This is an optimization exercise on Yosys and OpenROAD, whose aim is small area, not a production implementation. Where RTL was checked, it was by simulation tests only, not by an equivalence proof against the original. Some runs may be left out. An edit can pass the tests and still lose a function that they never use. No functional check of the RTL was part of runs 2, 3, 5, 6 and 15. No activity file was given, so power comes from the tool's default toggle rates.

<file path="design/flow/run.sh">
#!/bin/bash
# synth_recipe.tcl (not shown) runs the flow's synth.tcl, then flattens the netlist and writes it again
# the make line also repeats each setting of config.mk as NAME=value (left out here)
make -C /OpenROAD-flow-scripts/flow DESIGN_CONFIG=/design/flow/config.mk WORK_HOME=/design/flow/orfs CLKGATE_MAP_FILE= SYNTH_SCRIPT=/design/flow/synth_recipe.tcl finish
</file>
<file path="design/flow/config.mk">
export PLATFORM = sky130hd
export DESIGN_NAME = clock_project_top
export DESIGN_NICKNAME = clock_project_top
export VERILOG_FILES = /design/flow/design.v
export SDC_FILE = /design/flow/constraint.sdc
export NUM_CORES = 4
export LEC_CHECK = 0
export CAP_MARGIN = 20
export CORE_MARGIN = 2
export CORE_UTILIZATION = 40
export SLEW_MARGIN = 20
</file>
<file path="design/flow/constraint.sdc">
create_clock -name core_clock -period 20.0 [get_ports {CLK100MHZ}]
set_input_delay 4.0000 -clock core_clock [delete_from_list [all_inputs] [get_ports {CLK100MHZ}]]
set_output_delay 4.0000 -clock core_clock [all_outputs]
set_load 0.01 [all_outputs]
</file>
<file path="design/flow/design.v">
`timescale 1ns / 1ps
module debouncer(
        input btn,
        input clk,
        input por,
        output d_btn
        );
    reg delay1, delay2, delay3;
    always @(posedge clk)
    if (por)
    begin
        delay1 <= 1'b0;
        delay2 <= 1'b0;
        delay3 <= 1'b0;
    end
    else
    begin
        delay1 <= btn;
        delay2 <= delay1;
        delay3 <= delay2;
    end
    assign d_btn = delay1 & delay2 & ~delay3;
endmodule
`timescale 1ns / 1ps
module hexled(
    input [5:0] val,
    input rst,
    output [5:0] led
); 
    reg [5:0] disp;
    always @(*) 
        begin
            if (rst)
                disp <= 6'b0;   
            else
                disp <= val;       
        end
    assign led = disp;    
endmodule
`timescale 1ns / 1ps
module hex7seg #(
    parameter CNT_W = 18
) (
    input [31:0] val,
    input cclk, rst, por,
    output [7:0] seg,  
    output [7:0] dig   
);
    reg [CNT_W-1:0] cnt; 
    always @(posedge cclk)  
        if (rst | por) 
           cnt <= {CNT_W{1'b0}};
        else 
           cnt <= cnt + 1;
    wire [2:0] mpx;
    assign mpx = cnt[CNT_W-1:CNT_W-3];
    assign dig = 8'b00000001 << mpx; 
    reg [3:0] digit;
    always @(*) 
        case(mpx)
            3'b000: digit = val[3:0];     
            3'b001: digit = val[7:4];     
            3'b010: digit = val[11:8];    
            3'b011: digit = val[15:12];   
            3'b100: digit = val[19:16];   
            3'b101: digit = val[23:20];   
            3'b110: digit = val[27:24];   
            3'b111: digit = val[31:28];   
        endcase
    reg [7:0] disp;
    wire dp;
    assign dp = ~(mpx == 3'b010 || mpx == 3'b110);
    always @(*) 
        case(digit)
            4'h0: disp = {dp, 7'b0000001};  
            4'h1: disp = {dp, 7'b1001111};  
            4'h2: disp = {dp, 7'b0010010};  
            4'h3: disp = {dp, 7'b0000110};  
            4'h4: disp = {dp, 7'b1001100};  
            4'h5: disp = {dp, 7'b0100100};  
            4'h6: disp = {dp, 7'b0100000};  
            4'h7: disp = {dp, 7'b0001111};  
            4'h8: disp = {dp, 7'b0000000};  
            4'h9: disp = {dp, 7'b0000100};  
            default: disp = 8'hFF; 
        endcase
    assign seg = disp;
endmodule
`timescale 1ns / 1ps
module rategen #(
        parameter CLK_FREQ = 100_000_000
    ) (
        input clk, rst, por,
        output cy
    );
    reg [29:0] Q;  
    always @(posedge clk) 
        begin 
            if (rst | cy | por) 
                Q <= 0;
             else 
                Q <= Q + 1;
       end
    assign cy = (Q == CLK_FREQ - 1);
endmodule
`timescale 1ns / 1ps
module bcd_unit_counter #(
        parameter R = 0, N = 59, D = 0
    ) (
        input clk, rst, por,
        input ce, 
        input load_en,
        input [5:0] load_data,       
        output [5:0] q,
        output cout
    );
    reg [5:0] q_reg;
    wire q_reg_cout;
  always @(posedge clk) 
        if (por)
            q_reg <= 6'd0;
        else if (rst)
            q_reg <= D;
        else if (load_en)
            q_reg <= load_data;
        else if (ce) 
            if (q_reg_cout)
                q_reg <= R;
            else
                q_reg <= q_reg + 1;
    assign q_reg_cout = (q_reg == N); 
    assign q = q_reg;
    assign cout = q_reg_cout;
endmodule
`timescale 1ns / 1ps
module day_counter(
        input clk,
        input rst,
        input por,
        input ce,              
        input [3:0] month_tens,
        input [3:0] month_units,input load_en,
        input [4:0] load_day,
        output reg [3:0] du,   
        output reg [3:0] dt,   
        output reg cout        
    );
    reg [4:0] max_days; 
    wire [5:0] current_day; 
    assign current_day = dt*10 + du;
    always @(*)
        case({month_tens, month_units})
            8'h01, 8'h03, 8'h05, 8'h07, 8'h08, 8'h10, 8'h12: max_days = 31;
            8'h04, 8'h06, 8'h09, 8'h11: max_days = 30;
            8'h02: max_days = 28; 
            default: max_days = 28;
        endcase
    always @(posedge clk) 
        begin
            if (por)
                begin
                    du <= 4'd0;
                    dt <= 4'd0;
                    cout <= 0;
                end
            else if (rst) 
                begin
                    du <= 4'd7;
                    dt <= 4'd1;
                    cout <= 0;
                end 
            else if (load_en)
                begin
                    du <= load_day % 10;
                    dt <= load_day / 10;
                    cout <= 0;
                end
            else if (ce) 
                begin
                    if (current_day == max_days) 
                        begin
                            du <= 4'd1;
                            dt <= 4'd0;
                            cout <= 1;
                        end
                    else
                        begin
                            cout <= 0;
                            if (du == 4'd9) 
                                begin
                                    du <= 4'd0;
                                    dt <= dt + 1;
                                end 
                            else
                                du <= du + 1;
                        end
                end
        end
endmodule
`timescale 1ns / 1ps
module time_core #(
        parameter CLK_FREQ = 100_000_000,
        parameter CNT_W = 18
    ) (
        input clk,
        input rst,
        input por,
        input load_settings,       
        input [5:0] load_sec,
        input [5:0] load_min,
        input [4:0] load_hour,
        input [4:0] load_day,
        input [3:0] load_month,
        output [3:0] actual_month,
        output [4:0] actual_day, actual_hour,
        output [5:0] actual_min, actual_sec,       
        output [7:0] segm,   
        output [7:0] dign,
        output [5:0] led
    );
    wire [5:0] sec, min, l;
        wire [4:0] hour;  
        wire [3:0] month;  
    wire [31:0] hex;
    wire [7:0] seg, dig;
    wire day_ce, hour_ce, min_ce, sec_ce;
    wire [3:0] mot, mou, dt, du, ht, hu, mit, miu;
    wire ce;
    rategen #(.CLK_FREQ(CLK_FREQ)) rategenerator(.clk(clk), .rst(rst), .por(por), .cy(ce));
    bcd_unit_counter #(0, 59, 0) counter_sec (
        .clk(clk), 
        .rst(rst), 
        .por(por),
        .ce(ce),
        .load_en(load_settings),
        .load_data(load_sec),
        .q(sec), 
        .cout(sec_ce)
    );
    bcd_unit_counter #(0, 59, 20) counter_min (
        .clk(clk), 
        .rst(rst), 
        .por(por),
        .ce(ce&sec_ce),
        .load_en(load_settings),
        .load_data(load_min),
        .q(min), 
        .cout(min_ce)
    );        
   bcd_unit_counter #(0, 23, 4) counter_hour (
        .clk(clk), 
        .rst(rst), 
        .por(por),
        .ce(ce&sec_ce&min_ce),
        .load_en(load_settings),
        .load_data({1'b0, load_hour}),
        .q(hour), 
        .cout(hour_ce)
    );
    day_counter day_counter (
        .clk(clk),
        .rst(rst),
        .por(por),
        .ce(ce&sec_ce&min_ce&hour_ce),
        .load_en(load_settings),
        .load_day(load_day),
        .month_tens(mot),
        .month_units(mou),
        .du(du),
        .dt(dt),
        .cout(day_ce)
    );
     bcd_unit_counter #(1, 12, 8) counter_month (
        .clk(clk), 
        .rst(rst), 
        .por(por),
        .ce(ce&sec_ce&min_ce&hour_ce&day_ce),
        .load_en(load_settings),
        .load_data({2'b0, load_month}), 
        .q(month), 
        .cout()
    );
    hex7seg #(.CNT_W(CNT_W)) segdecoder ( 
        .val(hex), 
        .cclk(clk), 
        .rst(rst), 
        .por(por),
        .seg(seg), 
        .dig(dig)
    );
    hexled seconds_display (
        .val(sec),
        .rst(rst),
        .led(l)    
    );
    assign miu = min % 10;
    assign mit = min / 10;
    assign hu = hour % 10;
    assign ht = hour / 10;
    assign mou = month % 10;
    assign mot = month / 10;
    assign actual_month = month;
    assign actual_day   = dt * 10 + du;
    assign actual_hour  = hour;
    assign actual_min   = min;
    assign actual_sec  = sec;
    assign hex = { mot, mou, dt, du, ht, hu, mit, miu };
    assign segm = seg;
    assign dign = ~dig; 
    assign led = l;
endmodule
`timescale 1ns / 1ps
module set_control #(
        parameter CNT_W = 18,
        parameter BLINK_BIT = 25
    ) (
        input clk,
        input por,
        input rst, ent, ret, bstep,
        input is_alarm_going_off,
        input [5:0] sw,
        output [7:0] segm, dign,
        output [5:0] led,
        output set_done,
        output [5:0] out_sec,
        output [5:0] out_min,
        output [4:0] out_hour,
        output [4:0] out_day,
        output [3:0] out_month
    );
    parameter MONTHS  = 3'b000;
    parameter DAYS    = 3'b001;
    parameter HOURS   = 3'b010;
    parameter MINUTES = 3'b011;
    parameter SECONDS = 3'b100;
    parameter DONE    = 3'b101;
    reg done;
    reg [2:0] state;
    reg [5:0] set_sec, set_min;
    reg [4:0] set_hour, set_day;
    reg [3:0] set_month;
    reg [5:0] disp_sec, disp_min;
    reg [4:0] disp_hour, disp_day;
    reg [3:0] disp_month;
    wire [31:0] hex;
    wire [7:0] seg, dig;
    wire [3:0] mot, mou, dt, du, ht, hu, mit, miu;
    wire [5:0] seconds;
    always @(posedge clk)
        begin 
            if (por)
                begin
                    state <= MONTHS;
                    done  <= 0;
                    set_month <= 0;
                    set_day <= 0;
                    set_hour <= 0;
                    set_min <= 0;
                    set_sec <= 0;
                end
            else if (rst) 
                begin
                    state <= MONTHS;
                    done  <= 0;
                    set_month <= 1; 
                    set_day <= 1;
                    set_hour <= 0; 
                    set_min <= 0; 
                    set_sec <= 0;
                end
            else 
                begin
                    if (ret)
                        state <= MONTHS;
                    else if (bstep) 
                        begin
                            case (state)
                                MONTHS:  state <= MONTHS;
                                DAYS:    state <= MONTHS;
                                HOURS:   state <= DAYS;
                                MINUTES: state <= HOURS;
                                SECONDS: state <= MINUTES;
                                DONE:    state <= SECONDS;
                            endcase
                        end            
                    else if (ent && is_alarm_going_off == 0)
                        begin
                            case (state)
                                MONTHS: 
                                    begin 
                                        set_month <= sw[3:0];
                                        if (set_month > 12) 
                                            set_month <= 12;
                                        else if (set_month < 1) 
                                            set_month <= 1;
                                        state <= DAYS;
                                    end
                                DAYS: 
                                    begin
                                        set_day <= sw[4:0];
                                        if (set_day < 1) 
                                            set_day <= 1;
                                        else
                                            begin
                                                case (set_month)
                                                    4'd1, 4'd3, 4'd5, 4'd7, 4'd8, 4'd10, 4'd12: 
                                                        set_day <= (set_day > 31) ? 31 : set_day;
                                                    4'd4, 4'd6, 4'd9, 4'd11: 
                                                        set_day <= (set_day > 30) ? 30 : set_day;
                                                    4'd2: 
                                                        set_day <= (set_day > 28) ? 28 : set_day;                      
                                                    default:
                                                        set_day <= (set_day > 28) ? 28 : set_day;
                                                endcase
                                            end
                                        state <= HOURS;
                                    end  
                                HOURS: 
                                    begin 
                                        set_hour <= (sw[4:0] > 23) ? 23 : sw[4:0];
                                        state <= MINUTES;
                                    end
                                MINUTES: 
                                    begin
                                        set_min <= (sw[5:0] > 59) ? 59 : sw[5:0];
                                        state <= SECONDS;
                                    end
                                SECONDS: 
                                    begin
                                        set_sec <= (sw[5:0] > 59) ? 59 : sw[5:0];
                                        state <= DONE;
                                    end
                                DONE:
                                    begin
                                        done <= 1;
                                        state <= MONTHS;
                                    end
                            endcase 
                        end
                    else
                        done <= 0;
                end
        end
    reg [BLINK_BIT:0] blink_cnt;
    wire blink_enable;
    reg [7:0] dig_mask;
    always @(posedge clk) 
        begin
            if (por)
                blink_cnt <= 0;
            else
                blink_cnt <= blink_cnt + 1;
        end
    assign blink_enable = blink_cnt[BLINK_BIT];
    always @(*)
        begin 
            disp_month = (set_month < 1) ? 1 : set_month; 
            disp_day   = (set_day < 1) ? 1 : set_day; 
            disp_hour  = set_hour;
            disp_min   = set_min;
            disp_sec   = set_sec;
            dig_mask   = 8'b11111111;
            begin
                case (state)
                    MONTHS: 
                        begin
                            disp_month = sw[3:0];
                            if (disp_month > 12) disp_month = 12;
                            else if (disp_month < 1) disp_month = 1;
                            if (blink_enable) dig_mask = 8'b00111111;
                            else dig_mask = 8'b11111111;
                        end
                    DAYS: 
                        begin
                            disp_day = sw[4:0];
                            if (disp_day < 1) disp_day = 1;
                            else
                                begin
                                    case (disp_month)
                                        4'd1, 4'd3, 4'd5, 4'd7, 4'd8, 4'd10, 4'd12: 
                                            disp_day = (disp_day > 31) ? 31 : disp_day;
                                        4'd4, 4'd6, 4'd9, 4'd11: 
                                            disp_day = (disp_day > 30) ? 30 : disp_day;
                                        4'd2: 
                                            disp_day = (disp_day > 28) ? 28 : disp_day;                      
                                        default:
                                            disp_day = (disp_day > 28) ? 28 : disp_day;
                                    endcase
                                end
                            if (blink_enable) dig_mask = 8'b11001111;
                            else dig_mask = 8'b11111111;
                        end
                    HOURS: 
                        begin
                            disp_hour = (sw[4:0] > 23) ? 23 : sw[4:0]; 
                            if (blink_enable) dig_mask = 8'b11110011;
                            else dig_mask = 8'b11111111;
                        end
                    MINUTES: 
                        begin
                            disp_min = (sw[5:0] > 59) ? 59 : sw[5:0];
                            if (blink_enable) dig_mask = 8'b11111100;
                            else dig_mask = 8'b11111111;
                        end
                    SECONDS:
                        begin
                            disp_sec = (sw[5:0] > 59) ? 59 : sw[5:0];
                            if (blink_enable) disp_sec = 6'b0;
                            else dig_mask = 8'b11111111; 
                        end
                    default: dig_mask = 8'b11111111;
                endcase 
            end
        end
        hex7seg #(.CNT_W(CNT_W)) segdecoder ( 
            .val(hex), 
            .cclk(clk), 
            .rst(rst), 
            .por(por),
            .seg(seg), 
            .dig(dig)
        );
        hexled seconds_display (
            .val(seconds),
            .rst(rst),
            .led(led)    
        );
        assign miu = disp_min % 10;
        assign mit = disp_min / 10;
        assign hu  = disp_hour % 10;
        assign ht  = disp_hour / 10;
        assign du  = disp_day % 10;
        assign dt  = disp_day / 10;
        assign mou = disp_month % 10;
        assign mot = disp_month / 10;
        assign out_sec   = set_sec;
        assign out_min   = set_min;
        assign out_hour  = set_hour;
        assign out_day   = set_day;
        assign out_month = set_month;
        assign hex = { mot, mou, dt, du, ht, hu, mit, miu };
        assign segm = seg;
        assign dign = ~(dig & dig_mask);
        assign set_done = done;
        assign seconds  = disp_sec;
endmodule
`timescale 1ns / 1ps
module RGB_controller #(
        parameter CLK_FREQ = 100_000_000
    ) (
        input  GCLK,  
        input  por,
        input  [3:0] alarm_state_in,  
        output reg [2:0] RGB_LED_1_O, 
        output reg [2:0] RGB_LED_2_O
    );
    parameter [7:0] MAX_BRIGHTNESS = 8'd4;
    parameter ALARM_IDLE_MODE   = 4'b1000;  
    parameter ALARM_ACTIVE_MODE = 4'b1001;  
    parameter ALARM_WAKE_MODE   = 4'b1010;  
    localparam [7:0]  WINDOW       = 8'b11111111;
    localparam [19:0] DELTA_COUNT_MAX = CLK_FREQ / 100;
    localparam [25:0] BLINK_COUNT_MAX = CLK_FREQ / 2;
    localparam [8:0]  VAL_COUNT_MAX = 9'b101111111;
    reg [7:0]  windowcount;
    reg [19:0] deltacount;
    reg [8:0]  valcount;
    reg [7:0] incVal;
    reg [7:0] decVal;
    reg [7:0] redVal, greenVal, blueVal;
    reg [7:0] redVal2, greenVal2, blueVal2;
    reg [25:0] blink_counter; 
    reg blink_enable;
    always @(posedge GCLK) begin
        if (por)
            windowcount <= 0;
        else if (windowcount < WINDOW)
            windowcount <= windowcount + 1;
        else
            windowcount <= 0;
    end
    always @(posedge GCLK) begin
        if (por)
            deltacount <= 0;
        else if (deltacount < DELTA_COUNT_MAX)
            deltacount <= deltacount + 1;
        else
            deltacount <= 0;
    end
    always @(posedge GCLK) begin
        if (por)
            valcount <= 0;
        else if (deltacount == 0) begin
            if (valcount < VAL_COUNT_MAX)
                valcount <= valcount + 1;
            else
                valcount <= 0;
        end
    end
    always @(*) begin
        incVal = {1'b0, valcount[6:0]};
        decVal[7] = 1'b0;
        decVal[6:0] = ~valcount[6:0];
    end
    always @(posedge GCLK) begin
        if (por) begin
            blink_counter <= 0;
            blink_enable <= 1'b0;
        end
        else if (blink_counter < BLINK_COUNT_MAX)  
            blink_counter <= blink_counter + 1;
        else begin
            blink_counter <= 0;
            blink_enable <= ~blink_enable; 
        end
    end
    always @(*) begin
        redVal   = 8'd0;
        greenVal = 8'd0;
        blueVal  = 8'd0;
        case (alarm_state_in)
            ALARM_WAKE_MODE: begin  
                if (blink_enable)
                    begin
                        redVal   = 8'hFF;
                        greenVal = 8'd0;
                        blueVal  = 8'd0;
                    end
            end
            ALARM_ACTIVE_MODE: begin  
                case (valcount[8:7])
                    2'b00: begin
                        redVal   = (incVal   > MAX_BRIGHTNESS) ? MAX_BRIGHTNESS : incVal;
                        greenVal = (decVal   > MAX_BRIGHTNESS) ? MAX_BRIGHTNESS : decVal;
                        blueVal  = 8'd0;
                    end
                    2'b01: begin
                        redVal   = (decVal   > MAX_BRIGHTNESS) ? MAX_BRIGHTNESS : decVal;
                        greenVal = 8'd0;
                        blueVal  = (incVal   > MAX_BRIGHTNESS) ? MAX_BRIGHTNESS : incVal;
                    end
                    default: begin
                        redVal   = 8'd0;
                        greenVal = (incVal   > MAX_BRIGHTNESS) ? MAX_BRIGHTNESS : incVal;
                        blueVal  = (decVal   > MAX_BRIGHTNESS) ? MAX_BRIGHTNESS : decVal;
                    end
                endcase 
            end
            default: begin 
            end
        endcase
        redVal2   = redVal;
        greenVal2 = greenVal;
        blueVal2  = blueVal;
    end
    always @(posedge GCLK) begin
        if (por) begin
            RGB_LED_1_O <= 3'b000;
            RGB_LED_2_O <= 3'b000;
        end else begin
        RGB_LED_1_O[2] <= (redVal   > windowcount);
        RGB_LED_1_O[1] <= (greenVal > windowcount);
        RGB_LED_1_O[0] <= (blueVal  > windowcount);
        RGB_LED_2_O[2] <= (redVal2   > windowcount);
        RGB_LED_2_O[1] <= (greenVal2 > windowcount);
        RGB_LED_2_O[0] <= (blueVal2  > windowcount);
        end
    end
endmodule
`timescale 1ns / 1ps
module alarm_control #(
        parameter CLK_FREQ = 100_000_000,
        parameter CNT_W = 18,
        parameter BLINK_BIT = 25
    ) (
        input clk,
        input por,
        input rst, ent, ret, bstep,
        input [4:0] uart_alarm_hour, 
        input [5:0] uart_alarm_minute,
        input is_uart_set,
        input [5:0] sw,
        input [4:0] actual_hour,
        input [5:0] actual_min, actual_sec,
        output [7:0] segm, dign,
        output alm_set_done,
        output is_alarm_going_off,
        output [2:0] rgb_led_1, rgb_led_2
    );
    parameter ALARM_SET_HOURS   = 4'b0000;
    parameter ALARM_SET_MINUTES = 4'b0001;
    parameter ALARM_SET_DONE    = 4'b0010;
    parameter ALARM_IDLE_MODE   = 4'b1000; 
    parameter ALARM_ACTIVE_MODE = 4'b1001; 
    parameter ALARM_WAKE_MODE   = 4'b1010;
    reg [3:0] alarm_state; 
    reg [3:0] set_state;  
    reg alm_set_done_flag;
    wire ent_wake_off_pulse;
    wire is_alarm_going_off_w;
    wire is_alarm_time;
    wire [2:0] rgb_l_1, rbg_l_2;
    wire [31:0] hex; 
    wire [7:0] seg, dig;
    wire [3:0] ht, hu, mt, mu;
    reg [5:0] alm_min;
    reg [4:0] alm_hour;
    reg [5:0] display_min;
    reg [4:0] display_hour;
    reg ent_prev, bstep_prev;
    wire ent_pulse, bstep_pulse;
    assign ent_pulse = ent && ~ent_prev;
    assign bstep_pulse = bstep && ~bstep_prev;
    assign alm_set_done = alm_set_done_flag;
    assign is_alarm_going_off = (alarm_state == ALARM_WAKE_MODE);
    assign is_alarm_time = (alarm_state == ALARM_ACTIVE_MODE) &&
                           (actual_hour == alm_hour) && 
                           (actual_min == alm_min) &&
                           (actual_sec == 6'd0);
    assign ent_wake_off_pulse = (alarm_state == ALARM_WAKE_MODE) ? ent_pulse : 1'b0;
    always @(posedge clk)
        begin 
            if (rst | por) 
                begin
                    set_state   <= ALARM_SET_HOURS;
                    alarm_state <= ALARM_IDLE_MODE;
                    alm_hour    <= 4'd0; 
                    alm_min     <= 6'd0;
                    alm_set_done_flag <= 1'b0;
                    ent_prev <= 1'b0;
                    bstep_prev <= 1'b0;
                end
            else
                begin
                    ent_prev <= ent;
                    bstep_prev <= bstep;
                    alm_set_done_flag <= 1'b0;
                    if (is_alarm_time) begin
                        alarm_state <= ALARM_WAKE_MODE;
                    end
                    else if (ent_wake_off_pulse) begin
                        alarm_state <= ALARM_IDLE_MODE;
                    end
                    else if ((alarm_state == ALARM_IDLE_MODE) && ent_pulse) begin
                        alarm_state <= ALARM_SET_HOURS;
                        set_state   <= ALARM_SET_HOURS;
                    end
                    else if (is_uart_set) begin
                        alm_hour <= uart_alarm_hour;
                        alm_min  <= uart_alarm_minute;
                        alarm_state <= ALARM_ACTIVE_MODE; 
                    end
                    else begin
                        case (alarm_state)
                            ALARM_IDLE_MODE: begin
                            end
                            ALARM_SET_HOURS, ALARM_SET_MINUTES, ALARM_SET_DONE: begin
                                if (ret) begin
                                    alarm_state <= ALARM_IDLE_MODE; 
                                    set_state   <= ALARM_SET_HOURS;
                                end
                                else if (bstep_pulse)
                                    begin
                                        case (set_state)
                                            ALARM_SET_HOURS:   set_state <= ALARM_SET_HOURS;
                                            ALARM_SET_MINUTES: set_state <= ALARM_SET_HOURS;
                                            ALARM_SET_DONE:    set_state <= ALARM_SET_MINUTES;
                                        endcase 
                                    end
                                else if (ent_pulse)
                                    begin
                                        case (set_state)
                                            ALARM_SET_HOURS: 
                                                begin
                                                    alm_hour <= (sw[4:0] > 23) ? 23 : sw[4:0];
                                                    set_state <= ALARM_SET_MINUTES;
                                                end
                                            ALARM_SET_MINUTES:
                                                begin
                                                    alm_min  <= (sw[5:0] > 59) ? 59 : sw[5:0];
                                                    set_state <= ALARM_SET_DONE;
                                                end
                                            ALARM_SET_DONE:
                                                begin 
                                                    alarm_state <= ALARM_ACTIVE_MODE;
                                                    set_state   <= ALARM_SET_HOURS;
                                                    alm_set_done_flag <= 1'b1;
                                                end 
                                        endcase 
                                    end
                            end 
                            ALARM_ACTIVE_MODE: begin
                                if (ret)
                                    alarm_state <= ALARM_IDLE_MODE;
                            end
                            ALARM_WAKE_MODE: begin
                            end
                            default: alarm_state <= ALARM_IDLE_MODE;
                        endcase
                    end
                end
        end
    reg [BLINK_BIT:0] blink_cnt;
    wire blink_enable;
    reg [7:0] dig_mask;
    always @(posedge clk) 
        begin
            if (por)
                blink_cnt <= 0;
            else
                blink_cnt <= blink_cnt + 1;
        end
    assign blink_enable = blink_cnt[BLINK_BIT];
    always @(*)
        begin 
            if (alarm_state >= ALARM_SET_HOURS && alarm_state <= ALARM_SET_DONE) begin
                display_hour = alm_hour;
                display_min  = alm_min;
            end else begin
                display_hour = alm_hour;
                display_min  = alm_min;
            end
            dig_mask = 8'b11111111;
            if (alarm_state >= ALARM_SET_HOURS && alarm_state <= ALARM_SET_DONE) begin 
                case (set_state)
                    ALARM_SET_HOURS:
                        begin 
                            display_hour = (sw[4:0] > 23) ? 23 : sw[4:0]; 
                            if (blink_enable)
                                dig_mask = 8'b11110011; 
                            else
                                dig_mask = 8'b11111111;
                        end
                    ALARM_SET_MINUTES: 
                        begin
                            display_min  = (sw[5:0]) > 59 ? 59 : sw[5:0];
                            if (blink_enable)
                                dig_mask = 8'b11111100;
                            else
                                dig_mask = 8'b11111111;
                        end
                    default: dig_mask = 8'b11111111;
                endcase 
            end
        end
        hex7seg #(.CNT_W(CNT_W)) segdecoder ( 
            .val(hex), 
            .cclk(clk), 
            .rst(rst), 
            .por(por),
            .seg(seg), 
            .dig(dig)
        );
        RGB_controller #(.CLK_FREQ(CLK_FREQ)) RGB_contoller(
            .GCLK(clk),
            .por(por),
            .alarm_state_in(alarm_state), 
            .RGB_LED_1_O(rgb_led_1), 
            .RGB_LED_2_O(rgb_led_2)
        );
        assign mu = display_min % 10;
        assign mt = display_min / 10;
        assign hu = display_hour % 10;
        assign ht = display_hour / 10;
        assign hex = { 16'hFFFF, ht, hu, mt, mu };
        assign segm = seg;
        assign dign = ~(dig & dig_mask);
endmodule
`timescale 1ns / 1ps
module uart_rx #(
            parameter CLK_FREQ = 100_000_000,
            parameter BAUD_RATE = 9600
        )(
            input clk,
            input rst,
            input por,
            input rx_in,       
            output reg [7:0] rx_data, 
            output reg rx_done,     
            output reg rx_error     
    );
    localparam OVERSAMPLE = 16; 
    localparam CLK_PER_OS = CLK_FREQ / (BAUD_RATE * OVERSAMPLE); 
    reg [15:0] os_counter;
    reg os_tick;
    always @(posedge clk) begin
        if (rst | por) begin
            os_counter <= 0;
            os_tick <= 0;
        end else begin
            if (os_counter == CLK_PER_OS - 1) begin
                os_counter <= 0;
                os_tick <= 1;
            end else begin
                os_counter <= os_counter + 1;
                os_tick <= 0;
            end
        end
    end
    localparam IDLE = 3'd0;
    localparam START_BIT = 3'd1;
    localparam DATA_BITS = 3'd2;
    localparam STOP_BIT = 3'd3;
    reg [2:0] state;
    reg [3:0] bit_count;
    reg [7:0] data_buffer;
    reg [3:0] os_bit_count; 
    reg rx_in_r;
    always @(posedge clk)
        if (por)
            rx_in_r <= 1'b1;
        else
            rx_in_r <= rx_in;
    always @(posedge clk) begin
        rx_done <= 1'b0;
        rx_error <= 1'b0;
        if (por) begin
            state <= IDLE;
            bit_count <= 0;
            data_buffer <= 0;
            os_bit_count <= 0;
            rx_data <= 0;
        end else if (rst) begin
            state <= IDLE;
        end else if (os_tick) begin
            case (state)
                IDLE: begin
                    if (rx_in_r == 1'b0) begin
                        state <= START_BIT;
                        os_bit_count <= 1;
                    end
                end
                START_BIT: begin
                    if (os_bit_count == OVERSAMPLE / 2) begin 
                        if (rx_in_r == 1'b0) begin 
                            state <= DATA_BITS;
                            os_bit_count <= 0;
                            bit_count <= 0;
                            data_buffer <= 0;
                        end else begin
                            state <= IDLE;
                        end
                    end else begin
                        os_bit_count <= os_bit_count + 1;
                    end
                end
                DATA_BITS: begin
                    if (os_bit_count == OVERSAMPLE - 1) begin
                        data_buffer <= {rx_in_r, data_buffer[7:1]};
                        os_bit_count <= 0;
                        if (bit_count == 7) begin
                            state <= STOP_BIT;
                        end else begin
                            bit_count <= bit_count + 1;
                        end
                    end else begin
                        os_bit_count <= os_bit_count + 1;
                    end
                end
                STOP_BIT: begin
                    if (os_bit_count == OVERSAMPLE - 1) begin
                        if (rx_in_r == 1'b1) begin
                            rx_data <= data_buffer;
                            rx_done <= 1'b1;
                            state <= IDLE;
                        end else begin
                            rx_error <= 1'b1;
                            state <= IDLE;
                        end
                    end else begin
                        os_bit_count <= os_bit_count + 1;
                    end
                end
            endcase
        end
    end
endmodule
`timescale 1ns / 1ps
module uart_tx #(
        parameter CLK_FREQ = 100_000_000, 
        parameter BAUD_RATE = 9600         
    ) (
        input clk,           
        input rst,           
        input por,
        input tx_start,      
        input [7:0] tx_data,  
        output tx_busy,       
        output reg tx         
    );
    localparam BAUD_CNT_MAX = (CLK_FREQ / BAUD_RATE) - 1; 
    localparam [2:0] 
        IDLE  = 3'd0,
        START = 3'd1,
        DATA  = 3'd2,
        STOP  = 3'd3;
    reg [2:0] state;
    reg [$clog2(BAUD_CNT_MAX):0] baud_cnt; 
    reg [3:0] bit_cnt;                    
    reg [7:0] data_reg;                    
    wire baud_tick = (baud_cnt == BAUD_CNT_MAX);
    assign tx_busy = (state != IDLE);
    always @(posedge clk) begin
        if (por)
            begin
                state <= IDLE;
                tx    <= 1'b1;
                baud_cnt <= 0;
                bit_cnt <= 0;
                data_reg <= 0;
            end
        else if (rst) 
            begin
                state <= IDLE;
                tx    <= 1'b1; 
                baud_cnt <= 0;
                bit_cnt <= 0;
            end 
        else 
            begin
                if (state != IDLE) 
                    begin
                        if (baud_tick) 
                            baud_cnt <= 0;
                        else
                            baud_cnt <= baud_cnt + 1;
                    end 
                else 
                    begin
                        baud_cnt <= 0;
                    end
            case (state)
                IDLE: begin
                    tx <= 1'b1; 
                    if (tx_start) begin
                        data_reg <= tx_data; 
                        bit_cnt <= 0;
                        state <= START;       
                    end
                end
                START: begin
                    tx <= 1'b0; 
                    if (baud_tick) begin
                        state <= DATA;
                    end
                end
                DATA: begin
                    tx <= data_reg[0]; 
                    if (baud_tick) begin
                        data_reg <= data_reg >> 1; 
                        bit_cnt <= bit_cnt + 1;
                        if (bit_cnt == 7) begin
                            state <= STOP;
                        end
                    end
                end
                STOP: begin
                    tx <= 1'b1;
                    if (baud_tick) begin
                        state <= IDLE;
                    end
                end
                default: state <= IDLE;
            endcase
        end
    end
endmodule
`timescale 1ns / 1ps
module clock_project_top (
        input CLK100MHZ, 
        input por_n,
        input btn_rst, btn_set, btn_alm, btn_ent, btn_ret, btn_bstep,
        input [5:0] SW,
        input  rx,
        output tx,
        output reg [7:0] a_to_g,
        output reg [7:0] an,
        output reg [5:0] LED,
        output [2:0] I_RGB_LED, II_RGB_LED
    );
    localparam CLK_FREQ  = 307_200;
    localparam CNT_W     = 10;
    localparam BLINK_BIT = 18;
    wire por = ~por_n;
    parameter CLOCK = 2'b00;
    parameter SET   = 2'b01;
    parameter ALARM = 2'b10;
    parameter IDLE     = 3'b000;
    parameter MONTHS   = 3'b001;
    parameter DAYS     = 3'b010;
    parameter HOURS    = 3'b011;
    parameter MINUTES  = 3'b100;
    parameter SECONDS  = 3'b101;
    parameter ALARM_HOURS    = 3'b110;
    parameter ALARM_MINUTES  = 3'b111;
    parameter TX_IDLE  = 3'b000;
    parameter TX_MARKER= 3'b001;
    parameter TX_TYPE  = 3'b110;  
    parameter TX_VALUE = 3'b111;
    reg [1:0] mode;
    reg [1:0] next_mode;
    wire set_done, alm_set_done;
    wire is_alarm_going_off_w;
    wire [5:0] actual_min, actual_sec; 
    wire [4:0] actual_day, actual_hour;
    wire [3:0] actual_month;
    reg [3:0] month_reg;
    reg [4:0] day_reg;
    reg [4:0] hour_reg;
    reg [5:0] min_reg;
    reg [5:0] sec_reg;
    wire month_change = (actual_month != month_reg);
    wire day_change   = (actual_day   != day_reg);
    wire hour_change  = (actual_hour  != hour_reg);
    wire min_change   = (actual_min   != min_reg);
    wire sec_change   = (actual_sec   != sec_reg);
    reg is_uart_alarm_set;
    reg [4:0] uart_alarm_hour;
    reg [5:0] uart_alarm_minute;
    reg [3:0] new_month;
    reg [4:0] new_day;
    reg [4:0] new_hour;
    reg [5:0] new_minute;
    reg [5:0] new_second;
    reg [2:0] tx_state;
    reg [7:0] tx_type_r;
    reg [7:0] tx_value_r;
    reg uart_tx_start; 
    reg [7:0] uart_data_to_send;   
    wire uart_tx_busy;
    reg [2:0] uart_rx_state; 
    reg uart_set_pulse;
    wire [7:0] rx_data;
    wire rx_data_valid;
    reg final_load_time_en;
    reg [3:0] final_load_month;
    reg [4:0] final_load_day;
    reg [4:0] final_load_hour;
    reg [5:0] final_load_min;
    reg [5:0] final_load_sec;
    wire [5:0] set_sec, set_min;
    wire [4:0] set_hour, set_day;
    wire [3:0] set_month;
    wire btn_set_d, btn_alm_d, btn_ent_d, btn_ret_d, btn_bstep_d;
    reg btn_rst_time, btn_ent_set, btn_rst_set, btn_bstep_set, btn_bstep_alm, btn_ent_alm, btn_rst_alm;
    wire [7:0] seg_time, seg_set, seg_alarm;
    wire [7:0] dig_time, dig_set, dig_alarm;
    wire [5:0] led_time, led_set, led_alarm;
    reg load_settings_reg;
    reg set_done_prev, alm_set_done_prev;
    wire set_done_pulse, alm_set_done_pulse; 
    assign set_done_pulse = set_done & ~set_done_prev; 
    assign alm_set_done_pulse = alm_set_done & ~alm_set_done_prev;
    always @(posedge CLK100MHZ)        
        if (por)
        begin
            set_done_prev <= 1'b0;
            alm_set_done_prev <= 1'b0;
            mode <= CLOCK;
            load_settings_reg <= 1'b0;
        end
        else
        begin            
            set_done_prev <= set_done;
            alm_set_done_prev <= alm_set_done; 
            mode <= next_mode;
            if (set_done_pulse)
                load_settings_reg <= 1'b1;
            else 
                load_settings_reg <= 1'b0;
        end
    always @(*)
        begin
            next_mode     = mode;
            btn_rst_time  = 1'b0; 
            btn_ent_set   = 1'b0;
            btn_rst_set   = 1'b0;
            btn_bstep_set = 1'b0;
            btn_bstep_alm = 1'b0;
            btn_ent_alm   = 1'b0;
            btn_rst_alm   = 1'b0;
            final_load_time_en = load_settings_reg;
            final_load_month   = set_month;
            final_load_day     = set_day;
            final_load_hour    = set_hour;
            final_load_min     = set_min;
            final_load_sec     = set_sec;
            a_to_g = seg_time; 
            an     = dig_time;
            LED    = led_time;
            if (uart_set_pulse) begin
                final_load_time_en = 1'b1;
                final_load_month = new_month;
                final_load_day   = new_day;
                final_load_hour  = new_hour;
                final_load_min   = new_minute;
                final_load_sec   = new_second;
            end
            case (mode) 
                CLOCK: begin
                    btn_rst_time  = ~btn_rst; 
                    if (btn_set_d) 
                        next_mode = SET; 
                    else if (btn_alm_d)
                        next_mode = ALARM; 
                end
                SET: begin
                    btn_ent_set   = btn_ent_d;  
                    btn_rst_set   = ~btn_rst;    
                    btn_bstep_set = btn_bstep_d; 
                    a_to_g = seg_set;
                    an     = dig_set;
                    LED    = led_set;
                    if (set_done_pulse) 
                        next_mode = CLOCK;
                    else if (btn_ret_d) 
                        next_mode = CLOCK;
                    else if (~btn_rst)
                        next_mode = CLOCK;
                end
                ALARM: begin
                    btn_bstep_alm = btn_bstep_d; 
                    btn_rst_alm   = ~btn_rst;
                    btn_ent_alm   = btn_ent_d;
                    a_to_g = seg_alarm;
                    an     = dig_alarm;
                    LED    = 6'b0;
                    if (alm_set_done_pulse) 
                        next_mode = CLOCK; 
                    else if (btn_ret_d)
                        next_mode = CLOCK;
                    else if (~btn_rst)
                        next_mode = CLOCK;
                end
                default: begin
                    next_mode = CLOCK;
                end
            endcase
        end
    always @(posedge CLK100MHZ) 
        if (por)
        begin
            uart_set_pulse <= 1'b0;
            is_uart_alarm_set <= 1'b0;
            uart_rx_state <= IDLE;
            new_month <= 4'h0;
            new_day <= 5'h0;
            new_hour <= 5'h0;
            new_minute <= 6'h0;
            new_second <= 6'h0;
            uart_alarm_hour <= 5'h0;
            uart_alarm_minute <= 6'h0;
        end
        else
        begin
            uart_set_pulse <= 1'b0;
            is_uart_alarm_set <= 1'b0;
            if (rx_data_valid) 
                begin
                    case (uart_rx_state)
                        IDLE: begin
                            if (rx_data == 8'hAA) begin
                                uart_rx_state <= MONTHS;
                            end
                            else if (rx_data == 8'hBB) begin 
                                uart_rx_state <= ALARM_HOURS;
                            end
                        end
                        MONTHS: begin
                            if (rx_data >= 8'd1 && rx_data <= 8'd12) begin 
                                new_month <= rx_data;
                                uart_rx_state <= DAYS;
                            end else begin
                                uart_rx_state <= IDLE; 
                            end
                        end
                        DAYS: begin 
                            if (rx_data >= 8'd1 && rx_data <= 8'd31) begin
                                new_day <= rx_data;
                                uart_rx_state <= HOURS;
                            end else begin
                                uart_rx_state <= IDLE; 
                            end
                        end
                        HOURS: begin
                            if (rx_data < 8'd24) begin 
                                new_hour <= rx_data;
                                uart_rx_state <= MINUTES;
                            end else begin
                                uart_rx_state <= IDLE; 
                            end
                        end
                        MINUTES: begin 
                            if (rx_data < 8'd60) begin
                                new_minute <= rx_data;
                                uart_rx_state <= SECONDS; 
                            end else begin
                                uart_rx_state <= IDLE; 
                            end
                        end
                        SECONDS: begin
                            if (rx_data < 8'd60) begin
                                new_second <= rx_data;
                                uart_set_pulse <= 1'b1;
                                uart_rx_state <= IDLE;
                            end else begin
                                uart_rx_state <= IDLE; 
                            end
                        end
                        ALARM_HOURS: begin
                            if (rx_data < 8'd24) begin 
                                uart_alarm_hour <= rx_data;
                                uart_rx_state <= ALARM_MINUTES;
                            end else begin
                                uart_rx_state <= IDLE; 
                            end
                        end
                        ALARM_MINUTES: begin
                            if (rx_data < 8'd60) begin 
                                uart_alarm_minute <= rx_data;
                                is_uart_alarm_set <= 1'b1;
                                uart_rx_state <= IDLE;
                            end else begin
                                uart_rx_state <= IDLE; 
                            end
                        end                        
                        default: uart_rx_state <= IDLE;
                    endcase
                end
        end
    always @(posedge CLK100MHZ) 
        begin
            if (por)
                begin
                    uart_tx_start <= 1'b0;
                    tx_state <= TX_IDLE;
                    tx_type_r <= 8'b0;
                    tx_value_r <= 8'b0;
                    uart_data_to_send <= 8'b0;
                    month_reg <= 4'd0;
                    day_reg   <= 5'd0;
                    hour_reg  <= 5'd0;
                    min_reg   <= 6'd0;
                    sec_reg   <= 6'd0;
                end
            else if (~btn_rst) 
                begin
                    uart_tx_start <= 1'b0;
                    tx_state <= TX_IDLE;
                    month_reg <= 4'd0;
                    day_reg   <= 5'd0;
                    hour_reg  <= 5'd0;
                    min_reg   <= 6'd0;
                    sec_reg   <= 6'd0;
                end 
           else
                begin
                    if (~uart_tx_busy) begin 
                        case (tx_state)
                            TX_IDLE: begin
                                if (month_change) begin
                                    tx_type_r <= 8'hB4; 
                                    tx_value_r <= {4'b0000, actual_month};
                                    tx_state <= TX_TYPE;
                                    month_reg <= actual_month;
                                end
                                else if (day_change) begin
                                    tx_type_r <= 8'hB3; 
                                    tx_value_r <= {3'b000, actual_day};
                                    tx_state <= TX_TYPE;
                                    day_reg <= actual_day;
                                end
                                else if (hour_change) begin
                                    tx_type_r <= 8'hB2; 
                                    tx_value_r <= {3'b000, actual_hour};
                                    tx_state <= TX_TYPE;
                                    hour_reg <= actual_hour;
                                end
                                else if (min_change) begin
                                    tx_type_r <= 8'hB1; 
                                    tx_value_r <= {2'b00, actual_min};
                                    tx_state <= TX_TYPE;
                                    min_reg <= actual_min;
                                end
                                else if (sec_change) begin
                                    tx_type_r <= 8'hB0; 
                                    tx_value_r <= {2'b00, actual_sec};
                                    tx_state <= TX_TYPE;
                                    sec_reg <= actual_sec;
                                end
                            end
                            TX_TYPE: begin
                                uart_data_to_send <= tx_type_r;
                                uart_tx_start <= 1'b1;
                                tx_state <= TX_MARKER;
                            end
                            TX_MARKER: begin
                                uart_data_to_send <= 8'hBE;
                                uart_tx_start <= 1'b1;
                                tx_state <= TX_VALUE;
                            end
                            TX_VALUE: begin 
                                uart_data_to_send <= tx_value_r;
                                uart_tx_start <= 1'b1;
                                tx_state <= TX_IDLE;
                            end
                            default: tx_state <= TX_IDLE;
                        endcase
                    end
                else
                    uart_tx_start <= 1'b0;
            end
        end
    debouncer enter_debouncer(.btn(btn_ent), .clk(CLK100MHZ), .por(por), .d_btn(btn_ent_d));
    debouncer set_debouncer(.btn(btn_set), .clk(CLK100MHZ), .por(por), .d_btn(btn_set_d));
    debouncer alarm_debouncer(.btn(btn_alm), .clk(CLK100MHZ), .por(por), .d_btn(btn_alm_d));
    debouncer return_debouncer(.btn(btn_ret), .clk(CLK100MHZ), .por(por), .d_btn(btn_ret_d));
    debouncer back_step_debouncer(.btn(btn_bstep), .clk(CLK100MHZ), .por(por), .d_btn(btn_bstep_d));
    time_core #(.CLK_FREQ(CLK_FREQ), .CNT_W(CNT_W)) time_core(
        .clk(CLK100MHZ),
        .por(por),
        .rst(btn_rst_time),
        .load_settings(final_load_time_en), 
        .load_sec(final_load_sec),
        .load_min(final_load_min),
        .load_hour(final_load_hour),
        .load_day(final_load_day),
        .load_month(final_load_month),
        .actual_month(actual_month),
        .actual_day(actual_day),    
        .actual_hour(actual_hour),
        .actual_min(actual_min),
        .actual_sec(actual_sec),
        .segm(seg_time),
        .dign(dig_time),
        .led(led_time)
    );
    set_control #(.CNT_W(CNT_W), .BLINK_BIT(BLINK_BIT)) set_control (
        .clk(CLK100MHZ), 
        .por(por),
        .rst(btn_rst_set), 
        .ent(btn_ent_set),
        .ret(btn_ret_d),
        .bstep(btn_bstep_set),
        .is_alarm_going_off(is_alarm_going_off_w),
        .sw(SW),
        .segm(seg_set), 
        .dign(dig_set),
        .led(led_set),
        .set_done(set_done),
        .out_sec(set_sec),
        .out_min(set_min),
        .out_hour(set_hour),
        .out_day(set_day),
        .out_month(set_month)
    );
    alarm_control #(.CLK_FREQ(CLK_FREQ), .CNT_W(CNT_W), .BLINK_BIT(BLINK_BIT)) alarm_control(
        .clk(CLK100MHZ),
        .por(por),
        .rst(btn_rst_alm), 
        .ent(btn_ent_alm),
        .ret(btn_ret_d),
        .bstep(btn_bstep_alm),
        .actual_hour(actual_hour),
        .actual_min(actual_min),
        .actual_sec(actual_sec),
        .uart_alarm_hour(uart_alarm_hour),
        .uart_alarm_minute(uart_alarm_minute),
        .is_uart_set(is_uart_alarm_set),
        .sw(SW),
        .segm(seg_alarm), 
        .dign(dig_alarm),
        .alm_set_done(alm_set_done),
        .is_alarm_going_off(is_alarm_going_off_w),
        .rgb_led_1(I_RGB_LED),
        .rgb_led_2(II_RGB_LED)
    );
    uart_rx #(
            .CLK_FREQ  (CLK_FREQ),
            .BAUD_RATE (9600)
        ) uart_rx (
            .clk(CLK100MHZ),
            .rst(1'b0), 
            .por(por),
            .rx_in(rx),           
            .rx_data(rx_data),       
            .rx_done(rx_data_valid)
    );
    uart_tx #(
            .CLK_FREQ(CLK_FREQ), 
            .BAUD_RATE(9600)
        ) uart_tx (
            .clk(CLK100MHZ),        
            .rst(~btn_rst),         
            .por(por),
            .tx_start(uart_tx_start),
            .tx_data(uart_data_to_send),
            .tx_busy(uart_tx_busy),
            .tx(tx)                 
    );
endmodule
</file>
==> run_1/final_all.png <==
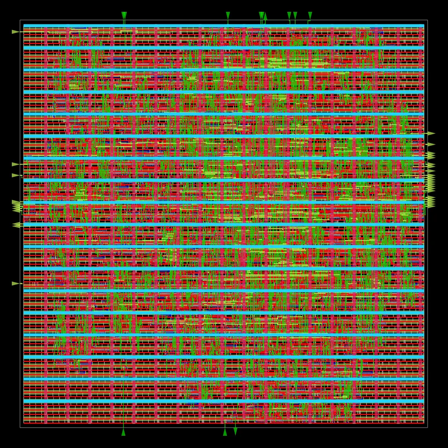
total routed wirelength: 67,700 µm
Finished Cell Area: 0.0270 mm²

==> run_1/port_nets.png <==
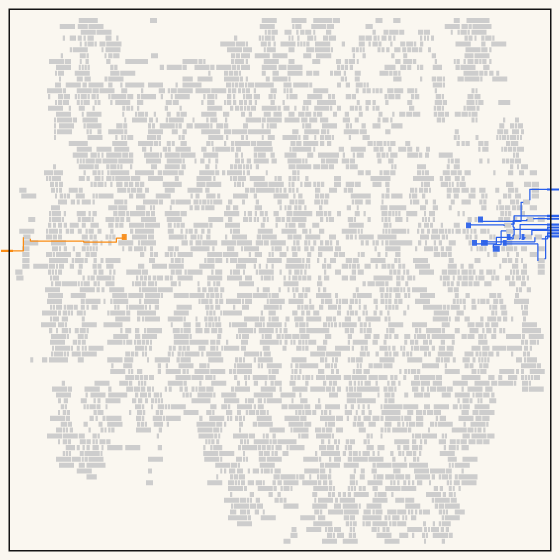
port	color	bits	direction	edge	end cells	buffers	wire
`btn_alm`	orange	1	input	left	1	1	59.5 µm
`an`	blue	8	output	right	8	8	258 µm
total I/O pin count: 44
IO Port Bufs: 43

==> run_1/drive_strength.png <==
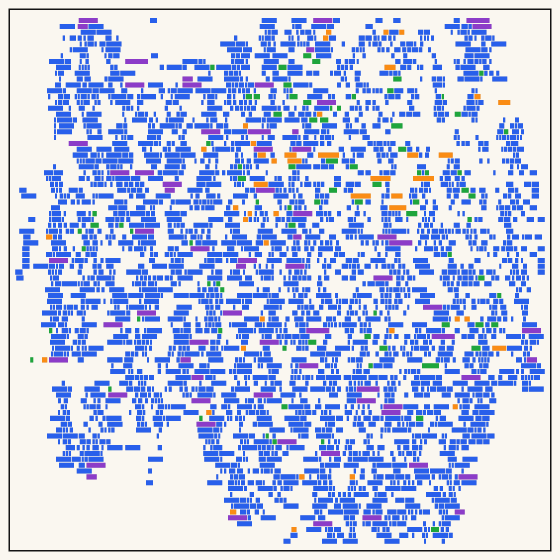
size	color	cells	most used
drive 1 or less	blue	2,868	nor2_1
drive 6 and up	purple	67	clkbuf_16
drive 3 to 4	orange	43	buf_4
drive 2	green	80	or2_2
Non-clk bufs: 64
setup ws final: 6.68 ns
Syn-to-layout area delta: 10.5%

==> run_1/metal_stack.png <==
Two of the layers only.
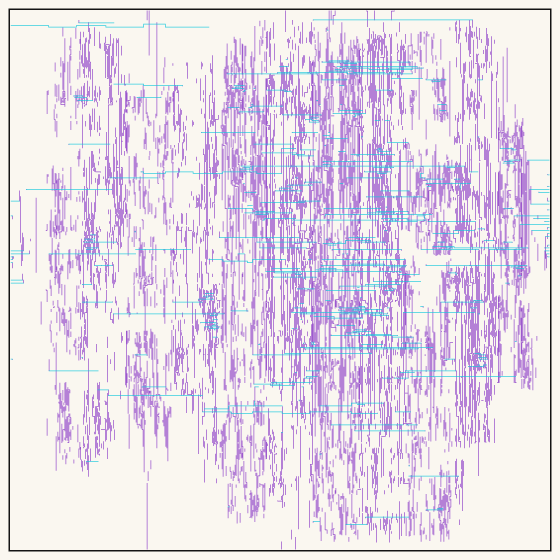
layer	color	wire length
met3	cyan	3,860 µm
met2	purple	30.4 mm
vias: 21,727
GRT Overall Usage: 0.210
DR WL/cell: 17.6 µm

-- run 1: worst max-delay path, cell delays in order --
cell	delay [ns]
clkdlybuf4s50_1	0.45
buf_4	0.32
nor2b_1	0.33
nand3_1	0.15
nand3_1	0.22
o21a_1	0.15
ha_1	0.22
inv_1	0.07
a221oi_1	0.09
a311oi_2	0.45
nor2_1	0.18
or3_1	0.33
o211a_1	0.14
ha_1	0.30
a221oi_1	0.30
o21ai_1	0.15
nor2_1	0.26
o31a_1	0.21
a21bo_1	0.23
a31oi_1	0.17
clkdlybuf4s50_1	0.55
-- run 1: synthesized netlist by cell type, types with 25 or more instances --
cell type and n:
nor2_1 444, dfxtp_1 419, nand2_1 270, a21oi_1 190
o21ai_0 144, clkbuf_1 141, nand3_1 135, mux2i_1 110
xor2_1 107, ha_1 102, inv_1 91, xnor2_1 76
nor3_1 61, and3_1 59, nand4_1 46, and2_1 43
nand2b_1 40, a211oi_1 38, a31oi_1 34, nor2b_1 34
or3_1 32, o211ai_1 25
-- run 1: through the flow --
step                instance area (µm²)  hold WS (ns)  worst slack (ns)
finish                            27000         0.424              6.68
global route                      27000         0.445              6.23
CTS                               27000         0.421              6.69
detailed placement                25300         0.411              6.71
global placement                  25300         0.405              6.74
floorplan                         24500         0.383              8.38
-- run 1: metal layers --
layer | vias to the layer above | global-route usage
met3 | 133 | 0.0312
li1 | 10727 | -
met2 | 581 | 0.340
met1 | 10286 | 0.282
met5 | - | 0
met4 | 0 | 0.0791
-- run 1: placed cells by master (no fill, tap or decap), drive strengths merged, types with 35 or more instances in the layout --
cell	instances
xnor2	76
nor2	447
dfxtp	419
and2	45
ha	102
a31oi	35
nand2b	40
nor3	65
nand3	135
clkdlybuf4s50	42
inv	96
nand2	270
nand4	46
a21oi	192
and3	59
xor2	107
o21ai	156
a211oi	38
clkbuf	60
mux2i	111
-- run 1: cell families after synthesis --
kind of cell	after synthesis	synth area share
other cells	1	0.000154
flops	419	0.344
mux	125	0.0534
simple gates	1298	0.259
compound gates	659	0.179
fa+ha+maj	104	0.0535
xor+xnor	183	0.0656
buf+inv	280	0.0464
-- run 1: where the power goes --
part / leakage (µW) / internal, µW / total (µW) / switching [µW]
clock: 0.000828 / 562 / 931 / 369
combinational: 0.00575 / 69.8 / 175 / 106
sequential: 0.00339 / 851 / 867 / 16.3
total: 0.00997 / 1480 / 1970 / 490
==> impl_metrics.csv, run 1 <==
group,metric,value,unit
outcome,outcome,"finished clean",
sta,fin_tns_setup,0,ns
yosys,ys_types,110,
finish,inv_count,95,
clock_tree,cts_resized,0,
yosys,ys_seq_elements,419,
setup_path,critPathKind,"in -> out",
placed_design,gp_congestion,0.931,
finish,ff_latch_area,0.00839,mm²
floorplanning,tap_cells,782,
hold_path,hold_depth,1,
sta,tightest_slew,1.10,ns
finish,final_nets,3138,
floorplanning,rows,90,
yosys,syn_inst,3069,
setup_path,r2r_setup_slack,15.82,ns
finish,multi_input_area_share,0.556,
setup_path,reg2reg_depth,12,
yosys,synth_edf_count,0,
setup_path,worstPathMaxFanout,31,
sta,skew,0.0308,ns
placed_design,place_inst,3753,
finish,largest_reg_flops,30,
global_route,grt_overflow,0,
yosys,synth_area_leader_cell,"dfxtp_1",
detailed_routing,routed-wl-met3,3860,µm
sta,timing.final.crit_share,0.666,
setup_path,worstReg2RegStart,"time_core.rategenerator.Q[0]$_SDFF_PP0_",
setup_path,cp-start-kind,"input port",
yosys,avgSynthCellArea,7.96,µm²
detailed_routing,dr.pass1.iters,5,
job,cap_violations,0,
sta,slew-limit-headroom,0.268,
pwr,vdd_drop_max,69.6,µV
sta,rsz0062_at_grt,"false",
global_route,grt_pass1_wl,109000,µm
floorplanning,core,0.0604,mm²
clock_tree,cts_htree_levels,2,
floorplanning,die_area,0.0630,mm²
finish,fill_cells,5965,
finish,num-multi-input-gates,2393,
clock_tree,cts_root_buffer,"clkbuf_16",
sta,slew_viol_final,0,
hold_path,min_to,"load_settings_reg$_SDFF_PN0_",
clock_tree,clkTransAtPathRegs,0.07,ns
finish,drive_gt1_frac,0.0621,
detailed_routing,drtIter0Drc,1427,
finish,top_regs,"time_core.rategenerator.Q (30), alarm_control.RGB_contoller.blink_counter (26), alarm_control.RGB_contoller.deltacount (20)",
detailed_routing,dr_wl_met2,30400,µm
yosys,synthArstFlopShare,0,
finish,seq_share,0.311,
global_route,grt_pass1_vias,20408,
finish,seq_cells,419,
finish,final_cells,3841,
pwr,p_leak,0.00997,µW
yosys,syn_area,0.0244,mm²
sta,fin_crit,13.32,ns
setup_path,crit_path_end,"a_to_g[1]",
clock_tree,post_cts_buffers,0,
detailed_routing,ant_nets,0,
setup_path,timing.rr.end,"time_core.day_counter.du[2]$_SDFFE_PN0P_",
placed_design,dp_hpwl,48500,µm
clock_tree,cts.path.max_buffers,3,
global_route,grt_antenna_before_repair,1,
setup_path,cp.required,16.00,ns
floorplanning,die_x,251,µm
global_route,grt_max_degree,76,
yosys,ys_warn_count,17,
clock_tree,ctsHoldBuffers,0,
floorplanning,start_util,0.405,
yosys,ys_seq_area_frac,0.344,
detailed_routing,routed_via_density,5.66,
clock_tree,cts_tree,"yes",
hold_path,hp-start,"set_done_prev$_SDFF_PN0_",
sta,setup_viol,0,
finish,nClkBuffers,60,
pwr,p_per_area,73.1,mW/mm²
pwr,power,1970,µW
==> run 2: a larger rewrite; changed files in full <==
==> design/flow/design.v <==
`timescale 1ns / 1ps
module clock_project_top (
        input CLK100MHZ,
        input por_n,
        input btn_rst, btn_set, btn_alm, btn_ent, btn_ret, btn_bstep,
        input [5:0] SW,
        input  rx,
        output tx,
        output reg [7:0] a_to_g,
        output reg [7:0] an,
        output reg [5:0] LED,
        output [2:0] I_RGB_LED, II_RGB_LED
    );
    parameter SEC_HI     = 299;
    parameter SCAN_W     = 10;
    parameter BLINK_BIT  = 18;
    parameter DELTA_MAX  = 3072;     
    parameter RBLINK_MAX = 153600;   
    localparam SEC_W   = SCAN_W + 9;
    localparam [SEC_W-1:0] SEC_LAST = ((SEC_HI + 1) << SCAN_W) - 1;
    localparam DELTA_W = $clog2(DELTA_MAX + 1);
    localparam RBLK_W  = $clog2(RBLINK_MAX + 1);
    wire clk = CLK100MHZ;
    wire por = ~por_n;
    reg [2:0] db_set, db_alm, db_ent, db_ret, db_bst;
    always @(posedge clk)
        if (por) begin
            db_set <= 3'b0;
            db_alm <= 3'b0;
            db_ent <= 3'b0;
            db_ret <= 3'b0;
            db_bst <= 3'b0;
        end else begin
            db_set <= {db_set[1:0], btn_set};
            db_alm <= {db_alm[1:0], btn_alm};
            db_ent <= {db_ent[1:0], btn_ent};
            db_ret <= {db_ret[1:0], btn_ret};
            db_bst <= {db_bst[1:0], btn_bstep};
        end
    wire set_p = db_set[0] & db_set[1] & ~db_set[2];
    wire alm_p = db_alm[0] & db_alm[1] & ~db_alm[2];
    wire ent_p = db_ent[0] & db_ent[1] & ~db_ent[2];
    wire ret_p = db_ret[0] & db_ret[1] & ~db_ret[2];
    wire bst_p = db_bst[0] & db_bst[1] & ~db_bst[2];
    reg [BLINK_BIT:0] fcnt;
    always @(posedge clk)
        if (por)
            fcnt <= 0;
        else
            fcnt <= fcnt + 1'b1;
    wire       blink   = fcnt[BLINK_BIT];
    wire [7:0] window  = fcnt[7:0];
    wire       os_tick = ~fcnt[0];
    reg [1:0] mode;
    wire m_set = mode[0];
    wire m_alm = mode[1];
    wire m_clk = ~(mode[0] | mode[1]);
    wire rst_time = m_clk & ~btn_rst;
    wire rst_set  = m_set & ~btn_rst;
    wire rst_alm  = m_alm & ~btn_rst;
    wire ent_set  = m_set & ent_p;
    wire bst_set  = m_set & bst_p;
    wire ent_alm  = m_alm & ent_p;
    wire bst_alm  = m_alm & bst_p;
    reg done, done_prev, load_set;
    reg alm_done;
    wire set_done_pulse = done & ~done_prev;
    reg [1:0] next_mode;
    always @(*) begin
        if (m_set)
            next_mode = (set_done_pulse | ret_p | ~btn_rst) ? 2'b00 : 2'b01;
        else if (m_alm)
            next_mode = (alm_done | ret_p | ~btn_rst) ? 2'b00 : 2'b10;
        else
            next_mode = set_p ? 2'b01 : (alm_p ? 2'b10 : 2'b00);
    end
    always @(posedge clk)
        if (por) begin
            mode      <= 2'b00;
            done_prev <= 1'b0;
            load_set  <= 1'b0;
        end else begin
            mode      <= next_mode;
            done_prev <= done;
            load_set  <= set_done_pulse;
        end
    reg       rx_r;
    reg [1:0] rxst;         
    reg [3:0] osb;
    reg [8:0] rsh;          
    reg       rx_done;
    wire [7:0] rxd = rsh[8:1];
    always @(posedge clk)
        if (por)
            rx_r <= 1'b1;
        else
            rx_r <= rx;
    always @(posedge clk) begin
        rx_done <= 1'b0;
        if (por)
            rxst <= 2'd0;
        else if (os_tick)
            case (rxst)
                2'd0: if (~rx_r) begin
                          rxst <= 2'd1;
                          osb  <= 4'd1;
                      end
                2'd1: if (osb == 4'd8) begin
                          if (~rx_r) begin
                              rxst <= 2'd2;
                              osb  <= 4'd0;
                          end else
                              rxst <= 2'd0;
                      end else
                          osb <= osb + 1'b1;
                2'd2: begin
                          osb <= osb + 1'b1;
                          if (osb == 4'd15 && rsh[1])
                              rxst <= 2'd3;
                      end
                2'd3: begin
                          osb <= osb + 1'b1;
                          if (osb == 4'd15) begin
                              rx_done <= rx_r;
                              rxst    <= 2'd0;
                          end
                      end
            endcase
    end
    always @(posedge clk)
        if (os_tick) begin
            if (rxst == 2'd1 && osb == 4'd8)
                rsh <= 9'h100;
            else if (rxst == 2'd2 && osb == 4'd15)
                rsh <= {rx_r, rsh[8:1]};
        end
    reg [2:0] cst;
    reg uart_set_pulse, uart_alm_pulse;
    reg [3:0] n_mon;
    reg [4:0] n_day, n_hour, ua_hour;
    reg [5:0] n_min;
    always @(posedge clk)
        if (por) begin
            cst            <= 3'd0;
            uart_set_pulse <= 1'b0;
            uart_alm_pulse <= 1'b0;
        end else begin
            uart_set_pulse <= 1'b0;
            uart_alm_pulse <= 1'b0;
            if (rx_done)
                case (cst)
                    3'd0: if (rxd == 8'hAA) cst <= 3'd1;
                          else if (rxd == 8'hBB) cst <= 3'd6;
                    3'd1: cst <= (rxd >= 8'd1 && rxd <= 8'd12) ? 3'd2 : 3'd0;
                    3'd2: cst <= (rxd >= 8'd1 && rxd <= 8'd31) ? 3'd3 : 3'd0;
                    3'd3: cst <= (rxd < 8'd24) ? 3'd4 : 3'd0;
                    3'd4: cst <= (rxd < 8'd60) ? 3'd5 : 3'd0;
                    3'd5: begin
                              uart_set_pulse <= (rxd < 8'd60);
                              cst <= 3'd0;
                          end
                    3'd6: cst <= (rxd < 8'd24) ? 3'd7 : 3'd0;
                    3'd7: begin
                              uart_alm_pulse <= (rxd < 8'd60);
                              cst <= 3'd0;
                          end
                endcase
        end
    always @(posedge clk)
        if (rx_done)
            case (cst)
                3'd1: n_mon   <= rxd[3:0];
                3'd2: n_day   <= rxd[4:0];
                3'd3: n_hour  <= rxd[4:0];
                3'd4: n_min   <= rxd[5:0];
                3'd6: ua_hour <= rxd[4:0];
                default: ;
            endcase
    wire [5:0] c59 = (SW > 6'd59) ? 6'd59 : SW;
    wire [4:0] c23 = (SW[4:0] > 5'd23) ? 5'd23 : SW[4:0];
    wire [3:0] c12 = (SW[3:0] > 4'd12) ? 4'd12 : ((SW[3:0] == 4'd0) ? 4'd1 : SW[3:0]);
    function [4:0] mdays4;
        input [3:0] m;
        case (m)
            4'd1, 4'd3, 4'd5, 4'd7, 4'd8, 4'd10, 4'd12: mdays4 = 5'd31;
            4'd4, 4'd6, 4'd9, 4'd11:                    mdays4 = 5'd30;
            default:                                     mdays4 = 5'd28;
        endcase
    endfunction
    localparam A_IDLE = 3'b000, A_ACT = 3'b001, A_WAKE = 3'b010,
               A_SH   = 3'b100, A_SM  = 3'b101, A_SD   = 3'b110;
    reg [2:0] ast;
    reg [4:0] alm_hour;
    reg [5:0] alm_min;
    wire ringing = (ast == A_WAKE);
    localparam S_MON = 3'd0, S_DAY = 3'd1, S_HOUR = 3'd2, S_MIN = 3'd3,
               S_SEC = 3'd4, S_DONE = 3'd5;
    reg [2:0] sst;
    reg [3:0] set_month;
    reg [4:0] set_day, set_hour;
    reg [5:0] set_min, set_sec;
    wire [4:0] sd_max = mdays4(set_month);
    always @(posedge clk)
        if (por) begin
            sst       <= S_MON;
            done      <= 1'b0;
            set_month <= 4'd0;
            set_day   <= 5'd0;
            set_hour  <= 5'd0;
            set_min   <= 6'd0;
            set_sec   <= 6'd0;
        end else if (rst_set) begin
            sst       <= S_MON;
            done      <= 1'b0;
            set_month <= 4'd1;
            set_day   <= 5'd1;
            set_hour  <= 5'd0;
            set_min   <= 6'd0;
            set_sec   <= 6'd0;
        end else if (ret_p)
            sst <= S_MON;
        else if (bst_set)
            case (sst)
                S_DAY:  sst <= S_MON;
                S_HOUR: sst <= S_DAY;
                S_MIN:  sst <= S_HOUR;
                S_SEC:  sst <= S_MIN;
                S_DONE: sst <= S_SEC;
                default: ;
            endcase
        else if (ent_set & ~ringing)
            case (sst)
                S_MON: begin
                    if (set_month > 4'd12) set_month <= 4'd12;
                    else if (set_month == 4'd0) set_month <= 4'd1;
                    else set_month <= SW[3:0];
                    sst <= S_DAY;
                end
                S_DAY: begin
                    if (set_day == 5'd0) set_day <= 5'd1;
                    else if (set_day > sd_max) set_day <= sd_max;
                    sst <= S_HOUR;
                end
                S_HOUR: begin
                    set_hour <= c23;
                    sst <= S_MIN;
                end
                S_MIN: begin
                    set_min <= c59;
                    sst <= S_SEC;
                end
                S_SEC: begin
                    set_sec <= c59;
                    sst <= S_DONE;
                end
                S_DONE: begin
                    done <= 1'b1;
                    sst <= S_MON;
                end
                default: ;
            endcase
        else
            done <= 1'b0;
    wire [3:0] sm_nz = (set_month == 4'd0) ? 4'd1 : set_month;
    wire [3:0] disp_month = (sst == S_MON) ? c12 : sm_nz;
    wire [4:0] dd_max = mdays4(sm_nz);
    wire [4:0] disp_day = (sst == S_DAY) ?
                          ((SW[4:0] == 5'd0) ? 5'd1 : ((SW[4:0] > dd_max) ? dd_max : SW[4:0])) :
                          ((set_day == 5'd0) ? 5'd1 : set_day);
    wire [4:0] disp_hour = (sst == S_HOUR) ? c23 : set_hour;
    wire [5:0] disp_min  = (sst == S_MIN) ? c59 : set_min;
    wire [5:0] disp_sec  = (sst == S_SEC) ? (blink ? 6'd0 : c59) : set_sec;
    reg [SEC_W-1:0] q;        
    reg [5:0] sec, min;
    reg [4:0] hour;
    reg [6:0] day;
    reg       day_cout;
    reg [5:0] month;
    wire cy    = ((q & SEC_LAST) == SEC_LAST);
    wire sec59 = ((sec & 6'd59) == 6'd59);
    wire min59 = ((min & 6'd59) == 6'd59);
    wire hr23  = ((hour & 5'd23) == 5'd23);
    wire [4:0] max_days = mdays4(month[3:0]);
    wire load_time = load_set | uart_set_pulse;
    wire [5:0] l_sec   = uart_set_pulse ? rxd[5:0] : set_sec;
    wire [5:0] l_min   = uart_set_pulse ? n_min    : set_min;
    wire [4:0] l_hour  = uart_set_pulse ? n_hour   : set_hour;
    wire [4:0] l_day   = uart_set_pulse ? n_day    : set_day;
    wire [3:0] l_month = uart_set_pulse ? n_mon    : set_month;
    wire ce_min   = cy & sec59;
    wire ce_hour  = ce_min & min59;
    wire ce_day   = ce_hour & hr23;
    wire ce_month = ce_day & day_cout;
    always @(posedge clk)
        if (por | rst_time | cy)
            q <= 0;
        else
            q <= q + 1'b1;
    always @(posedge clk)
        if (por) begin
            sec      <= 6'd0;
            min      <= 6'd0;
            hour     <= 5'd0;
            day      <= 7'd0;
            day_cout <= 1'b0;
            month    <= 6'd0;
        end else if (rst_time) begin
            sec      <= 6'd0;
            min      <= 6'd20;
            hour     <= 5'd4;
            day      <= 7'd17;
            day_cout <= 1'b0;
            month    <= 6'd8;
        end else if (load_time) begin
            sec      <= l_sec;
            min      <= l_min;
            hour     <= l_hour;
            day      <= {2'b00, l_day};
            day_cout <= 1'b0;
            month    <= {2'b00, l_month};
        end else begin
            if (cy)
                sec <= sec59 ? 6'd0 : sec + 1'b1;
            if (ce_min)
                min <= min59 ? 6'd0 : min + 1'b1;
            if (ce_hour)
                hour <= hr23 ? 5'd0 : hour + 1'b1;
            if (ce_day) begin
                if (day[5:0] == {1'b0, max_days}) begin
                    day      <= 7'd1;
                    day_cout <= 1'b1;
                end else begin
                    day      <= day + 1'b1;
                    day_cout <= 1'b0;
                end
            end
            if (ce_month)
                month <= (month == 6'd12) ? 6'd1 : month + 1'b1;
        end
    wire is_alarm_time = (ast == A_ACT) && (hour == alm_hour) &&
                         (min == alm_min) && (sec == 6'd0);
    always @(posedge clk)
        if (por | rst_alm) begin
            ast      <= A_IDLE;
            alm_hour <= 5'd0;
            alm_min  <= 6'd0;
            alm_done <= 1'b0;
        end else begin
            alm_done <= 1'b0;
            if (is_alarm_time)
                ast <= A_WAKE;
            else if (ringing & ent_alm)
                ast <= A_IDLE;
            else if ((ast == A_IDLE) & ent_alm)
                ast <= A_SH;
            else if (uart_alm_pulse) begin
                alm_hour <= ua_hour;
                alm_min  <= rxd[5:0];
                ast      <= A_ACT;
            end else if (ast[2]) begin
                if (ret_p)
                    ast <= A_IDLE;
                else if (bst_alm) begin
                    if (ast == A_SM) ast <= A_SH;
                    else if (ast == A_SD) ast <= A_SM;
                end else if (ent_alm)
                    case (ast)
                        A_SH: begin
                            alm_hour <= c23;
                            ast <= A_SM;
                        end
                        A_SM: begin
                            alm_min <= c59;
                            ast <= A_SD;
                        end
                        A_SD: begin
                            ast <= A_ACT;
                            alm_done <= 1'b1;
                        end
                        default: ;
                    endcase
            end else if ((ast == A_ACT) & ret_p)
                ast <= A_IDLE;
        end
    wire [4:0] adisp_hour = (ast == A_SH) ? c23 : alm_hour;
    wire [5:0] adisp_min  = (ast == A_SM) ? c59 : alm_min;
    reg [DELTA_W-1:0] delta;
    reg [8:0]         valc;
    reg [RBLK_W-1:0]  rbc;
    reg               rblink;
    reg [2:0]         rgb;
    always @(posedge clk)
        if (por) begin
            delta  <= 0;
            valc   <= 9'd0;
            rbc    <= 0;
            rblink <= 1'b0;
        end else begin
            if ((delta & DELTA_MAX) == DELTA_MAX)
                delta <= 0;
            else
                delta <= delta + 1'b1;
            if (delta == 0)
                valc <= ((valc & 9'd383) == 9'd383) ? 9'd0 : valc + 1'b1;
            if ((rbc & RBLINK_MAX) == RBLINK_MAX) begin
                rbc    <= 0;
                rblink <= ~rblink;
            end else
                rbc <= rbc + 1'b1;
        end
    wire       wlow = ~|window[7:2];
    wire [6:0] incv = valc[6:0];
    wire [6:0] decv = ~valc[6:0];
    wire inc_on = wlow & ((|incv[6:2]) | (incv[1:0] > window[1:0]));
    wire dec_on = wlow & ((|decv[6:2]) | (decv[1:0] > window[1:0]));
    wire fade   = (ast == A_ACT);
    reg r_on, g_on, b_on;
    always @(*) begin
        r_on = 1'b0;
        g_on = 1'b0;
        b_on = 1'b0;
        if (ringing)
            r_on = rblink & ~&window;
        else if (fade)
            case (valc[8:7])
                2'b00: begin
                    r_on = inc_on;
                    g_on = dec_on;
                end
                2'b01: begin
                    r_on = dec_on;
                    b_on = inc_on;
                end
                default: begin
                    g_on = inc_on;
                    b_on = dec_on;
                end
            endcase
    end
    always @(posedge clk)
        if (por)
            rgb <= 3'b000;
        else
            rgb <= {r_on, g_on, b_on};
    assign I_RGB_LED  = rgb;
    assign II_RGB_LED = rgb;
    reg [1:0] tst;          
    reg [2:0] ttype;        
    reg       ustart;
    reg [3:0] r_mon;
    reg [4:0] r_day, r_hour;
    reg [5:0] r_min, r_sec;
    reg [9:0] tsh;          
    reg [4:0] baud;
    reg       tx_r;
    wire tbusy = |tsh;
    always @(posedge clk)
        if (por | ~btn_rst) begin
            ustart <= 1'b0;
            tst    <= 2'd0;
            r_mon  <= 4'd0;
            r_day  <= 5'd0;
            r_hour <= 5'd0;
            r_min  <= 6'd0;
            r_sec  <= 6'd0;
        end else if (~tbusy) begin
            case (tst)
                2'd0: begin
                    tst <= 2'd1;
                    if (month[3:0] != r_mon)
                        r_mon <= month[3:0];
                    else if (day[4:0] != r_day)
                        r_day <= day[4:0];
                    else if (hour != r_hour)
                        r_hour <= hour;
                    else if (min != r_min)
                        r_min <= min;
                    else if (sec != r_sec)
                        r_sec <= sec;
                    else
                        tst <= 2'd0;
                end
                2'd1: begin
                    ustart <= 1'b1;
                    tst <= 2'd2;
                end
                2'd2: begin
                    ustart <= 1'b1;
                    tst <= 2'd3;
                end
                2'd3: begin
                    ustart <= 1'b1;
                    tst <= 2'd0;
                end
            endcase
        end else
            ustart <= 1'b0;
    always @(posedge clk)
        if (~tbusy && tst == 2'd0) begin
            if (month[3:0] != r_mon)   ttype <= 3'd4;
            else if (day[4:0] != r_day) ttype <= 3'd3;
            else if (hour != r_hour)    ttype <= 3'd2;
            else if (min != r_min)      ttype <= 3'd1;
            else                        ttype <= 3'd0;
        end
    reg [5:0] tvalue;
    always @(*)
        case (ttype)
            3'd4:    tvalue = {2'b00, r_mon};
            3'd3:    tvalue = {1'b0, r_day};
            3'd2:    tvalue = {1'b0, r_hour};
            3'd1:    tvalue = r_min;
            default: tvalue = r_sec;
        endcase
    wire [7:0] tdata = (tst == 2'd2) ? {5'b10110, ttype} : {2'b00, tvalue};
    always @(posedge clk)
        if (por | ~btn_rst) begin
            tsh  <= 10'd0;
            baud <= 5'd0;
            tx_r <= 1'b1;
        end else if (~tbusy) begin
            baud <= 5'd0;
            tx_r <= 1'b1;
            if (ustart)
                tsh <= {1'b1, tdata, 1'b0};
        end else begin
            baud <= baud + 1'b1;
            tx_r <= tsh[0];
            if (&baud)
                tsh <= {1'b0, tsh[9:1]};
        end
    assign tx = tx_r;
    reg [SCAN_W-1:0] cnt_set, cnt_alm;
    always @(posedge clk)
        if (por | rst_set)
            cnt_set <= 0;
        else
            cnt_set <= cnt_set + 1'b1;
    always @(posedge clk)
        if (por | rst_alm)
            cnt_alm <= 0;
        else
            cnt_alm <= cnt_alm + 1'b1;
    wire [2:0] mpx = m_set ? cnt_set[SCAN_W-1:SCAN_W-3] :
                     m_alm ? cnt_alm[SCAN_W-1:SCAN_W-3] :
                             q[SCAN_W-1:SCAN_W-3];
    reg [6:0] fval;
    always @(*)
        case (mpx[2:1])
            2'd0: fval = m_set ? {1'b0, disp_min}  : m_alm ? {1'b0, adisp_min}  : {1'b0, min};
            2'd1: fval = m_set ? {2'b0, disp_hour} : m_alm ? {2'b0, adisp_hour} : {2'b0, hour};
            2'd2: fval = m_set ? {2'b0, disp_day}  : day;
            default: fval = m_set ? {3'b0, disp_month} : {3'b0, month[3:0]};
        endcase
    wire [3:0] tens  = fval / 7'd10;
    wire [3:0] units = fval - tens * 4'd10;
    wire [3:0] digit = mpx[0] ? tens : units;
    reg [6:0] seg;
    always @(*)
        case (digit)
            4'd0: seg = 7'b0000001;
            4'd1: seg = 7'b1001111;
            4'd2: seg = 7'b0010010;
            4'd3: seg = 7'b0000110;
            4'd4: seg = 7'b1001100;
            4'd5: seg = 7'b0100100;
            4'd6: seg = 7'b0100000;
            4'd7: seg = 7'b0001111;
            4'd8: seg = 7'b0000000;
            default: seg = 7'b0000100;
        endcase
    wire blank_seg = m_alm & mpx[2];
    wire dp = ~(mpx[1] & ~mpx[0]);
    wire blank_dig = blink & (
        (m_set & ((sst == S_MON  && mpx[2:1] == 2'd3) ||
                  (sst == S_DAY  && mpx[2:1] == 2'd2) ||
                  (sst == S_HOUR && mpx[2:1] == 2'd1) ||
                  (sst == S_MIN  && mpx[2:1] == 2'd0))) |
        (m_alm & ((ast == A_SH && mpx[2:1] == 2'd1) ||
                  (ast == A_SM && mpx[2:1] == 2'd0))));
    always @(*) begin
        a_to_g = blank_seg ? 8'hFF : {dp, seg};
        an     = blank_dig ? 8'hFF : ~(8'b1 << mpx);
        LED    = (~btn_rst | m_alm) ? 6'd0 : (m_set ? disp_sec : sec);
    end
endmodule
==> design/flow/config.mk <==
export PLATFORM = sky130hd
export DESIGN_NAME = clock_project_top
export DESIGN_NICKNAME = clock_project_top
export VERILOG_FILES = /design/flow/design.v
export SDC_FILE = /design/flow/constraint.sdc
export NUM_CORES = 4
export LEC_CHECK = 0
export ABC_AREA = 1
export CAP_MARGIN = 20
export CORE_MARGIN = 2
export CORE_UTILIZATION = 70
export PLACE_DENSITY = 0.75
export SLEW_MARGIN = 20
==> run_2/drive_strength.png <==
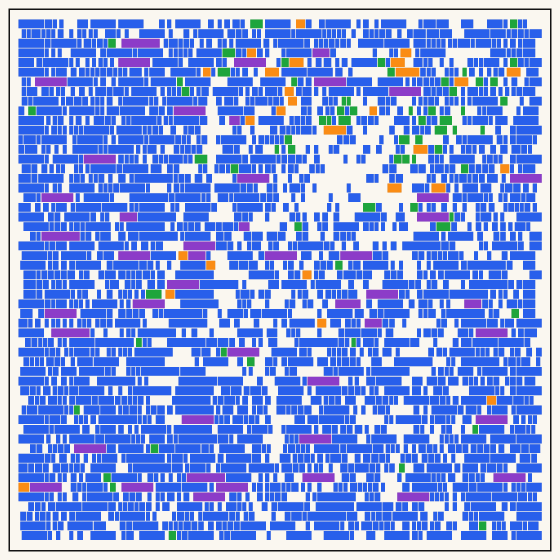
size	color	cells	most used
drive 2	green	66	nand2_2
drive 3 to 4	orange	27	buf_4
drive 1 or less	blue	2,060	nand2_1
drive 6 and up	purple	46	clkbuf_16
Non-clk bufs: 55
Syn-to-layout area delta: 11.5%
setup ws final: 7.05 ns
Finished Cell Area: 0.0171 mm²

==> run_2/final_all.png <==
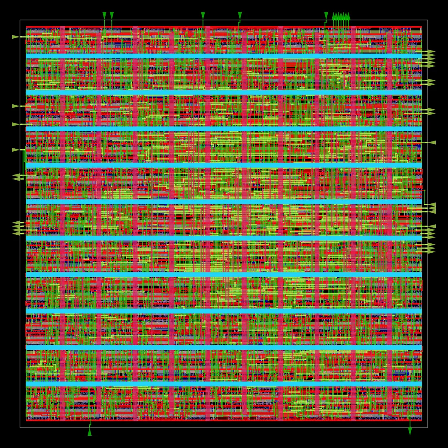
die height: 152 µm
Row Count: 54
final std cells w/o fill: 2,479

==> run_2/port_nets.png <==
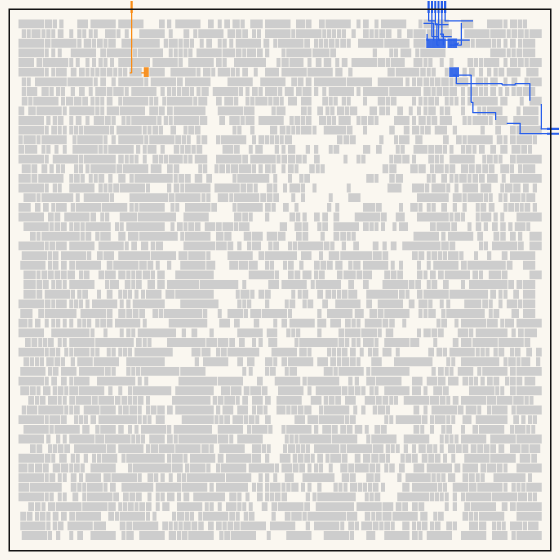
port	color	bits	direction	edge	end cells	buffers	wire
`an`	blue	8	output	6 top, 2 right	8	8	166 µm
`btn_alm`	orange	1	input	top	1	1	18.9 µm

==> run_2/gate_families.png <==
Scale bar: 50 µm.
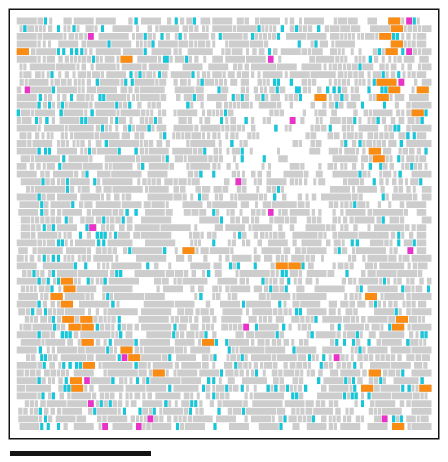
family	color	cells	where
inverters	cyan	343	all over the die
AND and OR gates	magenta	20	all over the die
adder and majority cells	orange	41	all over the die
commonest non-fill, non-tap cell in the layout: nand2_1
fraction of area in multi-input gates: 0.447

==> run 2 against run 1 <==
  * Still clean
  * Area after synthesis shrank 37%
  * Clock power is 33% lower
  * Final cell count shrank 35%
  * First-iteration DRC count grew 21%
  * Via count decreased by 30%
  * Non-clock buffer count down 9
  * Setup slack improved by 0.37 ns
  * Global-route usage rose by 16 points
  * Sequential share of layout area is 4.9 points higher
  * Cell area fell by 37%
  * Critical path depth rose by 6
  * Count of clock-buffer cells in the layout fell by 19
  * Critical path type unchanged
  * Critical endpoint is now a_to_g[0]
  * Largest cell class unchanged
==> impl_metrics.csv, run 2 <==
group,metric,value,unit
setup_path,r2r_setup_slack,16.12,ns
setup_path,endpoint_kind,"output pin",
placed_design,place_inst,2421,
hold_path,hold_depth,1,
pwr,pwr-share-comb,0.135,
placed_design,gp_congestion,1.02,
detailed_routing,wl_per_cell,18.0,µm
finish,final_nets,2230,
sta,hold_violations,0,
yosys,syn_area,0.0154,mm²
clock_tree,clkLatencyLatePin,0.57,ns
pwr,p_switching,397,µW
sta,slew_viol_final,0,
global_route,grt_overflow,0,
clock_tree,clock-sinks,288,
pwr,p_int,1060,µW
sta,tightest_slew,1.07,ns
finish,top_regs,"fcnt (19), q (19), rbc (18)",
yosys,ys_warn_count,1,
clock_tree,cts_tree,"yes",
yosys,synth_top_area_share,0.323,
placed_design,dpl_cell_area,0.0160,mm²
sta,rsz0062_at_grt,"false",
sta,fin_crit,12.95,ns
detailed_routing,drc,0,
pwr,p_seq_frac,0.434,
pwr,p_per_area,84.8,mW/mm²
yosys,avgSynthCellArea,7.17,µm²
detailed_routing,vias,15226,
global_route,grt_antenna_before_repair,0,
yosys,synthArstFlopShare,0,
sta,timing.final.crit_share,0.648,
pwr,vdd_drop_max,94.2,µV
setup_path,cp_common_cell,"nand2_1",
global_route,grt_use_total,0.373,
setup_path,worst_path_largest_cell_delay,0.74,ns
detailed_routing,ant_nets,0,
detailed_routing,routed_wirelength,44500,µm
setup_path,worstPathMaxFanout,10,
yosys,synth_area_leader_cell,"dfxtp_1",
global_route,grt_pass1_wl,71000,µm
sta,slew-limit-headroom,0.280,
setup_path,cp.required,16.00,ns
sta,fin_tns_setup,0,ns
sta,setup_viol,0,
clock_tree,ctsHoldBuffers,0,
pwr,sw_frac_of_total,0.273,
floorplanning,ios,44,
clock_tree,cts_made_buffers,31,
detailed_routing,routed_via_density,6.14,
placed_design,dp_hpwl,31400,µm
setup_path,critPathArrivalTime,8.95,ns
placed_design,port_buffers,43,
floorplanning,die_x,152,µm
setup_path,reg2reg_depth,9,
global_route,grt_pass1_vias,14346,
yosys,ys_seq_area_frac,0.401,
setup_path,cp-start-kind,"input port",
outcome,outcome,"finished clean",
yosys,syn_inst,2144,
finish,final_cell_mix,"nand2_1 (351), inv_1 (324), nor2_1 (250)",
clock_tree,post_cts_buffers,0,
yosys,ys_types,60,
job,cap_violations,0,
floorplanning,core,0.0217,mm²
setup_path,cp_slowest_cell,"clkdlybuf4s50_1",
yosys,yosysMostFrequentCell,"nand2_1",
yosys,ys_top_cells_by_count,"nand2_1 (351), inv_1 (324), nor2_1 (250), dfxtp_1 (248), o21ai_0 (173)",
pwr,p_leak,0.00701,µW
pwr,p_clk_frac,0.430,
yosys,synth_edf_count,40,
clock_tree,cts_resized,0,
floorplanning,die_area,0.0232,mm²
clock_tree,cts_htree_levels,1,
yosys,synthFlopType,"dfxtp_1",
detailed_routing,dr.pass1.iters,6,
sta,fmax,77.2,MHz
hold_path,min_path_type,"reg -> reg",
global_route,grt_max_degree,41,
clock_tree,cts.path.max_buffers,3,
sta,skew,0.00954,ns
floorplanning,start_util,0.709,
setup_path,critPathKind,"in -> out",
yosys,ys_seq_elements,288,
yosys,synthTopCellsByArea,"dfxtp_1 (32%), nand2_1 (8.6%), inv_1 (7.9%), edfxtp_1 (7.8%), nor2_1 (6.1%)",
clock_tree,clkTransAtPathRegs,0.06,ns
finish,drive_gt1_frac,0.0632,
finish,diodes,0,
clock_tree,cts_root_buffer,"clkbuf_16",
detailed_routing,drtIter0Drc,1728,
run 2: cell types whose count changed after synthesis, sizes merged, moves of 67 or more:
| cell | before | now |
|---|---|---|
| inv | 93 | 338 |
| nor2 | 447 | 260 |
| dfxtp | 419 | 248 |
| mux2i | 111 | 1 |
| nand2 | 270 | 372 |
| clkbuf | 141 | 45 |
| xor2 | 107 | 36 |
| xnor2 | 76 | 9 |
run 2: cell families (layout without fill, tap and decap cells):
family                     Yosys count  in the layout  synth area share
adders and majority gates           41             41            0.0339
xor gates and xnor gates            45             45            0.0256
AOI/OAI and AO/OA                  462            462             0.176
DFF                                288            288             0.401
muxes                                1              1          0.000651
buffers and inverters              401            456             0.101
and+or+nand+nor                    906            906             0.262
run 2: layout make-up:
type / count / area (µm²)
clock buffers: 41 / 927
clock inverters: 17 / 218
fillers: 1546 / 4560
inverters: 343 / 1290
multi-input cells: 1455 / 7660
flip-flops and latches: 288 / 6170
well taps: 280 / 350
repair buffers: 55 / 515
run 2: path summary, 6_finish.rpt:
check	start	end
setup / recovery	SW[3]	a_to_g[0]
hold / removal	done_prev$_SDFF_PN0_	load_set$_SDFF_PN0_
setup reg to reg	mode[1]$_SDFF_PP0_	q[18]$_SDFF_PP0_
hold reg to reg	done_prev$_SDFF_PN0_	load_set$_SDFF_PN0_
run 2: stage by stage:
stage          utilization  total power (µW)  setup WS (ns)  hold slack, ns
2_1_floorplan            -               774           8.77           0.391
3_3_place_gp         0.737               823           7.30           0.408
3_5_place_dp         0.737               831           7.14           0.409
4_1_cts              0.789              1450           7.12           0.421
5_1_grt              0.790              1500           6.55           0.443
6_report             0.790              1450           7.05           0.420
run 2: critical path, delay by kind of cell:
kind	cells	cell delay, ns
simple gates	15	1.74
buf+inv	4	1.40
compound gates	5	1.04
fa+ha+maj	3	0.78
run 2: per-layer routing:
layer | global-route usage | share of wire
met1 | 0.486 | 0.40
met2 | 0.603 | 0.45
met3 | 0.0697 | 0.10
met4 | 0.174 | 0.049
met5 | 0 | 0
run 2: power groups by stage:
stage               Sequential [µW]  Combinational (µW)  Clock (µW)
floorplan                       635                 140           0
finish                          631                 196         625
CTS                             630                 193         625
detailed placement              642                 189           0
global placement                641                 182           0
global route                    633                 220         652
==> run 3, diff against run 2 <==
--- a/design/flow/config.mk
+++ b/design/flow/config.mk
@@ -9,5 +9,7 @@
 export CAP_MARGIN = 20
 export CORE_MARGIN = 2
 export CORE_UTILIZATION = 70
+export CTS_BUF_LIST = sky130_fd_sc_hd__clkbuf_4
+export CTS_CLUSTER_SIZE = 20
 export PLACE_DENSITY = 0.75
 export SLEW_MARGIN = 20
==> run_3/final_all.png <==
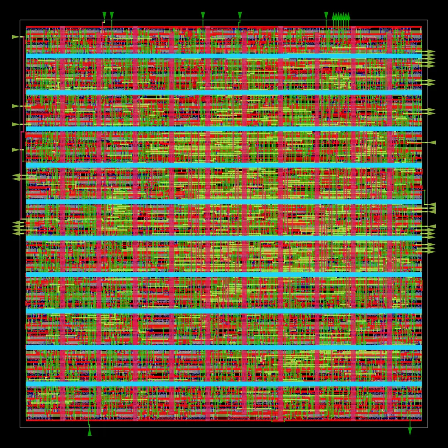
total routed wirelength: 43,700 µm
Die ar.: 0.0232 mm²
Core Util, Final: 0.781
Finished Cell Area: 0.0169 mm²
final std cells w/o fill: 2,552

==> run_3/metal_stack.png <==
Two of the layers only.
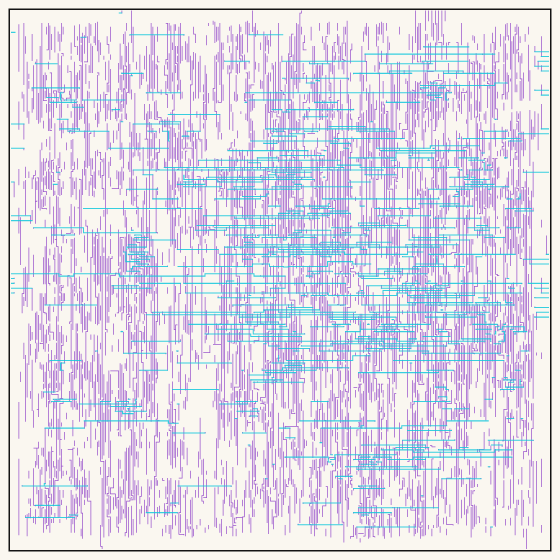
layer	color	wire length
met3	cyan	4,570 µm
met2	purple	19,400 µm
vias: 15,338
DR WL/cell: 17.1 µm

==> run_3/drive_strength.png <==
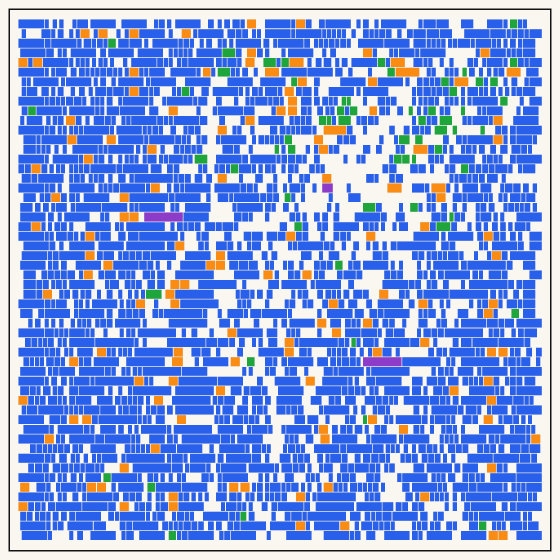
size	color	cells	most used
drive 2	green	62	nand2_2
drive 1 or less	blue	2,072	nand2_1
drive 3 to 4	orange	133	clkbuf_4
drive 6 and up	purple	3	bufinv_16
Syn-to-layout area delta: 10.3%
setup ws final: 7.06 ns

==> run_3/gate_families.png <==
Scale bar: 50 µm.
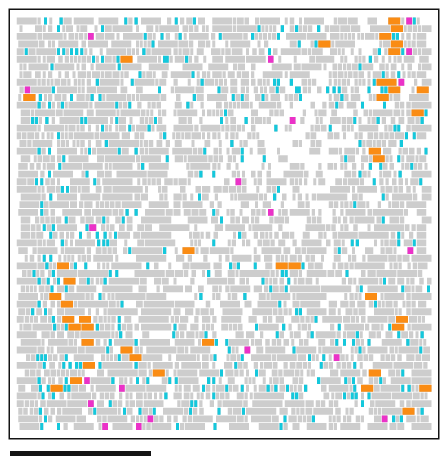
family	color	cells	where
AND and OR gates	magenta	20	all over the die
inverters	cyan	343	all over the die
adder and majority cells	orange	41	all over the die
fraction of area in multi-input gates: 0.452

==> run 3 against run 2 <==
  * Clock power decreased by 17%
  * Cell area is 1.1% lower
  * Synthesized cell count did not move
  * Register-to-register slack improved by 0.04 ns
  * Setup slack gained 0.0097 ns
  * Count of clock-buffer cells in the layout grew 66
  * Non-clock buffer count unchanged
  * First-iteration DRC count is 16% lower
  * Die area is the same
  * Still clean
==> impl_metrics.csv, run 3 <==
group,metric,value,unit
clock_tree,clock-sinks,288,
hold_path,min_to,"db_ent[2]$_SDFF_PN0_",
setup_path,worstReg2RegStart,"mode[1]$_SDFF_PP0_",
sta,slew_viol_final,0,
clock_tree,cts_made_buffers,74,
sta,fmax,77.3,MHz
sta,timing.final.crit_share,0.647,
global_route,grt_pass1_vias,14216,
detailed_routing,drc,0,
sta,hold_violations,0,
clock_tree,clkLatencyLatePin,0.71,ns
pwr,power,1340,µW
floorplanning,start_util,0.709,
setup_path,cp_common_cell,"nand2_1",
yosys,synth_top_area_share,0.323,
sta,hold_ws,0.423,ns
setup_path,critPathKind,"in -> out",
pwr,vdd_drop_max,62.2,µV
clock_tree,post_cts_buffers,0,
sta,slew-limit-headroom,0.325,
clock_tree,ctsHoldBuffers,0,
sta,skew,0.0527,ns
detailed_routing,ant_nets,0,
finish,final_nets,2273,
detailed_routing,dr.pass1.iters,6,
yosys,synth_area_leader_cell,"dfxtp_1",
job,cap_violations,0,
pwr,p_switching,395,µW
yosys,ys_warn_count,1,
clock_tree,cts_tree,"yes",
pwr,sw_frac_of_total,0.294,
global_route,grt_pass1_wl,69500,µm
setup_path,cp-startpoint,"SW[3]",
setup_path,r2r_setup_slack,16.16,ns
hold_path,hold_depth,2,
yosys,ys_seq_elements,288,
setup_path,cp.required,16.00,ns
yosys,avgSynthCellArea,7.17,µm²
setup_path,cp_slowest_cell,"clkdlybuf4s50_1",
floorplanning,ios,44,
sta,rsz0062_at_grt,"false",
sta,fin_tns_setup,0,ns
global_route,grt_use_total,0.367,
hold_path,hp-start,"db_ent[1]$_SDFF_PN0_",
pwr,p_leak,0.00700,µW
detailed_routing,drtIter0Drc,1447,
setup_path,path_buf_inv,4,
setup_path,timing.rr.end,"q[2]$_SDFF_PP0_",
yosys,ys_top_cells_by_count,"nand2_1 (351), inv_1 (324), nor2_1 (250), dfxtp_1 (248), o21ai_0 (173)",
setup_path,crit_family,"simple AND/OR/NAND/NOR gates",
floorplanning,die_x,152,µm
floorplanning,fp.dieH,152,µm
yosys,syn_area,0.0154,mm²
setup_path,reg2reg_depth,9,
global_route,grt_max_degree,41,
placed_design,dpl_cell_area,0.0160,mm²
setup_path,worst_path_largest_cell_delay,0.72,ns
clock_tree,cts_htree_levels,3,
finish,top_regs,"fcnt (19), q (19), rbc (18)",
detailed_routing,routed_via_density,6.01,
global_route,grt_antenna_before_repair,1,
yosys,synthFlopType,"dfxtp_1",
setup_path,critPathArrivalTime,8.94,ns
finish,mostFrequentLayoutCell,"nand2_1",
sta,setup_viol,0,
pwr,pwr-share-comb,0.145,
yosys,synthTopCellsByArea,"dfxtp_1 (32%), nand2_1 (8.6%), inv_1 (7.9%), edfxtp_1 (7.8%), nor2_1 (6.1%)",
floorplanning,rows,54,
pwr,p_clk_frac,0.386,
finish,final_cell_mix,"nand2_1 (351), inv_1 (324), nor2_1 (250)",
hold_path,min_path_type,"reg -> reg",
clock_tree,cts.path.max_buffers,3,
finish,drive_gt1_frac,0.0872,
pwr,p_int,948,µW
setup_path,endpoint_kind,"output pin",
yosys,syn_inst,2144,
yosys,synthArstFlopShare,0,
pwr,p_per_area,79.3,mW/mm²
placed_design,gp_congestion,1.02,
clock_tree,cts_resized,0,
yosys,synth_edf_count,40,
yosys,yosysMostFrequentCell,"nand2_1",
placed_design,port_buffers,43,
outcome,outcome,"finished clean",
global_route,grt_overflow,0,
setup_path,worstPathMaxFanout,10,
clock_tree,clkTransAtPathRegs,0.06,ns
sta,fin_crit,12.94,ns
floorplanning,core,0.0217,mm²
clock_tree,cts_root_buffer,"clkbuf_4",
sta,tightest_slew,1.00,ns
placed_design,dp_hpwl,31400,µm
pwr,p_seq_frac,0.469,
setup_path,cp-start-kind,"input port",
yosys,ys_types,60,
placed_design,dp_worst_setup_slack,7.14,ns
yosys,ys_seq_area_frac,0.401,
run 3: changes by cell type in the layout (fill, tap and decap cells not counted), sizes merged:
cell	previous run	this run
bufinv	4	2
clkinv	14	22
inv	341	340
diode	0	2
clkbuf	41	107
run 3: how the worst max path moves through the flow:
stage	end	slack (ns)	cells after the start
detailed placement	a_to_g[3]	7.14	28
finish	a_to_g[0]	7.06	27
CTS	a_to_g[3]	7.12	28
floorplan	a_to_g[2]	8.77	27
global placement	a_to_g[0]	7.30	27
global route	a_to_g[3]	6.59	28
run 3: worst min-delay path: cells and delay by family (launching register included):
| kind | cells | cell delay (ns) |
|---|---|---|
| flops | 1 | 0.30 |
| simple gates | 1 | 0.05 |
| buf+inv | 1 | 0.03 |
run 3: metal layers:
metal	wire, µm	track usage	vias up
met4	2100	0.186	0
met1	17700	0.480	6957
met3	4570	0.0788	175
met5	0	0	-
li1	-	-	7361
met2	19400	0.579	845
run 3: metrics by stage:
step                std cells   util
floorplan                2144      -
global placement         2421  0.737
detailed placement       2421  0.737
CTS                      2550  0.781
global route             2552  0.781
finish                   2552  0.781
run 3: kinds of logic (layout without fill, tap and decap cells):
kind of cell               Yosys count  count (layout)  share of synthesized area
adders and majority gates           41              41                     0.0339
DFF                                288             288                      0.401
xor gates and xnor gates            45              45                     0.0256
buffers and inverters              401             527                      0.101
other                                0               2                          0
and+or+nand+nor                    906             906                      0.262
muxes                                1               1                   0.000651
AOI/OAI and AO/OA                  462             462                      0.176
run 3: final cells by class:
cell class,instances,area (µm²)
well taps,280,350
repair buffers,55,515
inverters,343,1290
clock inverters,22,151
multi-input cells,1455,7660
clock buffers,107,803
diodes,2,5.00
fillers,1637,4750
flip-flops and latches,288,6170
run 3: power by group through the flow:
stage	logic [µW]	registers [µW]	clock network, µW
global placement	182	641	0
detailed placement	189	642	0
CTS	191	629	524
floorplan	140	635	0
finish	194	630	519
global route	218	632	558
==> run 4, diff against run 3 <==
--- a/design/flow/design.v
+++ b/design/flow/design.v
@@ -280,7 +280,13 @@
     wire sec59 = ((sec & 6'd59) == 6'd59);
     wire min59 = ((min & 6'd59) == 6'd59);
     wire hr23  = ((hour & 5'd23) == 5'd23);
-    wire [4:0] max_days = mdays4(month[3:0]);
+    reg [4:0] max_days;
+    always @(*)
+        case (month)
+            6'd1, 6'd3, 6'd5, 6'd7, 6'd8, 6'd10, 6'd12: max_days = 5'd31;
+            6'd4, 6'd6, 6'd9, 6'd11:                    max_days = 5'd30;
+            default:                                     max_days = 5'd28;
+        endcase
     wire load_time = load_set | uart_set_pulse;
     wire [5:0] l_sec   = uart_set_pulse ? rxd[5:0] : set_sec;
     wire [5:0] l_min   = uart_set_pulse ? n_min    : set_min;
@@ -550,7 +556,7 @@
             2'd0: fval = m_set ? {1'b0, disp_min}  : m_alm ? {1'b0, adisp_min}  : {1'b0, min};
             2'd1: fval = m_set ? {2'b0, disp_hour} : m_alm ? {2'b0, adisp_hour} : {2'b0, hour};
             2'd2: fval = m_set ? {2'b0, disp_day}  : day;
-            default: fval = m_set ? {3'b0, disp_month} : {3'b0, month[3:0]};
+            default: fval = m_set ? {3'b0, disp_month} : {1'b0, month};
         endcase
     wire [3:0] tens  = fval / 7'd10;
     wire [3:0] units = fval - tens * 4'd10;
==> design/flow/config.mk (replaced) <==
export PLATFORM = sky130hd
export DESIGN_NAME = clock_project_top
export DESIGN_NICKNAME = clock_project_top
export VERILOG_FILES = /design/flow/design.v
export SDC_FILE = /design/flow/constraint.sdc
export NUM_CORES = 4
export LEC_CHECK = 0
export CAP_MARGIN = 20
export CORE_MARGIN = 2
export CORE_UTILIZATION = 40
export SLEW_MARGIN = 20
==> run_4/drive_strength.png <==
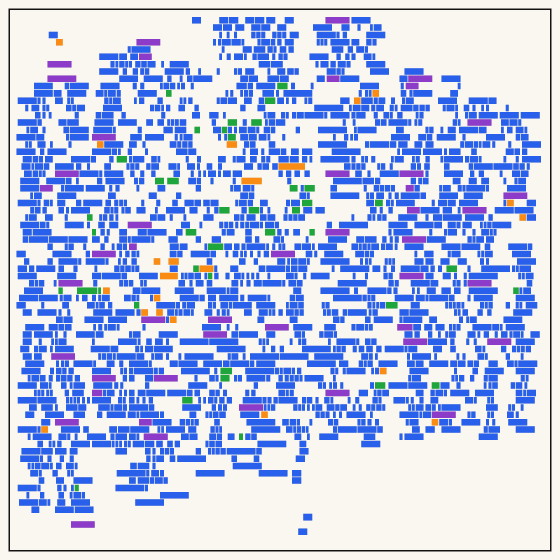
size	color	cells	most used
drive 1 or less	blue	1,785	nor2_1
drive 2	green	40	or2_2
drive 3 to 4	orange	22	buf_4
drive 6 and up	purple	45	clkbuf_16
Finished Cell Area: 0.0173 mm²
Non-clk bufs: 58

==> run_4/final_all.png <==
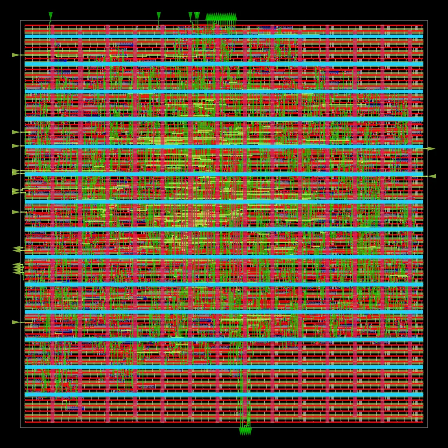
Row Count: 72
Die ar.: 0.0404 mm²
total routed wirelength: 42,100 µm
die height: 201 µm

==> run_4/port_nets.png <==
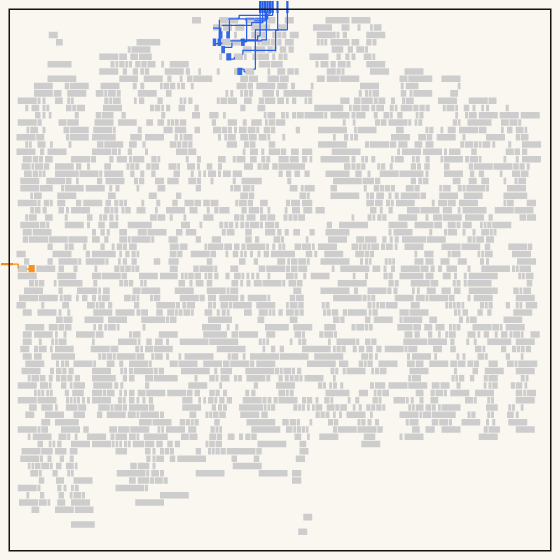
port	color	bits	direction	edge	end cells	buffers	wire
`btn_alm`	orange	1	input	left	1	1	6.20 µm
`an`	blue	8	output	top	8	8	208 µm

==> run_4/metal_stack.png <==
Two of the layers only.
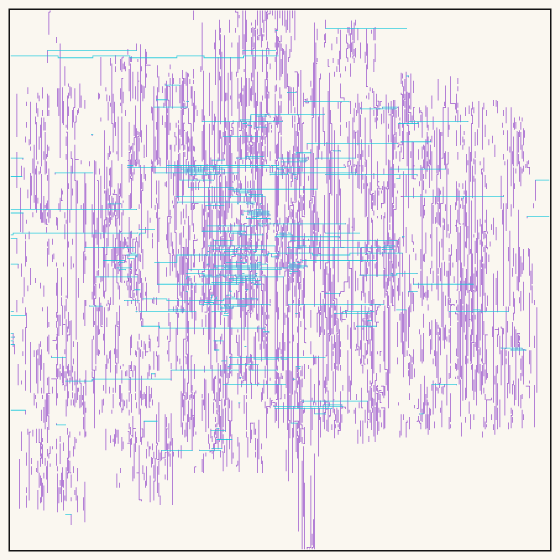
layer	color	wire length
met2	purple	19,400 µm
met3	cyan	2,510 µm
vias: 13,467
DR WL/cell: 17.5 µm
GRT Overall Usage: 0.206

==> run 4 against run 3 <==
  * Area after synthesis increased by 1.1%
  * Total power decreased by 0.29%
  * Still clean on timing, DRC and antenna
  * Register-to-register slack improved by 0.20 ns
  * Sequential share of layout area decreased by 0.84 points
  * Wire length decreased by 3.6%
==> impl_metrics.csv, run 4 <==
group,metric,value,unit
outcome,outcome,"finished clean",
yosys,syn_inst,1887,
setup_path,critPathKind,"in -> out",
global_route,grt_max_degree,59,
finish,drive_gt1_frac,0.0566,
clock_tree,cts.path.max_buffers,3,
yosys,synth_edf_count,40,
sta,skew,0.0177,ns
finish,fill_cells,3883,
sta,timing.final.crit_share,0.725,
clock_tree,clkTransAtPathRegs,0.06,ns
floorplanning,ios,44,
sta,tightest_slew,0.924,ns
setup_path,reg2reg_depth,9,
global_route,grt_antenna_before_repair,1,
finish,multi_input_area,0.00868,mm²
pwr,p_per_area,77.2,mW/mm²
pwr,vdd_drop_max,48.8,µV
yosys,ys_top_cells_by_count,"nor2_1 (283), dfxtp_1 (248), nand2_1 (186), a21oi_1 (109), clkbuf_1 (90)",
setup_path,crit_chain,"clkdlybuf4s50_1, a21oi_1, mux2i_1, o221a_2, a31oi_1, a31oi_4, or4_1, o211ai_1, ha_1, o41a_1, o31ai_1, nor2_1, o32ai_1, a22o_1, or2_1, ha_1, fa_1, nand2b_1, mux2_1, and4_1, mux2i_1, nand2_1, o21ai_1, clkdlybuf4s50_1",
detailed_routing,routed_via_density,5.59,
global_route,grt_overflow,0,
floorplanning,die_x,201,µm
global_route,grt_pass1_vias,12705,
yosys,yosysMostFrequentCell,"nor2_1",
yosys,synthFlopType,"dfxtp_1",
clock_tree,cts_root_buffer,"clkbuf_16",
pwr,p_seq_frac,0.457,
pwr,p_clk_frac,0.448,
detailed_routing,dr.pass1.iters,5,
setup_path,r2r_setup_slack,16.36,ns
setup_path,endpoint_kind,"output pin",
setup_path,cp-startpoint,"SW[3]",
finish,postLayoutCoreUtil,0.451,
pwr,p_switching,338,µW
hold_path,hp-start,"done_prev$_SDFF_PN0_",
yosys,ys_seq_elements,288,
yosys,ys_warn_count,1,
finish,final_cell_mix,"nor2_1 (283), dfxtp_1 (247), nand2_1 (186)",
setup_path,critPathArrivalTime,10.50,ns
pwr,p_leak,0.00620,µW
yosys,synth_area_leader_cell,"dfxtp_1",
detailed_routing,ant_nets,0,
placed_design,port_buffers,43,
pwr,pwr-share-comb,0.096,
setup_path,crit_family,"compound AO/OA/AOI/OAI gates",
setup_path,timing.rr.end,"r_sec[0]$_SDFFE_PP0P_",
setup_path,cp_slowest_cell,"clkdlybuf4s50_1",
yosys,avgSynthCellArea,8.23,µm²
finish,top_regs,"fcnt (19), q (19), rbc (18)",
sta,slew_viol_final,0,
clock_tree,post_cts_buffers,0,
yosys,synth_top_area_share,0.320,
placed_design,gp_congestion,0.960,
finish,mostFrequentLayoutCell,"nor2_1",
floorplanning,start_util,0.404,
detailed_routing,drc,0,
hold_path,min_path_type,"reg -> reg",
detailed_routing,drtIter0Drc,1075,
clock_tree,ctsHoldBuffers,0,
global_route,grt_pass1_wl,68200,µm
sta,setup_viol,0,
yosys,synthTopCellsByArea,"dfxtp_1 (32%), edfxtp_1 (7.7%), nor2_1 (6.8%), nand2_1 (4.5%), xor2_1 (4.4%)",
pwr,power,1340,µW
setup_path,cp.required,16.00,ns
clock_tree,cts_resized,0,
setup_path,worstPathMaxFanout,18,
sta,rsz0062_at_grt,"false",
finish,final_nets,1922,
setup_path,worst_path_largest_cell_delay,0.77,ns
sta,fin_crit,14.50,ns
clock_tree,cts_htree_levels,2,
setup_path,path_buf_inv,2,
sta,hold_ws,0.422,ns
sta,hold_violations,0,
pwr,sw_frac_of_total,0.252,
pwr,p_int,1000,µW
clock_tree,cts_made_buffers,34,
clock_tree,clkLatencyLatePin,0.53,ns
yosys,syn_area,0.0155,mm²
setup_path,worstReg2RegStart,"tsh[3]$_SDFFE_PP0P_",
hold_path,min_to,"load_set$_SDFF_PN0_",
finish,ff_latch_area,0.00617,mm²
clock_tree,cts_tree,"yes",
sta,slew-limit-headroom,0.382,
yosys,ys_seq_area_frac,0.397,
placed_design,dp_hpwl,30200,µm
job,cap_violations,0,
setup_path,cp-start-kind,"input port",
yosys,synthArstFlopShare,0,
sta,fin_tns_setup,0,ns
finish,area_delta_synth_final,11.7,%
yosys,ys_types,92,
floorplanning,core,0.0385,mm²
hold_path,hold_depth,1,
clock_tree,clock-sinks,288,
sta,fmax,69.0,MHz
run 4: changes by cell type after synthesis, moves of 17 or more:
cell,change
nand2_1,-165
and3_1,+24
a21oi_1,-37
mux2i_1,+58
nor2_1,+33
xnor2_1,+44
and2_1,+34
nand3_1,-18
clkbuf_1,+45
nor3_1,-33
o21ai_0,-103
xor2_1,+42
nand2_2,-17
inv_1,-266
run 4: layer usage:
layer | track usage | vias to the layer above | share of wire
met5 | 0 | - | 0
met4 | 0.0717 | 0 | 0.032
met3 | 0.0349 | 104 | 0.060
met2 | 0.341 | 396 | 0.46
met1 | 0.270 | 6368 | 0.45
li1 | - | 6599 | -
run 4: worst max-delay path by stage:
stage / end / slack [ns] / depth (start not counted)
global placement: a_to_g[1] / 5.69 / 24
detailed placement: a_to_g[0] / 5.58 / 24
floorplan: a_to_g[0] / 7.24 / 24
finish: a_to_g[3] / 5.50 / 24
global route: a_to_g[0] / 5.10 / 24
CTS: a_to_g[0] / 5.57 / 24
run 4: power by group through the flow:
| stage | Combinational, µW | Sequential [µW] | Clock [µW] |
|---|---|---|---|
| after floorplan | 99.4 | 615 | 0 |
| after global placement | 125 | 624 | 0 |
| after detailed placement | 127 | 624 | 0 |
| after CTS | 128 | 612 | 616 |
| after global routing | 144 | 614 | 640 |
| final | 128 | 612 | 600 |
run 4: layout make-up:
class	instances	share of cell area
Inverter	60	0.0130
Multi-Input combinational cell	1424	0.500
Clock inverter	14	0.00685
Sequential cell	288	0.356
Timing Repair Buffer	58	0.0313
Tap cell	518	0.0374
Clock buffer	48	0.0555
Antenna cell	1	0.000144
run 4: cell families (layout without fill, tap and decap cells):
family	after synthesis	after routing	synth area share
other cells	0	1	0
xor+xnor	131	131	0.0739
flops	288	288	0.397
mux	70	70	0.0462
buf+inv	175	180	0.0449
compound gates	372	372	0.156
fa+ha+maj	43	43	0.0348
simple gates	808	808	0.247
run 4: stage by stage:
| step | instance area, µm² | setup WS, ns | cells |
|---|---|---|---|
| finish | 17300 | 5.50 | 2411 |
| global route | 17300 | 5.10 | 2411 |
| CTS | 17300 | 5.57 | 2410 |
| detailed placement | 16300 | 5.58 | 2348 |
| global placement | 16300 | 5.69 | 2348 |
| floorplan | 15500 | 7.24 | 1887 |
==> run 5, diff against run 4 <==
--- a/design/flow/design.v
+++ b/design/flow/design.v
@@ -137,7 +137,7 @@
     reg [2:0] cst;
     reg uart_set_pulse, uart_alm_pulse;
     reg [3:0] n_mon;
-    reg [4:0] n_day, n_hour, ua_hour;
+    reg [4:0] n_day, n_hour;    
     reg [5:0] n_min;
     always @(posedge clk)
         if (por) begin
@@ -173,7 +173,7 @@
                 3'd2: n_day   <= rxd[4:0];
                 3'd3: n_hour  <= rxd[4:0];
                 3'd4: n_min   <= rxd[5:0];
-                3'd6: ua_hour <= rxd[4:0];
+                3'd6: n_day   <= rxd[4:0];
                 default: ;
             endcase
     wire [5:0] c59 = (SW > 6'd59) ? 6'd59 : SW;
@@ -262,14 +262,9 @@
         else
             done <= 1'b0;
     wire [3:0] sm_nz = (set_month == 4'd0) ? 4'd1 : set_month;
-    wire [3:0] disp_month = (sst == S_MON) ? c12 : sm_nz;
     wire [4:0] dd_max = mdays4(sm_nz);
-    wire [4:0] disp_day = (sst == S_DAY) ?
-                          ((SW[4:0] == 5'd0) ? 5'd1 : ((SW[4:0] > dd_max) ? dd_max : SW[4:0])) :
-                          ((set_day == 5'd0) ? 5'd1 : set_day);
-    wire [4:0] disp_hour = (sst == S_HOUR) ? c23 : set_hour;
-    wire [5:0] disp_min  = (sst == S_MIN) ? c59 : set_min;
-    wire [5:0] disp_sec  = (sst == S_SEC) ? (blink ? 6'd0 : c59) : set_sec;
+    wire [4:0] c_day = (SW[4:0] == 5'd0) ? 5'd1 : ((SW[4:0] > dd_max) ? dd_max : SW[4:0]);
+    wire [5:0] disp_sec = (sst == S_SEC) ? (blink ? 6'd0 : c59) : set_sec;
     reg [SEC_W-1:0] q;        
     reg [5:0] sec, min;
     reg [4:0] hour;
@@ -280,13 +275,7 @@
     wire sec59 = ((sec & 6'd59) == 6'd59);
     wire min59 = ((min & 6'd59) == 6'd59);
     wire hr23  = ((hour & 5'd23) == 5'd23);
-    reg [4:0] max_days;
-    always @(*)
-        case (month)
-            6'd1, 6'd3, 6'd5, 6'd7, 6'd8, 6'd10, 6'd12: max_days = 5'd31;
-            6'd4, 6'd6, 6'd9, 6'd11:                    max_days = 5'd30;
-            default:                                     max_days = 5'd28;
-        endcase
+    wire [4:0] max_days = mdays4(month[3:0]);
     wire load_time = load_set | uart_set_pulse;
     wire [5:0] l_sec   = uart_set_pulse ? rxd[5:0] : set_sec;
     wire [5:0] l_min   = uart_set_pulse ? n_min    : set_min;
@@ -360,7 +349,7 @@
             else if ((ast == A_IDLE) & ent_alm)
                 ast <= A_SH;
             else if (uart_alm_pulse) begin
-                alm_hour <= ua_hour;
+                alm_hour <= n_day;
                 alm_min  <= rxd[5:0];
                 ast      <= A_ACT;
             end else if (ast[2]) begin
@@ -388,8 +377,6 @@
             end else if ((ast == A_ACT) & ret_p)
                 ast <= A_IDLE;
         end
-    wire [4:0] adisp_hour = (ast == A_SH) ? c23 : alm_hour;
-    wire [5:0] adisp_min  = (ast == A_SM) ? c59 : alm_min;
     reg [DELTA_W-1:0] delta;
     reg [8:0]         valc;
     reg [RBLK_W-1:0]  rbc;
@@ -550,14 +537,25 @@
     wire [2:0] mpx = m_set ? cnt_set[SCAN_W-1:SCAN_W-3] :
                      m_alm ? cnt_alm[SCAN_W-1:SCAN_W-3] :
                              q[SCAN_W-1:SCAN_W-3];
+    wire [1:0] pos = mpx[2:1];
+    wire edit = (m_set & ~sst[2] & (sst[1:0] == ~pos)) |
+                (m_alm & (((ast == A_SH) & (pos == 2'd1)) | ((ast == A_SM) & (pos == 2'd0))));
     reg [6:0] fval;
     always @(*)
-        case (mpx[2:1])
-            2'd0: fval = m_set ? {1'b0, disp_min}  : m_alm ? {1'b0, adisp_min}  : {1'b0, min};
-            2'd1: fval = m_set ? {2'b0, disp_hour} : m_alm ? {2'b0, adisp_hour} : {2'b0, hour};
-            2'd2: fval = m_set ? {2'b0, disp_day}  : day;
-            default: fval = m_set ? {3'b0, disp_month} : {1'b0, month};
-        endcase
+        if (edit)
+            case (pos)
+                2'd0:    fval = {1'b0, c59};
+                2'd1:    fval = {2'b0, c23};
+                2'd2:    fval = {2'b0, c_day};
+                default: fval = {3'b0, c12};
+            endcase
+        else
+            case (pos)
+                2'd0:    fval = m_set ? {1'b0, set_min}  : m_alm ? {1'b0, alm_min}  : {1'b0, min};
+                2'd1:    fval = m_set ? {2'b0, set_hour} : m_alm ? {2'b0, alm_hour} : {2'b0, hour};
+                2'd2:    fval = m_set ? ((set_day == 5'd0) ? 7'd1 : {2'b0, set_day}) : day;
+                default: fval = m_set ? {3'b0, sm_nz} : {3'b0, month[3:0]};
+            endcase
     wire [3:0] tens  = fval / 7'd10;
     wire [3:0] units = fval - tens * 4'd10;
     wire [3:0] digit = mpx[0] ? tens : units;
@@ -577,13 +575,7 @@
         endcase
     wire blank_seg = m_alm & mpx[2];
     wire dp = ~(mpx[1] & ~mpx[0]);
-    wire blank_dig = blink & (
-        (m_set & ((sst == S_MON  && mpx[2:1] == 2'd3) ||
-                  (sst == S_DAY  && mpx[2:1] == 2'd2) ||
-                  (sst == S_HOUR && mpx[2:1] == 2'd1) ||
-                  (sst == S_MIN  && mpx[2:1] == 2'd0))) |
-        (m_alm & ((ast == A_SH && mpx[2:1] == 2'd1) ||
-                  (ast == A_SM && mpx[2:1] == 2'd0))));
+    wire blank_dig = blink & edit;
     always @(*) begin
         a_to_g = blank_seg ? 8'hFF : {dp, seg};
         an     = blank_dig ? 8'hFF : ~(8'b1 << mpx);
==> design/flow/flow/run.sh (new file) <==
#!/bin/bash
set -euo pipefail
W=$(pwd)

# ORFS scripts folder with the ABC script replaced
mkdir -p "$W/scripts_area"
for f in "$FLOW_HOME"/scripts/*; do
    ln -sf "$f" "$W/scripts_area/"
done
rm -f "$W/scripts_area/abc_area.script" "$W/scripts_area/abc_speed.script"
cp "$W/flow/abc_area.script" "$W/scripts_area/abc_area.script"
cp "$W/flow/abc_area.script" "$W/scripts_area/abc_speed.script"

# synthesis (registers as the standard synthesis makes them)
bash standard.sh SCRIPTS_DIR="$W/scripts_area" ADDER_MAP_FILE= synth > "$W/synth.log" 2>&1

# floorplan to final layout, standard scripts
bash standard.sh finish > "$W/layout.log" 2>&1
==> design/flow/flow/abc_area.script (new file) <==
strash
&get -n
&fraig -x
&put
scorr
dc2
dretime
strash
&get -n
&dch -f
&nf -R 1000
&put
strash
&get -n
&dch -f
&nf -R 1000
&put
==> design/flow/standard.sh (new file) <==
#!/bin/bash
# synth_recipe.tcl (not shown) runs the flow's synth.tcl, then flattens the netlist and writes it again
# the make line also repeats each setting of config.mk as NAME=value (left out here)
make -C /OpenROAD-flow-scripts/flow DESIGN_CONFIG=/design/flow/config.mk WORK_HOME=/design/flow/orfs CLKGATE_MAP_FILE= SYNTH_SCRIPT=/design/flow/synth_recipe.tcl "${@:-finish}"
removed: design/flow/run.sh
==> run_5/final_all.png <==
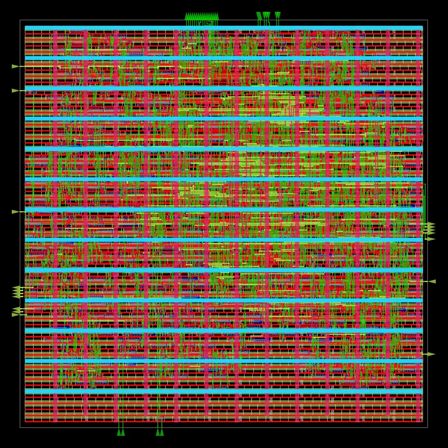
total routed wirelength: 38,000 µm
die height: 183 µm
Core Util, Final: 0.471
Finished Cell Area: 0.0149 mm²

==> run_5/drive_strength.png <==
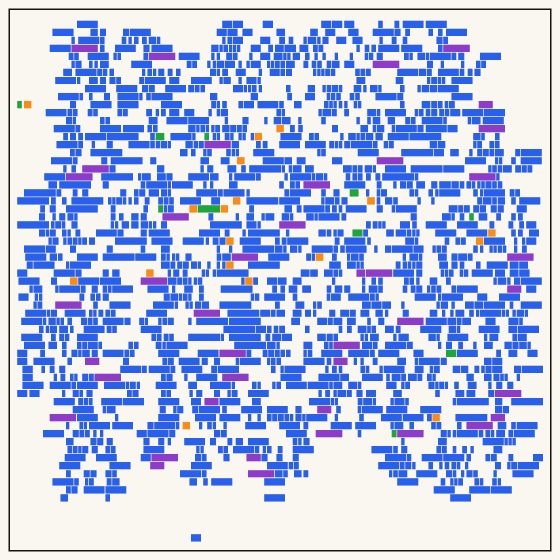
size	color	cells	most used
drive 1 or less	blue	1,563	dfxtp_1
drive 2	green	10	clkinv_2
drive 6 and up	purple	41	clkbuf_16
drive 3 to 4	orange	18	buf_4
Syn-to-layout area delta: 15.9%
setup ws final: 7.27 ns
Non-clk bufs: 61

==> run_5/port_nets.png <==
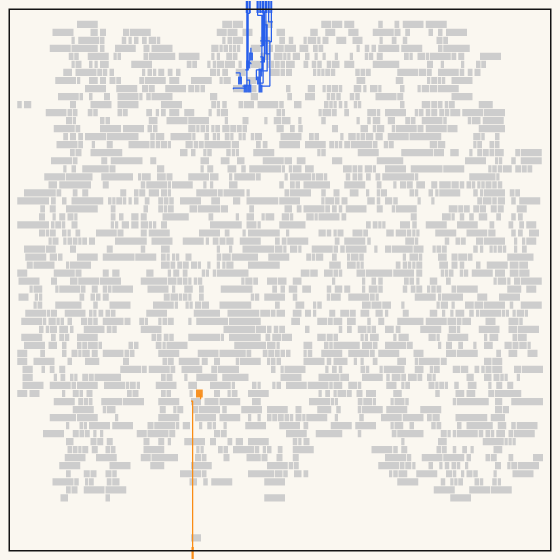
port	color	bits	direction	edge	end cells	buffers	wire
`an`	blue	8	output	top	8	8	206 µm
`btn_alm`	orange	1	input	bottom	1	1	52.8 µm

==> run_5/metal_stack.png <==
Two of the layers only.
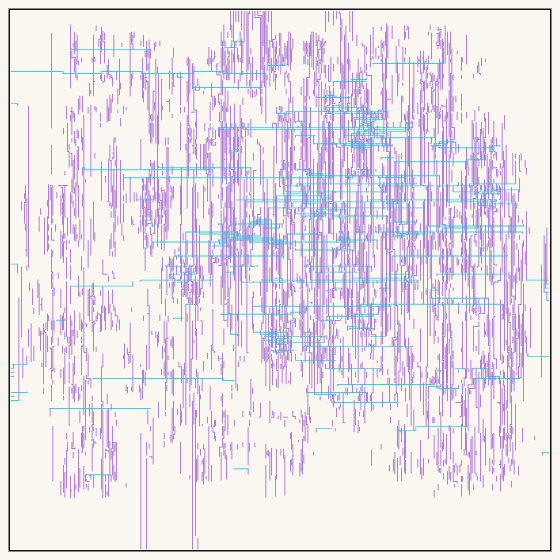
layer	color	wire length
met3	cyan	2,670 µm
met2	purple	17,200 µm
vias: 11,924
DR WL/cell: 18.7 µm
GRT Overall Usage: 0.227

==> run 5 against run 4 <==
  * Combinational power fell by 28%
  * Non-clock buffer count rose by 3
  * Final cell count fell by 16%
  * Total power fell by 7.5%
  * Synthesized cell count fell by 20%
  * Area after synthesis fell by 17%
  * Wire length fell by 9.7%
  * Highest routed layer unchanged
  * Flip-flop and latch count fell by 5
  * Largest cell class unchanged
  * Clock skew fell by 0.0063 ns
==> impl_metrics.csv, run 5 <==
group,metric,value,unit
finish,final_cell_mix,"dfxtp_1 (247), nor2_1 (210), a21oi_1 (195)",
finish,mostFrequentLayoutCell,"dfxtp_1",
detailed_routing,ant_nets,0,
placed_design,port_buffers,43,
sta,timing.final.crit_share,0.637,
setup_path,worstReg2RegStart,"q[0]$_SDFF_PP0_",
finish,top_regs,"fcnt (19), q (19), rbc (18)",
sta,tightest_slew,1.09,ns
placed_design,gp_congestion,0.915,
clock_tree,ctsHoldBuffers,0,
finish,final_cells,2034,
yosys,ys_types,60,
global_route,grt_pass1_wl,60700,µm
clock_tree,post_cts_buffers,0,
yosys,synthTopCellsByArea,"dfxtp_1 (39%), edfxtp_1 (8.2%), a21oi_1 (7.6%), nor2_1 (6.1%), o21ai_0 (4.5%)",
job,cap_violations,0,
detailed_routing,drc,0,
setup_path,critPathKind,"in -> out",
yosys,ys_top_cells_by_count,"dfxtp_1 (248), nor2_1 (210), a21oi_1 (195), nand2_1 (120), o21ai_0 (114)",
yosys,synth_edf_count,35,
floorplanning,ios,44,
pwr,p_leak,0.00529,µW
clock_tree,cts.path.max_buffers,3,
clock_tree,cts_made_buffers,31,
setup_path,cp.required,16.00,ns
setup_path,crit_chain,"clkdlybuf4s50_1, nand3b_1, o21ai_0, o21ai_0, a211oi_1, a21oi_1, xnor2_1, nor2_1, o21a_1, nor2_1, nand2b_1, nor2_1, o21ai_0, nor2b_1, xnor2_1, mux2_1, and3_1, o31ai_1, clkdlybuf4s50_1",
pwr,vdd_drop_max,63.7,µV
yosys,synth-adder-area-share,0.000781,
placed_design,dpl_cell_area,0.0139,mm²
clock_tree,cts_htree_levels,1,
setup_path,reg2reg_depth,11,
setup_path,path_buf_inv,2,
setup_path,endpoint_kind,"output pin",
pwr,p_per_area,83.4,mW/mm²
finish,final_nets,1622,
placed_design,dp_worst_setup_slack,7.39,ns
hold_path,min_to,"load_set$_SDFF_PN0_",
yosys,synthArstFlopShare,0,
finish,drive_gt1_frac,0.0423,
floorplanning,rows,65,
hold_path,min_path_type,"reg -> reg",
floorplanning,die_area,0.0335,mm²
floorplanning,core,0.0316,mm²
detailed_routing,dr.pass1.iters,6,
yosys,avgSynthCellArea,8.46,µm²
setup_path,critPathArrivalTime,8.73,ns
clock_tree,clock-sinks,283,
yosys,yosysMostFrequentCell,"dfxtp_1",
yosys,ys_seq_area_frac,0.469,
detailed_routing,routed_via_density,5.86,
global_route,grt_max_degree,55,
sta,fin_tns_setup,0,ns
yosys,synth_compound_area_frac,0.229,
finish,diodes,0,
setup_path,crit_family,"compound AO/OA/AOI/OAI gates",
floorplanning,die_x,183,µm
outcome,outcome,"finished clean",
placed_design,place_inst,1976,
yosys,ys_seq_elements,283,
setup_path,worst_path_largest_cell_delay,0.69,ns
pwr,p_clk_frac,0.443,
yosys,synth_xor_area_frac,0.0335,
sta,setup_viol,0,
clock_tree,cts_tree,"yes",
yosys,syn_inst,1516,
pwr,pwr-share-comb,0.075,
yosys,synthMuxAreaShare,0.0183,
sta,slew_viol_final,0,
setup_path,cp_num_cells,19,
hold_path,hp-start,"done_prev$_SDFF_PN0_",
placed_design,dp_hpwl,27000,µm
setup_path,timing.rr.end,"hour[0]$_SDFFE_PP0P_",
yosys,synth_top_area_share,0.387,
sta,rsz0062_at_grt,"false",
clock_tree,clkTransAtPathRegs,0.06,ns
floorplanning,start_util,0.406,
clock_tree,clkLatencyLatePin,0.57,ns
setup_path,worstPathMaxFanout,10,
setup_path,r2r_setup_slack,16.15,ns
setup_path,cp-start-kind,"input port",
pwr,sw_frac_of_total,0.241,
setup_path,cp_slowest_cell,"clkdlybuf4s50_1",
global_route,grt_antenna_before_repair,0,
pwr,p_seq_frac,0.483,
clock_tree,cts_root_buffer,"clkbuf_16",
sta,skew,0.0114,ns
yosys,syn_area,0.0128,mm²
pwr,p_switching,299,µW
sta,fmax,78.6,MHz
clock_tree,cts_resized,0,
yosys,synthSimpleGateAreaFrac,0.235,
global_route,grt_pass1_vias,10911,
hold_path,hold_depth,1,
yosys,synth_area_leader_cell,"dfxtp_1",
yosys,synth_top_family_by_area,"simple AND/OR/NAND/NOR gates",
sta,hold_violations,0,
sta,fin_crit,12.73,ns
pwr,p_int,940,µW
yosys,synthFlopType,"dfxtp_1",
sta,slew-limit-headroom,0.266,
detailed_routing,drtIter0Drc,1115,
yosys,ys_warn_count,1,
global_route,grt_overflow,0,
finish,fill_cells,3077,
-- run 5: cell types whose count changed after synthesis, moves of 44 or more --
| cell | change |
|---|---|
| xor2_1 | -61 |
| nand2_1 | -66 |
| clkbuf_1 | -90 |
| nor2_1 | -73 |
| a21oi_1 | +86 |
| and2_0 | +45 |
| o21ai_0 | +44 |
| nand3_1 | -59 |
| inv_1 | -58 |
| nor3_1 | +46 |
-- run 5: logic make-up after synthesis --
kind of cell	after synthesis
flip-flops	283
multiplexers	23
AO/OA/AOI/OAI	485
adder cells (fa/ha/maj)	1
buffers and inverters	43
XOR/XNOR	49
AND/OR/NAND/NOR	632
-- run 5: per-layer routing --
metal | track usage | part of all wire
met4 | 0.0739 | 0.031
met2 | 0.360 | 0.45
met5 | 0 | 0
met3 | 0.0417 | 0.070
met1 | 0.312 | 0.45
-- run 5: layout make-up --
| class | count | area, µm² | share of cell area |
|---|---|---|---|
| tap | 402 | 503 | 0.0339 |
| timing repair buffer | 61 | 561 | 0.0377 |
| multi-input combinational | 1190 | 6650 | 0.447 |
| clock inverter | 5 | 28.8 | 0.00194 |
| inverter | 40 | 150 | 0.0101 |
| sequential | 283 | 6020 | 0.405 |
| clock buffer | 53 | 948 | 0.0638 |
-- run 5: power by group through the flow --
stage          Sequential [µW]  Clock [µW]  Combinational (µW)
6_report                   598         548                92.6
5_1_grt                    600         584                 103
4_1_cts                    598         561                91.8
3_5_place_dp               610           0                91.1
3_3_place_gp               610           0                89.7
2_1_floorplan              607           0                58.3
-- run 5: per-stage QoR --
step	hold WS (ns)	power, µW
2_1_floorplan	0.399	665
3_3_place_gp	0.406	699
3_5_place_dp	0.407	701
4_1_cts	0.406	1250
5_1_grt	0.415	1290
6_report	0.406	1240
-- run 5: how the worst max path moves through the flow --
| stage | from | end | slack (ns) |
|---|---|---|---|
| floorplan | SW[4] | a_to_g[1] | 8.86 |
| global placement | SW[4] | a_to_g[1] | 7.53 |
| detailed placement | SW[4] | a_to_g[1] | 7.39 |
| CTS | SW[4] | a_to_g[1] | 7.37 |
| global route | SW[4] | a_to_g[4] | 6.76 |
| finish | SW[4] | a_to_g[1] | 7.27 |
==> run 6, diff against run 5 <==
--- a/design/flow/design.v
+++ b/design/flow/design.v
@@ -16,10 +16,32 @@
     parameter BLINK_BIT  = 18;
     parameter DELTA_MAX  = 3072;     
     parameter RBLINK_MAX = 153600;   
+    function [11:0] lfsr12_term;
+        input integer n;
+        integer i;
+        reg [11:0] s;
+        begin
+            s = 12'd0;
+            for (i = 0; i < n; i = i + 1)
+                s = {s[10:0], ~(s[11] ^ s[5] ^ s[3] ^ s[0])};
+            lfsr12_term = s;
+        end
+    endfunction
+    function [17:0] lfsr18_term;
+        input integer n;
+        integer i;
+        reg [17:0] s;
+        begin
+            s = 18'd0;
+            for (i = 0; i < n; i = i + 1)
+                s = {s[16:0], ~(s[17] ^ s[10])};
+            lfsr18_term = s;
+        end
+    endfunction
     localparam SEC_W   = SCAN_W + 9;
     localparam [SEC_W-1:0] SEC_LAST = ((SEC_HI + 1) << SCAN_W) - 1;
-    localparam DELTA_W = $clog2(DELTA_MAX + 1);
-    localparam RBLK_W  = $clog2(RBLINK_MAX + 1);
+    localparam [11:0] DELTA_TERM = lfsr12_term(DELTA_MAX);
+    localparam [17:0] RBLK_TERM  = lfsr18_term(RBLINK_MAX);
     wire clk = CLK100MHZ;
     wire por = ~por_n;
     reg [2:0] db_set, db_alm, db_ent, db_ret, db_bst;
@@ -197,15 +219,15 @@
                S_SEC = 3'd4, S_DONE = 3'd5;
     reg [2:0] sst;
     reg [3:0] set_month;
-    reg [4:0] set_day, set_hour;
+    reg [4:0] set_hour;
+    reg       set_day1;     
     reg [5:0] set_min, set_sec;
-    wire [4:0] sd_max = mdays4(set_month);
     always @(posedge clk)
         if (por) begin
             sst       <= S_MON;
             done      <= 1'b0;
             set_month <= 4'd0;
-            set_day   <= 5'd0;
+            set_day1  <= 1'b0;
             set_hour  <= 5'd0;
             set_min   <= 6'd0;
             set_sec   <= 6'd0;
@@ -213,7 +235,7 @@
             sst       <= S_MON;
             done      <= 1'b0;
             set_month <= 4'd1;
-            set_day   <= 5'd1;
+            set_day1  <= 1'b1;
             set_hour  <= 5'd0;
             set_min   <= 6'd0;
             set_sec   <= 6'd0;
@@ -237,8 +259,7 @@
                     sst <= S_DAY;
                 end
                 S_DAY: begin
-                    if (set_day == 5'd0) set_day <= 5'd1;
-                    else if (set_day > sd_max) set_day <= sd_max;
+                    set_day1 <= 1'b1;
                     sst <= S_HOUR;
                 end
                 S_HOUR: begin
@@ -280,7 +301,7 @@
     wire [5:0] l_sec   = uart_set_pulse ? rxd[5:0] : set_sec;
     wire [5:0] l_min   = uart_set_pulse ? n_min    : set_min;
     wire [4:0] l_hour  = uart_set_pulse ? n_hour   : set_hour;
-    wire [4:0] l_day   = uart_set_pulse ? n_day    : set_day;
+    wire [4:0] l_day   = uart_set_pulse ? n_day    : {4'b0, set_day1};
     wire [3:0] l_month = uart_set_pulse ? n_mon    : set_month;
     wire ce_min   = cy & sec59;
     wire ce_hour  = ce_min & min59;
@@ -377,9 +398,9 @@
             end else if ((ast == A_ACT) & ret_p)
                 ast <= A_IDLE;
         end
-    reg [DELTA_W-1:0] delta;
+    reg [11:0]        delta;
     reg [8:0]         valc;
-    reg [RBLK_W-1:0]  rbc;
+    reg [17:0]        rbc;
     reg               rblink;
     reg [2:0]         rgb;
     always @(posedge clk)
@@ -389,17 +410,17 @@
             rbc    <= 0;
             rblink <= 1'b0;
         end else begin
-            if ((delta & DELTA_MAX) == DELTA_MAX)
-                delta <= 0;
+            if (delta == DELTA_TERM)
+                delta <= 12'd0;
             else
-                delta <= delta + 1'b1;
-            if (delta == 0)
+                delta <= {delta[10:0], ~(delta[11] ^ delta[5] ^ delta[3] ^ delta[0])};
+            if (delta == 12'd0)
                 valc <= ((valc & 9'd383) == 9'd383) ? 9'd0 : valc + 1'b1;
-            if ((rbc & RBLINK_MAX) == RBLINK_MAX) begin
-                rbc    <= 0;
+            if (rbc == RBLK_TERM) begin
+                rbc    <= 18'd0;
                 rblink <= ~rblink;
             end else
-                rbc <= rbc + 1'b1;
+                rbc <= {rbc[16:0], ~(rbc[17] ^ rbc[10])};
         end
     wire       wlow = ~|window[7:2];
     wire [6:0] incv = valc[6:0];
@@ -553,7 +574,7 @@
             case (pos)
                 2'd0:    fval = m_set ? {1'b0, set_min}  : m_alm ? {1'b0, alm_min}  : {1'b0, min};
                 2'd1:    fval = m_set ? {2'b0, set_hour} : m_alm ? {2'b0, alm_hour} : {2'b0, hour};
-                2'd2:    fval = m_set ? ((set_day == 5'd0) ? 7'd1 : {2'b0, set_day}) : day;
+                2'd2:    fval = m_set ? 7'd1 : day;
                 default: fval = m_set ? {3'b0, sm_nz} : {3'b0, month[3:0]};
             endcase
     wire [3:0] tens  = fval / 7'd10;
--- a/design/flow/flow/run.sh
+++ b/design/flow/flow/run.sh
@@ -1,4 +1,13 @@
 #!/bin/bash
+# Own layout flow: the standard flow (standard.sh), except
+#  - synthesis maps the logic with an area-oriented ABC script
+#    (flow/abc_area.script) and leaves adders to ABC instead of the
+#    half/full-adder cell map; registers are made exactly as in the
+#    standard synthesis;
+#  - port buffers use the smallest buffer cell;
+#  - clock tree: larger sink clusters, no dummy loads.
+# Each step's full output goes to a log file in this folder (and ORFS's
+# own per-step logs under orfs/logs/).
 set -euo pipefail
 W=$(pwd)
 
@@ -11,8 +20,10 @@
 cp "$W/flow/abc_area.script" "$W/scripts_area/abc_area.script"
 cp "$W/flow/abc_area.script" "$W/scripts_area/abc_speed.script"
 
-# synthesis (registers as the standard synthesis makes them)
+# synthesis
 bash standard.sh SCRIPTS_DIR="$W/scripts_area" ADDER_MAP_FILE= synth > "$W/synth.log" 2>&1
 
 # floorplan to final layout, standard scripts
+export BUFFER_PORTS_ARGS="-buffer_cell sky130_fd_sc_hd__buf_1"
+export CTS_ARGS="-sink_clustering_enable -repair_clock_nets -dont_use_dummy_load -sink_clustering_size 20 -sink_clustering_max_diameter 60"
 bash standard.sh finish > "$W/layout.log" 2>&1
==> run_6/gate_families.png <==
Scale bar: 50 µm.
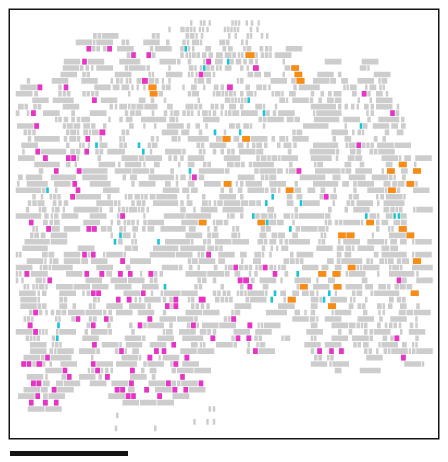
family	color	cells
multiplexers	orange	31
AND and OR gates	magenta	122
inverters	cyan	33
fraction of area in multi-input gates: 0.462
commonest non-fill, non-tap cell in the layout: dfxtp_1
final std cells w/o fill: 1,925

==> run_6/final_all.png <==
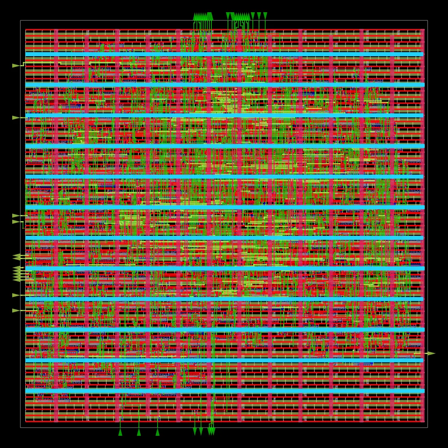
Row Count: 64
Core Util, Final: 0.452
Die ar.: 0.0327 mm²

==> run_6/metal_stack.png <==
Two of the layers only.
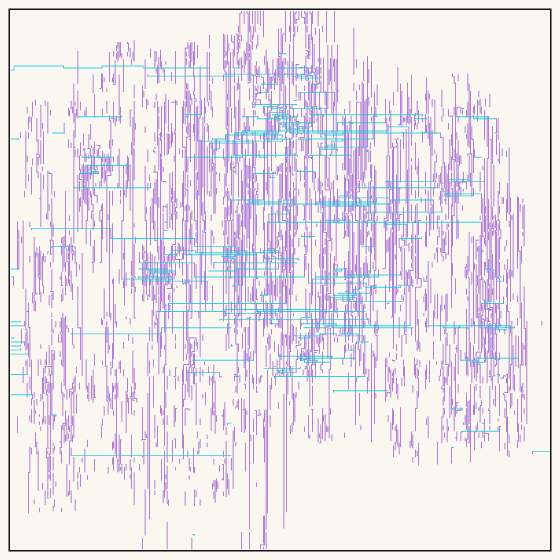
layer	color	wire length
met2	purple	16,000 µm
met3	cyan	2,370 µm
GRT Overall Usage: 0.214
vias: 11,350

==> run_6/drive_strength.png <==
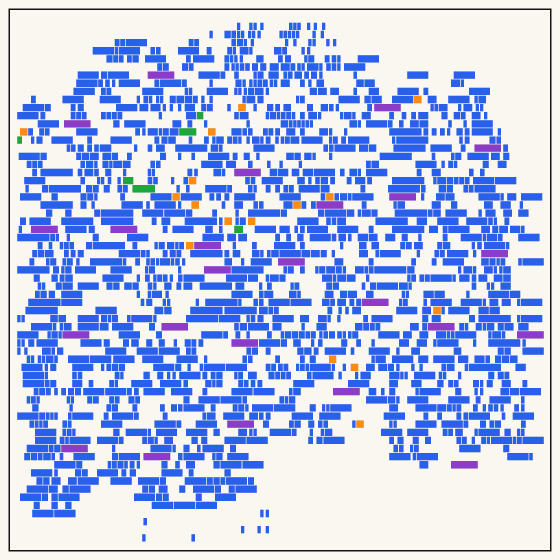
size	color	cells
drive 6 and up	purple	24
drive 2	green	6
drive 3 to 4	orange	16
drive 1 or less	blue	1,483
Finished Cell Area: 0.0139 mm²
Syn-to-layout area delta: 11.0%
setup ws final: 7.91 ns
Non-clk bufs: 59

==> run 6 against run 5 <==
  * Clock skew up 0.042 ns
  * Synthesized cell count decreased by 4.4%
  * Cell area fell by 6.4%
  * First-iteration DRC count increased by 2.1%
  * Sequential share of layout area grew 2.5 points
  * Still clean
  * Global-route usage decreased by 1.3 points
  * Critical path depth increased by 2
==> impl_metrics.csv, run 6 <==
group,metric,value,unit
hold_path,min_path_type,"reg -> reg",
finish,final_cell_mix,"dfxtp_1 (245), nor2_1 (203), a21oi_1 (153)",
detailed_routing,drc,0,
detailed_routing,wl_per_cell,18.6,µm
clock_tree,cts_tree,"yes",
yosys,ys_warn_count,1,
global_route,grt_overflow,0,
yosys,ys_seq_area_frac,0.477,
sta,hold_ws,0.426,ns
pwr,vdd_drop_max,74.5,µV
yosys,synth_area_leader_cell,"dfxtp_1",
sta,hold_violations,0,
floorplanning,ios,44,
clock_tree,ctsHoldBuffers,0,
clock_tree,clkLatencyLatePin,0.55,ns
finish,drive_gt1_frac,0.0301,
floorplanning,start_util,0.407,
finish,final_nets,1546,
sta,tightest_slew,1.18,ns
clock_tree,clkTransAtPathRegs,0.06,ns
clock_tree,cts_made_buffers,24,
detailed_routing,dr.pass1.iters,9,
detailed_routing,drtIter0Drc,1138,
yosys,synthFlopType,"dfxtp_1",
yosys,syn_area,0.0125,mm²
sta,timing.final.crit_share,0.605,
yosys,yosysMostFrequentCell,"dfxtp_1",
setup_path,cp-start-kind,"input port",
global_route,grt_pass1_vias,10489,
global_route,grt_pass1_wl,56700,µm
sta,slew_viol_final,0,
setup_path,worst_path_largest_cell_delay,0.37,ns
setup_path,crit_family,"compound AO/OA/AOI/OAI gates",
floorplanning,die_x,181,µm
sta,setup_viol,0,
placed_design,port_buffers,43,
global_route,grt_antenna_before_repair,0,
finish,fill_cells,3081,
yosys,ys_types,60,
detailed_routing,ant_nets,0,
finish,top_regs,"fcnt (19), q (19), rbc (18)",
sta,skew,0.0531,ns
setup_path,worstPathMaxFanout,9,
yosys,synthArstFlopShare,0,
placed_design,gp_congestion,0.935,
clock_tree,cts.path.max_buffers,3,
clock_tree,post_cts_buffers,0,
setup_path,critPathArrivalTime,8.09,ns
placed_design,dp_hpwl,25700,µm
placed_design,dp_worst_setup_slack,8.06,ns
job,cap_violations,0,
yosys,ys_top_cells_by_count,"dfxtp_1 (246), nor2_1 (204), a21oi_1 (153), nand2_1 (118), o21ai_0 (106)",
setup_path,crit_chain,"buf_1, a31o_1, o21ai_0, mux2_1, a21oi_1, a21oi_1, nand2b_1, xnor2_1, o211a_1, and2_0, nand2b_1, nand3_1, o21ai_0, and2_0, nor2_1, nand2_1, o21ai_0, o21ai_0, nand2b_1, o21ai_0, buf_1",
finish,ff_latch_area,0.00598,mm²
clock_tree,cts_resized,0,
detailed_routing,routed_wirelength,35900,µm
setup_path,cp_common_cell,"o21ai_0",
detailed_routing,routed_via_density,5.90,
yosys,avgSynthCellArea,8.64,µm²
sta,fin_crit,12.09,ns
finish,multi_input_area,0.00642,mm²
setup_path,critPathKind,"in -> out",
floorplanning,core,0.0307,mm²
sta,fmax,82.7,MHz
finish,diodes,0,
pwr,p_leak,0.00477,µW
setup_path,cp_slowest_cell,"mux2_1",
sta,rsz0062_at_grt,"false",
yosys,syn_inst,1449,
setup_path,path_buf_inv,2,
yosys,synthTopCellsByArea,"dfxtp_1 (39%), edfxtp_1 (8.4%), a21oi_1 (6.1%), nor2_1 (6.1%), o21ai_0 (4.2%)",
pwr,p_per_area,77.2,mW/mm²
setup_path,endpoint_kind,"output pin",
yosys,ys_seq_elements,281,
global_route,grt_max_degree,59,
floorplanning,fp.dieH,181,µm
outcome,outcome,"finished clean",
yosys,synth_edf_count,35,
clock_tree,cts_root_buffer,"clkbuf_16",
sta,slew-limit-headroom,0.204,
yosys,synth_top_area_share,0.393,
sta,fin_tns_setup,0,ns
clock_tree,clock-sinks,281,
setup_path,cp.required,16.00,ns
clock_tree,cts_htree_levels,1,
-- run 6: cells by family after synthesis --
| family | after synthesis | share of synthesized area |
|---|---|---|
| mux | 31 | 0.0249 |
| flops | 281 | 0.477 |
| buf+inv | 36 | 0.0117 |
| simple gates | 618 | 0.237 |
| compound gates | 433 | 0.214 |
| xor+xnor | 49 | 0.0343 |
| fa+ha+maj | 1 | 0.000799 |
-- run 6: metal layers --
layer	vias to the layer above	routed length (µm)	share of wire	track usage
met5	-	0	0	0
met4	0	1380	0.038	0.0780
met3	79	2370	0.066	0.0351
met1	5323	16100	0.45	0.290
met2	412	16000	0.45	0.345
li1	5536	-	-	-
-- run 6: worst reg2reg max path, cell delays in order (launching register included) --
cell and delay [ns]:
dfxtp_1 0.39, and3_1 0.26, and3_1 0.26, and3_1 0.25, and2_0 0.19, and3_1 0.25, nand4_1 0.17, nor4_1 0.45
buf_4 0.23, nand2_1 0.08, nor3_1 0.22, nand2_1 0.12, xor2_1 0.15, nor2_1 0.05
-- run 6: area by class of cell --
class                           instances  share of cell area
Sequential cell                       281               0.430
Timing Repair Buffer                   59              0.0203
Inverter                               33             0.00891
Clock buffer                           24              0.0432
Multi-Input combinational cell       1132               0.462
Tap cell                              396              0.0357
-- run 6: path summary, 6_finish.rpt --
check	from	end	slack (ns)	depth (start not counted)
setup / recovery	SW[4]	a_to_g[1]	7.91	21
hold / removal	done_prev$_SDFF_PN0_	load_set$_SDFF_PN0_	0.43	1
setup reg to reg	q[0]$_SDFF_PP0_	month[5]$_SDFFE_PP0P_	16.79	13
hold reg to reg	done_prev$_SDFF_PN0_	load_set$_SDFF_PN0_	0.43	1
-- run 6: power by group --
| group | total, µW | internal (µW) | switching [µW] |
|---|---|---|---|
| combinational | 78.4 | 27.1 | 51.3 |
| clock | 403 | 210 | 193 |
| sequential | 591 | 580 | 10.6 |
| total | 1070 | 818 | 255 |
-- run 6: through the flow --
step,std cells,utilization,power [µW],area [µm²]
final,1925,0.452,1070,13900
after global routing,1925,0.452,1110,13900
after CTS,1925,0.452,1080,13900
after detailed placement,1901,0.432,681,13300
after global placement,1901,0.432,680,13300
after floorplan,1449,-,654,12500
==> run 7, diff against run 6 <==
--- a/design/flow/design.v
+++ b/design/flow/design.v
@@ -14,34 +14,10 @@
     parameter SEC_HI     = 299;
     parameter SCAN_W     = 10;
     parameter BLINK_BIT  = 18;
-    parameter DELTA_MAX  = 3072;     
-    parameter RBLINK_MAX = 153600;   
-    function [11:0] lfsr12_term;
-        input integer n;
-        integer i;
-        reg [11:0] s;
-        begin
-            s = 12'd0;
-            for (i = 0; i < n; i = i + 1)
-                s = {s[10:0], ~(s[11] ^ s[5] ^ s[3] ^ s[0])};
-            lfsr12_term = s;
-        end
-    endfunction
-    function [17:0] lfsr18_term;
-        input integer n;
-        integer i;
-        reg [17:0] s;
-        begin
-            s = 18'd0;
-            for (i = 0; i < n; i = i + 1)
-                s = {s[16:0], ~(s[17] ^ s[10])};
-            lfsr18_term = s;
-        end
-    endfunction
+    parameter [11:0] DELTA_TERM = 12'h1c1;
+    parameter [17:0] RBLK_TERM  = 18'h28ee7;
     localparam SEC_W   = SCAN_W + 9;
     localparam [SEC_W-1:0] SEC_LAST = ((SEC_HI + 1) << SCAN_W) - 1;
-    localparam [11:0] DELTA_TERM = lfsr12_term(DELTA_MAX);
-    localparam [17:0] RBLK_TERM  = lfsr18_term(RBLINK_MAX);
     wire clk = CLK100MHZ;
     wire por = ~por_n;
     reg [2:0] db_set, db_alm, db_ent, db_ret, db_bst;
@@ -107,7 +83,8 @@
             load_set  <= set_done_pulse;
         end
     reg       rx_r;
-    reg [1:0] rxst;         
+    reg       rxst0, rxst1;
+    wire [1:0] rxst = {rxst1, rxst0};
     reg [3:0] osb;
     reg [8:0] rsh;          
     reg       rx_done;
@@ -117,35 +94,33 @@
             rx_r <= 1'b1;
         else
             rx_r <= rx;
+    reg [1:0] rxst_nx;
+    always @(*)
+        case (rxst)
+            2'd0:    rxst_nx = rx_r ? 2'd0 : 2'd1;
+            2'd1:    rxst_nx = (osb != 4'd8) ? 2'd1 : (rx_r ? 2'd0 : 2'd2);
+            2'd2:    rxst_nx = (osb == 4'd15 && rsh[1]) ? 2'd3 : 2'd2;
+            default: rxst_nx = (osb == 4'd15) ? 2'd0 : 2'd3;
+        endcase
+    always @(posedge clk)
+        if (por) begin
+            rxst0 <= 1'b0;
+            rxst1 <= 1'b0;
+        end else if (os_tick) begin
+            rxst0 <= rxst_nx[0];
+            rxst1 <= rxst_nx[1];
+        end
     always @(posedge clk) begin
         rx_done <= 1'b0;
-        if (por)
-            rxst <= 2'd0;
-        else if (os_tick)
+        if (~por && os_tick)
             case (rxst)
-                2'd0: if (~rx_r) begin
-                          rxst <= 2'd1;
-                          osb  <= 4'd1;
-                      end
-                2'd1: if (osb == 4'd8) begin
-                          if (~rx_r) begin
-                              rxst <= 2'd2;
-                              osb  <= 4'd0;
-                          end else
-                              rxst <= 2'd0;
-                      end else
-                          osb <= osb + 1'b1;
-                2'd2: begin
-                          osb <= osb + 1'b1;
-                          if (osb == 4'd15 && rsh[1])
-                              rxst <= 2'd3;
-                      end
-                2'd3: begin
+                2'd0: osb <= 4'd1;
+                2'd1: if (osb == 4'd8) osb <= 4'd0;
+                      else osb <= osb + 1'b1;
+                default: begin
                           osb <= osb + 1'b1;
-                          if (osb == 4'd15) begin
+                          if (rxst[0] && osb == 4'd15)
                               rx_done <= rx_r;
-                              rxst    <= 2'd0;
-                          end
                       end
             endcase
     end
--- a/design/flow/flow/run.sh
+++ b/design/flow/flow/run.sh
@@ -25,5 +25,5 @@
 
 # floorplan to final layout, standard scripts
 export BUFFER_PORTS_ARGS="-buffer_cell sky130_fd_sc_hd__buf_1"
-export CTS_ARGS="-sink_clustering_enable -repair_clock_nets -dont_use_dummy_load -sink_clustering_size 20 -sink_clustering_max_diameter 60"
+export CTS_ARGS="-sink_clustering_enable -repair_clock_nets -dont_use_dummy_load -sink_clustering_size 25 -sink_clustering_max_diameter 100"
 bash standard.sh finish > "$W/layout.log" 2>&1
==> design/flow/flow/abc_area.script (replaced) <==
strash
&get -n
&fraig -x
&put
scorr
dc2
dretime
strash
&get -n
&deepsyn -T 120
&put
&get -n
&dch -f
&nf -R 1000
&put
strash
&get -n
&dch -f
&nf -R 1000
&put
--- a/design/flow/config.mk
+++ b/design/flow/config.mk
@@ -5,7 +5,7 @@
 export SDC_FILE = /design/flow/constraint.sdc
 export NUM_CORES = 4
 export LEC_CHECK = 0
-export CAP_MARGIN = 20
+export CAP_MARGIN = 0
 export CORE_MARGIN = 2
 export CORE_UTILIZATION = 40
-export SLEW_MARGIN = 20
+export SLEW_MARGIN = 0
==> run_7/gate_families.png <==
Scale bar: 50 µm.
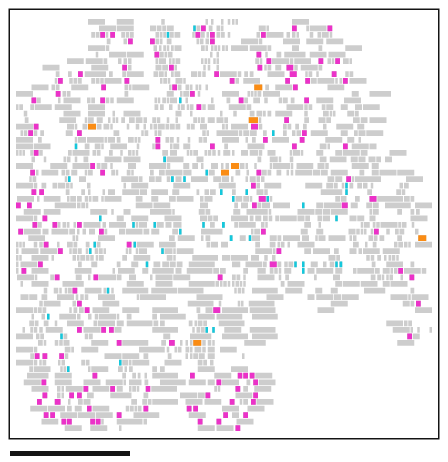
family	color	cells
multiplexers	orange	7
inverters	cyan	43
AND and OR gates	magenta	139
fraction of area in multi-input gates: 0.450
final std cells w/o fill: 1,800

==> run_7/drive_strength.png <==
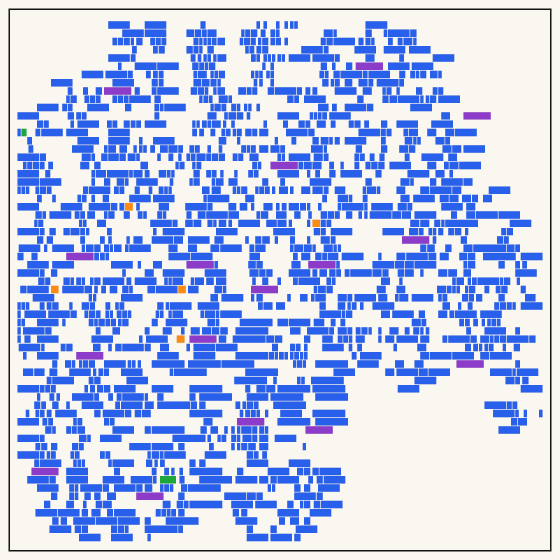
size	color	cells
drive 6 and up	purple	16
drive 3 to 4	orange	5
drive 1 or less	blue	1,387
drive 2	green	2
Finished Cell Area: 0.0131 mm²
setup ws final: 8.20 ns
Non-clk bufs: 48

==> run_7/final_all.png <==
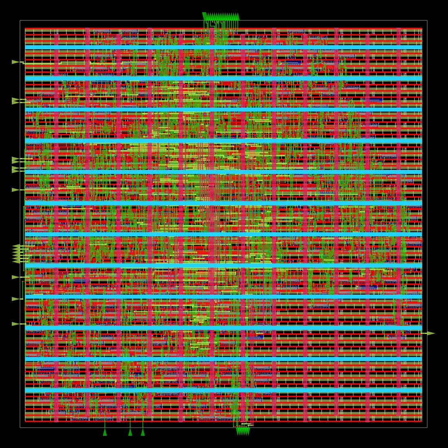
total routed wirelength: 33,900 µm
chip width: 178 µm
Die ar.: 0.0315 mm²
die height: 178 µm

==> run_7/port_nets.png <==
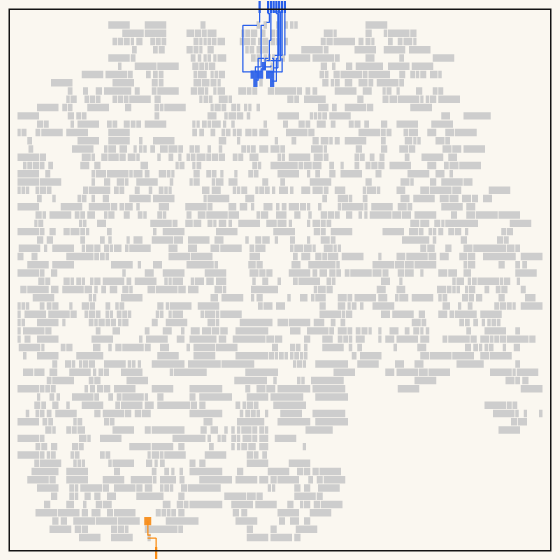
port	color	bits	direction	edge	end cells	buffers	wire
`btn_alm`	orange	1	input	bottom	1	1	11.7 µm
`an`	blue	8	output	top	8	8	197 µm

==> run 7 against run 6 <==
  * Cell area decreased by 5.5%
  * Largest cell class is now registers
  * Total power decreased by 8.5%
  * Combinational power shrank 16%
  * Die area shrank 3.6%
  * Maximum frequency is 2.5% higher
  * Still clean
  * First-iteration DRC count is 10% lower
  * Setup slack better by 0.29 ns
  * Critical path type unchanged
  * Sequential power barely moved
  * Critical endpoint is now a_to_g[3]
  * Hold slack got worse by 0.0076 ns
==> impl_metrics.csv, run 7 <==
group,metric,value,unit
yosys,synth_edf_count,35,
yosys,ys_top_cells_by_count,"dfxtp_1 (246), nor2_1 (135), nand2_1 (119), a21oi_1 (107), o21ai_0 (101)",
finish,diodes,0,
sta,hold_ws,0.418,ns
job,cap_violations,0,
clock_tree,post_cts_buffers,0,
clock_tree,clkTransAtPathRegs,0.09,ns
detailed_routing,dr.pass1.iters,8,
setup_path,cp-startpoint,"SW[3]",
detailed_routing,wl_per_cell,18.9,µm
sta,timing.final.crit_share,0.590,
yosys,ys_warn_count,1,
detailed_routing,ant_nets,0,
finish,mostFrequentLayoutCell,"dfxtp_1",
setup_path,critPathKind,"in -> out",
setup_path,crit_chain,"buf_1, and2_0, nand2_1, o21ai_0, nand2_1, o21ai_0, nand2_1, xnor2_1, and3_1, or2_0, o21ai_0, o22ai_1, clkinv_1, and2_0, or3_1, nand3_1, o21ai_0, buf_1",
placed_design,dp_hpwl,24900,µm
setup_path,endpoint_kind,"output pin",
placed_design,port_buffers,43,
sta,hold_violations,0,
clock_tree,cts_root_buffer,"clkbuf_16",
hold_path,min_path_type,"reg -> reg",
setup_path,cp_slowest_cell,"buf_1",
floorplanning,ios,44,
detailed_routing,drtIter0Drc,1020,
floorplanning,core,0.0296,mm²
clock_tree,cts_htree_levels,1,
clock_tree,ctsHoldBuffers,0,
sta,fin_crit,11.80,ns
setup_path,worstReg2RegStart,"q[0]$_SDFF_PP0_",
detailed_routing,drc,0,
finish,final_cell_mix,"dfxtp_1 (246), nor2_1 (135), nand2_1 (119)",
placed_design,gp_congestion,0.943,
yosys,ys_seq_area_frac,0.496,
pwr,p_leak,0.00469,µW
sta,setup_viol,0,
global_route,grt_antenna_before_repair,0,
clock_tree,cts.path.max_buffers,3,
yosys,ys_seq_elements,281,
global_route,grt_max_degree,71,
hold_path,hp-start,"done_prev$_SDFF_PN0_",
floorplanning,start_util,0.407,
floorplanning,rows,63,
sta,slew_viol_final,0,
setup_path,cp_common_cell,"o21ai_0",
yosys,synthArstFlopShare,0,
clock_tree,cts_tree,"yes",
sta,tightest_slew,1.11,ns
finish,final_nets,1427,
outcome,outcome,"finished clean",
global_route,grt_pass1_vias,9709,
yosys,synthFlopType,"dfxtp_1",
setup_path,cp-start-kind,"input port",
sta,fin_tns_setup,0,ns
finish,postLayoutCoreUtil,0.443,
setup_path,critPathArrivalTime,7.80,ns
clock_tree,clock-sinks,281,
pwr,p_per_area,74.7,mW/mm²
yosys,syn_inst,1349,
detailed_routing,routed_via_density,5.85,
placed_design,place_inst,1784,
pwr,vdd_drop_max,58.5,µV
global_route,grt_overflow,0,
global_route,grt_pass1_wl,53500,µm
finish,fill_cells,2929,
clock_tree,cts_made_buffers,16,
sta,slew-limit-headroom,0.251,
setup_path,cp.required,16.00,ns
yosys,yosysMostFrequentCell,"dfxtp_1",
yosys,syn_area,0.0121,mm²
yosys,synthTopCellsByArea,"dfxtp_1 (41%), edfxtp_1 (8.7%), a21oi_1 (4.4%), nor2_1 (4.2%), o21ai_0 (4.2%)",
clock_tree,clkLatencyLatePin,0.51,ns
finish,area_delta_synth_final,8.89,%
clock_tree,cts_resized,0,
yosys,avgSynthCellArea,8.94,µm²
sta,rsz0062_at_grt,"false",
yosys,synth_top_area_share,0.408,
sta,fmax,84.7,MHz
detailed_routing,vias,10527,
sta,skew,0.0400,ns
finish,top_regs,"fcnt (19), q (19), rbc (18)",
setup_path,worstPathMaxFanout,11,
yosys,synth_area_leader_cell,"dfxtp_1",
global_route,grt_use_total,0.214,
placed_design,dpl_cell_area,0.0127,mm²
finish,drive_gt1_frac,0.0163,
yosys,ys_types,54,
setup_path,worst_path_largest_cell_delay,0.46,ns
[run 7: final cells by class]
cell class	count	area, µm²	share of cell area
clock buffer	16	400	0.0305
inverter	43	161	0.0123
multi-input combinational	1022	5900	0.450
sequential	281	5980	0.455
tap	390	488	0.0372
timing repair buffer	48	200	0.0152
[run 7: worst paths after layout]
kind / cells past startpoint / endpoint / slack [ns]
max: 18 / a_to_g[3] / 8.20
min: 1 / load_set$_SDFF_PN0_ / 0.42
max reg2reg: 16 / month[2]$_SDFFE_PP0P_ / 15.51
min reg2reg: 1 / load_set$_SDFF_PN0_ / 0.42
[run 7: cell families after synthesis]
| group | synth area share |
|---|---|
| xor gates and xnor gates | 0.0298 |
| and+or+nand+nor | 0.238 |
| DFF | 0.496 |
| AOI/OAI and AO/OA | 0.215 |
| muxes | 0.00591 |
| buffers and inverters | 0.0153 |
[run 7: worst max-delay path: cells and delay by family]
family | cells | cell delay [ns]
AOI/OAI and AO/OA | 5 | 0.92
buffers and inverters | 3 | 0.76
and+or+nand+nor | 9 | 1.77
xor gates and xnor gates | 1 | 0.34
[run 7: layer usage]
metal	wire length (µm)	global-route usage
met2	15200	0.346
met1	15100	0.293
met3	2300	0.0293
met4	1320	0.0772
met5	0	0
[run 7: metrics by stage]
step | setup slack (ns) | total power (µW)
floorplan | 9.42 | 644
global placement | 8.47 | 667
detailed placement | 8.33 | 668
CTS | 8.31 | 992
global route | 7.91 | 1020
finish | 8.20 | 981
[run 7: where the power goes]
group | leakage (µW) | internal (µW) | switching (µW)
Sequential | 0.00231 | 579 | 11.3
Combinational | 0.00218 | 22.1 | 43.6
Clock | 0.000197 | 144 | 181
Total | 0.00469 | 745 | 236
==> run 8, diff against run 7 <==
--- a/design/flow/config.mk
+++ b/design/flow/config.mk
@@ -5,7 +5,7 @@
 export SDC_FILE = /design/flow/constraint.sdc
 export NUM_CORES = 4
 export LEC_CHECK = 0
-export CAP_MARGIN = 0
+export CAP_MARGIN = 20
 export CORE_MARGIN = 2
 export CORE_UTILIZATION = 40
-export SLEW_MARGIN = 0
+export SLEW_MARGIN = 20
==> run_8/metal_stack.png <==
Two of the layers only.
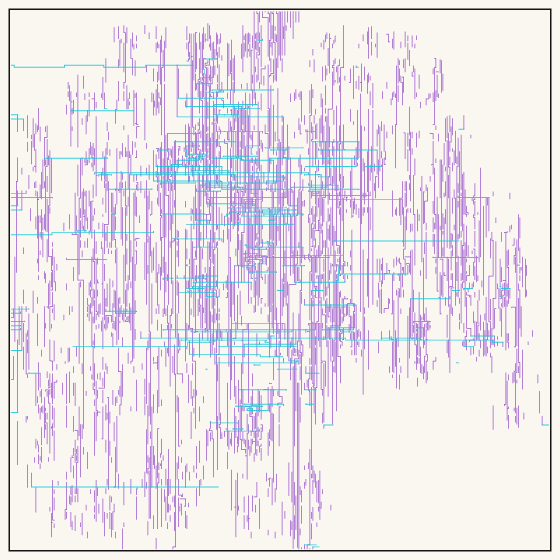
layer	color	wire length
met2	purple	15,400 µm
met3	cyan	2,180 µm
vias: 10,547
DR WL/cell: 18.8 µm
GRT Overall Usage: 0.214
total routed wirelength: 33,900 µm

==> run_8/drive_strength.png <==
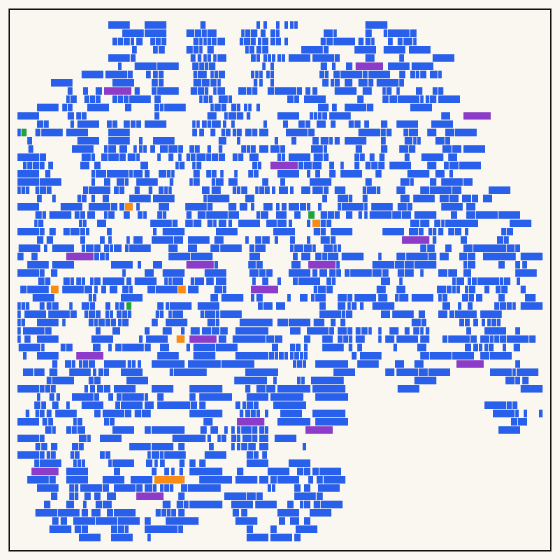
size	color	cells
drive 1 or less	blue	1,386
drive 6 and up	purple	16
drive 2	green	3
drive 3 to 4	orange	6
Syn-to-layout area delta: 9.06%
Non-clk bufs: 49
setup ws final: 8.21 ns

==> run_8/gate_families.png <==
Scale bar: 50 µm.
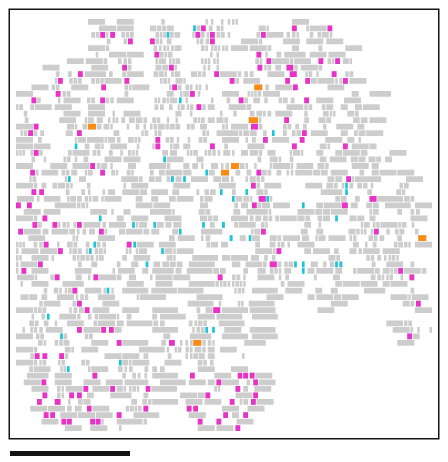
family	color	cells
inverters	cyan	43
multiplexers	orange	7
AND and OR gates	magenta	139
fraction of area in multi-input gates: 0.450
final std cells w/o fill: 1,801

==> run_8/port_nets.png <==
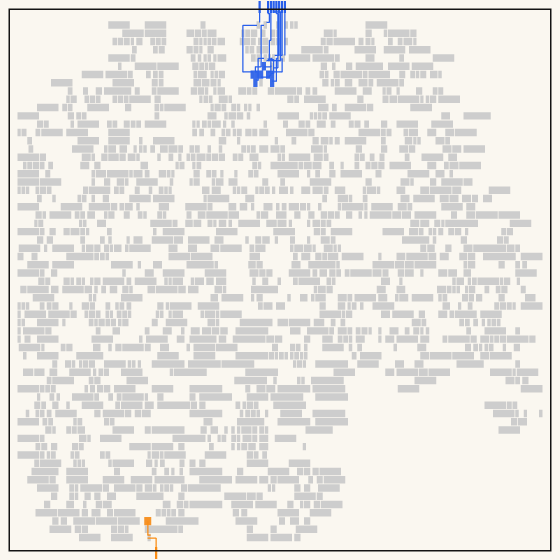
port	color	bits	direction	edge	end cells	buffers	wire
`btn_alm`	orange	1	input	bottom	1	1	11.7 µm
`an`	blue	8	output	top	8	8	202 µm

==> run 8 against run 7 <==
  * Die area is the same
  * Hold slack worse by 0.0014 ns
  * Maximum frequency is 0.12% higher
  * Total power about the same
  * Combinational power about the same
  * Cell area rose by 0.15%
  * First-iteration DRC count down 3.8%
  * Final cell count hardly changed
  * Global-route usage is the same
  * Utilization grew 0.068 points
  * Flip-flop and latch count stayed put
  * Register-to-register slack improved by 0.03 ns
  * Critical path type unchanged
==> impl_metrics.csv, run 8 <==
group,metric,value,unit
setup_path,cp_slowest_cell,"buf_1",
sta,tightest_slew,1.02,ns
finish,final_cell_mix,"dfxtp_1 (246), nor2_1 (134), nand2_1 (119)",
pwr,p_switching,237,µW
pwr,p_per_area,74.6,mW/mm²
yosys,ys_seq_elements,281,
setup_path,path_buf_inv,3,
yosys,syn_area,0.0121,mm²
floorplanning,core,0.0296,mm²
detailed_routing,ant_nets,0,
yosys,yosysMostFrequentCell,"dfxtp_1",
yosys,synthArstFlopShare,0,
pwr,vdd_drop_max,58.5,µV
pwr,p_int,745,µW
global_route,grt_antenna_before_repair,0,
floorplanning,die_x,178,µm
detailed_routing,routed_via_density,5.86,
yosys,synthTopCellsByArea,"dfxtp_1 (41%), edfxtp_1 (8.7%), a21oi_1 (4.4%), nor2_1 (4.2%), o21ai_0 (4.2%)",
setup_path,critPathArrivalTime,7.79,ns
pwr,sw_frac_of_total,0.241,
setup_path,worstPathMaxFanout,11,
sta,setup_viol,0,
yosys,synthFlopType,"dfxtp_1",
sta,rsz0062_at_grt,"false",
floorplanning,start_util,0.407,
floorplanning,fp.dieH,178,µm
finish,diodes,0,
global_route,grt_pass1_wl,53500,µm
pwr,p_leak,0.00470,µW
finish,final_nets,1428,
sta,skew,0.0400,ns
clock_tree,clkLatencyLatePin,0.51,ns
sta,hold_violations,0,
yosys,ys_seq_area_frac,0.496,
pwr,pwr-share-comb,0.067,
detailed_routing,dr.pass1.iters,5,
clock_tree,ctsHoldBuffers,0,
yosys,avgSynthCellArea,8.94,µm²
sta,fin_crit,11.79,ns
finish,fin_area,0.0132,mm²
setup_path,endpoint_kind,"output pin",
finish,top_regs,"fcnt (19), q (19), rbc (18)",
sta,timing.final.crit_share,0.589,
placed_design,gp_congestion,0.943,
yosys,ys_types,54,
pwr,p_clk_frac,0.331,
setup_path,cp_common_cell,"o21ai_0",
placed_design,port_buffers,43,
global_route,grt_max_degree,71,
setup_path,cp.required,16.00,ns
sta,slew-limit-headroom,0.315,
finish,drive_gt1_frac,0.0177,
yosys,synth_area_leader_cell,"dfxtp_1",
detailed_routing,drtIter0Drc,981,
floorplanning,rows,63,
floorplanning,die_area,0.0315,mm²
clock_tree,cts.path.max_buffers,3,
global_route,grt_overflow,0,
clock_tree,cts_tree,"yes",
setup_path,crit_chain,"buf_1, and2_0, nand2_1, o21ai_0, nand2_1, o21ai_0, nand2_1, xnor2_1, and3_1, or2_0, o21ai_0, o22ai_1, clkinv_1, and2_0, or3_1, nand3_1, o21ai_0, buf_1",
clock_tree,clkTransAtPathRegs,0.10,ns
yosys,synth_top_area_share,0.408,
global_route,grt_pass1_vias,9709,
placed_design,dp_hpwl,24900,µm
setup_path,worst_path_largest_cell_delay,0.49,ns
floorplanning,ios,44,
clock_tree,cts_root_buffer,"clkbuf_16",
yosys,syn_inst,1349,
clock_tree,cts_made_buffers,16,
yosys,synth_edf_count,35,
yosys,ys_warn_count,1,
pwr,p_seq_frac,0.601,
finish,postLayoutCoreUtil,0.444,
detailed_routing,drc,0,
setup_path,cp-start-kind,"input port",
placed_design,dpl_cell_area,0.0127,mm²
sta,slew_viol_final,0,
job,cap_violations,0,
finish,mostFrequentLayoutCell,"dfxtp_1",
clock_tree,post_cts_buffers,0,
clock_tree,cts_htree_levels,1,
yosys,ys_top_cells_by_count,"dfxtp_1 (246), nor2_1 (135), nand2_1 (119), a21oi_1 (107), o21ai_0 (101)",
hold_path,min_path_type,"reg -> reg",
clock_tree,cts_resized,0,
sta,fmax,84.8,MHz
setup_path,crit_family,"simple AND/OR/NAND/NOR gates",
placed_design,dp_worst_setup_slack,8.33,ns
outcome,outcome,"finished clean",
clock_tree,clock-sinks,281,
setup_path,critPathKind,"in -> out",
sta,fin_tns_setup,0,ns
sta,hold_ws,0.417,ns
-- run 8: worst register-to-register path, stage by stage, from the launching register on --
cell       delay, ns
dfxtp_1         0.39
and3_1          0.26
and3_1          0.26
and3_1          0.23
and2_0          0.19
and3_1          0.23
and4_1          0.31
and3_1          0.22
and4_1          0.28
and3_1          0.20
and4_1          0.23
and3_1          0.32
and3_1          0.27
and2_0          0.22
nor2_1          0.05
a2111oi_0       0.53
a221o_1         0.18
-- run 8: power groups by stage --
stage / registers (µW) / logic (µW) / clock network (µW)
after floorplan: 599 / 44.8 / 0
after global placement: 603 / 64.1 / 0
after detailed placement: 603 / 65.1 / 0
after CTS: 590 / 65.4 / 336
after global routing: 592 / 74.0 / 354
final: 590 / 66.0 / 325
-- run 8: metal layers --
layer,GRT usage,vias to the layer above,wire [µm]
met5,0,-,0
met4,0.0772,0,1240
met3,0.0293,69,2180
met2,0.346,358,15400
met1,0.293,4971,15100
li1,-,5149,-
-- run 8: cell type report --
cell class              instances  area (µm²)
fillers                      2924       16500
well taps                     390         488
flip-flops and latches        281        5980
repair buffers                 49         205
clock buffers                  16         400
multi-input cells            1022        5920
inverters                      43         161
-- run 8: metrics by stage --
| stage | instances | total power, µW |
|---|---|---|
| 2_1_floorplan | 1349 | 644 |
| 3_3_place_gp | 1784 | 667 |
| 3_5_place_dp | 1784 | 668 |
| 4_1_cts | 1800 | 992 |
| 5_1_grt | 1801 | 1020 |
| 6_report | 1801 | 982 |
-- run 8: path summary, 6_finish.rpt --
| kind | start | end | slack [ns] | cells past startpoint |
|---|---|---|---|---|
| max | SW[3] | a_to_g[3] | 8.21 | 18 |
| min | done_prev$_SDFF_PN0_ | load_set$_SDFF_PN0_ | 0.42 | 1 |
| max reg2reg | q[0]$_SDFF_PP0_ | month[2]$_SDFFE_PP0P_ | 15.54 | 16 |
| min reg2reg | done_prev$_SDFF_PN0_ | load_set$_SDFF_PN0_ | 0.42 | 1 |
-- run 8: cell families after synthesis --
group           Yosys count  synth area share
flops                   281             0.496
xor+xnor                 41            0.0298
simple gates            575             0.238
compound gates          399             0.215
mux                       7           0.00591
buf+inv                  46            0.0153
==> run 9, diff against run 8 <==
--- a/design/flow/flow/run.sh
+++ b/design/flow/flow/run.sh
@@ -25,5 +25,5 @@
 
 # floorplan to final layout, standard scripts
 export BUFFER_PORTS_ARGS="-buffer_cell sky130_fd_sc_hd__buf_1"
-export CTS_ARGS="-sink_clustering_enable -repair_clock_nets -dont_use_dummy_load -sink_clustering_size 25 -sink_clustering_max_diameter 100"
+export CTS_ARGS="-sink_clustering_enable -repair_clock_nets -dont_use_dummy_load -sink_clustering_size 30 -sink_clustering_max_diameter 100"
 bash standard.sh finish > "$W/layout.log" 2>&1
==> design/flow/config.mk (replaced) <==
export PLATFORM = sky130hd
export DESIGN_NAME = clock_project_top
export DESIGN_NICKNAME = clock_project_top
export VERILOG_FILES = /design/flow/design.v
export SDC_FILE = /design/flow/constraint.sdc
export NUM_CORES = 4
export LEC_CHECK = 0
export CAP_MARGIN = 10
export CORE_MARGIN = 2
export CORE_UTILIZATION = 65
export PLACE_DENSITY = 0.72
export SLEW_MARGIN = 10
==> run_9/port_nets.png <==
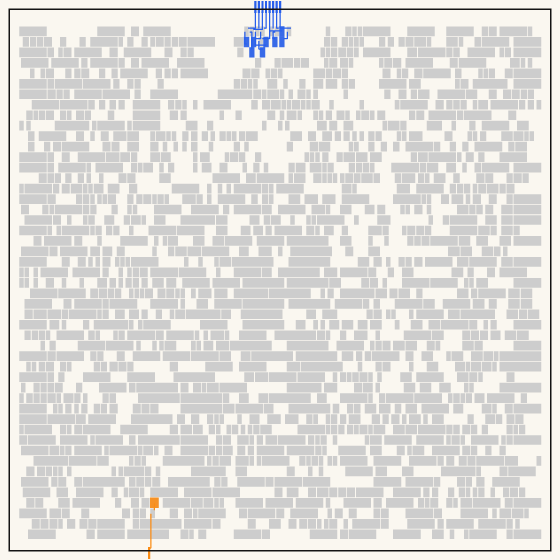
port	color	bits	direction	edge	end cells	buffers	wire
`an`	blue	8	output	top	8	8	76.1 µm
`btn_alm`	orange	1	input	bottom	1	1	11.2 µm

==> run_9/metal_stack.png <==
Two of the layers only.
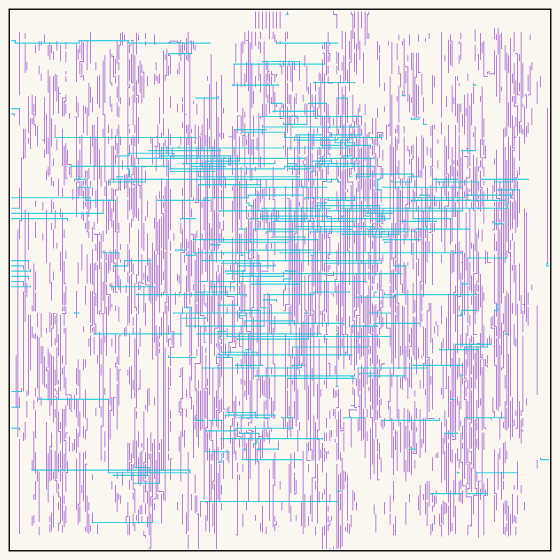
layer	color	wire length
met2	purple	14,800 µm
met3	cyan	2,830 µm
total routed wirelength: 32,500 µm
GRT Overall Usage: 0.328

==> run_9/final_all.png <==
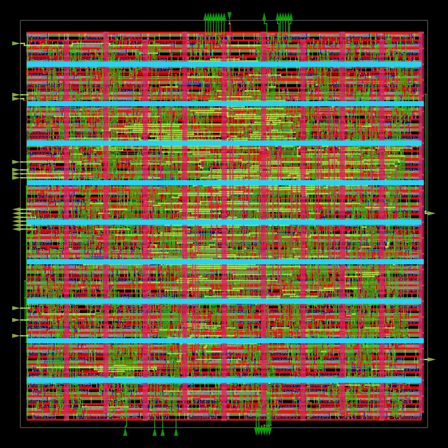
die height: 140 µm
final std cells w/o fill: 1,635
chip width: 140 µm

==> run_9/gate_families.png <==
Scale bar: 50 µm.
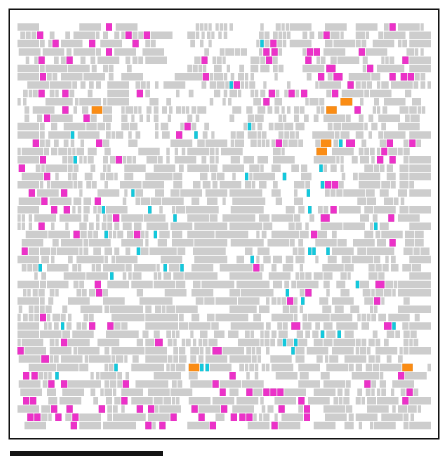
family	color	cells
multiplexers	orange	7
AND and OR gates	magenta	139
inverters	cyan	43
fraction of area in multi-input gates: 0.459

==> run 9 against run 8 <==
  * Highest routed layer unchanged
  * Still clean
  * Critical endpoint is now a_to_g[6]
  * Clock skew increased by 0.011 ns
  * Flip-flop and latch count unchanged
  * Critical path type unchanged
  * Utilization increased by 27 points
==> impl_metrics.csv, run 9 <==
group,metric,value,unit
detailed_routing,routed_via_density,6.53,
yosys,ys_seq_elements,281,
detailed_routing,drtIter0Drc,952,
clock_tree,cts_htree_levels,1,
yosys,ys_warn_count,1,
yosys,synthArstFlopShare,0,
pwr,power,943,µW
pwr,vdd_drop_max,75.9,µV
clock_tree,clkTransAtPathRegs,0.11,ns
clock_tree,cts_tree,"yes",
yosys,synthTopCellsByArea,"dfxtp_1 (41%), edfxtp_1 (8.7%), a21oi_1 (4.4%), nor2_1 (4.2%), o21ai_0 (4.2%)",
clock_tree,clock-sinks,281,
floorplanning,ios,44,
global_route,grt_max_degree,60,
finish,fill_cells,1451,
pwr,p_per_area,73.4,mW/mm²
hold_path,min_path_type,"reg -> reg",
finish,mostFrequentLayoutCell,"dfxtp_1",
global_route,grt_pass1_vias,9961,
placed_design,gp_congestion,0.987,
placed_design,dp_worst_setup_slack,8.47,ns
sta,skew,0.0512,ns
sta,fin_crit,11.63,ns
setup_path,critPathKind,"in -> out",
sta,slew-limit-headroom,0.242,
sta,tightest_slew,1.12,ns
setup_path,cp.required,16.00,ns
setup_path,crit_chain,"buf_1, and2_0, nand2_1, o21ai_0, nand2_1, o21ai_0, nand2_1, xnor2_1, and3_1, or2_0, o21ai_0, o22ai_1, clkinv_1, and2_0, or3_1, nand3_1, o21ai_0, buf_1",
clock_tree,post_cts_buffers,0,
setup_path,cp_slowest_cell,"buf_1",
sta,fmax,86.0,MHz
detailed_routing,vias,10676,
yosys,ys_types,54,
pwr,p_leak,0.00465,µW
sta,hold_violations,0,
clock_tree,cts_root_buffer,"clkbuf_16",
clock_tree,cts.path.max_buffers,3,
yosys,ys_top_cells_by_count,"dfxtp_1 (246), nor2_1 (135), nand2_1 (119), a21oi_1 (107), o21ai_0 (101)",
outcome,outcome,"finished clean",
sta,slew_viol_final,0,
sta,hold_ws,0.400,ns
setup_path,cp_common_cell,"o21ai_0",
sta,timing.final.crit_share,0.581,
finish,final_cell_mix,"dfxtp_1 (246), nor2_1 (135), nand2_1 (119)",
floorplanning,die_area,0.0197,mm²
detailed_routing,ant_nets,0,
placed_design,port_buffers,43,
setup_path,worstPathMaxFanout,11,
yosys,synth_edf_count,35,
clock_tree,cts_resized,0,
setup_path,worst_path_largest_cell_delay,0.46,ns
sta,fin_tns_setup,0,ns
clock_tree,clkLatencyLatePin,0.50,ns
yosys,synth_area_leader_cell,"dfxtp_1",
finish,final_nets,1423,
placed_design,dp_hpwl,24100,µm
sta,rsz0062_at_grt,"false",
floorplanning,core,0.0181,mm²
sta,setup_viol,0,
global_route,grt_overflow,0,
finish,diodes,0,
yosys,syn_inst,1349,
==> run 9: report_power, final <==
part           switching [µW]  internal [µW]
clock                     169            118
sequential               11.4            579
combinational            44.1           22.0
total                     224            719
==> run 9: metal layers <==
metal / vias to the layer above / track usage / share of wire
met5: - / 0 / 0
met2: 426 / 0.536 / 0.46
met3: 96 / 0.0653 / 0.087
met4: 0 / 0.123 / 0.041
li1: 5138 / - / -
met1: 5016 / 0.435 / 0.42
==> run 9: worst max-delay path, delay by kind of cell <==
family	cells	cell delay (ns)
buffers and inverters	3	0.75
XOR/XNOR	1	0.32
AND/OR/NAND/NOR	9	1.72
AO/OA/AOI/OAI	5	0.83
==> run 9: path summary, 6_finish.rpt <==
kind / to / slack (ns) / depth (start not counted) / start
setup / recovery: a_to_g[6] / 8.37 / 18 / SW[3]
hold reg to reg: load_set$_SDFF_PN0_ / 0.40 / 1 / done_prev$_SDFF_PN0_
hold / removal: load_set$_SDFF_PN0_ / 0.40 / 1 / done_prev$_SDFF_PN0_
setup reg to reg: month[2]$_SDFFE_PP0P_ / 15.32 / 16 / q[0]$_SDFF_PP0_
==> run 9: cells by family (layout without fill, tap and decap cells) <==
logic type | Yosys count | in the layout | synth area share
AO/OA/AOI/OAI | 399 | 399 | 0.215
flip-flops | 281 | 281 | 0.496
multiplexers | 7 | 7 | 0.00591
XOR/XNOR | 41 | 41 | 0.0298
AND/OR/NAND/NOR | 575 | 575 | 0.238
buffers and inverters | 46 | 103 | 0.0153
==> run 9: metrics by stage <==
stage	area, µm²	util	cells
5_1_grt	12800	0.710	1635
3_5_place_dp	12500	0.692	1621
2_1_floorplan	12100	-	1349
4_1_cts	12800	0.710	1634
6_report	12800	0.710	1635
3_3_place_gp	12500	0.692	1621
==> run 9: area by class of cell <==
cell class              instances  area [µm²]  area share
clock buffers                  13         325      0.0253
inverters                      43         161      0.0126
multi-input cells            1022        5900       0.459
flip-flops and latches        281        5980       0.465
well taps                     229         287      0.0223
repair buffers                 47         196      0.0153
==> run 10, diff against run 9 <==
--- a/design/flow/flow/run.sh
+++ b/design/flow/flow/run.sh
@@ -25,5 +25,5 @@
 
 # floorplan to final layout, standard scripts
 export BUFFER_PORTS_ARGS="-buffer_cell sky130_fd_sc_hd__buf_1"
-export CTS_ARGS="-sink_clustering_enable -repair_clock_nets -dont_use_dummy_load -sink_clustering_size 30 -sink_clustering_max_diameter 100"
+export CTS_ARGS="-sink_clustering_enable -repair_clock_nets -dont_use_dummy_load -sink_clustering_size 27 -sink_clustering_max_diameter 90"
 bash standard.sh finish > "$W/layout.log" 2>&1
==> run_10/drive_strength.png <==
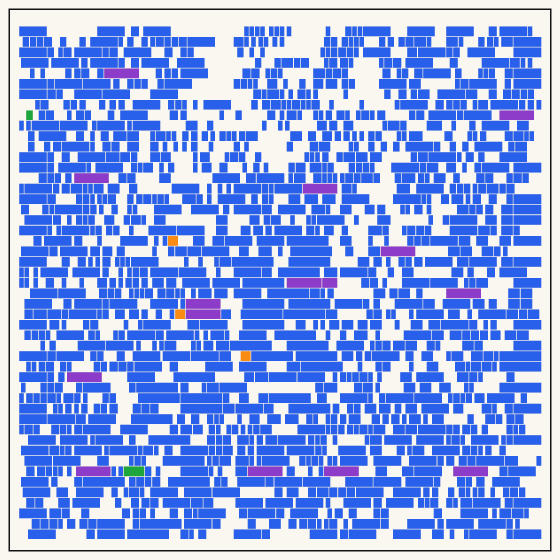
size	color	cells
drive 1 or less	blue	1,387
drive 6 and up	purple	15
drive 3 to 4	orange	3
drive 2	green	2
Non-clk bufs: 47
setup ws final: 8.37 ns

==> run_10/gate_families.png <==
Scale bar: 50 µm.
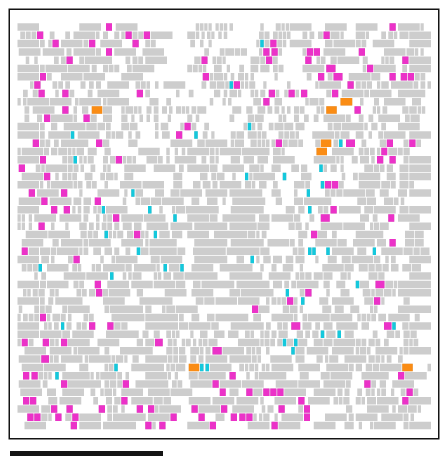
family	color	cells
AND and OR gates	magenta	139
multiplexers	orange	7
inverters	cyan	43
final std cells w/o fill: 1,636
fraction of area in multi-input gates: 0.459

==> run_10/port_nets.png <==
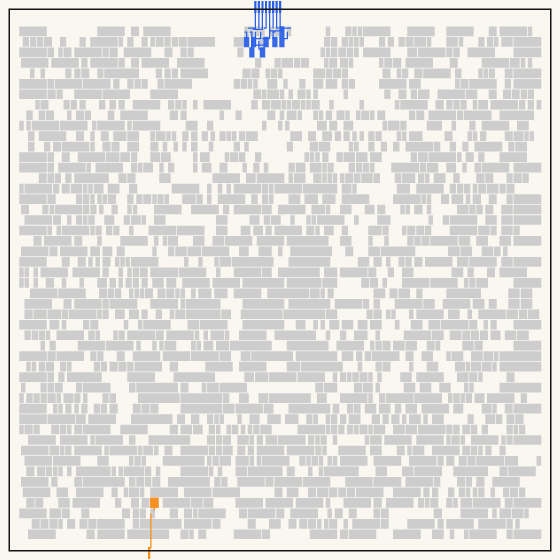
port	color	bits	direction	edge	end cells	buffers	wire
`btn_alm`	orange	1	input	bottom	1	1	11.2 µm
`an`	blue	8	output	top	8	8	75.1 µm

==> run_10/final_all.png <==
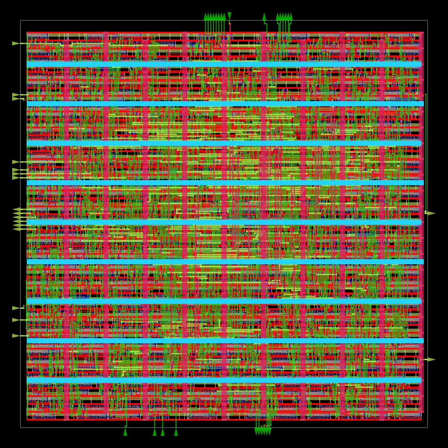
Row Count: 49
total routed wirelength: 32,300 µm
Finished Cell Area: 0.0129 mm²
Die ar.: 0.0197 mm²

==> run 10 against run 9 <==
  * Critical path depth did not move
  * Hold slack improved by 0.0038 ns
  * Sequential share of layout area fell by 0.090 points
  * Global-route usage fell by 0.10 points
  * Wire length fell by 0.77%
  * Final cell count barely moved
  * Setup slack improved by 0.0026 ns
  * Die area did not move
  * Flip-flop and latch count did not move
  * Utilization rose by 0.14 points
  * Cell area rose by 0.19%
  * Critical path type unchanged
==> impl_metrics.csv, run 10 <==
group,metric,value,unit
pwr,vdd_drop_max,65.0,µV
global_route,grt_max_degree,60,
clock_tree,cts.path.max_buffers,3,
setup_path,worstPathMaxFanout,11,
sta,hold_ws,0.404,ns
yosys,synth_area_leader_cell,"dfxtp_1",
placed_design,dpl_cell_area,0.0125,mm²
clock_tree,cts_resized,0,
floorplanning,die_x,140,µm
pwr,p_switching,225,µW
detailed_routing,drtIter0Drc,1025,
clock_tree,cts_tree,"yes",
yosys,synth_top_area_share,0.408,
finish,mostFrequentLayoutCell,"dfxtp_1",
detailed_routing,wl_per_cell,19.7,µm
yosys,syn_area,0.0121,mm²
sta,slew_viol_final,0,
clock_tree,clkTransAtPathRegs,0.10,ns
placed_design,port_buffers,43,
yosys,ys_top_cells_by_count,"dfxtp_1 (246), nor2_1 (135), nand2_1 (119), a21oi_1 (107), o21ai_0 (101)",
hold_path,hold_depth,1,
setup_path,crit_chain,"buf_1, and2_0, nand2_1, o21ai_0, nand2_1, o21ai_0, nand2_1, xnor2_1, and3_1, or2_0, o21ai_0, o22ai_1, clkinv_1, and2_0, or3_1, nand3_1, o21ai_0, buf_1",
yosys,synth_edf_count,35,
clock_tree,clkLatencyLatePin,0.50,ns
placed_design,gp_congestion,0.987,
global_route,grt_overflow,0,
clock_tree,clock-sinks,281,
job,cap_violations,0,
setup_path,crit_family,"simple AND/OR/NAND/NOR gates",
sta,fin_crit,11.63,ns
clock_tree,post_cts_buffers,0,
detailed_routing,drc,0,
sta,rsz0062_at_grt,"false",
floorplanning,start_util,0.667,
hold_path,min_to,"load_set$_SDFF_PN0_",
setup_path,cp.required,16.00,ns
finish,fill_cells,1443,
setup_path,path_buf_inv,3,
setup_path,cp_slowest_cell,"buf_1",
yosys,ys_seq_elements,281,
sta,tightest_slew,1.09,ns
setup_path,cp_num_cells,18,
finish,area_delta_synth_final,6.78,%
global_route,grt_pass1_vias,9933,
floorplanning,core,0.0181,mm²
sta,fmax,86.0,MHz
sta,slew-limit-headroom,0.263,
sta,setup_viol,0,
pwr,sw_frac_of_total,0.236,
sta,timing.final.crit_share,0.581,
finish,multi_input_area,0.00590,mm²
detailed_routing,ant_nets,0,
placed_design,dp_hpwl,24100,µm
finish,final_cell_mix,"dfxtp_1 (246), nor2_1 (135), nand2_1 (119)",
pwr,p_leak,0.00466,µW
setup_path,r2r_setup_slack,15.34,ns
detailed_routing,routed_via_density,6.51,
setup_path,critPathKind,"in -> out",
setup_path,worst_path_largest_cell_delay,0.45,ns
pwr,p_seq_frac,0.620,
global_route,grt_use_total,0.327,
yosys,yosysMostFrequentCell,"dfxtp_1",
finish,drive_gt1_frac,0.0142,
setup_path,reg2reg_depth,16,
setup_path,timing.rr.end,"month[2]$_SDFFE_PP0P_",
sta,skew,0.0228,ns
pwr,power,952,µW
floorplanning,ios,44,
setup_path,worstReg2RegStart,"q[0]$_SDFF_PP0_",
pwr,p_int,727,µW
setup_path,cp_common_cell,"o21ai_0",
clock_tree,cts_htree_levels,1,
finish,diodes,0,
yosys,ys_warn_count,1,
yosys,synthTopCellsByArea,"dfxtp_1 (41%), edfxtp_1 (8.7%), a21oi_1 (4.4%), nor2_1 (4.2%), o21ai_0 (4.2%)",
floorplanning,fp.dieH,140,µm
sta,fin_tns_setup,0,ns
clock_tree,cts_made_buffers,14,
pwr,p_per_area,74.0,mW/mm²
pwr,pwr-share-comb,0.069,
detailed_routing,vias,10650,
finish,top_regs,"fcnt (19), q (19), rbc (18)",
outcome,outcome,"finished clean",
finish,ff_latch_area,0.00598,mm²
yosys,ys_types,54,
setup_path,endpoint_kind,"output pin",
clock_tree,ctsHoldBuffers,0,
hold_path,min_path_type,"reg -> reg",
finish,final_nets,1424,
pwr,p_clk_frac,0.311,
yosys,syn_inst,1349,
hold_path,hp-start,"done_prev$_SDFF_PN0_",
clock_tree,cts_root_buffer,"clkbuf_16",
sta,hold_violations,0,
yosys,synthArstFlopShare,0,
setup_path,critPathArrivalTime,7.63,ns
finish,postLayoutCoreUtil,0.712,
run 10: cell counts after synthesis:
No cell type changed its count.
run 10: how the worst max path moves through the flow:
stage / startpoint / end / slack (ns)
after floorplan: SW[3] / a_to_g[3] / 9.42
after global placement: SW[3] / a_to_g[3] / 8.51
after detailed placement: SW[3] / a_to_g[3] / 8.47
after CTS: SW[3] / a_to_g[3] / 8.46
after global routing: SW[3] / a_to_g[3] / 7.98
final: SW[3] / a_to_g[6] / 8.37
run 10: power groups by stage:
stage               clock, µW  sequential, µW  combinational [µW]
floorplan                   0             599                44.8
global placement            0             602                63.5
detailed placement          0             603                65.0
CTS                       300             590                65.3
global route              316             592                74.0
finish                    296             590                66.0
run 10: cell type report:
type	count	share of cell area
flip-flops and latches	281	0.464
well taps	229	0.0223
multi-input cells	1022	0.459
repair buffers	47	0.0153
clock buffers	14	0.0272
inverters	43	0.0125
run 10: cells by family (layout without fill, tap and decap cells):
group | Yosys count | count (layout) | share of synthesized area
flops | 281 | 281 | 0.496
buf+inv | 46 | 104 | 0.0153
compound gates | 399 | 399 | 0.215
mux | 7 | 7 | 0.00591
xor+xnor | 41 | 41 | 0.0298
simple gates | 575 | 575 | 0.238
run 10: worst reg2reg max path, stage by stage, from the launching register on:
cell and delay (ns):
dfxtp_1 0.39, and3_1 0.25, and3_1 0.25, and3_1 0.23
and2_0 0.19, and3_1 0.25, and4_1 0.36, and3_1 0.25
and4_1 0.26, and3_1 0.22, and4_1 0.22, and3_1 0.32
and3_1 0.26, and2_0 0.22, nor2_1 0.06, a2111oi_0 0.68
a221o_1 0.20
run 10: stage by stage:
step           setup slack [ns]  std cells
2_1_floorplan              9.42       1349
3_3_place_gp               8.51       1621
3_5_place_dp               8.47       1621
4_1_cts                    8.46       1635
5_1_grt                    7.98       1636
6_report                   8.37       1636
run 10: layer usage:
layer | track usage | part of all wire | up-vias | wire (µm)
met5 | 0 | 0 | - | 0
met4 | 0.126 | 0.041 | 0 | 1320
met3 | 0.0629 | 0.083 | 93 | 2690
met2 | 0.533 | 0.45 | 418 | 14700
met1 | 0.434 | 0.42 | 5003 | 13600
li1 | - | - | 5136 | -
==> run 11, diff against run 10 <==
--- a/design/flow/flow/run.sh
+++ b/design/flow/flow/run.sh
@@ -25,5 +25,5 @@
 
 # floorplan to final layout, standard scripts
 export BUFFER_PORTS_ARGS="-buffer_cell sky130_fd_sc_hd__buf_1"
-export CTS_ARGS="-sink_clustering_enable -repair_clock_nets -dont_use_dummy_load -sink_clustering_size 27 -sink_clustering_max_diameter 90"
+export CTS_ARGS="-sink_clustering_enable -repair_clock_nets -dont_use_dummy_load -sink_clustering_size 16 -sink_clustering_max_diameter 70 -buf_list sky130_fd_sc_hd__clkbuf_8"
 bash standard.sh finish > "$W/layout.log" 2>&1
--- a/design/flow/config.mk
+++ b/design/flow/config.mk
@@ -7,6 +7,5 @@
 export LEC_CHECK = 0
 export CAP_MARGIN = 10
 export CORE_MARGIN = 2
-export CORE_UTILIZATION = 65
-export PLACE_DENSITY = 0.72
+export CORE_UTILIZATION = 40
 export SLEW_MARGIN = 10
==> run_11/gate_families.png <==
Scale bar: 50 µm.
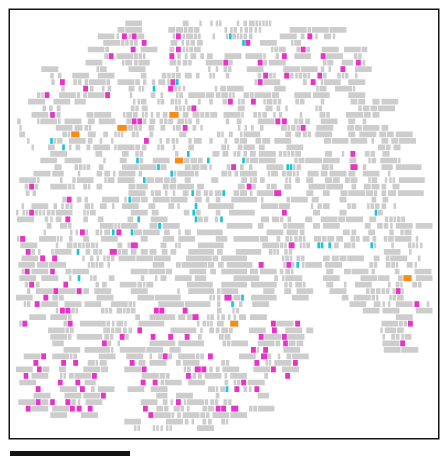
family	color	cells
multiplexers	orange	6
AND and OR gates	magenta	137
inverters	cyan	37
final std cells w/o fill: 1,816
fraction of area in multi-input gates: 0.456

==> run_11/final_all.png <==
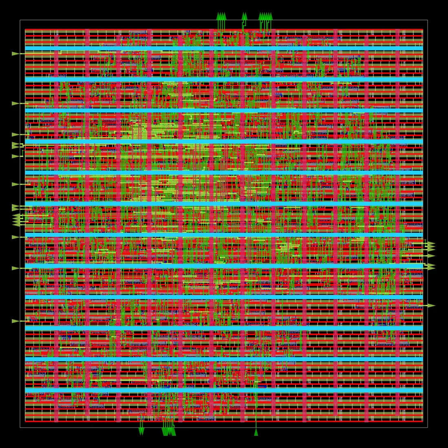
Core Util, Final: 0.443
die height: 178 µm
Row Count: 63
total routed wirelength: 34,600 µm

==> run_11/port_nets.png <==
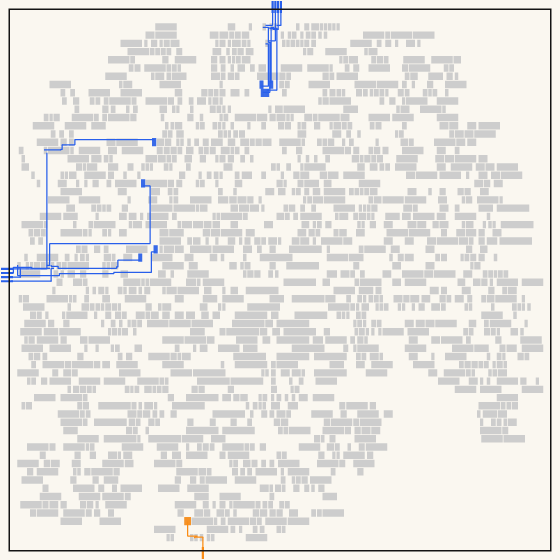
port	color	bits	direction	edge	end cells	buffers	wire
`an`	blue	8	output	4 left, 4 top	8	8	403 µm
`btn_alm`	orange	1	input	bottom	1	1	15.0 µm

==> run_11/metal_stack.png <==
Two of the layers only.
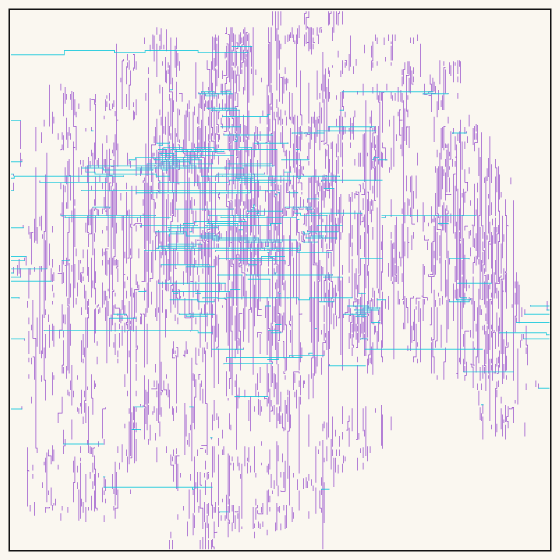
layer	color	wire length
met3	cyan	2,230 µm
met2	purple	14,900 µm
DR WL/cell: 19.1 µm
GRT Overall Usage: 0.217
vias: 10,625

==> run 11 against run 10 <==
  * Still clean
  * Global-route usage shrank 11 points
  * Utilization shrank 27 points
  * First-iteration DRC count shrank 9.3%
  * Hold slack gained 0.025 ns
  * Cell area grew 2.5%
  * Clock power shrank 3%
  * Die area grew 62%
  * Count of clock-buffer cells in the layout grew 10
  * Critical path type unchanged
  * Critical endpoint is now a_to_g[4]
==> impl_metrics.csv, run 11 <==
group,metric,value,unit
job,cap_violations,0,
yosys,syn_inst,1351,
sta,skew,0.0446,ns
yosys,yosysMostFrequentCell,"dfxtp_1",
hold_path,min_path_type,"reg -> reg",
finish,drive_gt1_frac,0.0260,
hold_path,hold_depth,1,
yosys,synth_top_area_share,0.405,
setup_path,endpoint_kind,"output pin",
sta,slew-limit-headroom,0.266,
pwr,p_leak,0.00466,µW
detailed_routing,ant_nets,0,
clock_tree,cts_tree,"yes",
pwr,power,955,µW
clock_tree,cts_htree_levels,1,
setup_path,critPathKind,"in -> out",
clock_tree,cts_resized,0,
placed_design,port_buffers,43,
setup_path,crit_family,"compound AO/OA/AOI/OAI gates",
yosys,ys_types,57,
sta,timing.final.crit_share,0.598,
yosys,ys_top_cells_by_count,"dfxtp_1 (246), nor2_1 (125), nand2_1 (122), a21oi_1 (103), o21ai_0 (91)",
yosys,syn_area,0.0122,mm²
floorplanning,start_util,0.408,
setup_path,timing.rr.end,"day[2]$_SDFFE_PP0P_",
clock_tree,ctsHoldBuffers,0,
sta,tightest_slew,1.09,ns
yosys,synthTopCellsByArea,"dfxtp_1 (41%), edfxtp_1 (8.6%), a21oi_1 (4.2%), nor2_1 (3.9%), nand2_1 (3.8%)",
setup_path,worst_path_largest_cell_delay,0.51,ns
pwr,p_clk_frac,0.302,
pwr,sw_frac_of_total,0.253,
detailed_routing,dr.pass1.iters,5,
clock_tree,cts_made_buffers,24,
setup_path,r2r_setup_slack,14.63,ns
setup_path,path_buf_inv,3,
yosys,ys_seq_area_frac,0.492,
setup_path,cp-start-kind,"input port",
sta,setup_viol,0,
clock_tree,post_cts_buffers,0,
hold_path,min_to,"tx_r$_SDFF_PP1_",
setup_path,critPathArrivalTime,7.95,ns
hold_path,hp-start,"tsh[0]$_SDFFE_PP0P_",
sta,hold_violations,0,
setup_path,cp_slowest_cell,"buf_1",
setup_path,reg2reg_depth,18,
setup_path,cp.required,16.00,ns
pwr,p_int,713,µW
sta,fin_tns_setup,0,ns
setup_path,worstReg2RegStart,"q[0]$_SDFF_PP0_",
pwr,p_per_area,72.3,mW/mm²
placed_design,dpl_cell_area,0.0129,mm²
clock_tree,clock-sinks,281,
detailed_routing,drc,0,
finish,top_regs,"fcnt (19), q (19), rbc (18)",
yosys,synth_area_leader_cell,"dfxtp_1",
outcome,outcome,"finished clean",
sta,fmax,83.7,MHz
yosys,ys_warn_count,1,
detailed_routing,routed_via_density,5.85,
pwr,pwr-share-comb,0.078,
finish,final_nets,1442,
pwr,p_switching,242,µW
yosys,avgSynthCellArea,8.99,µm²
global_route,grt_antenna_before_repair,0,
placed_design,dp_hpwl,25000,µm
yosys,synthFlopType,"dfxtp_1",
sta,rsz0062_at_grt,"false",
floorplanning,ios,44,
sta,hold_ws,0.429,ns
clock_tree,clkTransAtPathRegs,0.09,ns
global_route,grt_overflow,0,
pwr,p_seq_frac,0.620,
finish,mostFrequentLayoutCell,"dfxtp_1",
finish,fin_area,0.0132,mm²
floorplanning,die_x,178,µm
floorplanning,die_area,0.0318,mm²
setup_path,worstPathMaxFanout,13,
global_route,grt_max_degree,75,
pwr,vdd_drop_max,66.3,µV
clock_tree,clkLatencyLatePin,0.57,ns
placed_design,gp_congestion,0.952,
finish,area_delta_synth_final,8.61,%
global_route,grt_pass1_vias,9660,
finish,final_cell_mix,"dfxtp_1 (246), nor2_1 (124), nand2_1 (122)",
yosys,synthArstFlopShare,0,
yosys,synth_edf_count,35,
yosys,ys_seq_elements,281,
clock_tree,cts_root_buffer,"clkbuf_8",
clock_tree,cts.path.max_buffers,3,
detailed_routing,drtIter0Drc,930,
global_route,grt_pass1_wl,54400,µm
sta,slew_viol_final,0,
setup_path,crit_chain,"buf_1, nand2b_1, mux2_1, a31oi_1, nor2b_1, a21oi_1, and2_0, a211o_1, o2111ai_1, a211oi_1, o21ai_0, o31ai_1, nand2_1, clkinv_1, or3_1, o21ai_0, buf_1",
floorplanning,core,0.0298,mm²
sta,fin_crit,11.95,ns
==> run 11: worst max-delay path by stage <==
| stage | from | to | slack (ns) | cells after the start |
|---|---|---|---|---|
| 5_1_grt | SW[3] | a_to_g[4] | 7.68 | 18 |
| 3_5_place_dp | SW[4] | a_to_g[4] | 8.16 | 17 |
| 2_1_floorplan | SW[4] | a_to_g[4] | 9.20 | 15 |
| 3_3_place_gp | SW[3] | a_to_g[4] | 8.32 | 18 |
| 4_1_cts | SW[4] | a_to_g[4] | 8.15 | 17 |
| 6_report | SW[4] | a_to_g[4] | 8.05 | 17 |
==> run 11: through the flow <==
stage          setup slack (ns)  std cells
5_1_grt                    7.68       1815
3_3_place_gp               8.32       1791
6_report                   8.05       1816
2_1_floorplan              9.20       1351
3_5_place_dp               8.16       1791
4_1_cts                    8.15       1815
==> run 11: metal layers <==
metal / share of wire / global-route usage / vias to the layer above
met5: 0 / 0 / -
met4: 0.024 / 0.0593 / 0
met3: 0.065 / 0.0326 / 67
met2: 0.43 / 0.329 / 351
met1: 0.48 / 0.321 / 5023
li1: - / - / 5184
==> run 11: layout make-up <==
cell class / instances / area (µm²)
clock buffer: 24 / 330
inverter: 37 / 139
fill: 2975 / 16600
antenna: 1 / 2.50
timing repair buffer: 53 / 238
sequential: 281 / 5980
tap: 390 / 488
multi-input combinational: 1030 / 6020
==> run 11: power groups by stage <==
stage	logic (µW)	registers, µW	clock network [µW]
final	74.8	592	288
after global placement	72.5	604	0
after detailed placement	73.7	604	0
after floorplan	50.2	601	0
after CTS	74.0	591	298
after global routing	83.3	593	316
==> run 11: worst reg2reg max path, delay by kind of cell (launching register included) <==
kind             cells  cell delay, ns
flip-flops           1            0.40
AND/OR/NAND/NOR     16            4.54
AO/OA/AOI/OAI        2            0.34
==> run 11: kinds of logic (layout without fill, tap and decap cells) <==
family / count (synthesis) / count (layout) / synth area share
XOR/XNOR: 53 / 53 / 0.0382
flip-flops: 281 / 281 / 0.492
AO/OA/AOI/OAI: 390 / 390 / 0.209
other: 0 / 1 / 0
buffers and inverters: 40 / 114 / 0.0133
AND/OR/NAND/NOR: 581 / 581 / 0.242
multiplexers: 6 / 6 / 0.00515
==> run 12, diff against run 11 <==
==> design/flow/flow/run.sh (replaced) <==
#!/bin/bash
# Own layout flow: the standard flow (standard.sh), except
#  - synthesis maps the logic with an area-oriented ABC script
#    (flow/abc_area.script: deepsyn, two rounds of &dch/&nf area mapping,
#    then don't-care based area recovery with mfs3) and leaves adders to
#    ABC instead of the half/full-adder cell map; registers are made
#    exactly as in the standard synthesis. Should ABC fail on that
#    script, synthesis is rerun with flow/abc_area_safe.script (the same
#    without mfs3);
#  - port buffers use the smallest buffer cell;
#  - clock tree: larger sink clusters, no dummy loads.
# Each step's full output goes to a log file in this folder (and ORFS's
# own per-step logs under orfs/logs/).
set -euo pipefail
W=$(pwd)

# ORFS scripts folder with the ABC script replaced
mkdir -p "$W/scripts_area"
for f in "$FLOW_HOME"/scripts/*; do
    ln -sf "$f" "$W/scripts_area/"
done
use_abc_script() {
    rm -f "$W/scripts_area/abc_area.script" "$W/scripts_area/abc_speed.script"
    cp "$1" "$W/scripts_area/abc_area.script"
    cp "$1" "$W/scripts_area/abc_speed.script"
}

# synthesis
use_abc_script "$W/flow/abc_area.script"
if ! bash standard.sh SCRIPTS_DIR="$W/scripts_area" ADDER_MAP_FILE= synth > "$W/synth.log" 2>&1; then
    use_abc_script "$W/flow/abc_area_safe.script"
    bash standard.sh SCRIPTS_DIR="$W/scripts_area" ADDER_MAP_FILE= synth > "$W/synth_safe.log" 2>&1
fi

# floorplan to final layout, standard scripts
export BUFFER_PORTS_ARGS="-buffer_cell sky130_fd_sc_hd__buf_1"
export CTS_ARGS="-sink_clustering_enable -repair_clock_nets -dont_use_dummy_load -sink_clustering_size 27 -sink_clustering_max_diameter 90"
bash standard.sh finish > "$W/layout.log" 2>&1
--- a/design/flow/flow/abc_area.script
+++ b/design/flow/flow/abc_area.script
@@ -18,3 +18,4 @@
 &dch -f
 &nf -R 1000
 &put
+mfs3 -a -H 6 -R 2
==> design/flow/flow/abc_area_safe.script (new file) <==
strash
&get -n
&fraig -x
&put
scorr
dc2
dretime
strash
&get -n
&deepsyn -T 120
&put
&get -n
&dch -f
&nf -R 1000
&put
strash
&get -n
&dch -f
&nf -R 1000
&put
--- a/design/flow/config.mk
+++ b/design/flow/config.mk
@@ -7,5 +7,6 @@
 export LEC_CHECK = 0
 export CAP_MARGIN = 10
 export CORE_MARGIN = 2
-export CORE_UTILIZATION = 40
+export CORE_UTILIZATION = 65
+export PLACE_DENSITY = 0.72
 export SLEW_MARGIN = 10
==> run_12/gate_families.png <==
Scale bar: 50 µm.
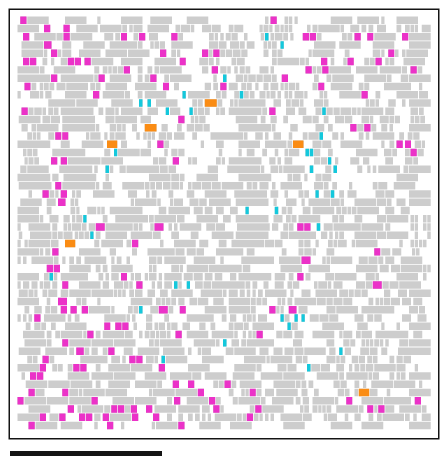
family	color	cells
multiplexers	orange	6
AND and OR gates	magenta	137
inverters	cyan	37
final std cells w/o fill: 1,649
fraction of area in multi-input gates: 0.463

==> run_12/final_all.png <==
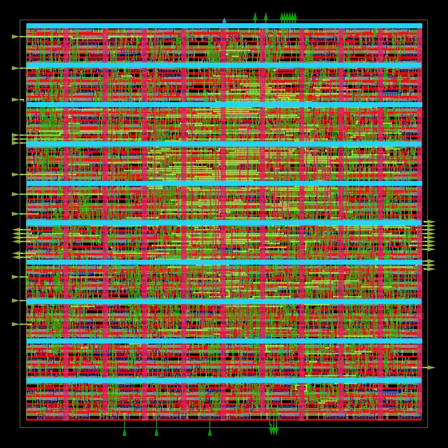
Finished Cell Area: 0.0130 mm²
Die ar.: 0.0198 mm²
Core Util, Final: 0.703
chip width: 141 µm
total routed wirelength: 32,900 µm

==> run_12/port_nets.png <==
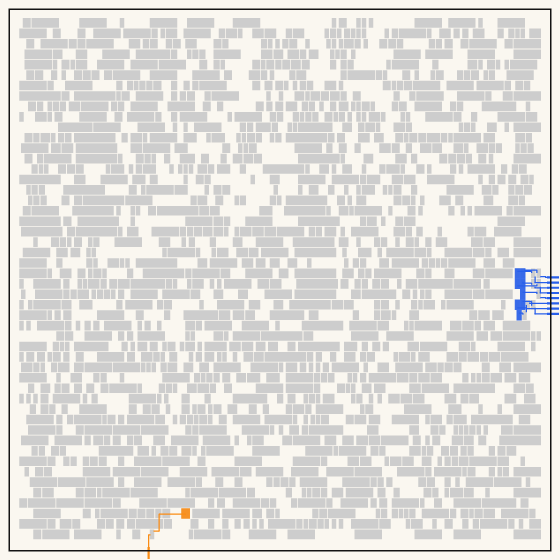
port	color	bits	direction	edge	end cells	buffers	wire
`an`	blue	8	output	right	8	8	61.1 µm
`btn_alm`	orange	1	input	bottom	1	1	16.7 µm

==> run_12/metal_stack.png <==
Two of the layers only.
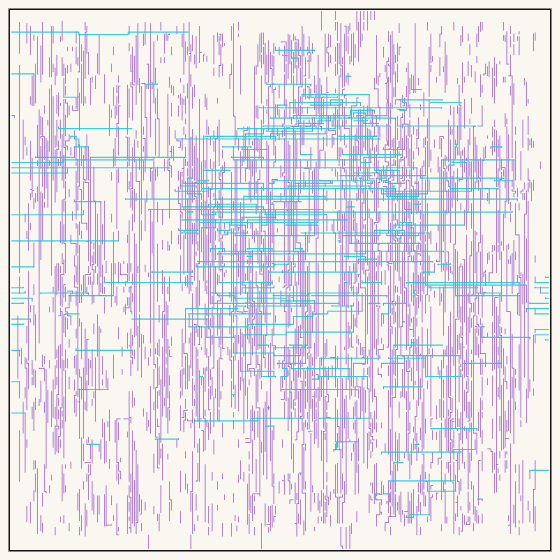
layer	color	wire length
met3	cyan	2,870 µm
met2	purple	14,600 µm
vias: 10,818
DR WL/cell: 19.9 µm
GRT Overall Usage: 0.327

==> run 12 against run 11 <==
  * Clock power is 3% higher
  * Cell area is 1.4% lower
  * Count of clock-buffer cells in the layout is 10 lower
  * First-iteration DRC count is 18% higher
  * Register-to-register slack worse by 0.06 ns
  * Flip-flop and latch count stayed put
  * Synthesized cell count stayed put
  * Sequential share of layout area is 0.63 points higher
  * Via count is 1.8% higher
  * Combinational power is 0.5% lower
  * Final cell count is 9.2% lower
==> impl_metrics.csv, run 12 <==
group,metric,value,unit
clock_tree,cts_htree_levels,1,
setup_path,worst_path_largest_cell_delay,0.48,ns
clock_tree,cts_tree,"yes",
pwr,pwr-share-comb,0.077,
sta,slew_viol_final,0,
pwr,sw_frac_of_total,0.239,
yosys,ys_top_cells_by_count,"dfxtp_1 (246), nor2_1 (125), nand2_1 (122), a21oi_1 (103), o21ai_0 (91)",
detailed_routing,top_layer,"met4",
setup_path,critPathArrivalTime,7.71,ns
yosys,ys_seq_area_frac,0.492,
yosys,syn_inst,1351,
sta,fmax,85.4,MHz
global_route,grt-busiest-layer,"met2",
pwr,seq_cell_power,592,µW
finish,diodes,0,
setup_path,critPathKind,"in -> out",
global_route,met3_usage,0.0591,
finish,mostFrequentLayoutCell,"dfxtp_1",
pwr,vdd_drop_max,65.5,µV
placed_design,gp_congestion,1.02,
yosys,synthTopCellsByArea,"dfxtp_1 (41%), edfxtp_1 (8.6%), a21oi_1 (4.2%), nor2_1 (3.9%), nand2_1 (3.8%)",
sta,skew,0.0329,ns
detailed_routing,ant_nets,0,
finish,final_cell_mix,"dfxtp_1 (246), nor2_1 (125), nand2_1 (122)",
clock_tree,cts_root_buffer,"clkbuf_16",
yosys,avgSynthCellArea,8.99,µm²
yosys,ys_types,57,
detailed_routing,dr.pass1.iters,5,
finish,area_delta_synth_final,7.13,%
clock_tree,cts_made_buffers,14,
detailed_routing,drtIter0Drc,1099,
pwr,maxPowerGroup,"sequential cells",
pwr,p_per_area,73.9,mW/mm²
pwr,comb_cell_power,74.4,µW
detailed_routing,drc,0,
outcome,outcome,"finished clean",
placed_design,dp_hpwl,23900,µm
setup_path,cp_common_cell,"o21ai_0",
setup_path,crit_chain,"buf_1, and3_1, nand2_1, nand3_1, o21ai_0, nor2_1, a21oi_1, and2_0, a211o_1, o2111ai_1, a211oi_1, o21ai_0, o31ai_1, nand2_1, clkinv_1, or3_1, o21ai_0, buf_1",
clock_tree,cts.path.max_buffers,3,
sta,timing.final.crit_share,0.585,
clock_tree,ctsHoldBuffers,0,
yosys,synthArstFlopShare,0,
global_route,grt_use_met1,0.461,
setup_path,cp_slowest_cell,"buf_1",
sta,hold_violations,0,
finish,fill_cells,1552,
pwr,p_leak,0.00466,µW
clock_tree,post_cts_buffers,0,
placed_design,port_buffers,43,
yosys,syn_area,0.0122,mm²
clock_tree,clkLatencyLatePin,0.49,ns
clock_tree,clock-sinks,281,
setup_path,cp.required,16.00,ns
setup_path,worstPathMaxFanout,14,
sta,setup_viol,0,
yosys,ys_warn_count,1,
yosys,synthFlopType,"dfxtp_1",
yosys,yosysMostFrequentCell,"dfxtp_1",
job,cap_violations,0,
floorplanning,rows,50,
pwr,p_switching,230,µW
sta,tightest_slew,1.18,ns
global_route,met2_usage,0.510,
pwr,p_clk_frac,0.308,
finish,final_nets,1432,
detailed_routing,wl_met1,14100,µm
global_route,grt_overflow,0,
yosys,ys_seq_elements,281,
setup_path,endpoint_kind,"output pin",
global_route,grt_antenna_before_repair,0,
floorplanning,core,0.0185,mm²
sta,fin_tns_setup,0,ns
clock_tree,clkTransAtPathRegs,0.10,ns
sta,fin_crit,11.71,ns
global_route,grt_pass1_wl,52000,µm
floorplanning,ios,44,
clock_tree,cts_resized,0,
pwr,powerClk,296,µW
detailed_routing,routed-wl-met3,2870,µm
detailed_routing,routed_via_density,6.56,
global_route,grt_max_degree,73,
setup_path,crit_family,"simple AND/OR/NAND/NOR gates",
setup_path,cp-start-kind,"input port",
yosys,synth_area_leader_cell,"dfxtp_1",
pwr,p_seq_frac,0.615,
finish,drive_gt1_frac,0.0184,
yosys,synth_edf_count,35,
sta,rsz0062_at_grt,"false",
yosys,synth_top_area_share,0.405,
global_route,grt_pass1_vias,9693,
finish,top_regs,"fcnt (19), q (19), rbc (18)",
floorplanning,start_util,0.656,
hold_path,min_path_type,"reg -> reg",
pwr,p_int,732,µW
sta,slew-limit-headroom,0.210,
setup_path,path_buf_inv,3,
detailed_routing,dr_wl_met2,14600,µm
[run 12: changes by cell type in the layout (fill, tap and decap cells not counted)]
cell and change:
clkbuf_16 +14, clkbuf_8 -24, diode_2 -1, nor2_1 +1
nor2_2 -1, o21ai_0 +1, o21ai_1 -1
[run 12: worst register-to-register path, stage by stage (launching register included)]
cell,delay (ns)
dfxtp_1,0.39
and3_1,0.24
and3_1,0.25
and3_1,0.23
and3_1,0.22
and3_1,0.22
and2_0,0.33
nor4b_1,0.91
nand3_1,0.20
nor2_1,0.28
and3_1,0.28
and4_1,0.27
nand2_1,0.11
nor3_1,0.51
nand3_1,0.30
nand2_1,0.16
nor2_1,0.07
o21a_1,0.15
a22o_1,0.19
[run 12: logic make-up (layout without fill, tap and decap cells)]
family                 Yosys count  in the layout  share of synthesized area
buffers and inverters           40            104                     0.0133
XOR/XNOR                        53             53                     0.0382
AO/OA/AOI/OAI                  390            390                      0.209
AND/OR/NAND/NOR                581            581                      0.242
flip-flops                     281            281                      0.492
multiplexers                     6              6                    0.00515
[run 12: cell type report]
class | instances | area [µm²] | area share
Clock buffer | 14 | 350 | 0.0269
Timing Repair Buffer | 53 | 238 | 0.0183
Inverter | 37 | 139 | 0.0107
Sequential cell | 281 | 5980 | 0.459
Tap cell | 234 | 293 | 0.0225
Multi-Input combinational cell | 1030 | 6020 | 0.463
[run 12: through the flow]
stage | hold slack, ns | setup WS [ns] | power [µW] | area, µm² | std cells
floorplan | 0.380 | 9.20 | 651 | 12200 | 1351
global placement | 0.391 | 8.43 | 675 | 12700 | 1635
detailed placement | 0.399 | 8.34 | 677 | 12700 | 1635
CTS | 0.413 | 8.35 | 965 | 13000 | 1649
global route | 0.439 | 7.85 | 996 | 13000 | 1649
finish | 0.411 | 8.29 | 962 | 13000 | 1649
[run 12: path summary, 6_finish.rpt]
path / startpoint / to / slack (ns) / depth (start not counted)
worst max-delay path: SW[3] / a_to_g[4] / 8.29 / 18
worst min-delay path: done_prev$_SDFF_PN0_ / load_set$_SDFF_PN0_ / 0.41 / 1
worst max register to register: q[0]$_SDFF_PP0_ / day[2]$_SDFFE_PP0P_ / 14.57 / 18
worst min register to register: done_prev$_SDFF_PN0_ / load_set$_SDFF_PN0_ / 0.41 / 1
==> run 13, diff against run 12 <==
--- a/design/flow/flow/run.sh
+++ b/design/flow/flow/run.sh
@@ -4,9 +4,9 @@
 #    (flow/abc_area.script: deepsyn, two rounds of &dch/&nf area mapping,
 #    then don't-care based area recovery with mfs3) and leaves adders to
 #    ABC instead of the half/full-adder cell map; registers are made
-#    exactly as in the standard synthesis. Should ABC fail on that
-#    script, synthesis is rerun with flow/abc_area_safe.script (the same
-#    without mfs3);
+#    exactly as in the standard synthesis. mfs3 can abort ABC, so should
+#    that happen synthesis is rerun with flow/abc_area_mfs.script (plain
+#    mfs3 -a) and then with flow/abc_area_safe.script (no mfs3);
 #  - port buffers use the smallest buffer cell;
 #  - clock tree: larger sink clusters, no dummy loads.
 # Each step's full output goes to a log file in this folder (and ORFS's
@@ -24,13 +24,13 @@
     cp "$1" "$W/scripts_area/abc_area.script"
     cp "$1" "$W/scripts_area/abc_speed.script"
 }
+synth_with() {
+    use_abc_script "$W/flow/$1.script"
+    bash standard.sh SCRIPTS_DIR="$W/scripts_area" ADDER_MAP_FILE= synth > "$W/synth_$1.log" 2>&1
+}
 
 # synthesis
-use_abc_script "$W/flow/abc_area.script"
-if ! bash standard.sh SCRIPTS_DIR="$W/scripts_area" ADDER_MAP_FILE= synth > "$W/synth.log" 2>&1; then
-    use_abc_script "$W/flow/abc_area_safe.script"
-    bash standard.sh SCRIPTS_DIR="$W/scripts_area" ADDER_MAP_FILE= synth > "$W/synth_safe.log" 2>&1
-fi
+synth_with abc_area || synth_with abc_area_mfs || synth_with abc_area_safe
 
 # floorplan to final layout, standard scripts
 export BUFFER_PORTS_ARGS="-buffer_cell sky130_fd_sc_hd__buf_1"
==> design/flow/flow/abc_area_mfs.script (new file) <==
strash
&get -n
&fraig -x
&put
scorr
dc2
dretime
strash
&get -n
&deepsyn -T 120
&put
&get -n
&dch -f
&nf -R 1000
&put
strash
&get -n
&dch -f
&nf -R 1000
&put
mfs3 -a
==> run_13/drive_strength.png <==
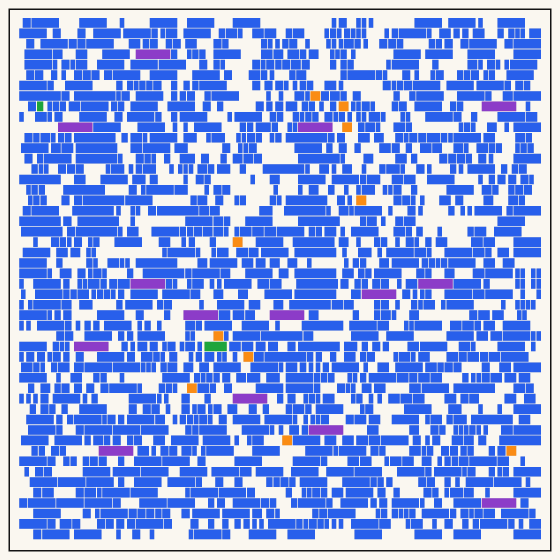
size	color	cells
drive 3 to 4	orange	10
drive 6 and up	purple	14
drive 2	green	2
drive 1 or less	blue	1,389
Syn-to-layout area delta: 7.13%
setup ws final: 8.29 ns

==> run 13 against run 12 <==
  * Non-clock buffer count unchanged
  * Flip-flop and latch count unchanged
  * Clock power about the same
  * Final cell count unchanged
  * Critical path type unchanged
==> impl_metrics.csv, run 13 <==
group,metric,value,unit
floorplanning,start_util,0.656,
setup_path,worstPathMaxFanout,14,
detailed_routing,ant_nets,0,
floorplanning,rows,50,
sta,timing.final.crit_share,0.585,
clock_tree,cts_tree,"yes",
sta,fin_crit,11.71,ns
finish,top_regs,"fcnt (19), q (19), rbc (18)",
detailed_routing,top_layer,"met4",
clock_tree,clock-sinks,281,
finish,multi_input_area,0.00602,mm²
sta,tightest_slew,1.18,ns
placed_design,place_inst,1635,
global_route,grt_pass1_wl,52000,µm
setup_path,cp_common_cell,"o21ai_0",
floorplanning,ios,44,
sta,rsz0062_at_grt,"false",
placed_design,gp_congestion,1.02,
detailed_routing,wl_met1,14100,µm
finish,fill_cells,1552,
clock_tree,cts_htree_levels,1,
yosys,ys_top_cells_by_count,"dfxtp_1 (246), nor2_1 (125), nand2_1 (122), a21oi_1 (103), o21ai_0 (91)",
pwr,vdd_drop_max,65.5,µV
floorplanning,die_x,141,µm
pwr,p_per_area,73.9,mW/mm²
clock_tree,cts_resized,0,
yosys,synth_edf_count,35,
yosys,synthArstFlopShare,0,
sta,slew_viol_final,0,
floorplanning,core,0.0185,mm²
yosys,syn_area,0.0122,mm²
clock_tree,cts_root_buffer,"clkbuf_16",
setup_path,endpoint_kind,"output pin",
global_route,grt_pass1_vias,9693,
detailed_routing,routed_via_density,6.56,
detailed_routing,dr.pass1.iters,5,
detailed_routing,drtIter0Drc,1099,
finish,ff_latch_area,0.00598,mm²
yosys,ys_warn_count,1,
global_route,grt_use_total,0.327,
yosys,synth_area_leader_cell,"dfxtp_1",
clock_tree,cts_made_buffers,14,
job,cap_violations,0,
sta,slew-limit-headroom,0.210,
finish,final_cell_mix,"dfxtp_1 (246), nor2_1 (125), nand2_1 (122)",
setup_path,cp.required,16.00,ns
placed_design,port_buffers,43,
yosys,ys_seq_elements,281,
finish,final_cells,1649,
global_route,grt_antenna_before_repair,0,
yosys,synthFlopType,"dfxtp_1",
finish,final_nets,1432,
clock_tree,clkLatencyLatePin,0.49,ns
detailed_routing,vias,10818,
setup_path,crit_chain,"buf_1, and3_1, nand2_1, nand3_1, o21ai_0, nor2_1, a21oi_1, and2_0, a211o_1, o2111ai_1, a211oi_1, o21ai_0, o31ai_1, nand2_1, clkinv_1, or3_1, o21ai_0, buf_1",
finish,mostFrequentLayoutCell,"dfxtp_1",
finish,diodes,0,
finish,drive_gt1_frac,0.0184,
detailed_routing,wl_per_cell,19.9,µm
setup_path,worst_path_largest_cell_delay,0.48,ns
detailed_routing,routed-wl-met3,2870,µm
finish,postLayoutCoreUtil,0.703,
sta,fin_tns_setup,0,ns
outcome,outcome,"finished clean",
clock_tree,ctsHoldBuffers,0,
floorplanning,die_area,0.0198,mm²
detailed_routing,dr_wl_met2,14600,µm
setup_path,cp_slowest_cell,"buf_1",
yosys,syn_inst,1351,
placed_design,dp_hpwl,23900,µm
placed_design,dp_worst_setup_slack,8.34,ns
yosys,ys_seq_area_frac,0.492,
sta,setup_viol,0,
sta,fmax,85.4,MHz
yosys,yosysMostFrequentCell,"dfxtp_1",
setup_path,critPathKind,"in -> out",
clock_tree,clkTransAtPathRegs,0.10,ns
clock_tree,post_cts_buffers,0,
clock_tree,cts.path.max_buffers,3,
global_route,grt_max_degree,73,
yosys,synthTopCellsByArea,"dfxtp_1 (41%), edfxtp_1 (8.6%), a21oi_1 (4.2%), nor2_1 (3.9%), nand2_1 (3.8%)",
sta,hold_violations,0,
pwr,p_leak,0.00466,µW
setup_path,critPathArrivalTime,7.71,ns
sta,hold_ws,0.411,ns
detailed_routing,routed_wirelength,32900,µm
yosys,synth_top_area_share,0.405,
yosys,ys_types,57,
floorplanning,fp.dieH,141,µm
setup_path,path_buf_inv,3,
setup_path,cp-start-kind,"input port",
global_route,grt_overflow,0,
sta,skew,0.0329,ns
yosys,avgSynthCellArea,8.99,µm²
setup_path,crit_family,"simple AND/OR/NAND/NOR gates",
hold_path,min_path_type,"reg -> reg",
detailed_routing,drc,0,
==> run 13: cell counts after synthesis <==
No cell type changed its count.
==> run 13: power by group <==
group	switching (µW)	total, µW	internal (µW)
logic	48.7	74.4	25.6
registers	11.9	592	580
clock network	170	296	127
==> run 13: area by class of cell <==
cell class | instances | area share
clock buffer | 14 | 0.0269
inverter | 37 | 0.0107
sequential | 281 | 0.459
timing repair buffer | 53 | 0.0183
multi-input combinational | 1030 | 0.463
tap | 234 | 0.0225
==> run 13: logic make-up (layout without fill, tap and decap cells) <==
group	count (synthesis)	in the layout	share of synthesized area
XOR/XNOR	53	53	0.0382
flip-flops	281	281	0.492
multiplexers	6	6	0.00515
AND/OR/NAND/NOR	581	581	0.242
AO/OA/AOI/OAI	390	390	0.209
buffers and inverters	40	104	0.0133
==> run 13: per-layer routing <==
layer | vias to the layer above | track usage
met3 | 84 | 0.0591
met2 | 465 | 0.510
met5 | - | 0
met1 | 5101 | 0.461
met4 | 0 | 0.118
li1 | 5168 | -
==> run 13: metrics by stage <==
stage / total power, µW / area (µm²)
final: 962 / 13000
after global routing: 996 / 13000
after global placement: 675 / 12700
after CTS: 965 / 13000
after floorplan: 651 / 12200
after detailed placement: 677 / 12700
==> run 13: final timing paths <==
path / start / endpoint / slack, ns / depth (start not counted)
setup / recovery: SW[3] / a_to_g[4] / 8.29 / 18
setup reg to reg: q[0]$_SDFF_PP0_ / day[2]$_SDFFE_PP0P_ / 14.57 / 18
hold reg to reg: done_prev$_SDFF_PN0_ / load_set$_SDFF_PN0_ / 0.41 / 1
hold / removal: done_prev$_SDFF_PN0_ / load_set$_SDFF_PN0_ / 0.41 / 1
==> run 14, diff against run 13 <==
--- a/design/flow/flow/run.sh
+++ b/design/flow/flow/run.sh
@@ -1,7 +1,7 @@
 #!/bin/bash
 # Own layout flow: the standard flow (standard.sh), except
 #  - synthesis maps the logic with an area-oriented ABC script
-#    (flow/abc_area.script: deepsyn, two rounds of &dch/&nf area mapping,
+#    (flow/abc_area.script: deepsyn for 4 minutes, two rounds of &dch/&nf area mapping,
 #    then don't-care based area recovery with mfs3) and leaves adders to
 #    ABC instead of the half/full-adder cell map; registers are made
 #    exactly as in the standard synthesis. mfs3 can abort ABC, so should
==> design/flow/flow/abc_area.script (replaced) <==
strash
&get -n
&fraig -x
&put
scorr
dc2
dretime
strash
&get -n
&deepsyn -T 240
&put
&get -n
&dch -f
&nf -R 1000
&put
strash
&get -n
&dch -f
&nf -R 1000
&put
mfs3 -a -H 6 -R 2
==> design/flow/flow/abc_area_mfs.script (replaced) <==
strash
&get -n
&fraig -x
&put
scorr
dc2
dretime
strash
&get -n
&deepsyn -T 240
&put
&get -n
&dch -f
&nf -R 1000
&put
strash
&get -n
&dch -f
&nf -R 1000
&put
mfs3 -a
==> design/flow/flow/abc_area_safe.script (replaced) <==
strash
&get -n
&fraig -x
&put
scorr
dc2
dretime
strash
&get -n
&deepsyn -T 240
&put
&get -n
&dch -f
&nf -R 1000
&put
strash
&get -n
&dch -f
&nf -R 1000
&put
==> run_14/port_nets.png <==
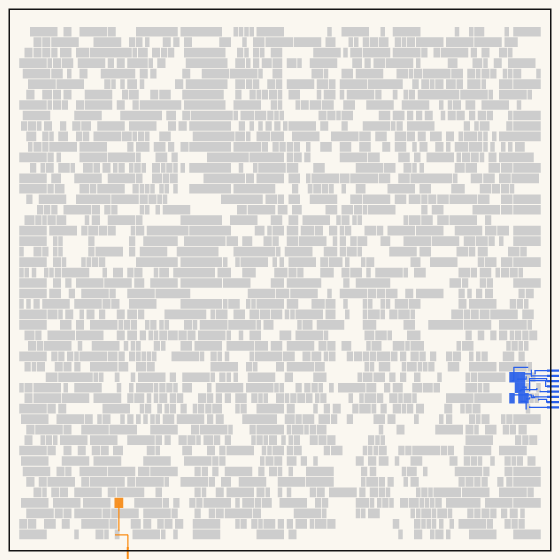
port	color	bits	direction	edge	end cells	buffers	wire
`btn_alm`	orange	1	input	bottom	1	1	13.9 µm
`an`	blue	8	output	right	8	8	71.2 µm

==> run_14/metal_stack.png <==
Two of the layers only.
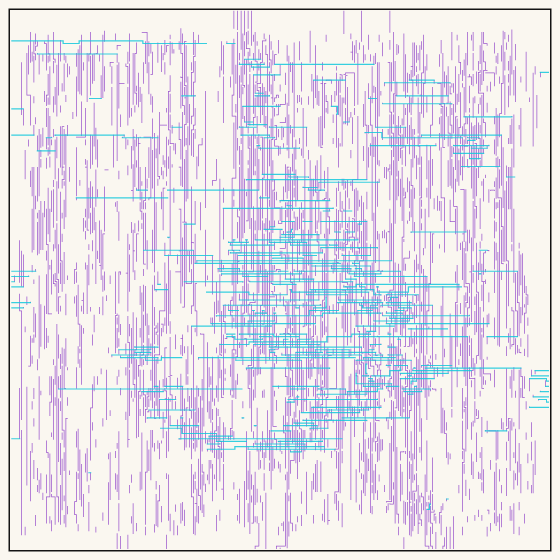
layer	color	wire length
met3	cyan	2,540 µm
met2	purple	13,500 µm
total routed wirelength: 30,400 µm
vias: 10,465

==> run_14/drive_strength.png <==
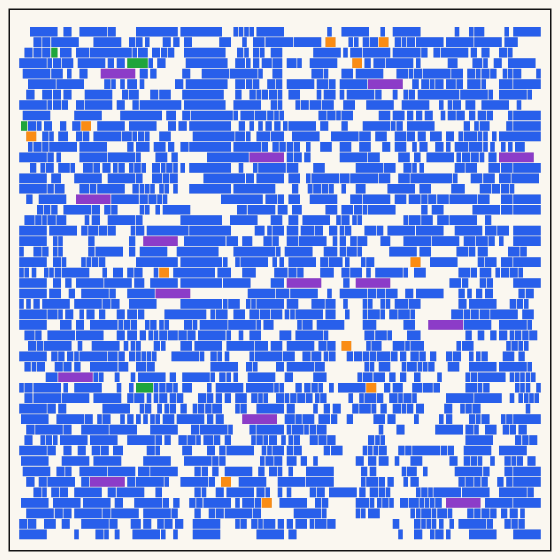
size	color	cells
drive 2	green	4
drive 1 or less	blue	1,386
drive 3 to 4	orange	11
drive 6 and up	purple	14
Non-clk bufs: 55
Finished Cell Area: 0.0129 mm²

==> run_14/gate_families.png <==
Scale bar: 50 µm.
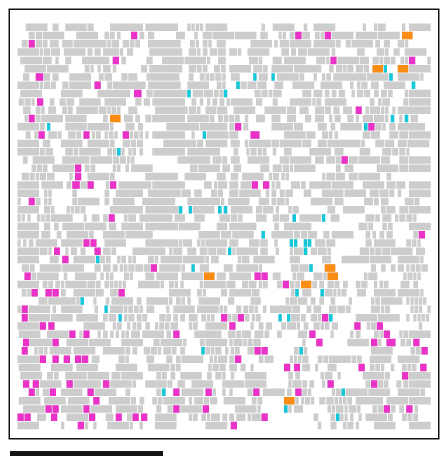
family	color	cells
multiplexers	orange	9
AND and OR gates	magenta	111
inverters	cyan	44
fraction of area in multi-input gates: 0.457
final std cells w/o fill: 1,644

==> run 14 against run 13 <==
  * First-iteration DRC count up 6.2%
  * Area after synthesis down 0.65%
  * Synthesized cell count is 0.15% lower
  * Total power is 0.26% lower
  * Global-route usage fell by 2.2 points
  * Via count fell by 3.3%
  * Highest routed layer unchanged
==> impl_metrics.csv, run 14 <==
group,metric,value,unit
global_route,grt_use_total,0.306,
finish,top_regs,"fcnt (19), q (19), rbc (18)",
hold_path,hp-start,"done_prev$_SDFF_PN0_",
finish,diodes,0,
clock_tree,cts_made_buffers,14,
yosys,ys_warn_count,1,
yosys,synthArstFlopShare,0,
detailed_routing,ant_nets,0,
yosys,synth_top_family_by_area,"simple AND/OR/NAND/NOR gates",
clock_tree,cts_tree,"yes",
clock_tree,cts_root_buffer,"clkbuf_16",
detailed_routing,dr.pass1.iters,7,
yosys,synthFlopType,"dfxtp_1",
yosys,synth-adder-area-share,0,
detailed_routing,routed_via_density,6.37,
job,cap_violations,0,
clock_tree,cts_htree_levels,1,
sta,tightest_slew,1.09,ns
finish,mostFrequentLayoutCell,"dfxtp_1",
placed_design,gp_congestion,1.04,
global_route,grt_pass1_vias,9554,
floorplanning,core,0.0181,mm²
sta,fin_crit,11.64,ns
finish,final_cell_mix,"dfxtp_1 (246), nor2_1 (140), nand2_1 (132)",
clock_tree,post_cts_buffers,0,
global_route,grt_pass1_wl,48800,µm
floorplanning,start_util,0.668,
setup_path,worstPathMaxFanout,12,
sta,setup_viol,0,
setup_path,endpoint_kind,"output pin",
yosys,ys_top_cells_by_count,"dfxtp_1 (246), nor2_1 (140), nand2_1 (132), a21oi_1 (99), o21ai_0 (93)",
detailed_routing,drc,0,
clock_tree,cts_resized,0,
detailed_routing,drtIter0Drc,1167,
global_route,grt_overflow,0,
detailed_routing,wl_per_cell,18.5,µm
floorplanning,die_x,140,µm
clock_tree,clkLatencyLatePin,0.51,ns
yosys,yosysMostFrequentCell,"dfxtp_1",
pwr,p_leak,0.00474,µW
yosys,synth_edf_count,35,
yosys,syn_area,0.0121,mm²
sta,skew,0.0502,ns
yosys,ys_seq_area_frac,0.495,
yosys,ys_types,54,
sta,slew_viol_final,0,
global_route,grt_antenna_before_repair,0,
clock_tree,ctsHoldBuffers,0,
sta,fin_tns_setup,0,ns
placed_design,port_buffers,43,
yosys,synth_top_area_share,0.408,
pwr,vdd_drop_max,74.0,µV
finish,drive_gt1_frac,0.0205,
setup_path,worstReg2RegStart,"q[0]$_SDFF_PP0_",
yosys,synth_xor_area_frac,0.0355,
sta,slew-limit-headroom,0.266,
placed_design,dpl_cell_area,0.0126,mm²
finish,final_nets,1432,
finish,postLayoutCoreUtil,0.716,
hold_path,min_path_type,"reg -> reg",
sta,timing.final.crit_share,0.582,
yosys,synthSimpleGateAreaFrac,0.240,
sta,fmax,85.9,MHz
setup_path,cp-start-kind,"input port",
floorplanning,ios,44,
setup_path,cp.required,16.00,ns
setup_path,critPathArrivalTime,7.64,ns
pwr,p_per_area,74.1,mW/mm²
global_route,grt_max_degree,60,
floorplanning,fp.dieH,140,µm
outcome,outcome,"finished clean",
yosys,synth_compound_area_frac,0.207,
yosys,ys_seq_elements,281,
floorplanning,rows,49,
yosys,synth_area_leader_cell,"dfxtp_1",
yosys,syn_inst,1349,
==> run 14: worst max-delay path, stage by stage <==
cell	delay [ns]
buf_1	0.07
buf_4	0.19
and3_1	0.23
nand2_1	0.10
and2_0	0.28
a21oi_1	0.10
a21oi_1	0.25
or2_0	0.22
nor2_1	0.08
or3_1	0.42
a21oi_1	0.19
nor2_1	0.06
a211o_1	0.26
o21ai_0	0.19
clkinv_1	0.20
nand3_1	0.15
nand2_1	0.08
o21ai_0	0.24
nor2b_1	0.16
buf_1	0.15
==> run 14: metrics by stage <==
step | std cells | total power [µW] | worst slack [ns]
after floorplan | 1349 | 652 | 9.07
after global placement | 1629 | 676 | 8.59
after detailed placement | 1629 | 678 | 8.44
after CTS | 1643 | 962 | 8.41
after global routing | 1644 | 992 | 8.10
final | 1644 | 960 | 8.36
==> run 14: cell type report <==
| cell class | instances | area (µm²) |
|---|---|---|
| inverters | 44 | 165 |
| clock buffers | 14 | 350 |
| multi-input cells | 1021 | 5920 |
| well taps | 229 | 287 |
| flip-flops and latches | 281 | 5980 |
| repair buffers | 55 | 250 |
| fillers | 1434 | 5140 |
==> run 14: path summary, 6_finish.rpt <==
| path | end | slack [ns] | depth (start not counted) |
|---|---|---|---|
| worst min register to register | load_set$_SDFF_PN0_ | 0.43 | 1 |
| worst max-delay path | a_to_g[4] | 8.36 | 20 |
| worst min-delay path | load_set$_SDFF_PN0_ | 0.43 | 1 |
| worst max register to register | month[2]$_SDFFE_PP0P_ | 15.02 | 17 |
==> run 14: logic make-up (layout without fill, tap and decap cells) <==
kind of cell | count (synthesis) | in the layout
buffers and inverters | 47 | 113
xor gates and xnor gates | 49 | 49
muxes | 9 | 9
AOI/OAI and AO/OA | 381 | 381
and+or+nand+nor | 582 | 582
DFF | 281 | 281
==> run 14: per-layer routing <==
metal,track usage,up-vias,routed length (µm)
li1,-,5079,-
met1,0.425,4797,13000
met2,0.488,486,13500
met3,0.0403,103,2540
met4,0.120,0,1410
met5,0,-,0
==> run 14: report_power, final <==
part,internal [µW],switching [µW]
combinational,26.4,49.1
clock,126,167
sequential,580,11.3
==> run 15: too many edits to list; what changed since run 14 <==
design/flow/design.v: 580 -> 605 lines; modules unchanged: 0
  clock_project_top: edited, 579 -> 604 lines
changed, not shown: design/flow/flow/run.sh
changed, not shown: design/flow/flow/abc_area.script
new, not shown: design/flow/flow/rtl/RGB_controller.v
new, not shown: design/flow/flow/rtl/alarm_control.v
new, not shown: design/flow/flow/rtl/bcd_unit_counter.v
new, not shown: design/flow/flow/rtl/clock_project_top.v
new, not shown: design/flow/flow/rtl/day_counter.v
new, not shown: design/flow/flow/rtl/debouncer.v
new, not shown: design/flow/flow/rtl/hex7seg.v
new, not shown: design/flow/flow/rtl/hexled.v
new, not shown: design/flow/flow/rtl/rategen.v
new, not shown: design/flow/flow/rtl/set_control.v
new, not shown: design/flow/flow/rtl/time_core.v
new, not shown: design/flow/flow/rtl/uart_rx.v
new, not shown: design/flow/flow/rtl/uart_tx.v
removed: design/flow/flow/abc_area_mfs.script
removed: design/flow/flow/abc_area_safe.script
--- a/design/flow/config.mk
+++ b/design/flow/config.mk
@@ -6,7 +6,6 @@
 export NUM_CORES = 4
 export LEC_CHECK = 0
-export CAP_MARGIN = 10
+export CAP_MARGIN = 20
 export CORE_MARGIN = 2
-export CORE_UTILIZATION = 65
-export PLACE_DENSITY = 0.72
-export SLEW_MARGIN = 10
+export CORE_UTILIZATION = 40
+export SLEW_MARGIN = 20
==> run_15/final_all.png <==
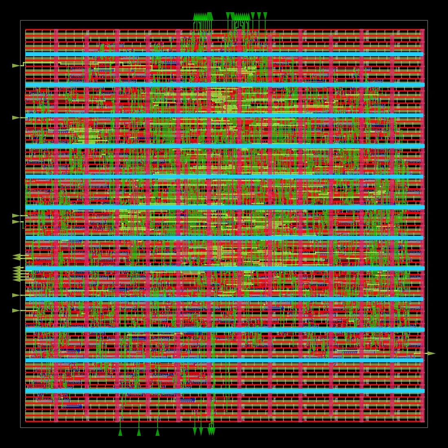
die height: 181 µm
chip width: 181 µm
Finished Cell Area: 0.0140 mm²
total routed wirelength: 36,000 µm
Die ar.: 0.0327 mm²

==> run_15/drive_strength.png <==
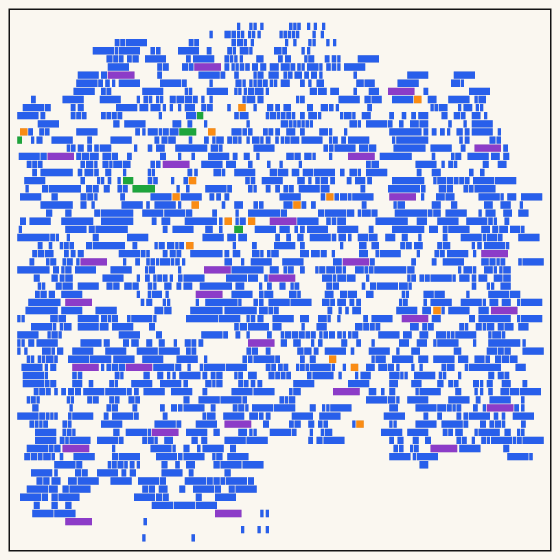
size	color	cells
drive 6 and up	purple	29
drive 1 or less	blue	1,483
drive 3 to 4	orange	16
drive 2	green	6
Syn-to-layout area delta: 12.0%
setup ws final: 7.92 ns
Non-clk bufs: 59

==> run_15/metal_stack.png <==
Two of the layers only.
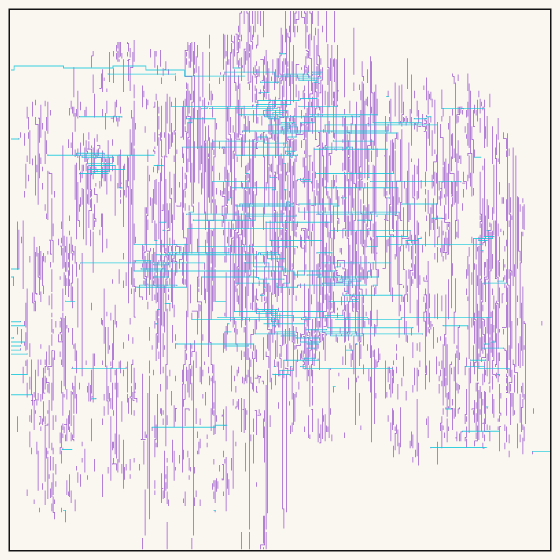
layer	color	wire length
met3	cyan	2,430 µm
met2	purple	16,200 µm
GRT Overall Usage: 0.214
vias: 11,410
DR WL/cell: 18.6 µm

==> run_15/gate_families.png <==
Scale bar: 50 µm.
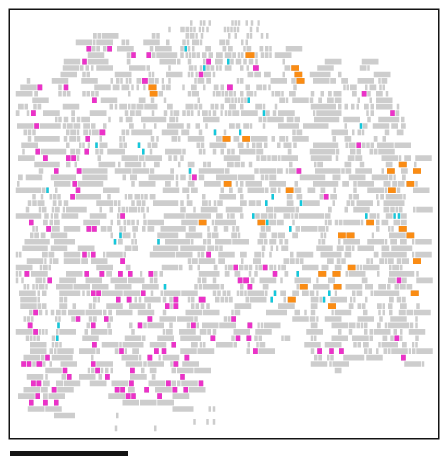
family	color	cells
inverters	cyan	33
AND and OR gates	magenta	122
multiplexers	orange	31
fraction of area in multi-input gates: 0.458
final std cells w/o fill: 1,930

==> run 15 against run 14 <==
  * Flip-flop and latch count unchanged
  * Synthesized cell count up 7.4%
  * Sequential power about the same
  * Global-route usage down 9.1 points
  * Critical endpoint is now a_to_g[1]
  * Largest cell class is now multi-input gates
  * Highest routed layer unchanged
==> impl_metrics.csv, run 15 <==
group,metric,value,unit
global_route,grt_use_met1,0.293,
detailed_routing,routed-wl-met3,2430,µm
sta,skew,0.0481,ns
outcome,outcome,"finished clean",
yosys,synthArstFlopShare,0,
global_route,met2_usage,0.348,
floorplanning,start_util,0.407,
clock_tree,cts_htree_levels,1,
placed_design,gp_congestion,0.935,
finish,final_cell_mix,"dfxtp_1 (245), nor2_1 (203), a21oi_1 (153)",
finish,mostFrequentLayoutCell,"dfxtp_1",
pwr,p_per_area,80.1,mW/mm²
yosys,syn_inst,1449,
yosys,ys_types,60,
placed_design,port_buffers,43,
sta,slew_viol_final,0,
global_route,grt_antenna_before_repair,0,
global_route,grt-busiest-layer,"met2",
detailed_routing,top_layer,"met4",
yosys,synth_area_leader_cell,"dfxtp_1",
detailed_routing,wl_met1,16100,µm
floorplanning,rows,64,
sta,hold_violations,0,
sta,fin_crit,12.08,ns
setup_path,worstPathMaxFanout,9,
finish,diodes,0,
detailed_routing,dr_wl_met2,16200,µm
sta,tightest_slew,1.17,ns
yosys,avgSynthCellArea,8.64,µm²
detailed_routing,ant_nets,0,
pwr,vdd_drop_max,59.7,µV
job,cap_violations,0,
sta,slew-limit-headroom,0.211,
clock_tree,cts_root_buffer,"clkbuf_16",
global_route,met3_usage,0.0316,
global_route,grt_pass1_vias,10517,
setup_path,endpoint_kind,"output pin",
sta,timing.final.crit_share,0.604,
finish,postLayoutCoreUtil,0.456,
sta,rsz0062_at_grt,"false",
setup_path,crit_path_end,"a_to_g[1]",
setup_path,cp-startpoint,"SW[4]",
clock_tree,clkLatencyLatePin,0.56,ns
setup_path,cp.required,16.00,ns
yosys,synth_edf_count,35,
clock_tree,cts_resized,0,
clock_tree,post_cts_buffers,0,
pwr,p_leak,0.00483,µW
setup_path,timing.rr.end,"month[5]$_SDFFE_PP0P_",
yosys,synthTopCellsByArea,"dfxtp_1 (39%), edfxtp_1 (8.4%), a21oi_1 (6.1%), nor2_1 (6.1%), o21ai_0 (4.2%)",
setup_path,critPathKind,"in -> out",
detailed_routing,dr.pass1.iters,6,
global_route,grt_max_degree,59,
setup_path,reg2reg_depth,13,
clock_tree,cts_tree,"yes",
sta,fmax,82.8,MHz
clock_tree,clock-sinks,281,
sta,fin_tns_setup,0,ns
yosys,ys_top_cells_by_count,"dfxtp_1 (246), nor2_1 (204), a21oi_1 (153), nand2_1 (118), o21ai_0 (106)",
sta,setup_viol,0,
clock_tree,clkTransAtPathRegs,0.06,ns
detailed_routing,drtIter0Drc,1101,
finish,top_regs,"fcnt (19), q (19), rbc (18)",
finish,drive_gt1_frac,0.0332,
setup_path,r2r_setup_slack,16.77,ns
yosys,ys_seq_area_frac,0.477,
detailed_routing,routed_via_density,5.91,
clock_tree,cts.path.max_buffers,3,
hold_path,min_path_type,"reg -> reg",
placed_design,dp_hpwl,25700,µm
clock_tree,ctsHoldBuffers,0,
placed_design,dpl_cell_area,0.0133,mm²
setup_path,cp-start-kind,"input port",
setup_path,worstReg2RegStart,"q[0]$_SDFF_PP0_",
yosys,ys_warn_count,1,
yosys,ys_seq_elements,281,
yosys,yosysMostFrequentCell,"dfxtp_1",
global_route,grt_pass1_wl,57100,µm
global_route,grt_overflow,0,
detailed_routing,drc,0,
setup_path,critPathArrivalTime,8.08,ns
floorplanning,core,0.0307,mm²
finish,final_nets,1551,
yosys,synthFlopType,"dfxtp_1",
floorplanning,ios,44,
yosys,synth_top_area_share,0.393,
yosys,syn_area,0.0125,mm²
clock_tree,cts_made_buffers,29,
sta,hold_ws,0.428,ns
[run 15: cell types whose count changed in the layout (fill, tap and decap cells not counted), sizes merged, moves of 11 or more]
cell and delta:
a211oi +18, a21oi +54, a22o -37, and2 +18, clkbuf +15, clkinv -11
mux2i +21, nand2 -14, nand4 +13, nor2 +64, nor2b -33, nor3 +11
o21ai +13
[run 15: logic make-up (layout without fill, tap and decap cells)]
group	Yosys count	count (layout)	share of synthesized area
simple gates	618	618	0.237
compound gates	433	433	0.214
flops	281	281	0.477
xor+xnor	49	49	0.0343
buf+inv	36	121	0.0117
mux	31	31	0.0249
fa+ha+maj	1	1	0.000799
[run 15: area by class of cell]
| type | instances | area [µm²] |
|---|---|---|
| timing repair buffer | 59 | 283 |
| sequential | 281 | 5980 |
| inverter | 33 | 124 |
| tap | 396 | 495 |
| multi-input combinational | 1132 | 6420 |
| fill | 3075 | 16700 |
| clock buffer | 29 | 726 |
[run 15: report_power, final]
group          switching, µW  internal [µW]
clock                    201            252
sequential              10.7            581
combinational           51.5           27.1
total                    264            860
[run 15: critical path, cell delays in order]
cell	delay (ns)
buf_1	0.34
a31o_1	0.30
o21ai_0	0.17
mux2_1	0.37
a21oi_1	0.14
a21oi_1	0.09
nand2b_1	0.18
xnor2_1	0.26
o211a_1	0.22
and2_0	0.16
nand2b_1	0.12
nand3_1	0.10
o21ai_0	0.21
and2_0	0.28
nor2_1	0.07
nand2_1	0.06
o21ai_0	0.21
o21ai_0	0.30
nand2b_1	0.09
o21ai_0	0.21
buf_1	0.20
[run 15: worst min-delay path by stage]
stage	start	end	slack, ns	cells after the start
4_1_cts	done_prev$_SDFF_PN0_	load_set$_SDFF_PN0_	0.42	1
3_3_place_gp	done_prev$_SDFF_PN0_	load_set$_SDFF_PN0_	0.41	1
3_5_place_dp	done_prev$_SDFF_PN0_	load_set$_SDFF_PN0_	0.41	1
5_1_grt	done_prev$_SDFF_PN0_	load_set$_SDFF_PN0_	0.44	1
6_report	done_prev$_SDFF_PN0_	load_set$_SDFF_PN0_	0.43	1
2_1_floorplan	done_prev$_SDFF_PN0_	load_set$_SDFF_PN0_	0.40	1
[run 15: stage by stage]
stage	cells	power, µW	setup slack (ns)
after detailed placement	1901	681	8.06
after CTS	1930	1130	8.03
after global placement	1901	680	8.26
after floorplan	1449	654	8.89
after global routing	1930	1160	7.53
final	1930	1120	7.92

## re-timing with driven ports
Ports are ideal in the flow. The routed layouts listed here were re-timed in OpenROAD.
Step 1 sets driving cells, clkbuf_16 on the clock port and buf_2 on the other inputs (assumed; they add their load-dependent delay and slew).
Step 2 adds t to the input delays and takes it off the output delays; t is the mean of the earliest and latest rising clock arrival at the registers after step 1. Input paths then give back, and output paths get back, about the clock's delay inside the block.
Slacks: ideal ports / drivers / drivers and shift; pairs: ideal ports / drivers.
| run | t, ns | slack for setup (ns) | pins driven straight from the clock port |
|---|---|---|---|
| run 1 | 0.641 | 6.680 / 6.658 / 6.658 | 1 |
| run 2 | 0.617 | 7.050 / 7.023 / 7.023 | 1 |
| run 3 | 0.726 | 7.059 / 7.021 / 7.021 | 1 |
| run 4 | 0.577 | 5.500 / 5.473 / 5.473 | 1 |
| run 5 | 0.612 | 7.270 / 7.239 / 7.239 | 1 |
| run 6 | 0.570 | 7.909 / 7.883 / 7.883 | 1 |
| run 7 | 0.540 | 8.199 / 8.174 / 8.174 | 1 |
| run 8 | 0.541 | 8.213 / 8.188 / 8.188 | 1 |
| run 9 | 0.526 | 8.372 / 8.331 / 8.330 | 1 |
| run 10 | 0.536 | 8.375 / 8.333 / 8.333 | 1 |
| run 11 | 0.590 | 8.048 / 8.022 / 8.022 | 1 |
| run 12 | 0.524 | 8.292 / 8.246 / 8.246 | 1 |
| run 13 | 0.524 | 8.292 / 8.246 / 8.246 | 1 |
| run 14 | 0.528 | 8.361 / 8.338 / 8.338 | 1 |
| run 15 | 0.586 | 7.923 / 7.897 / 7.897 | 1 |
After both steps setup and hold are still met in every run listed.
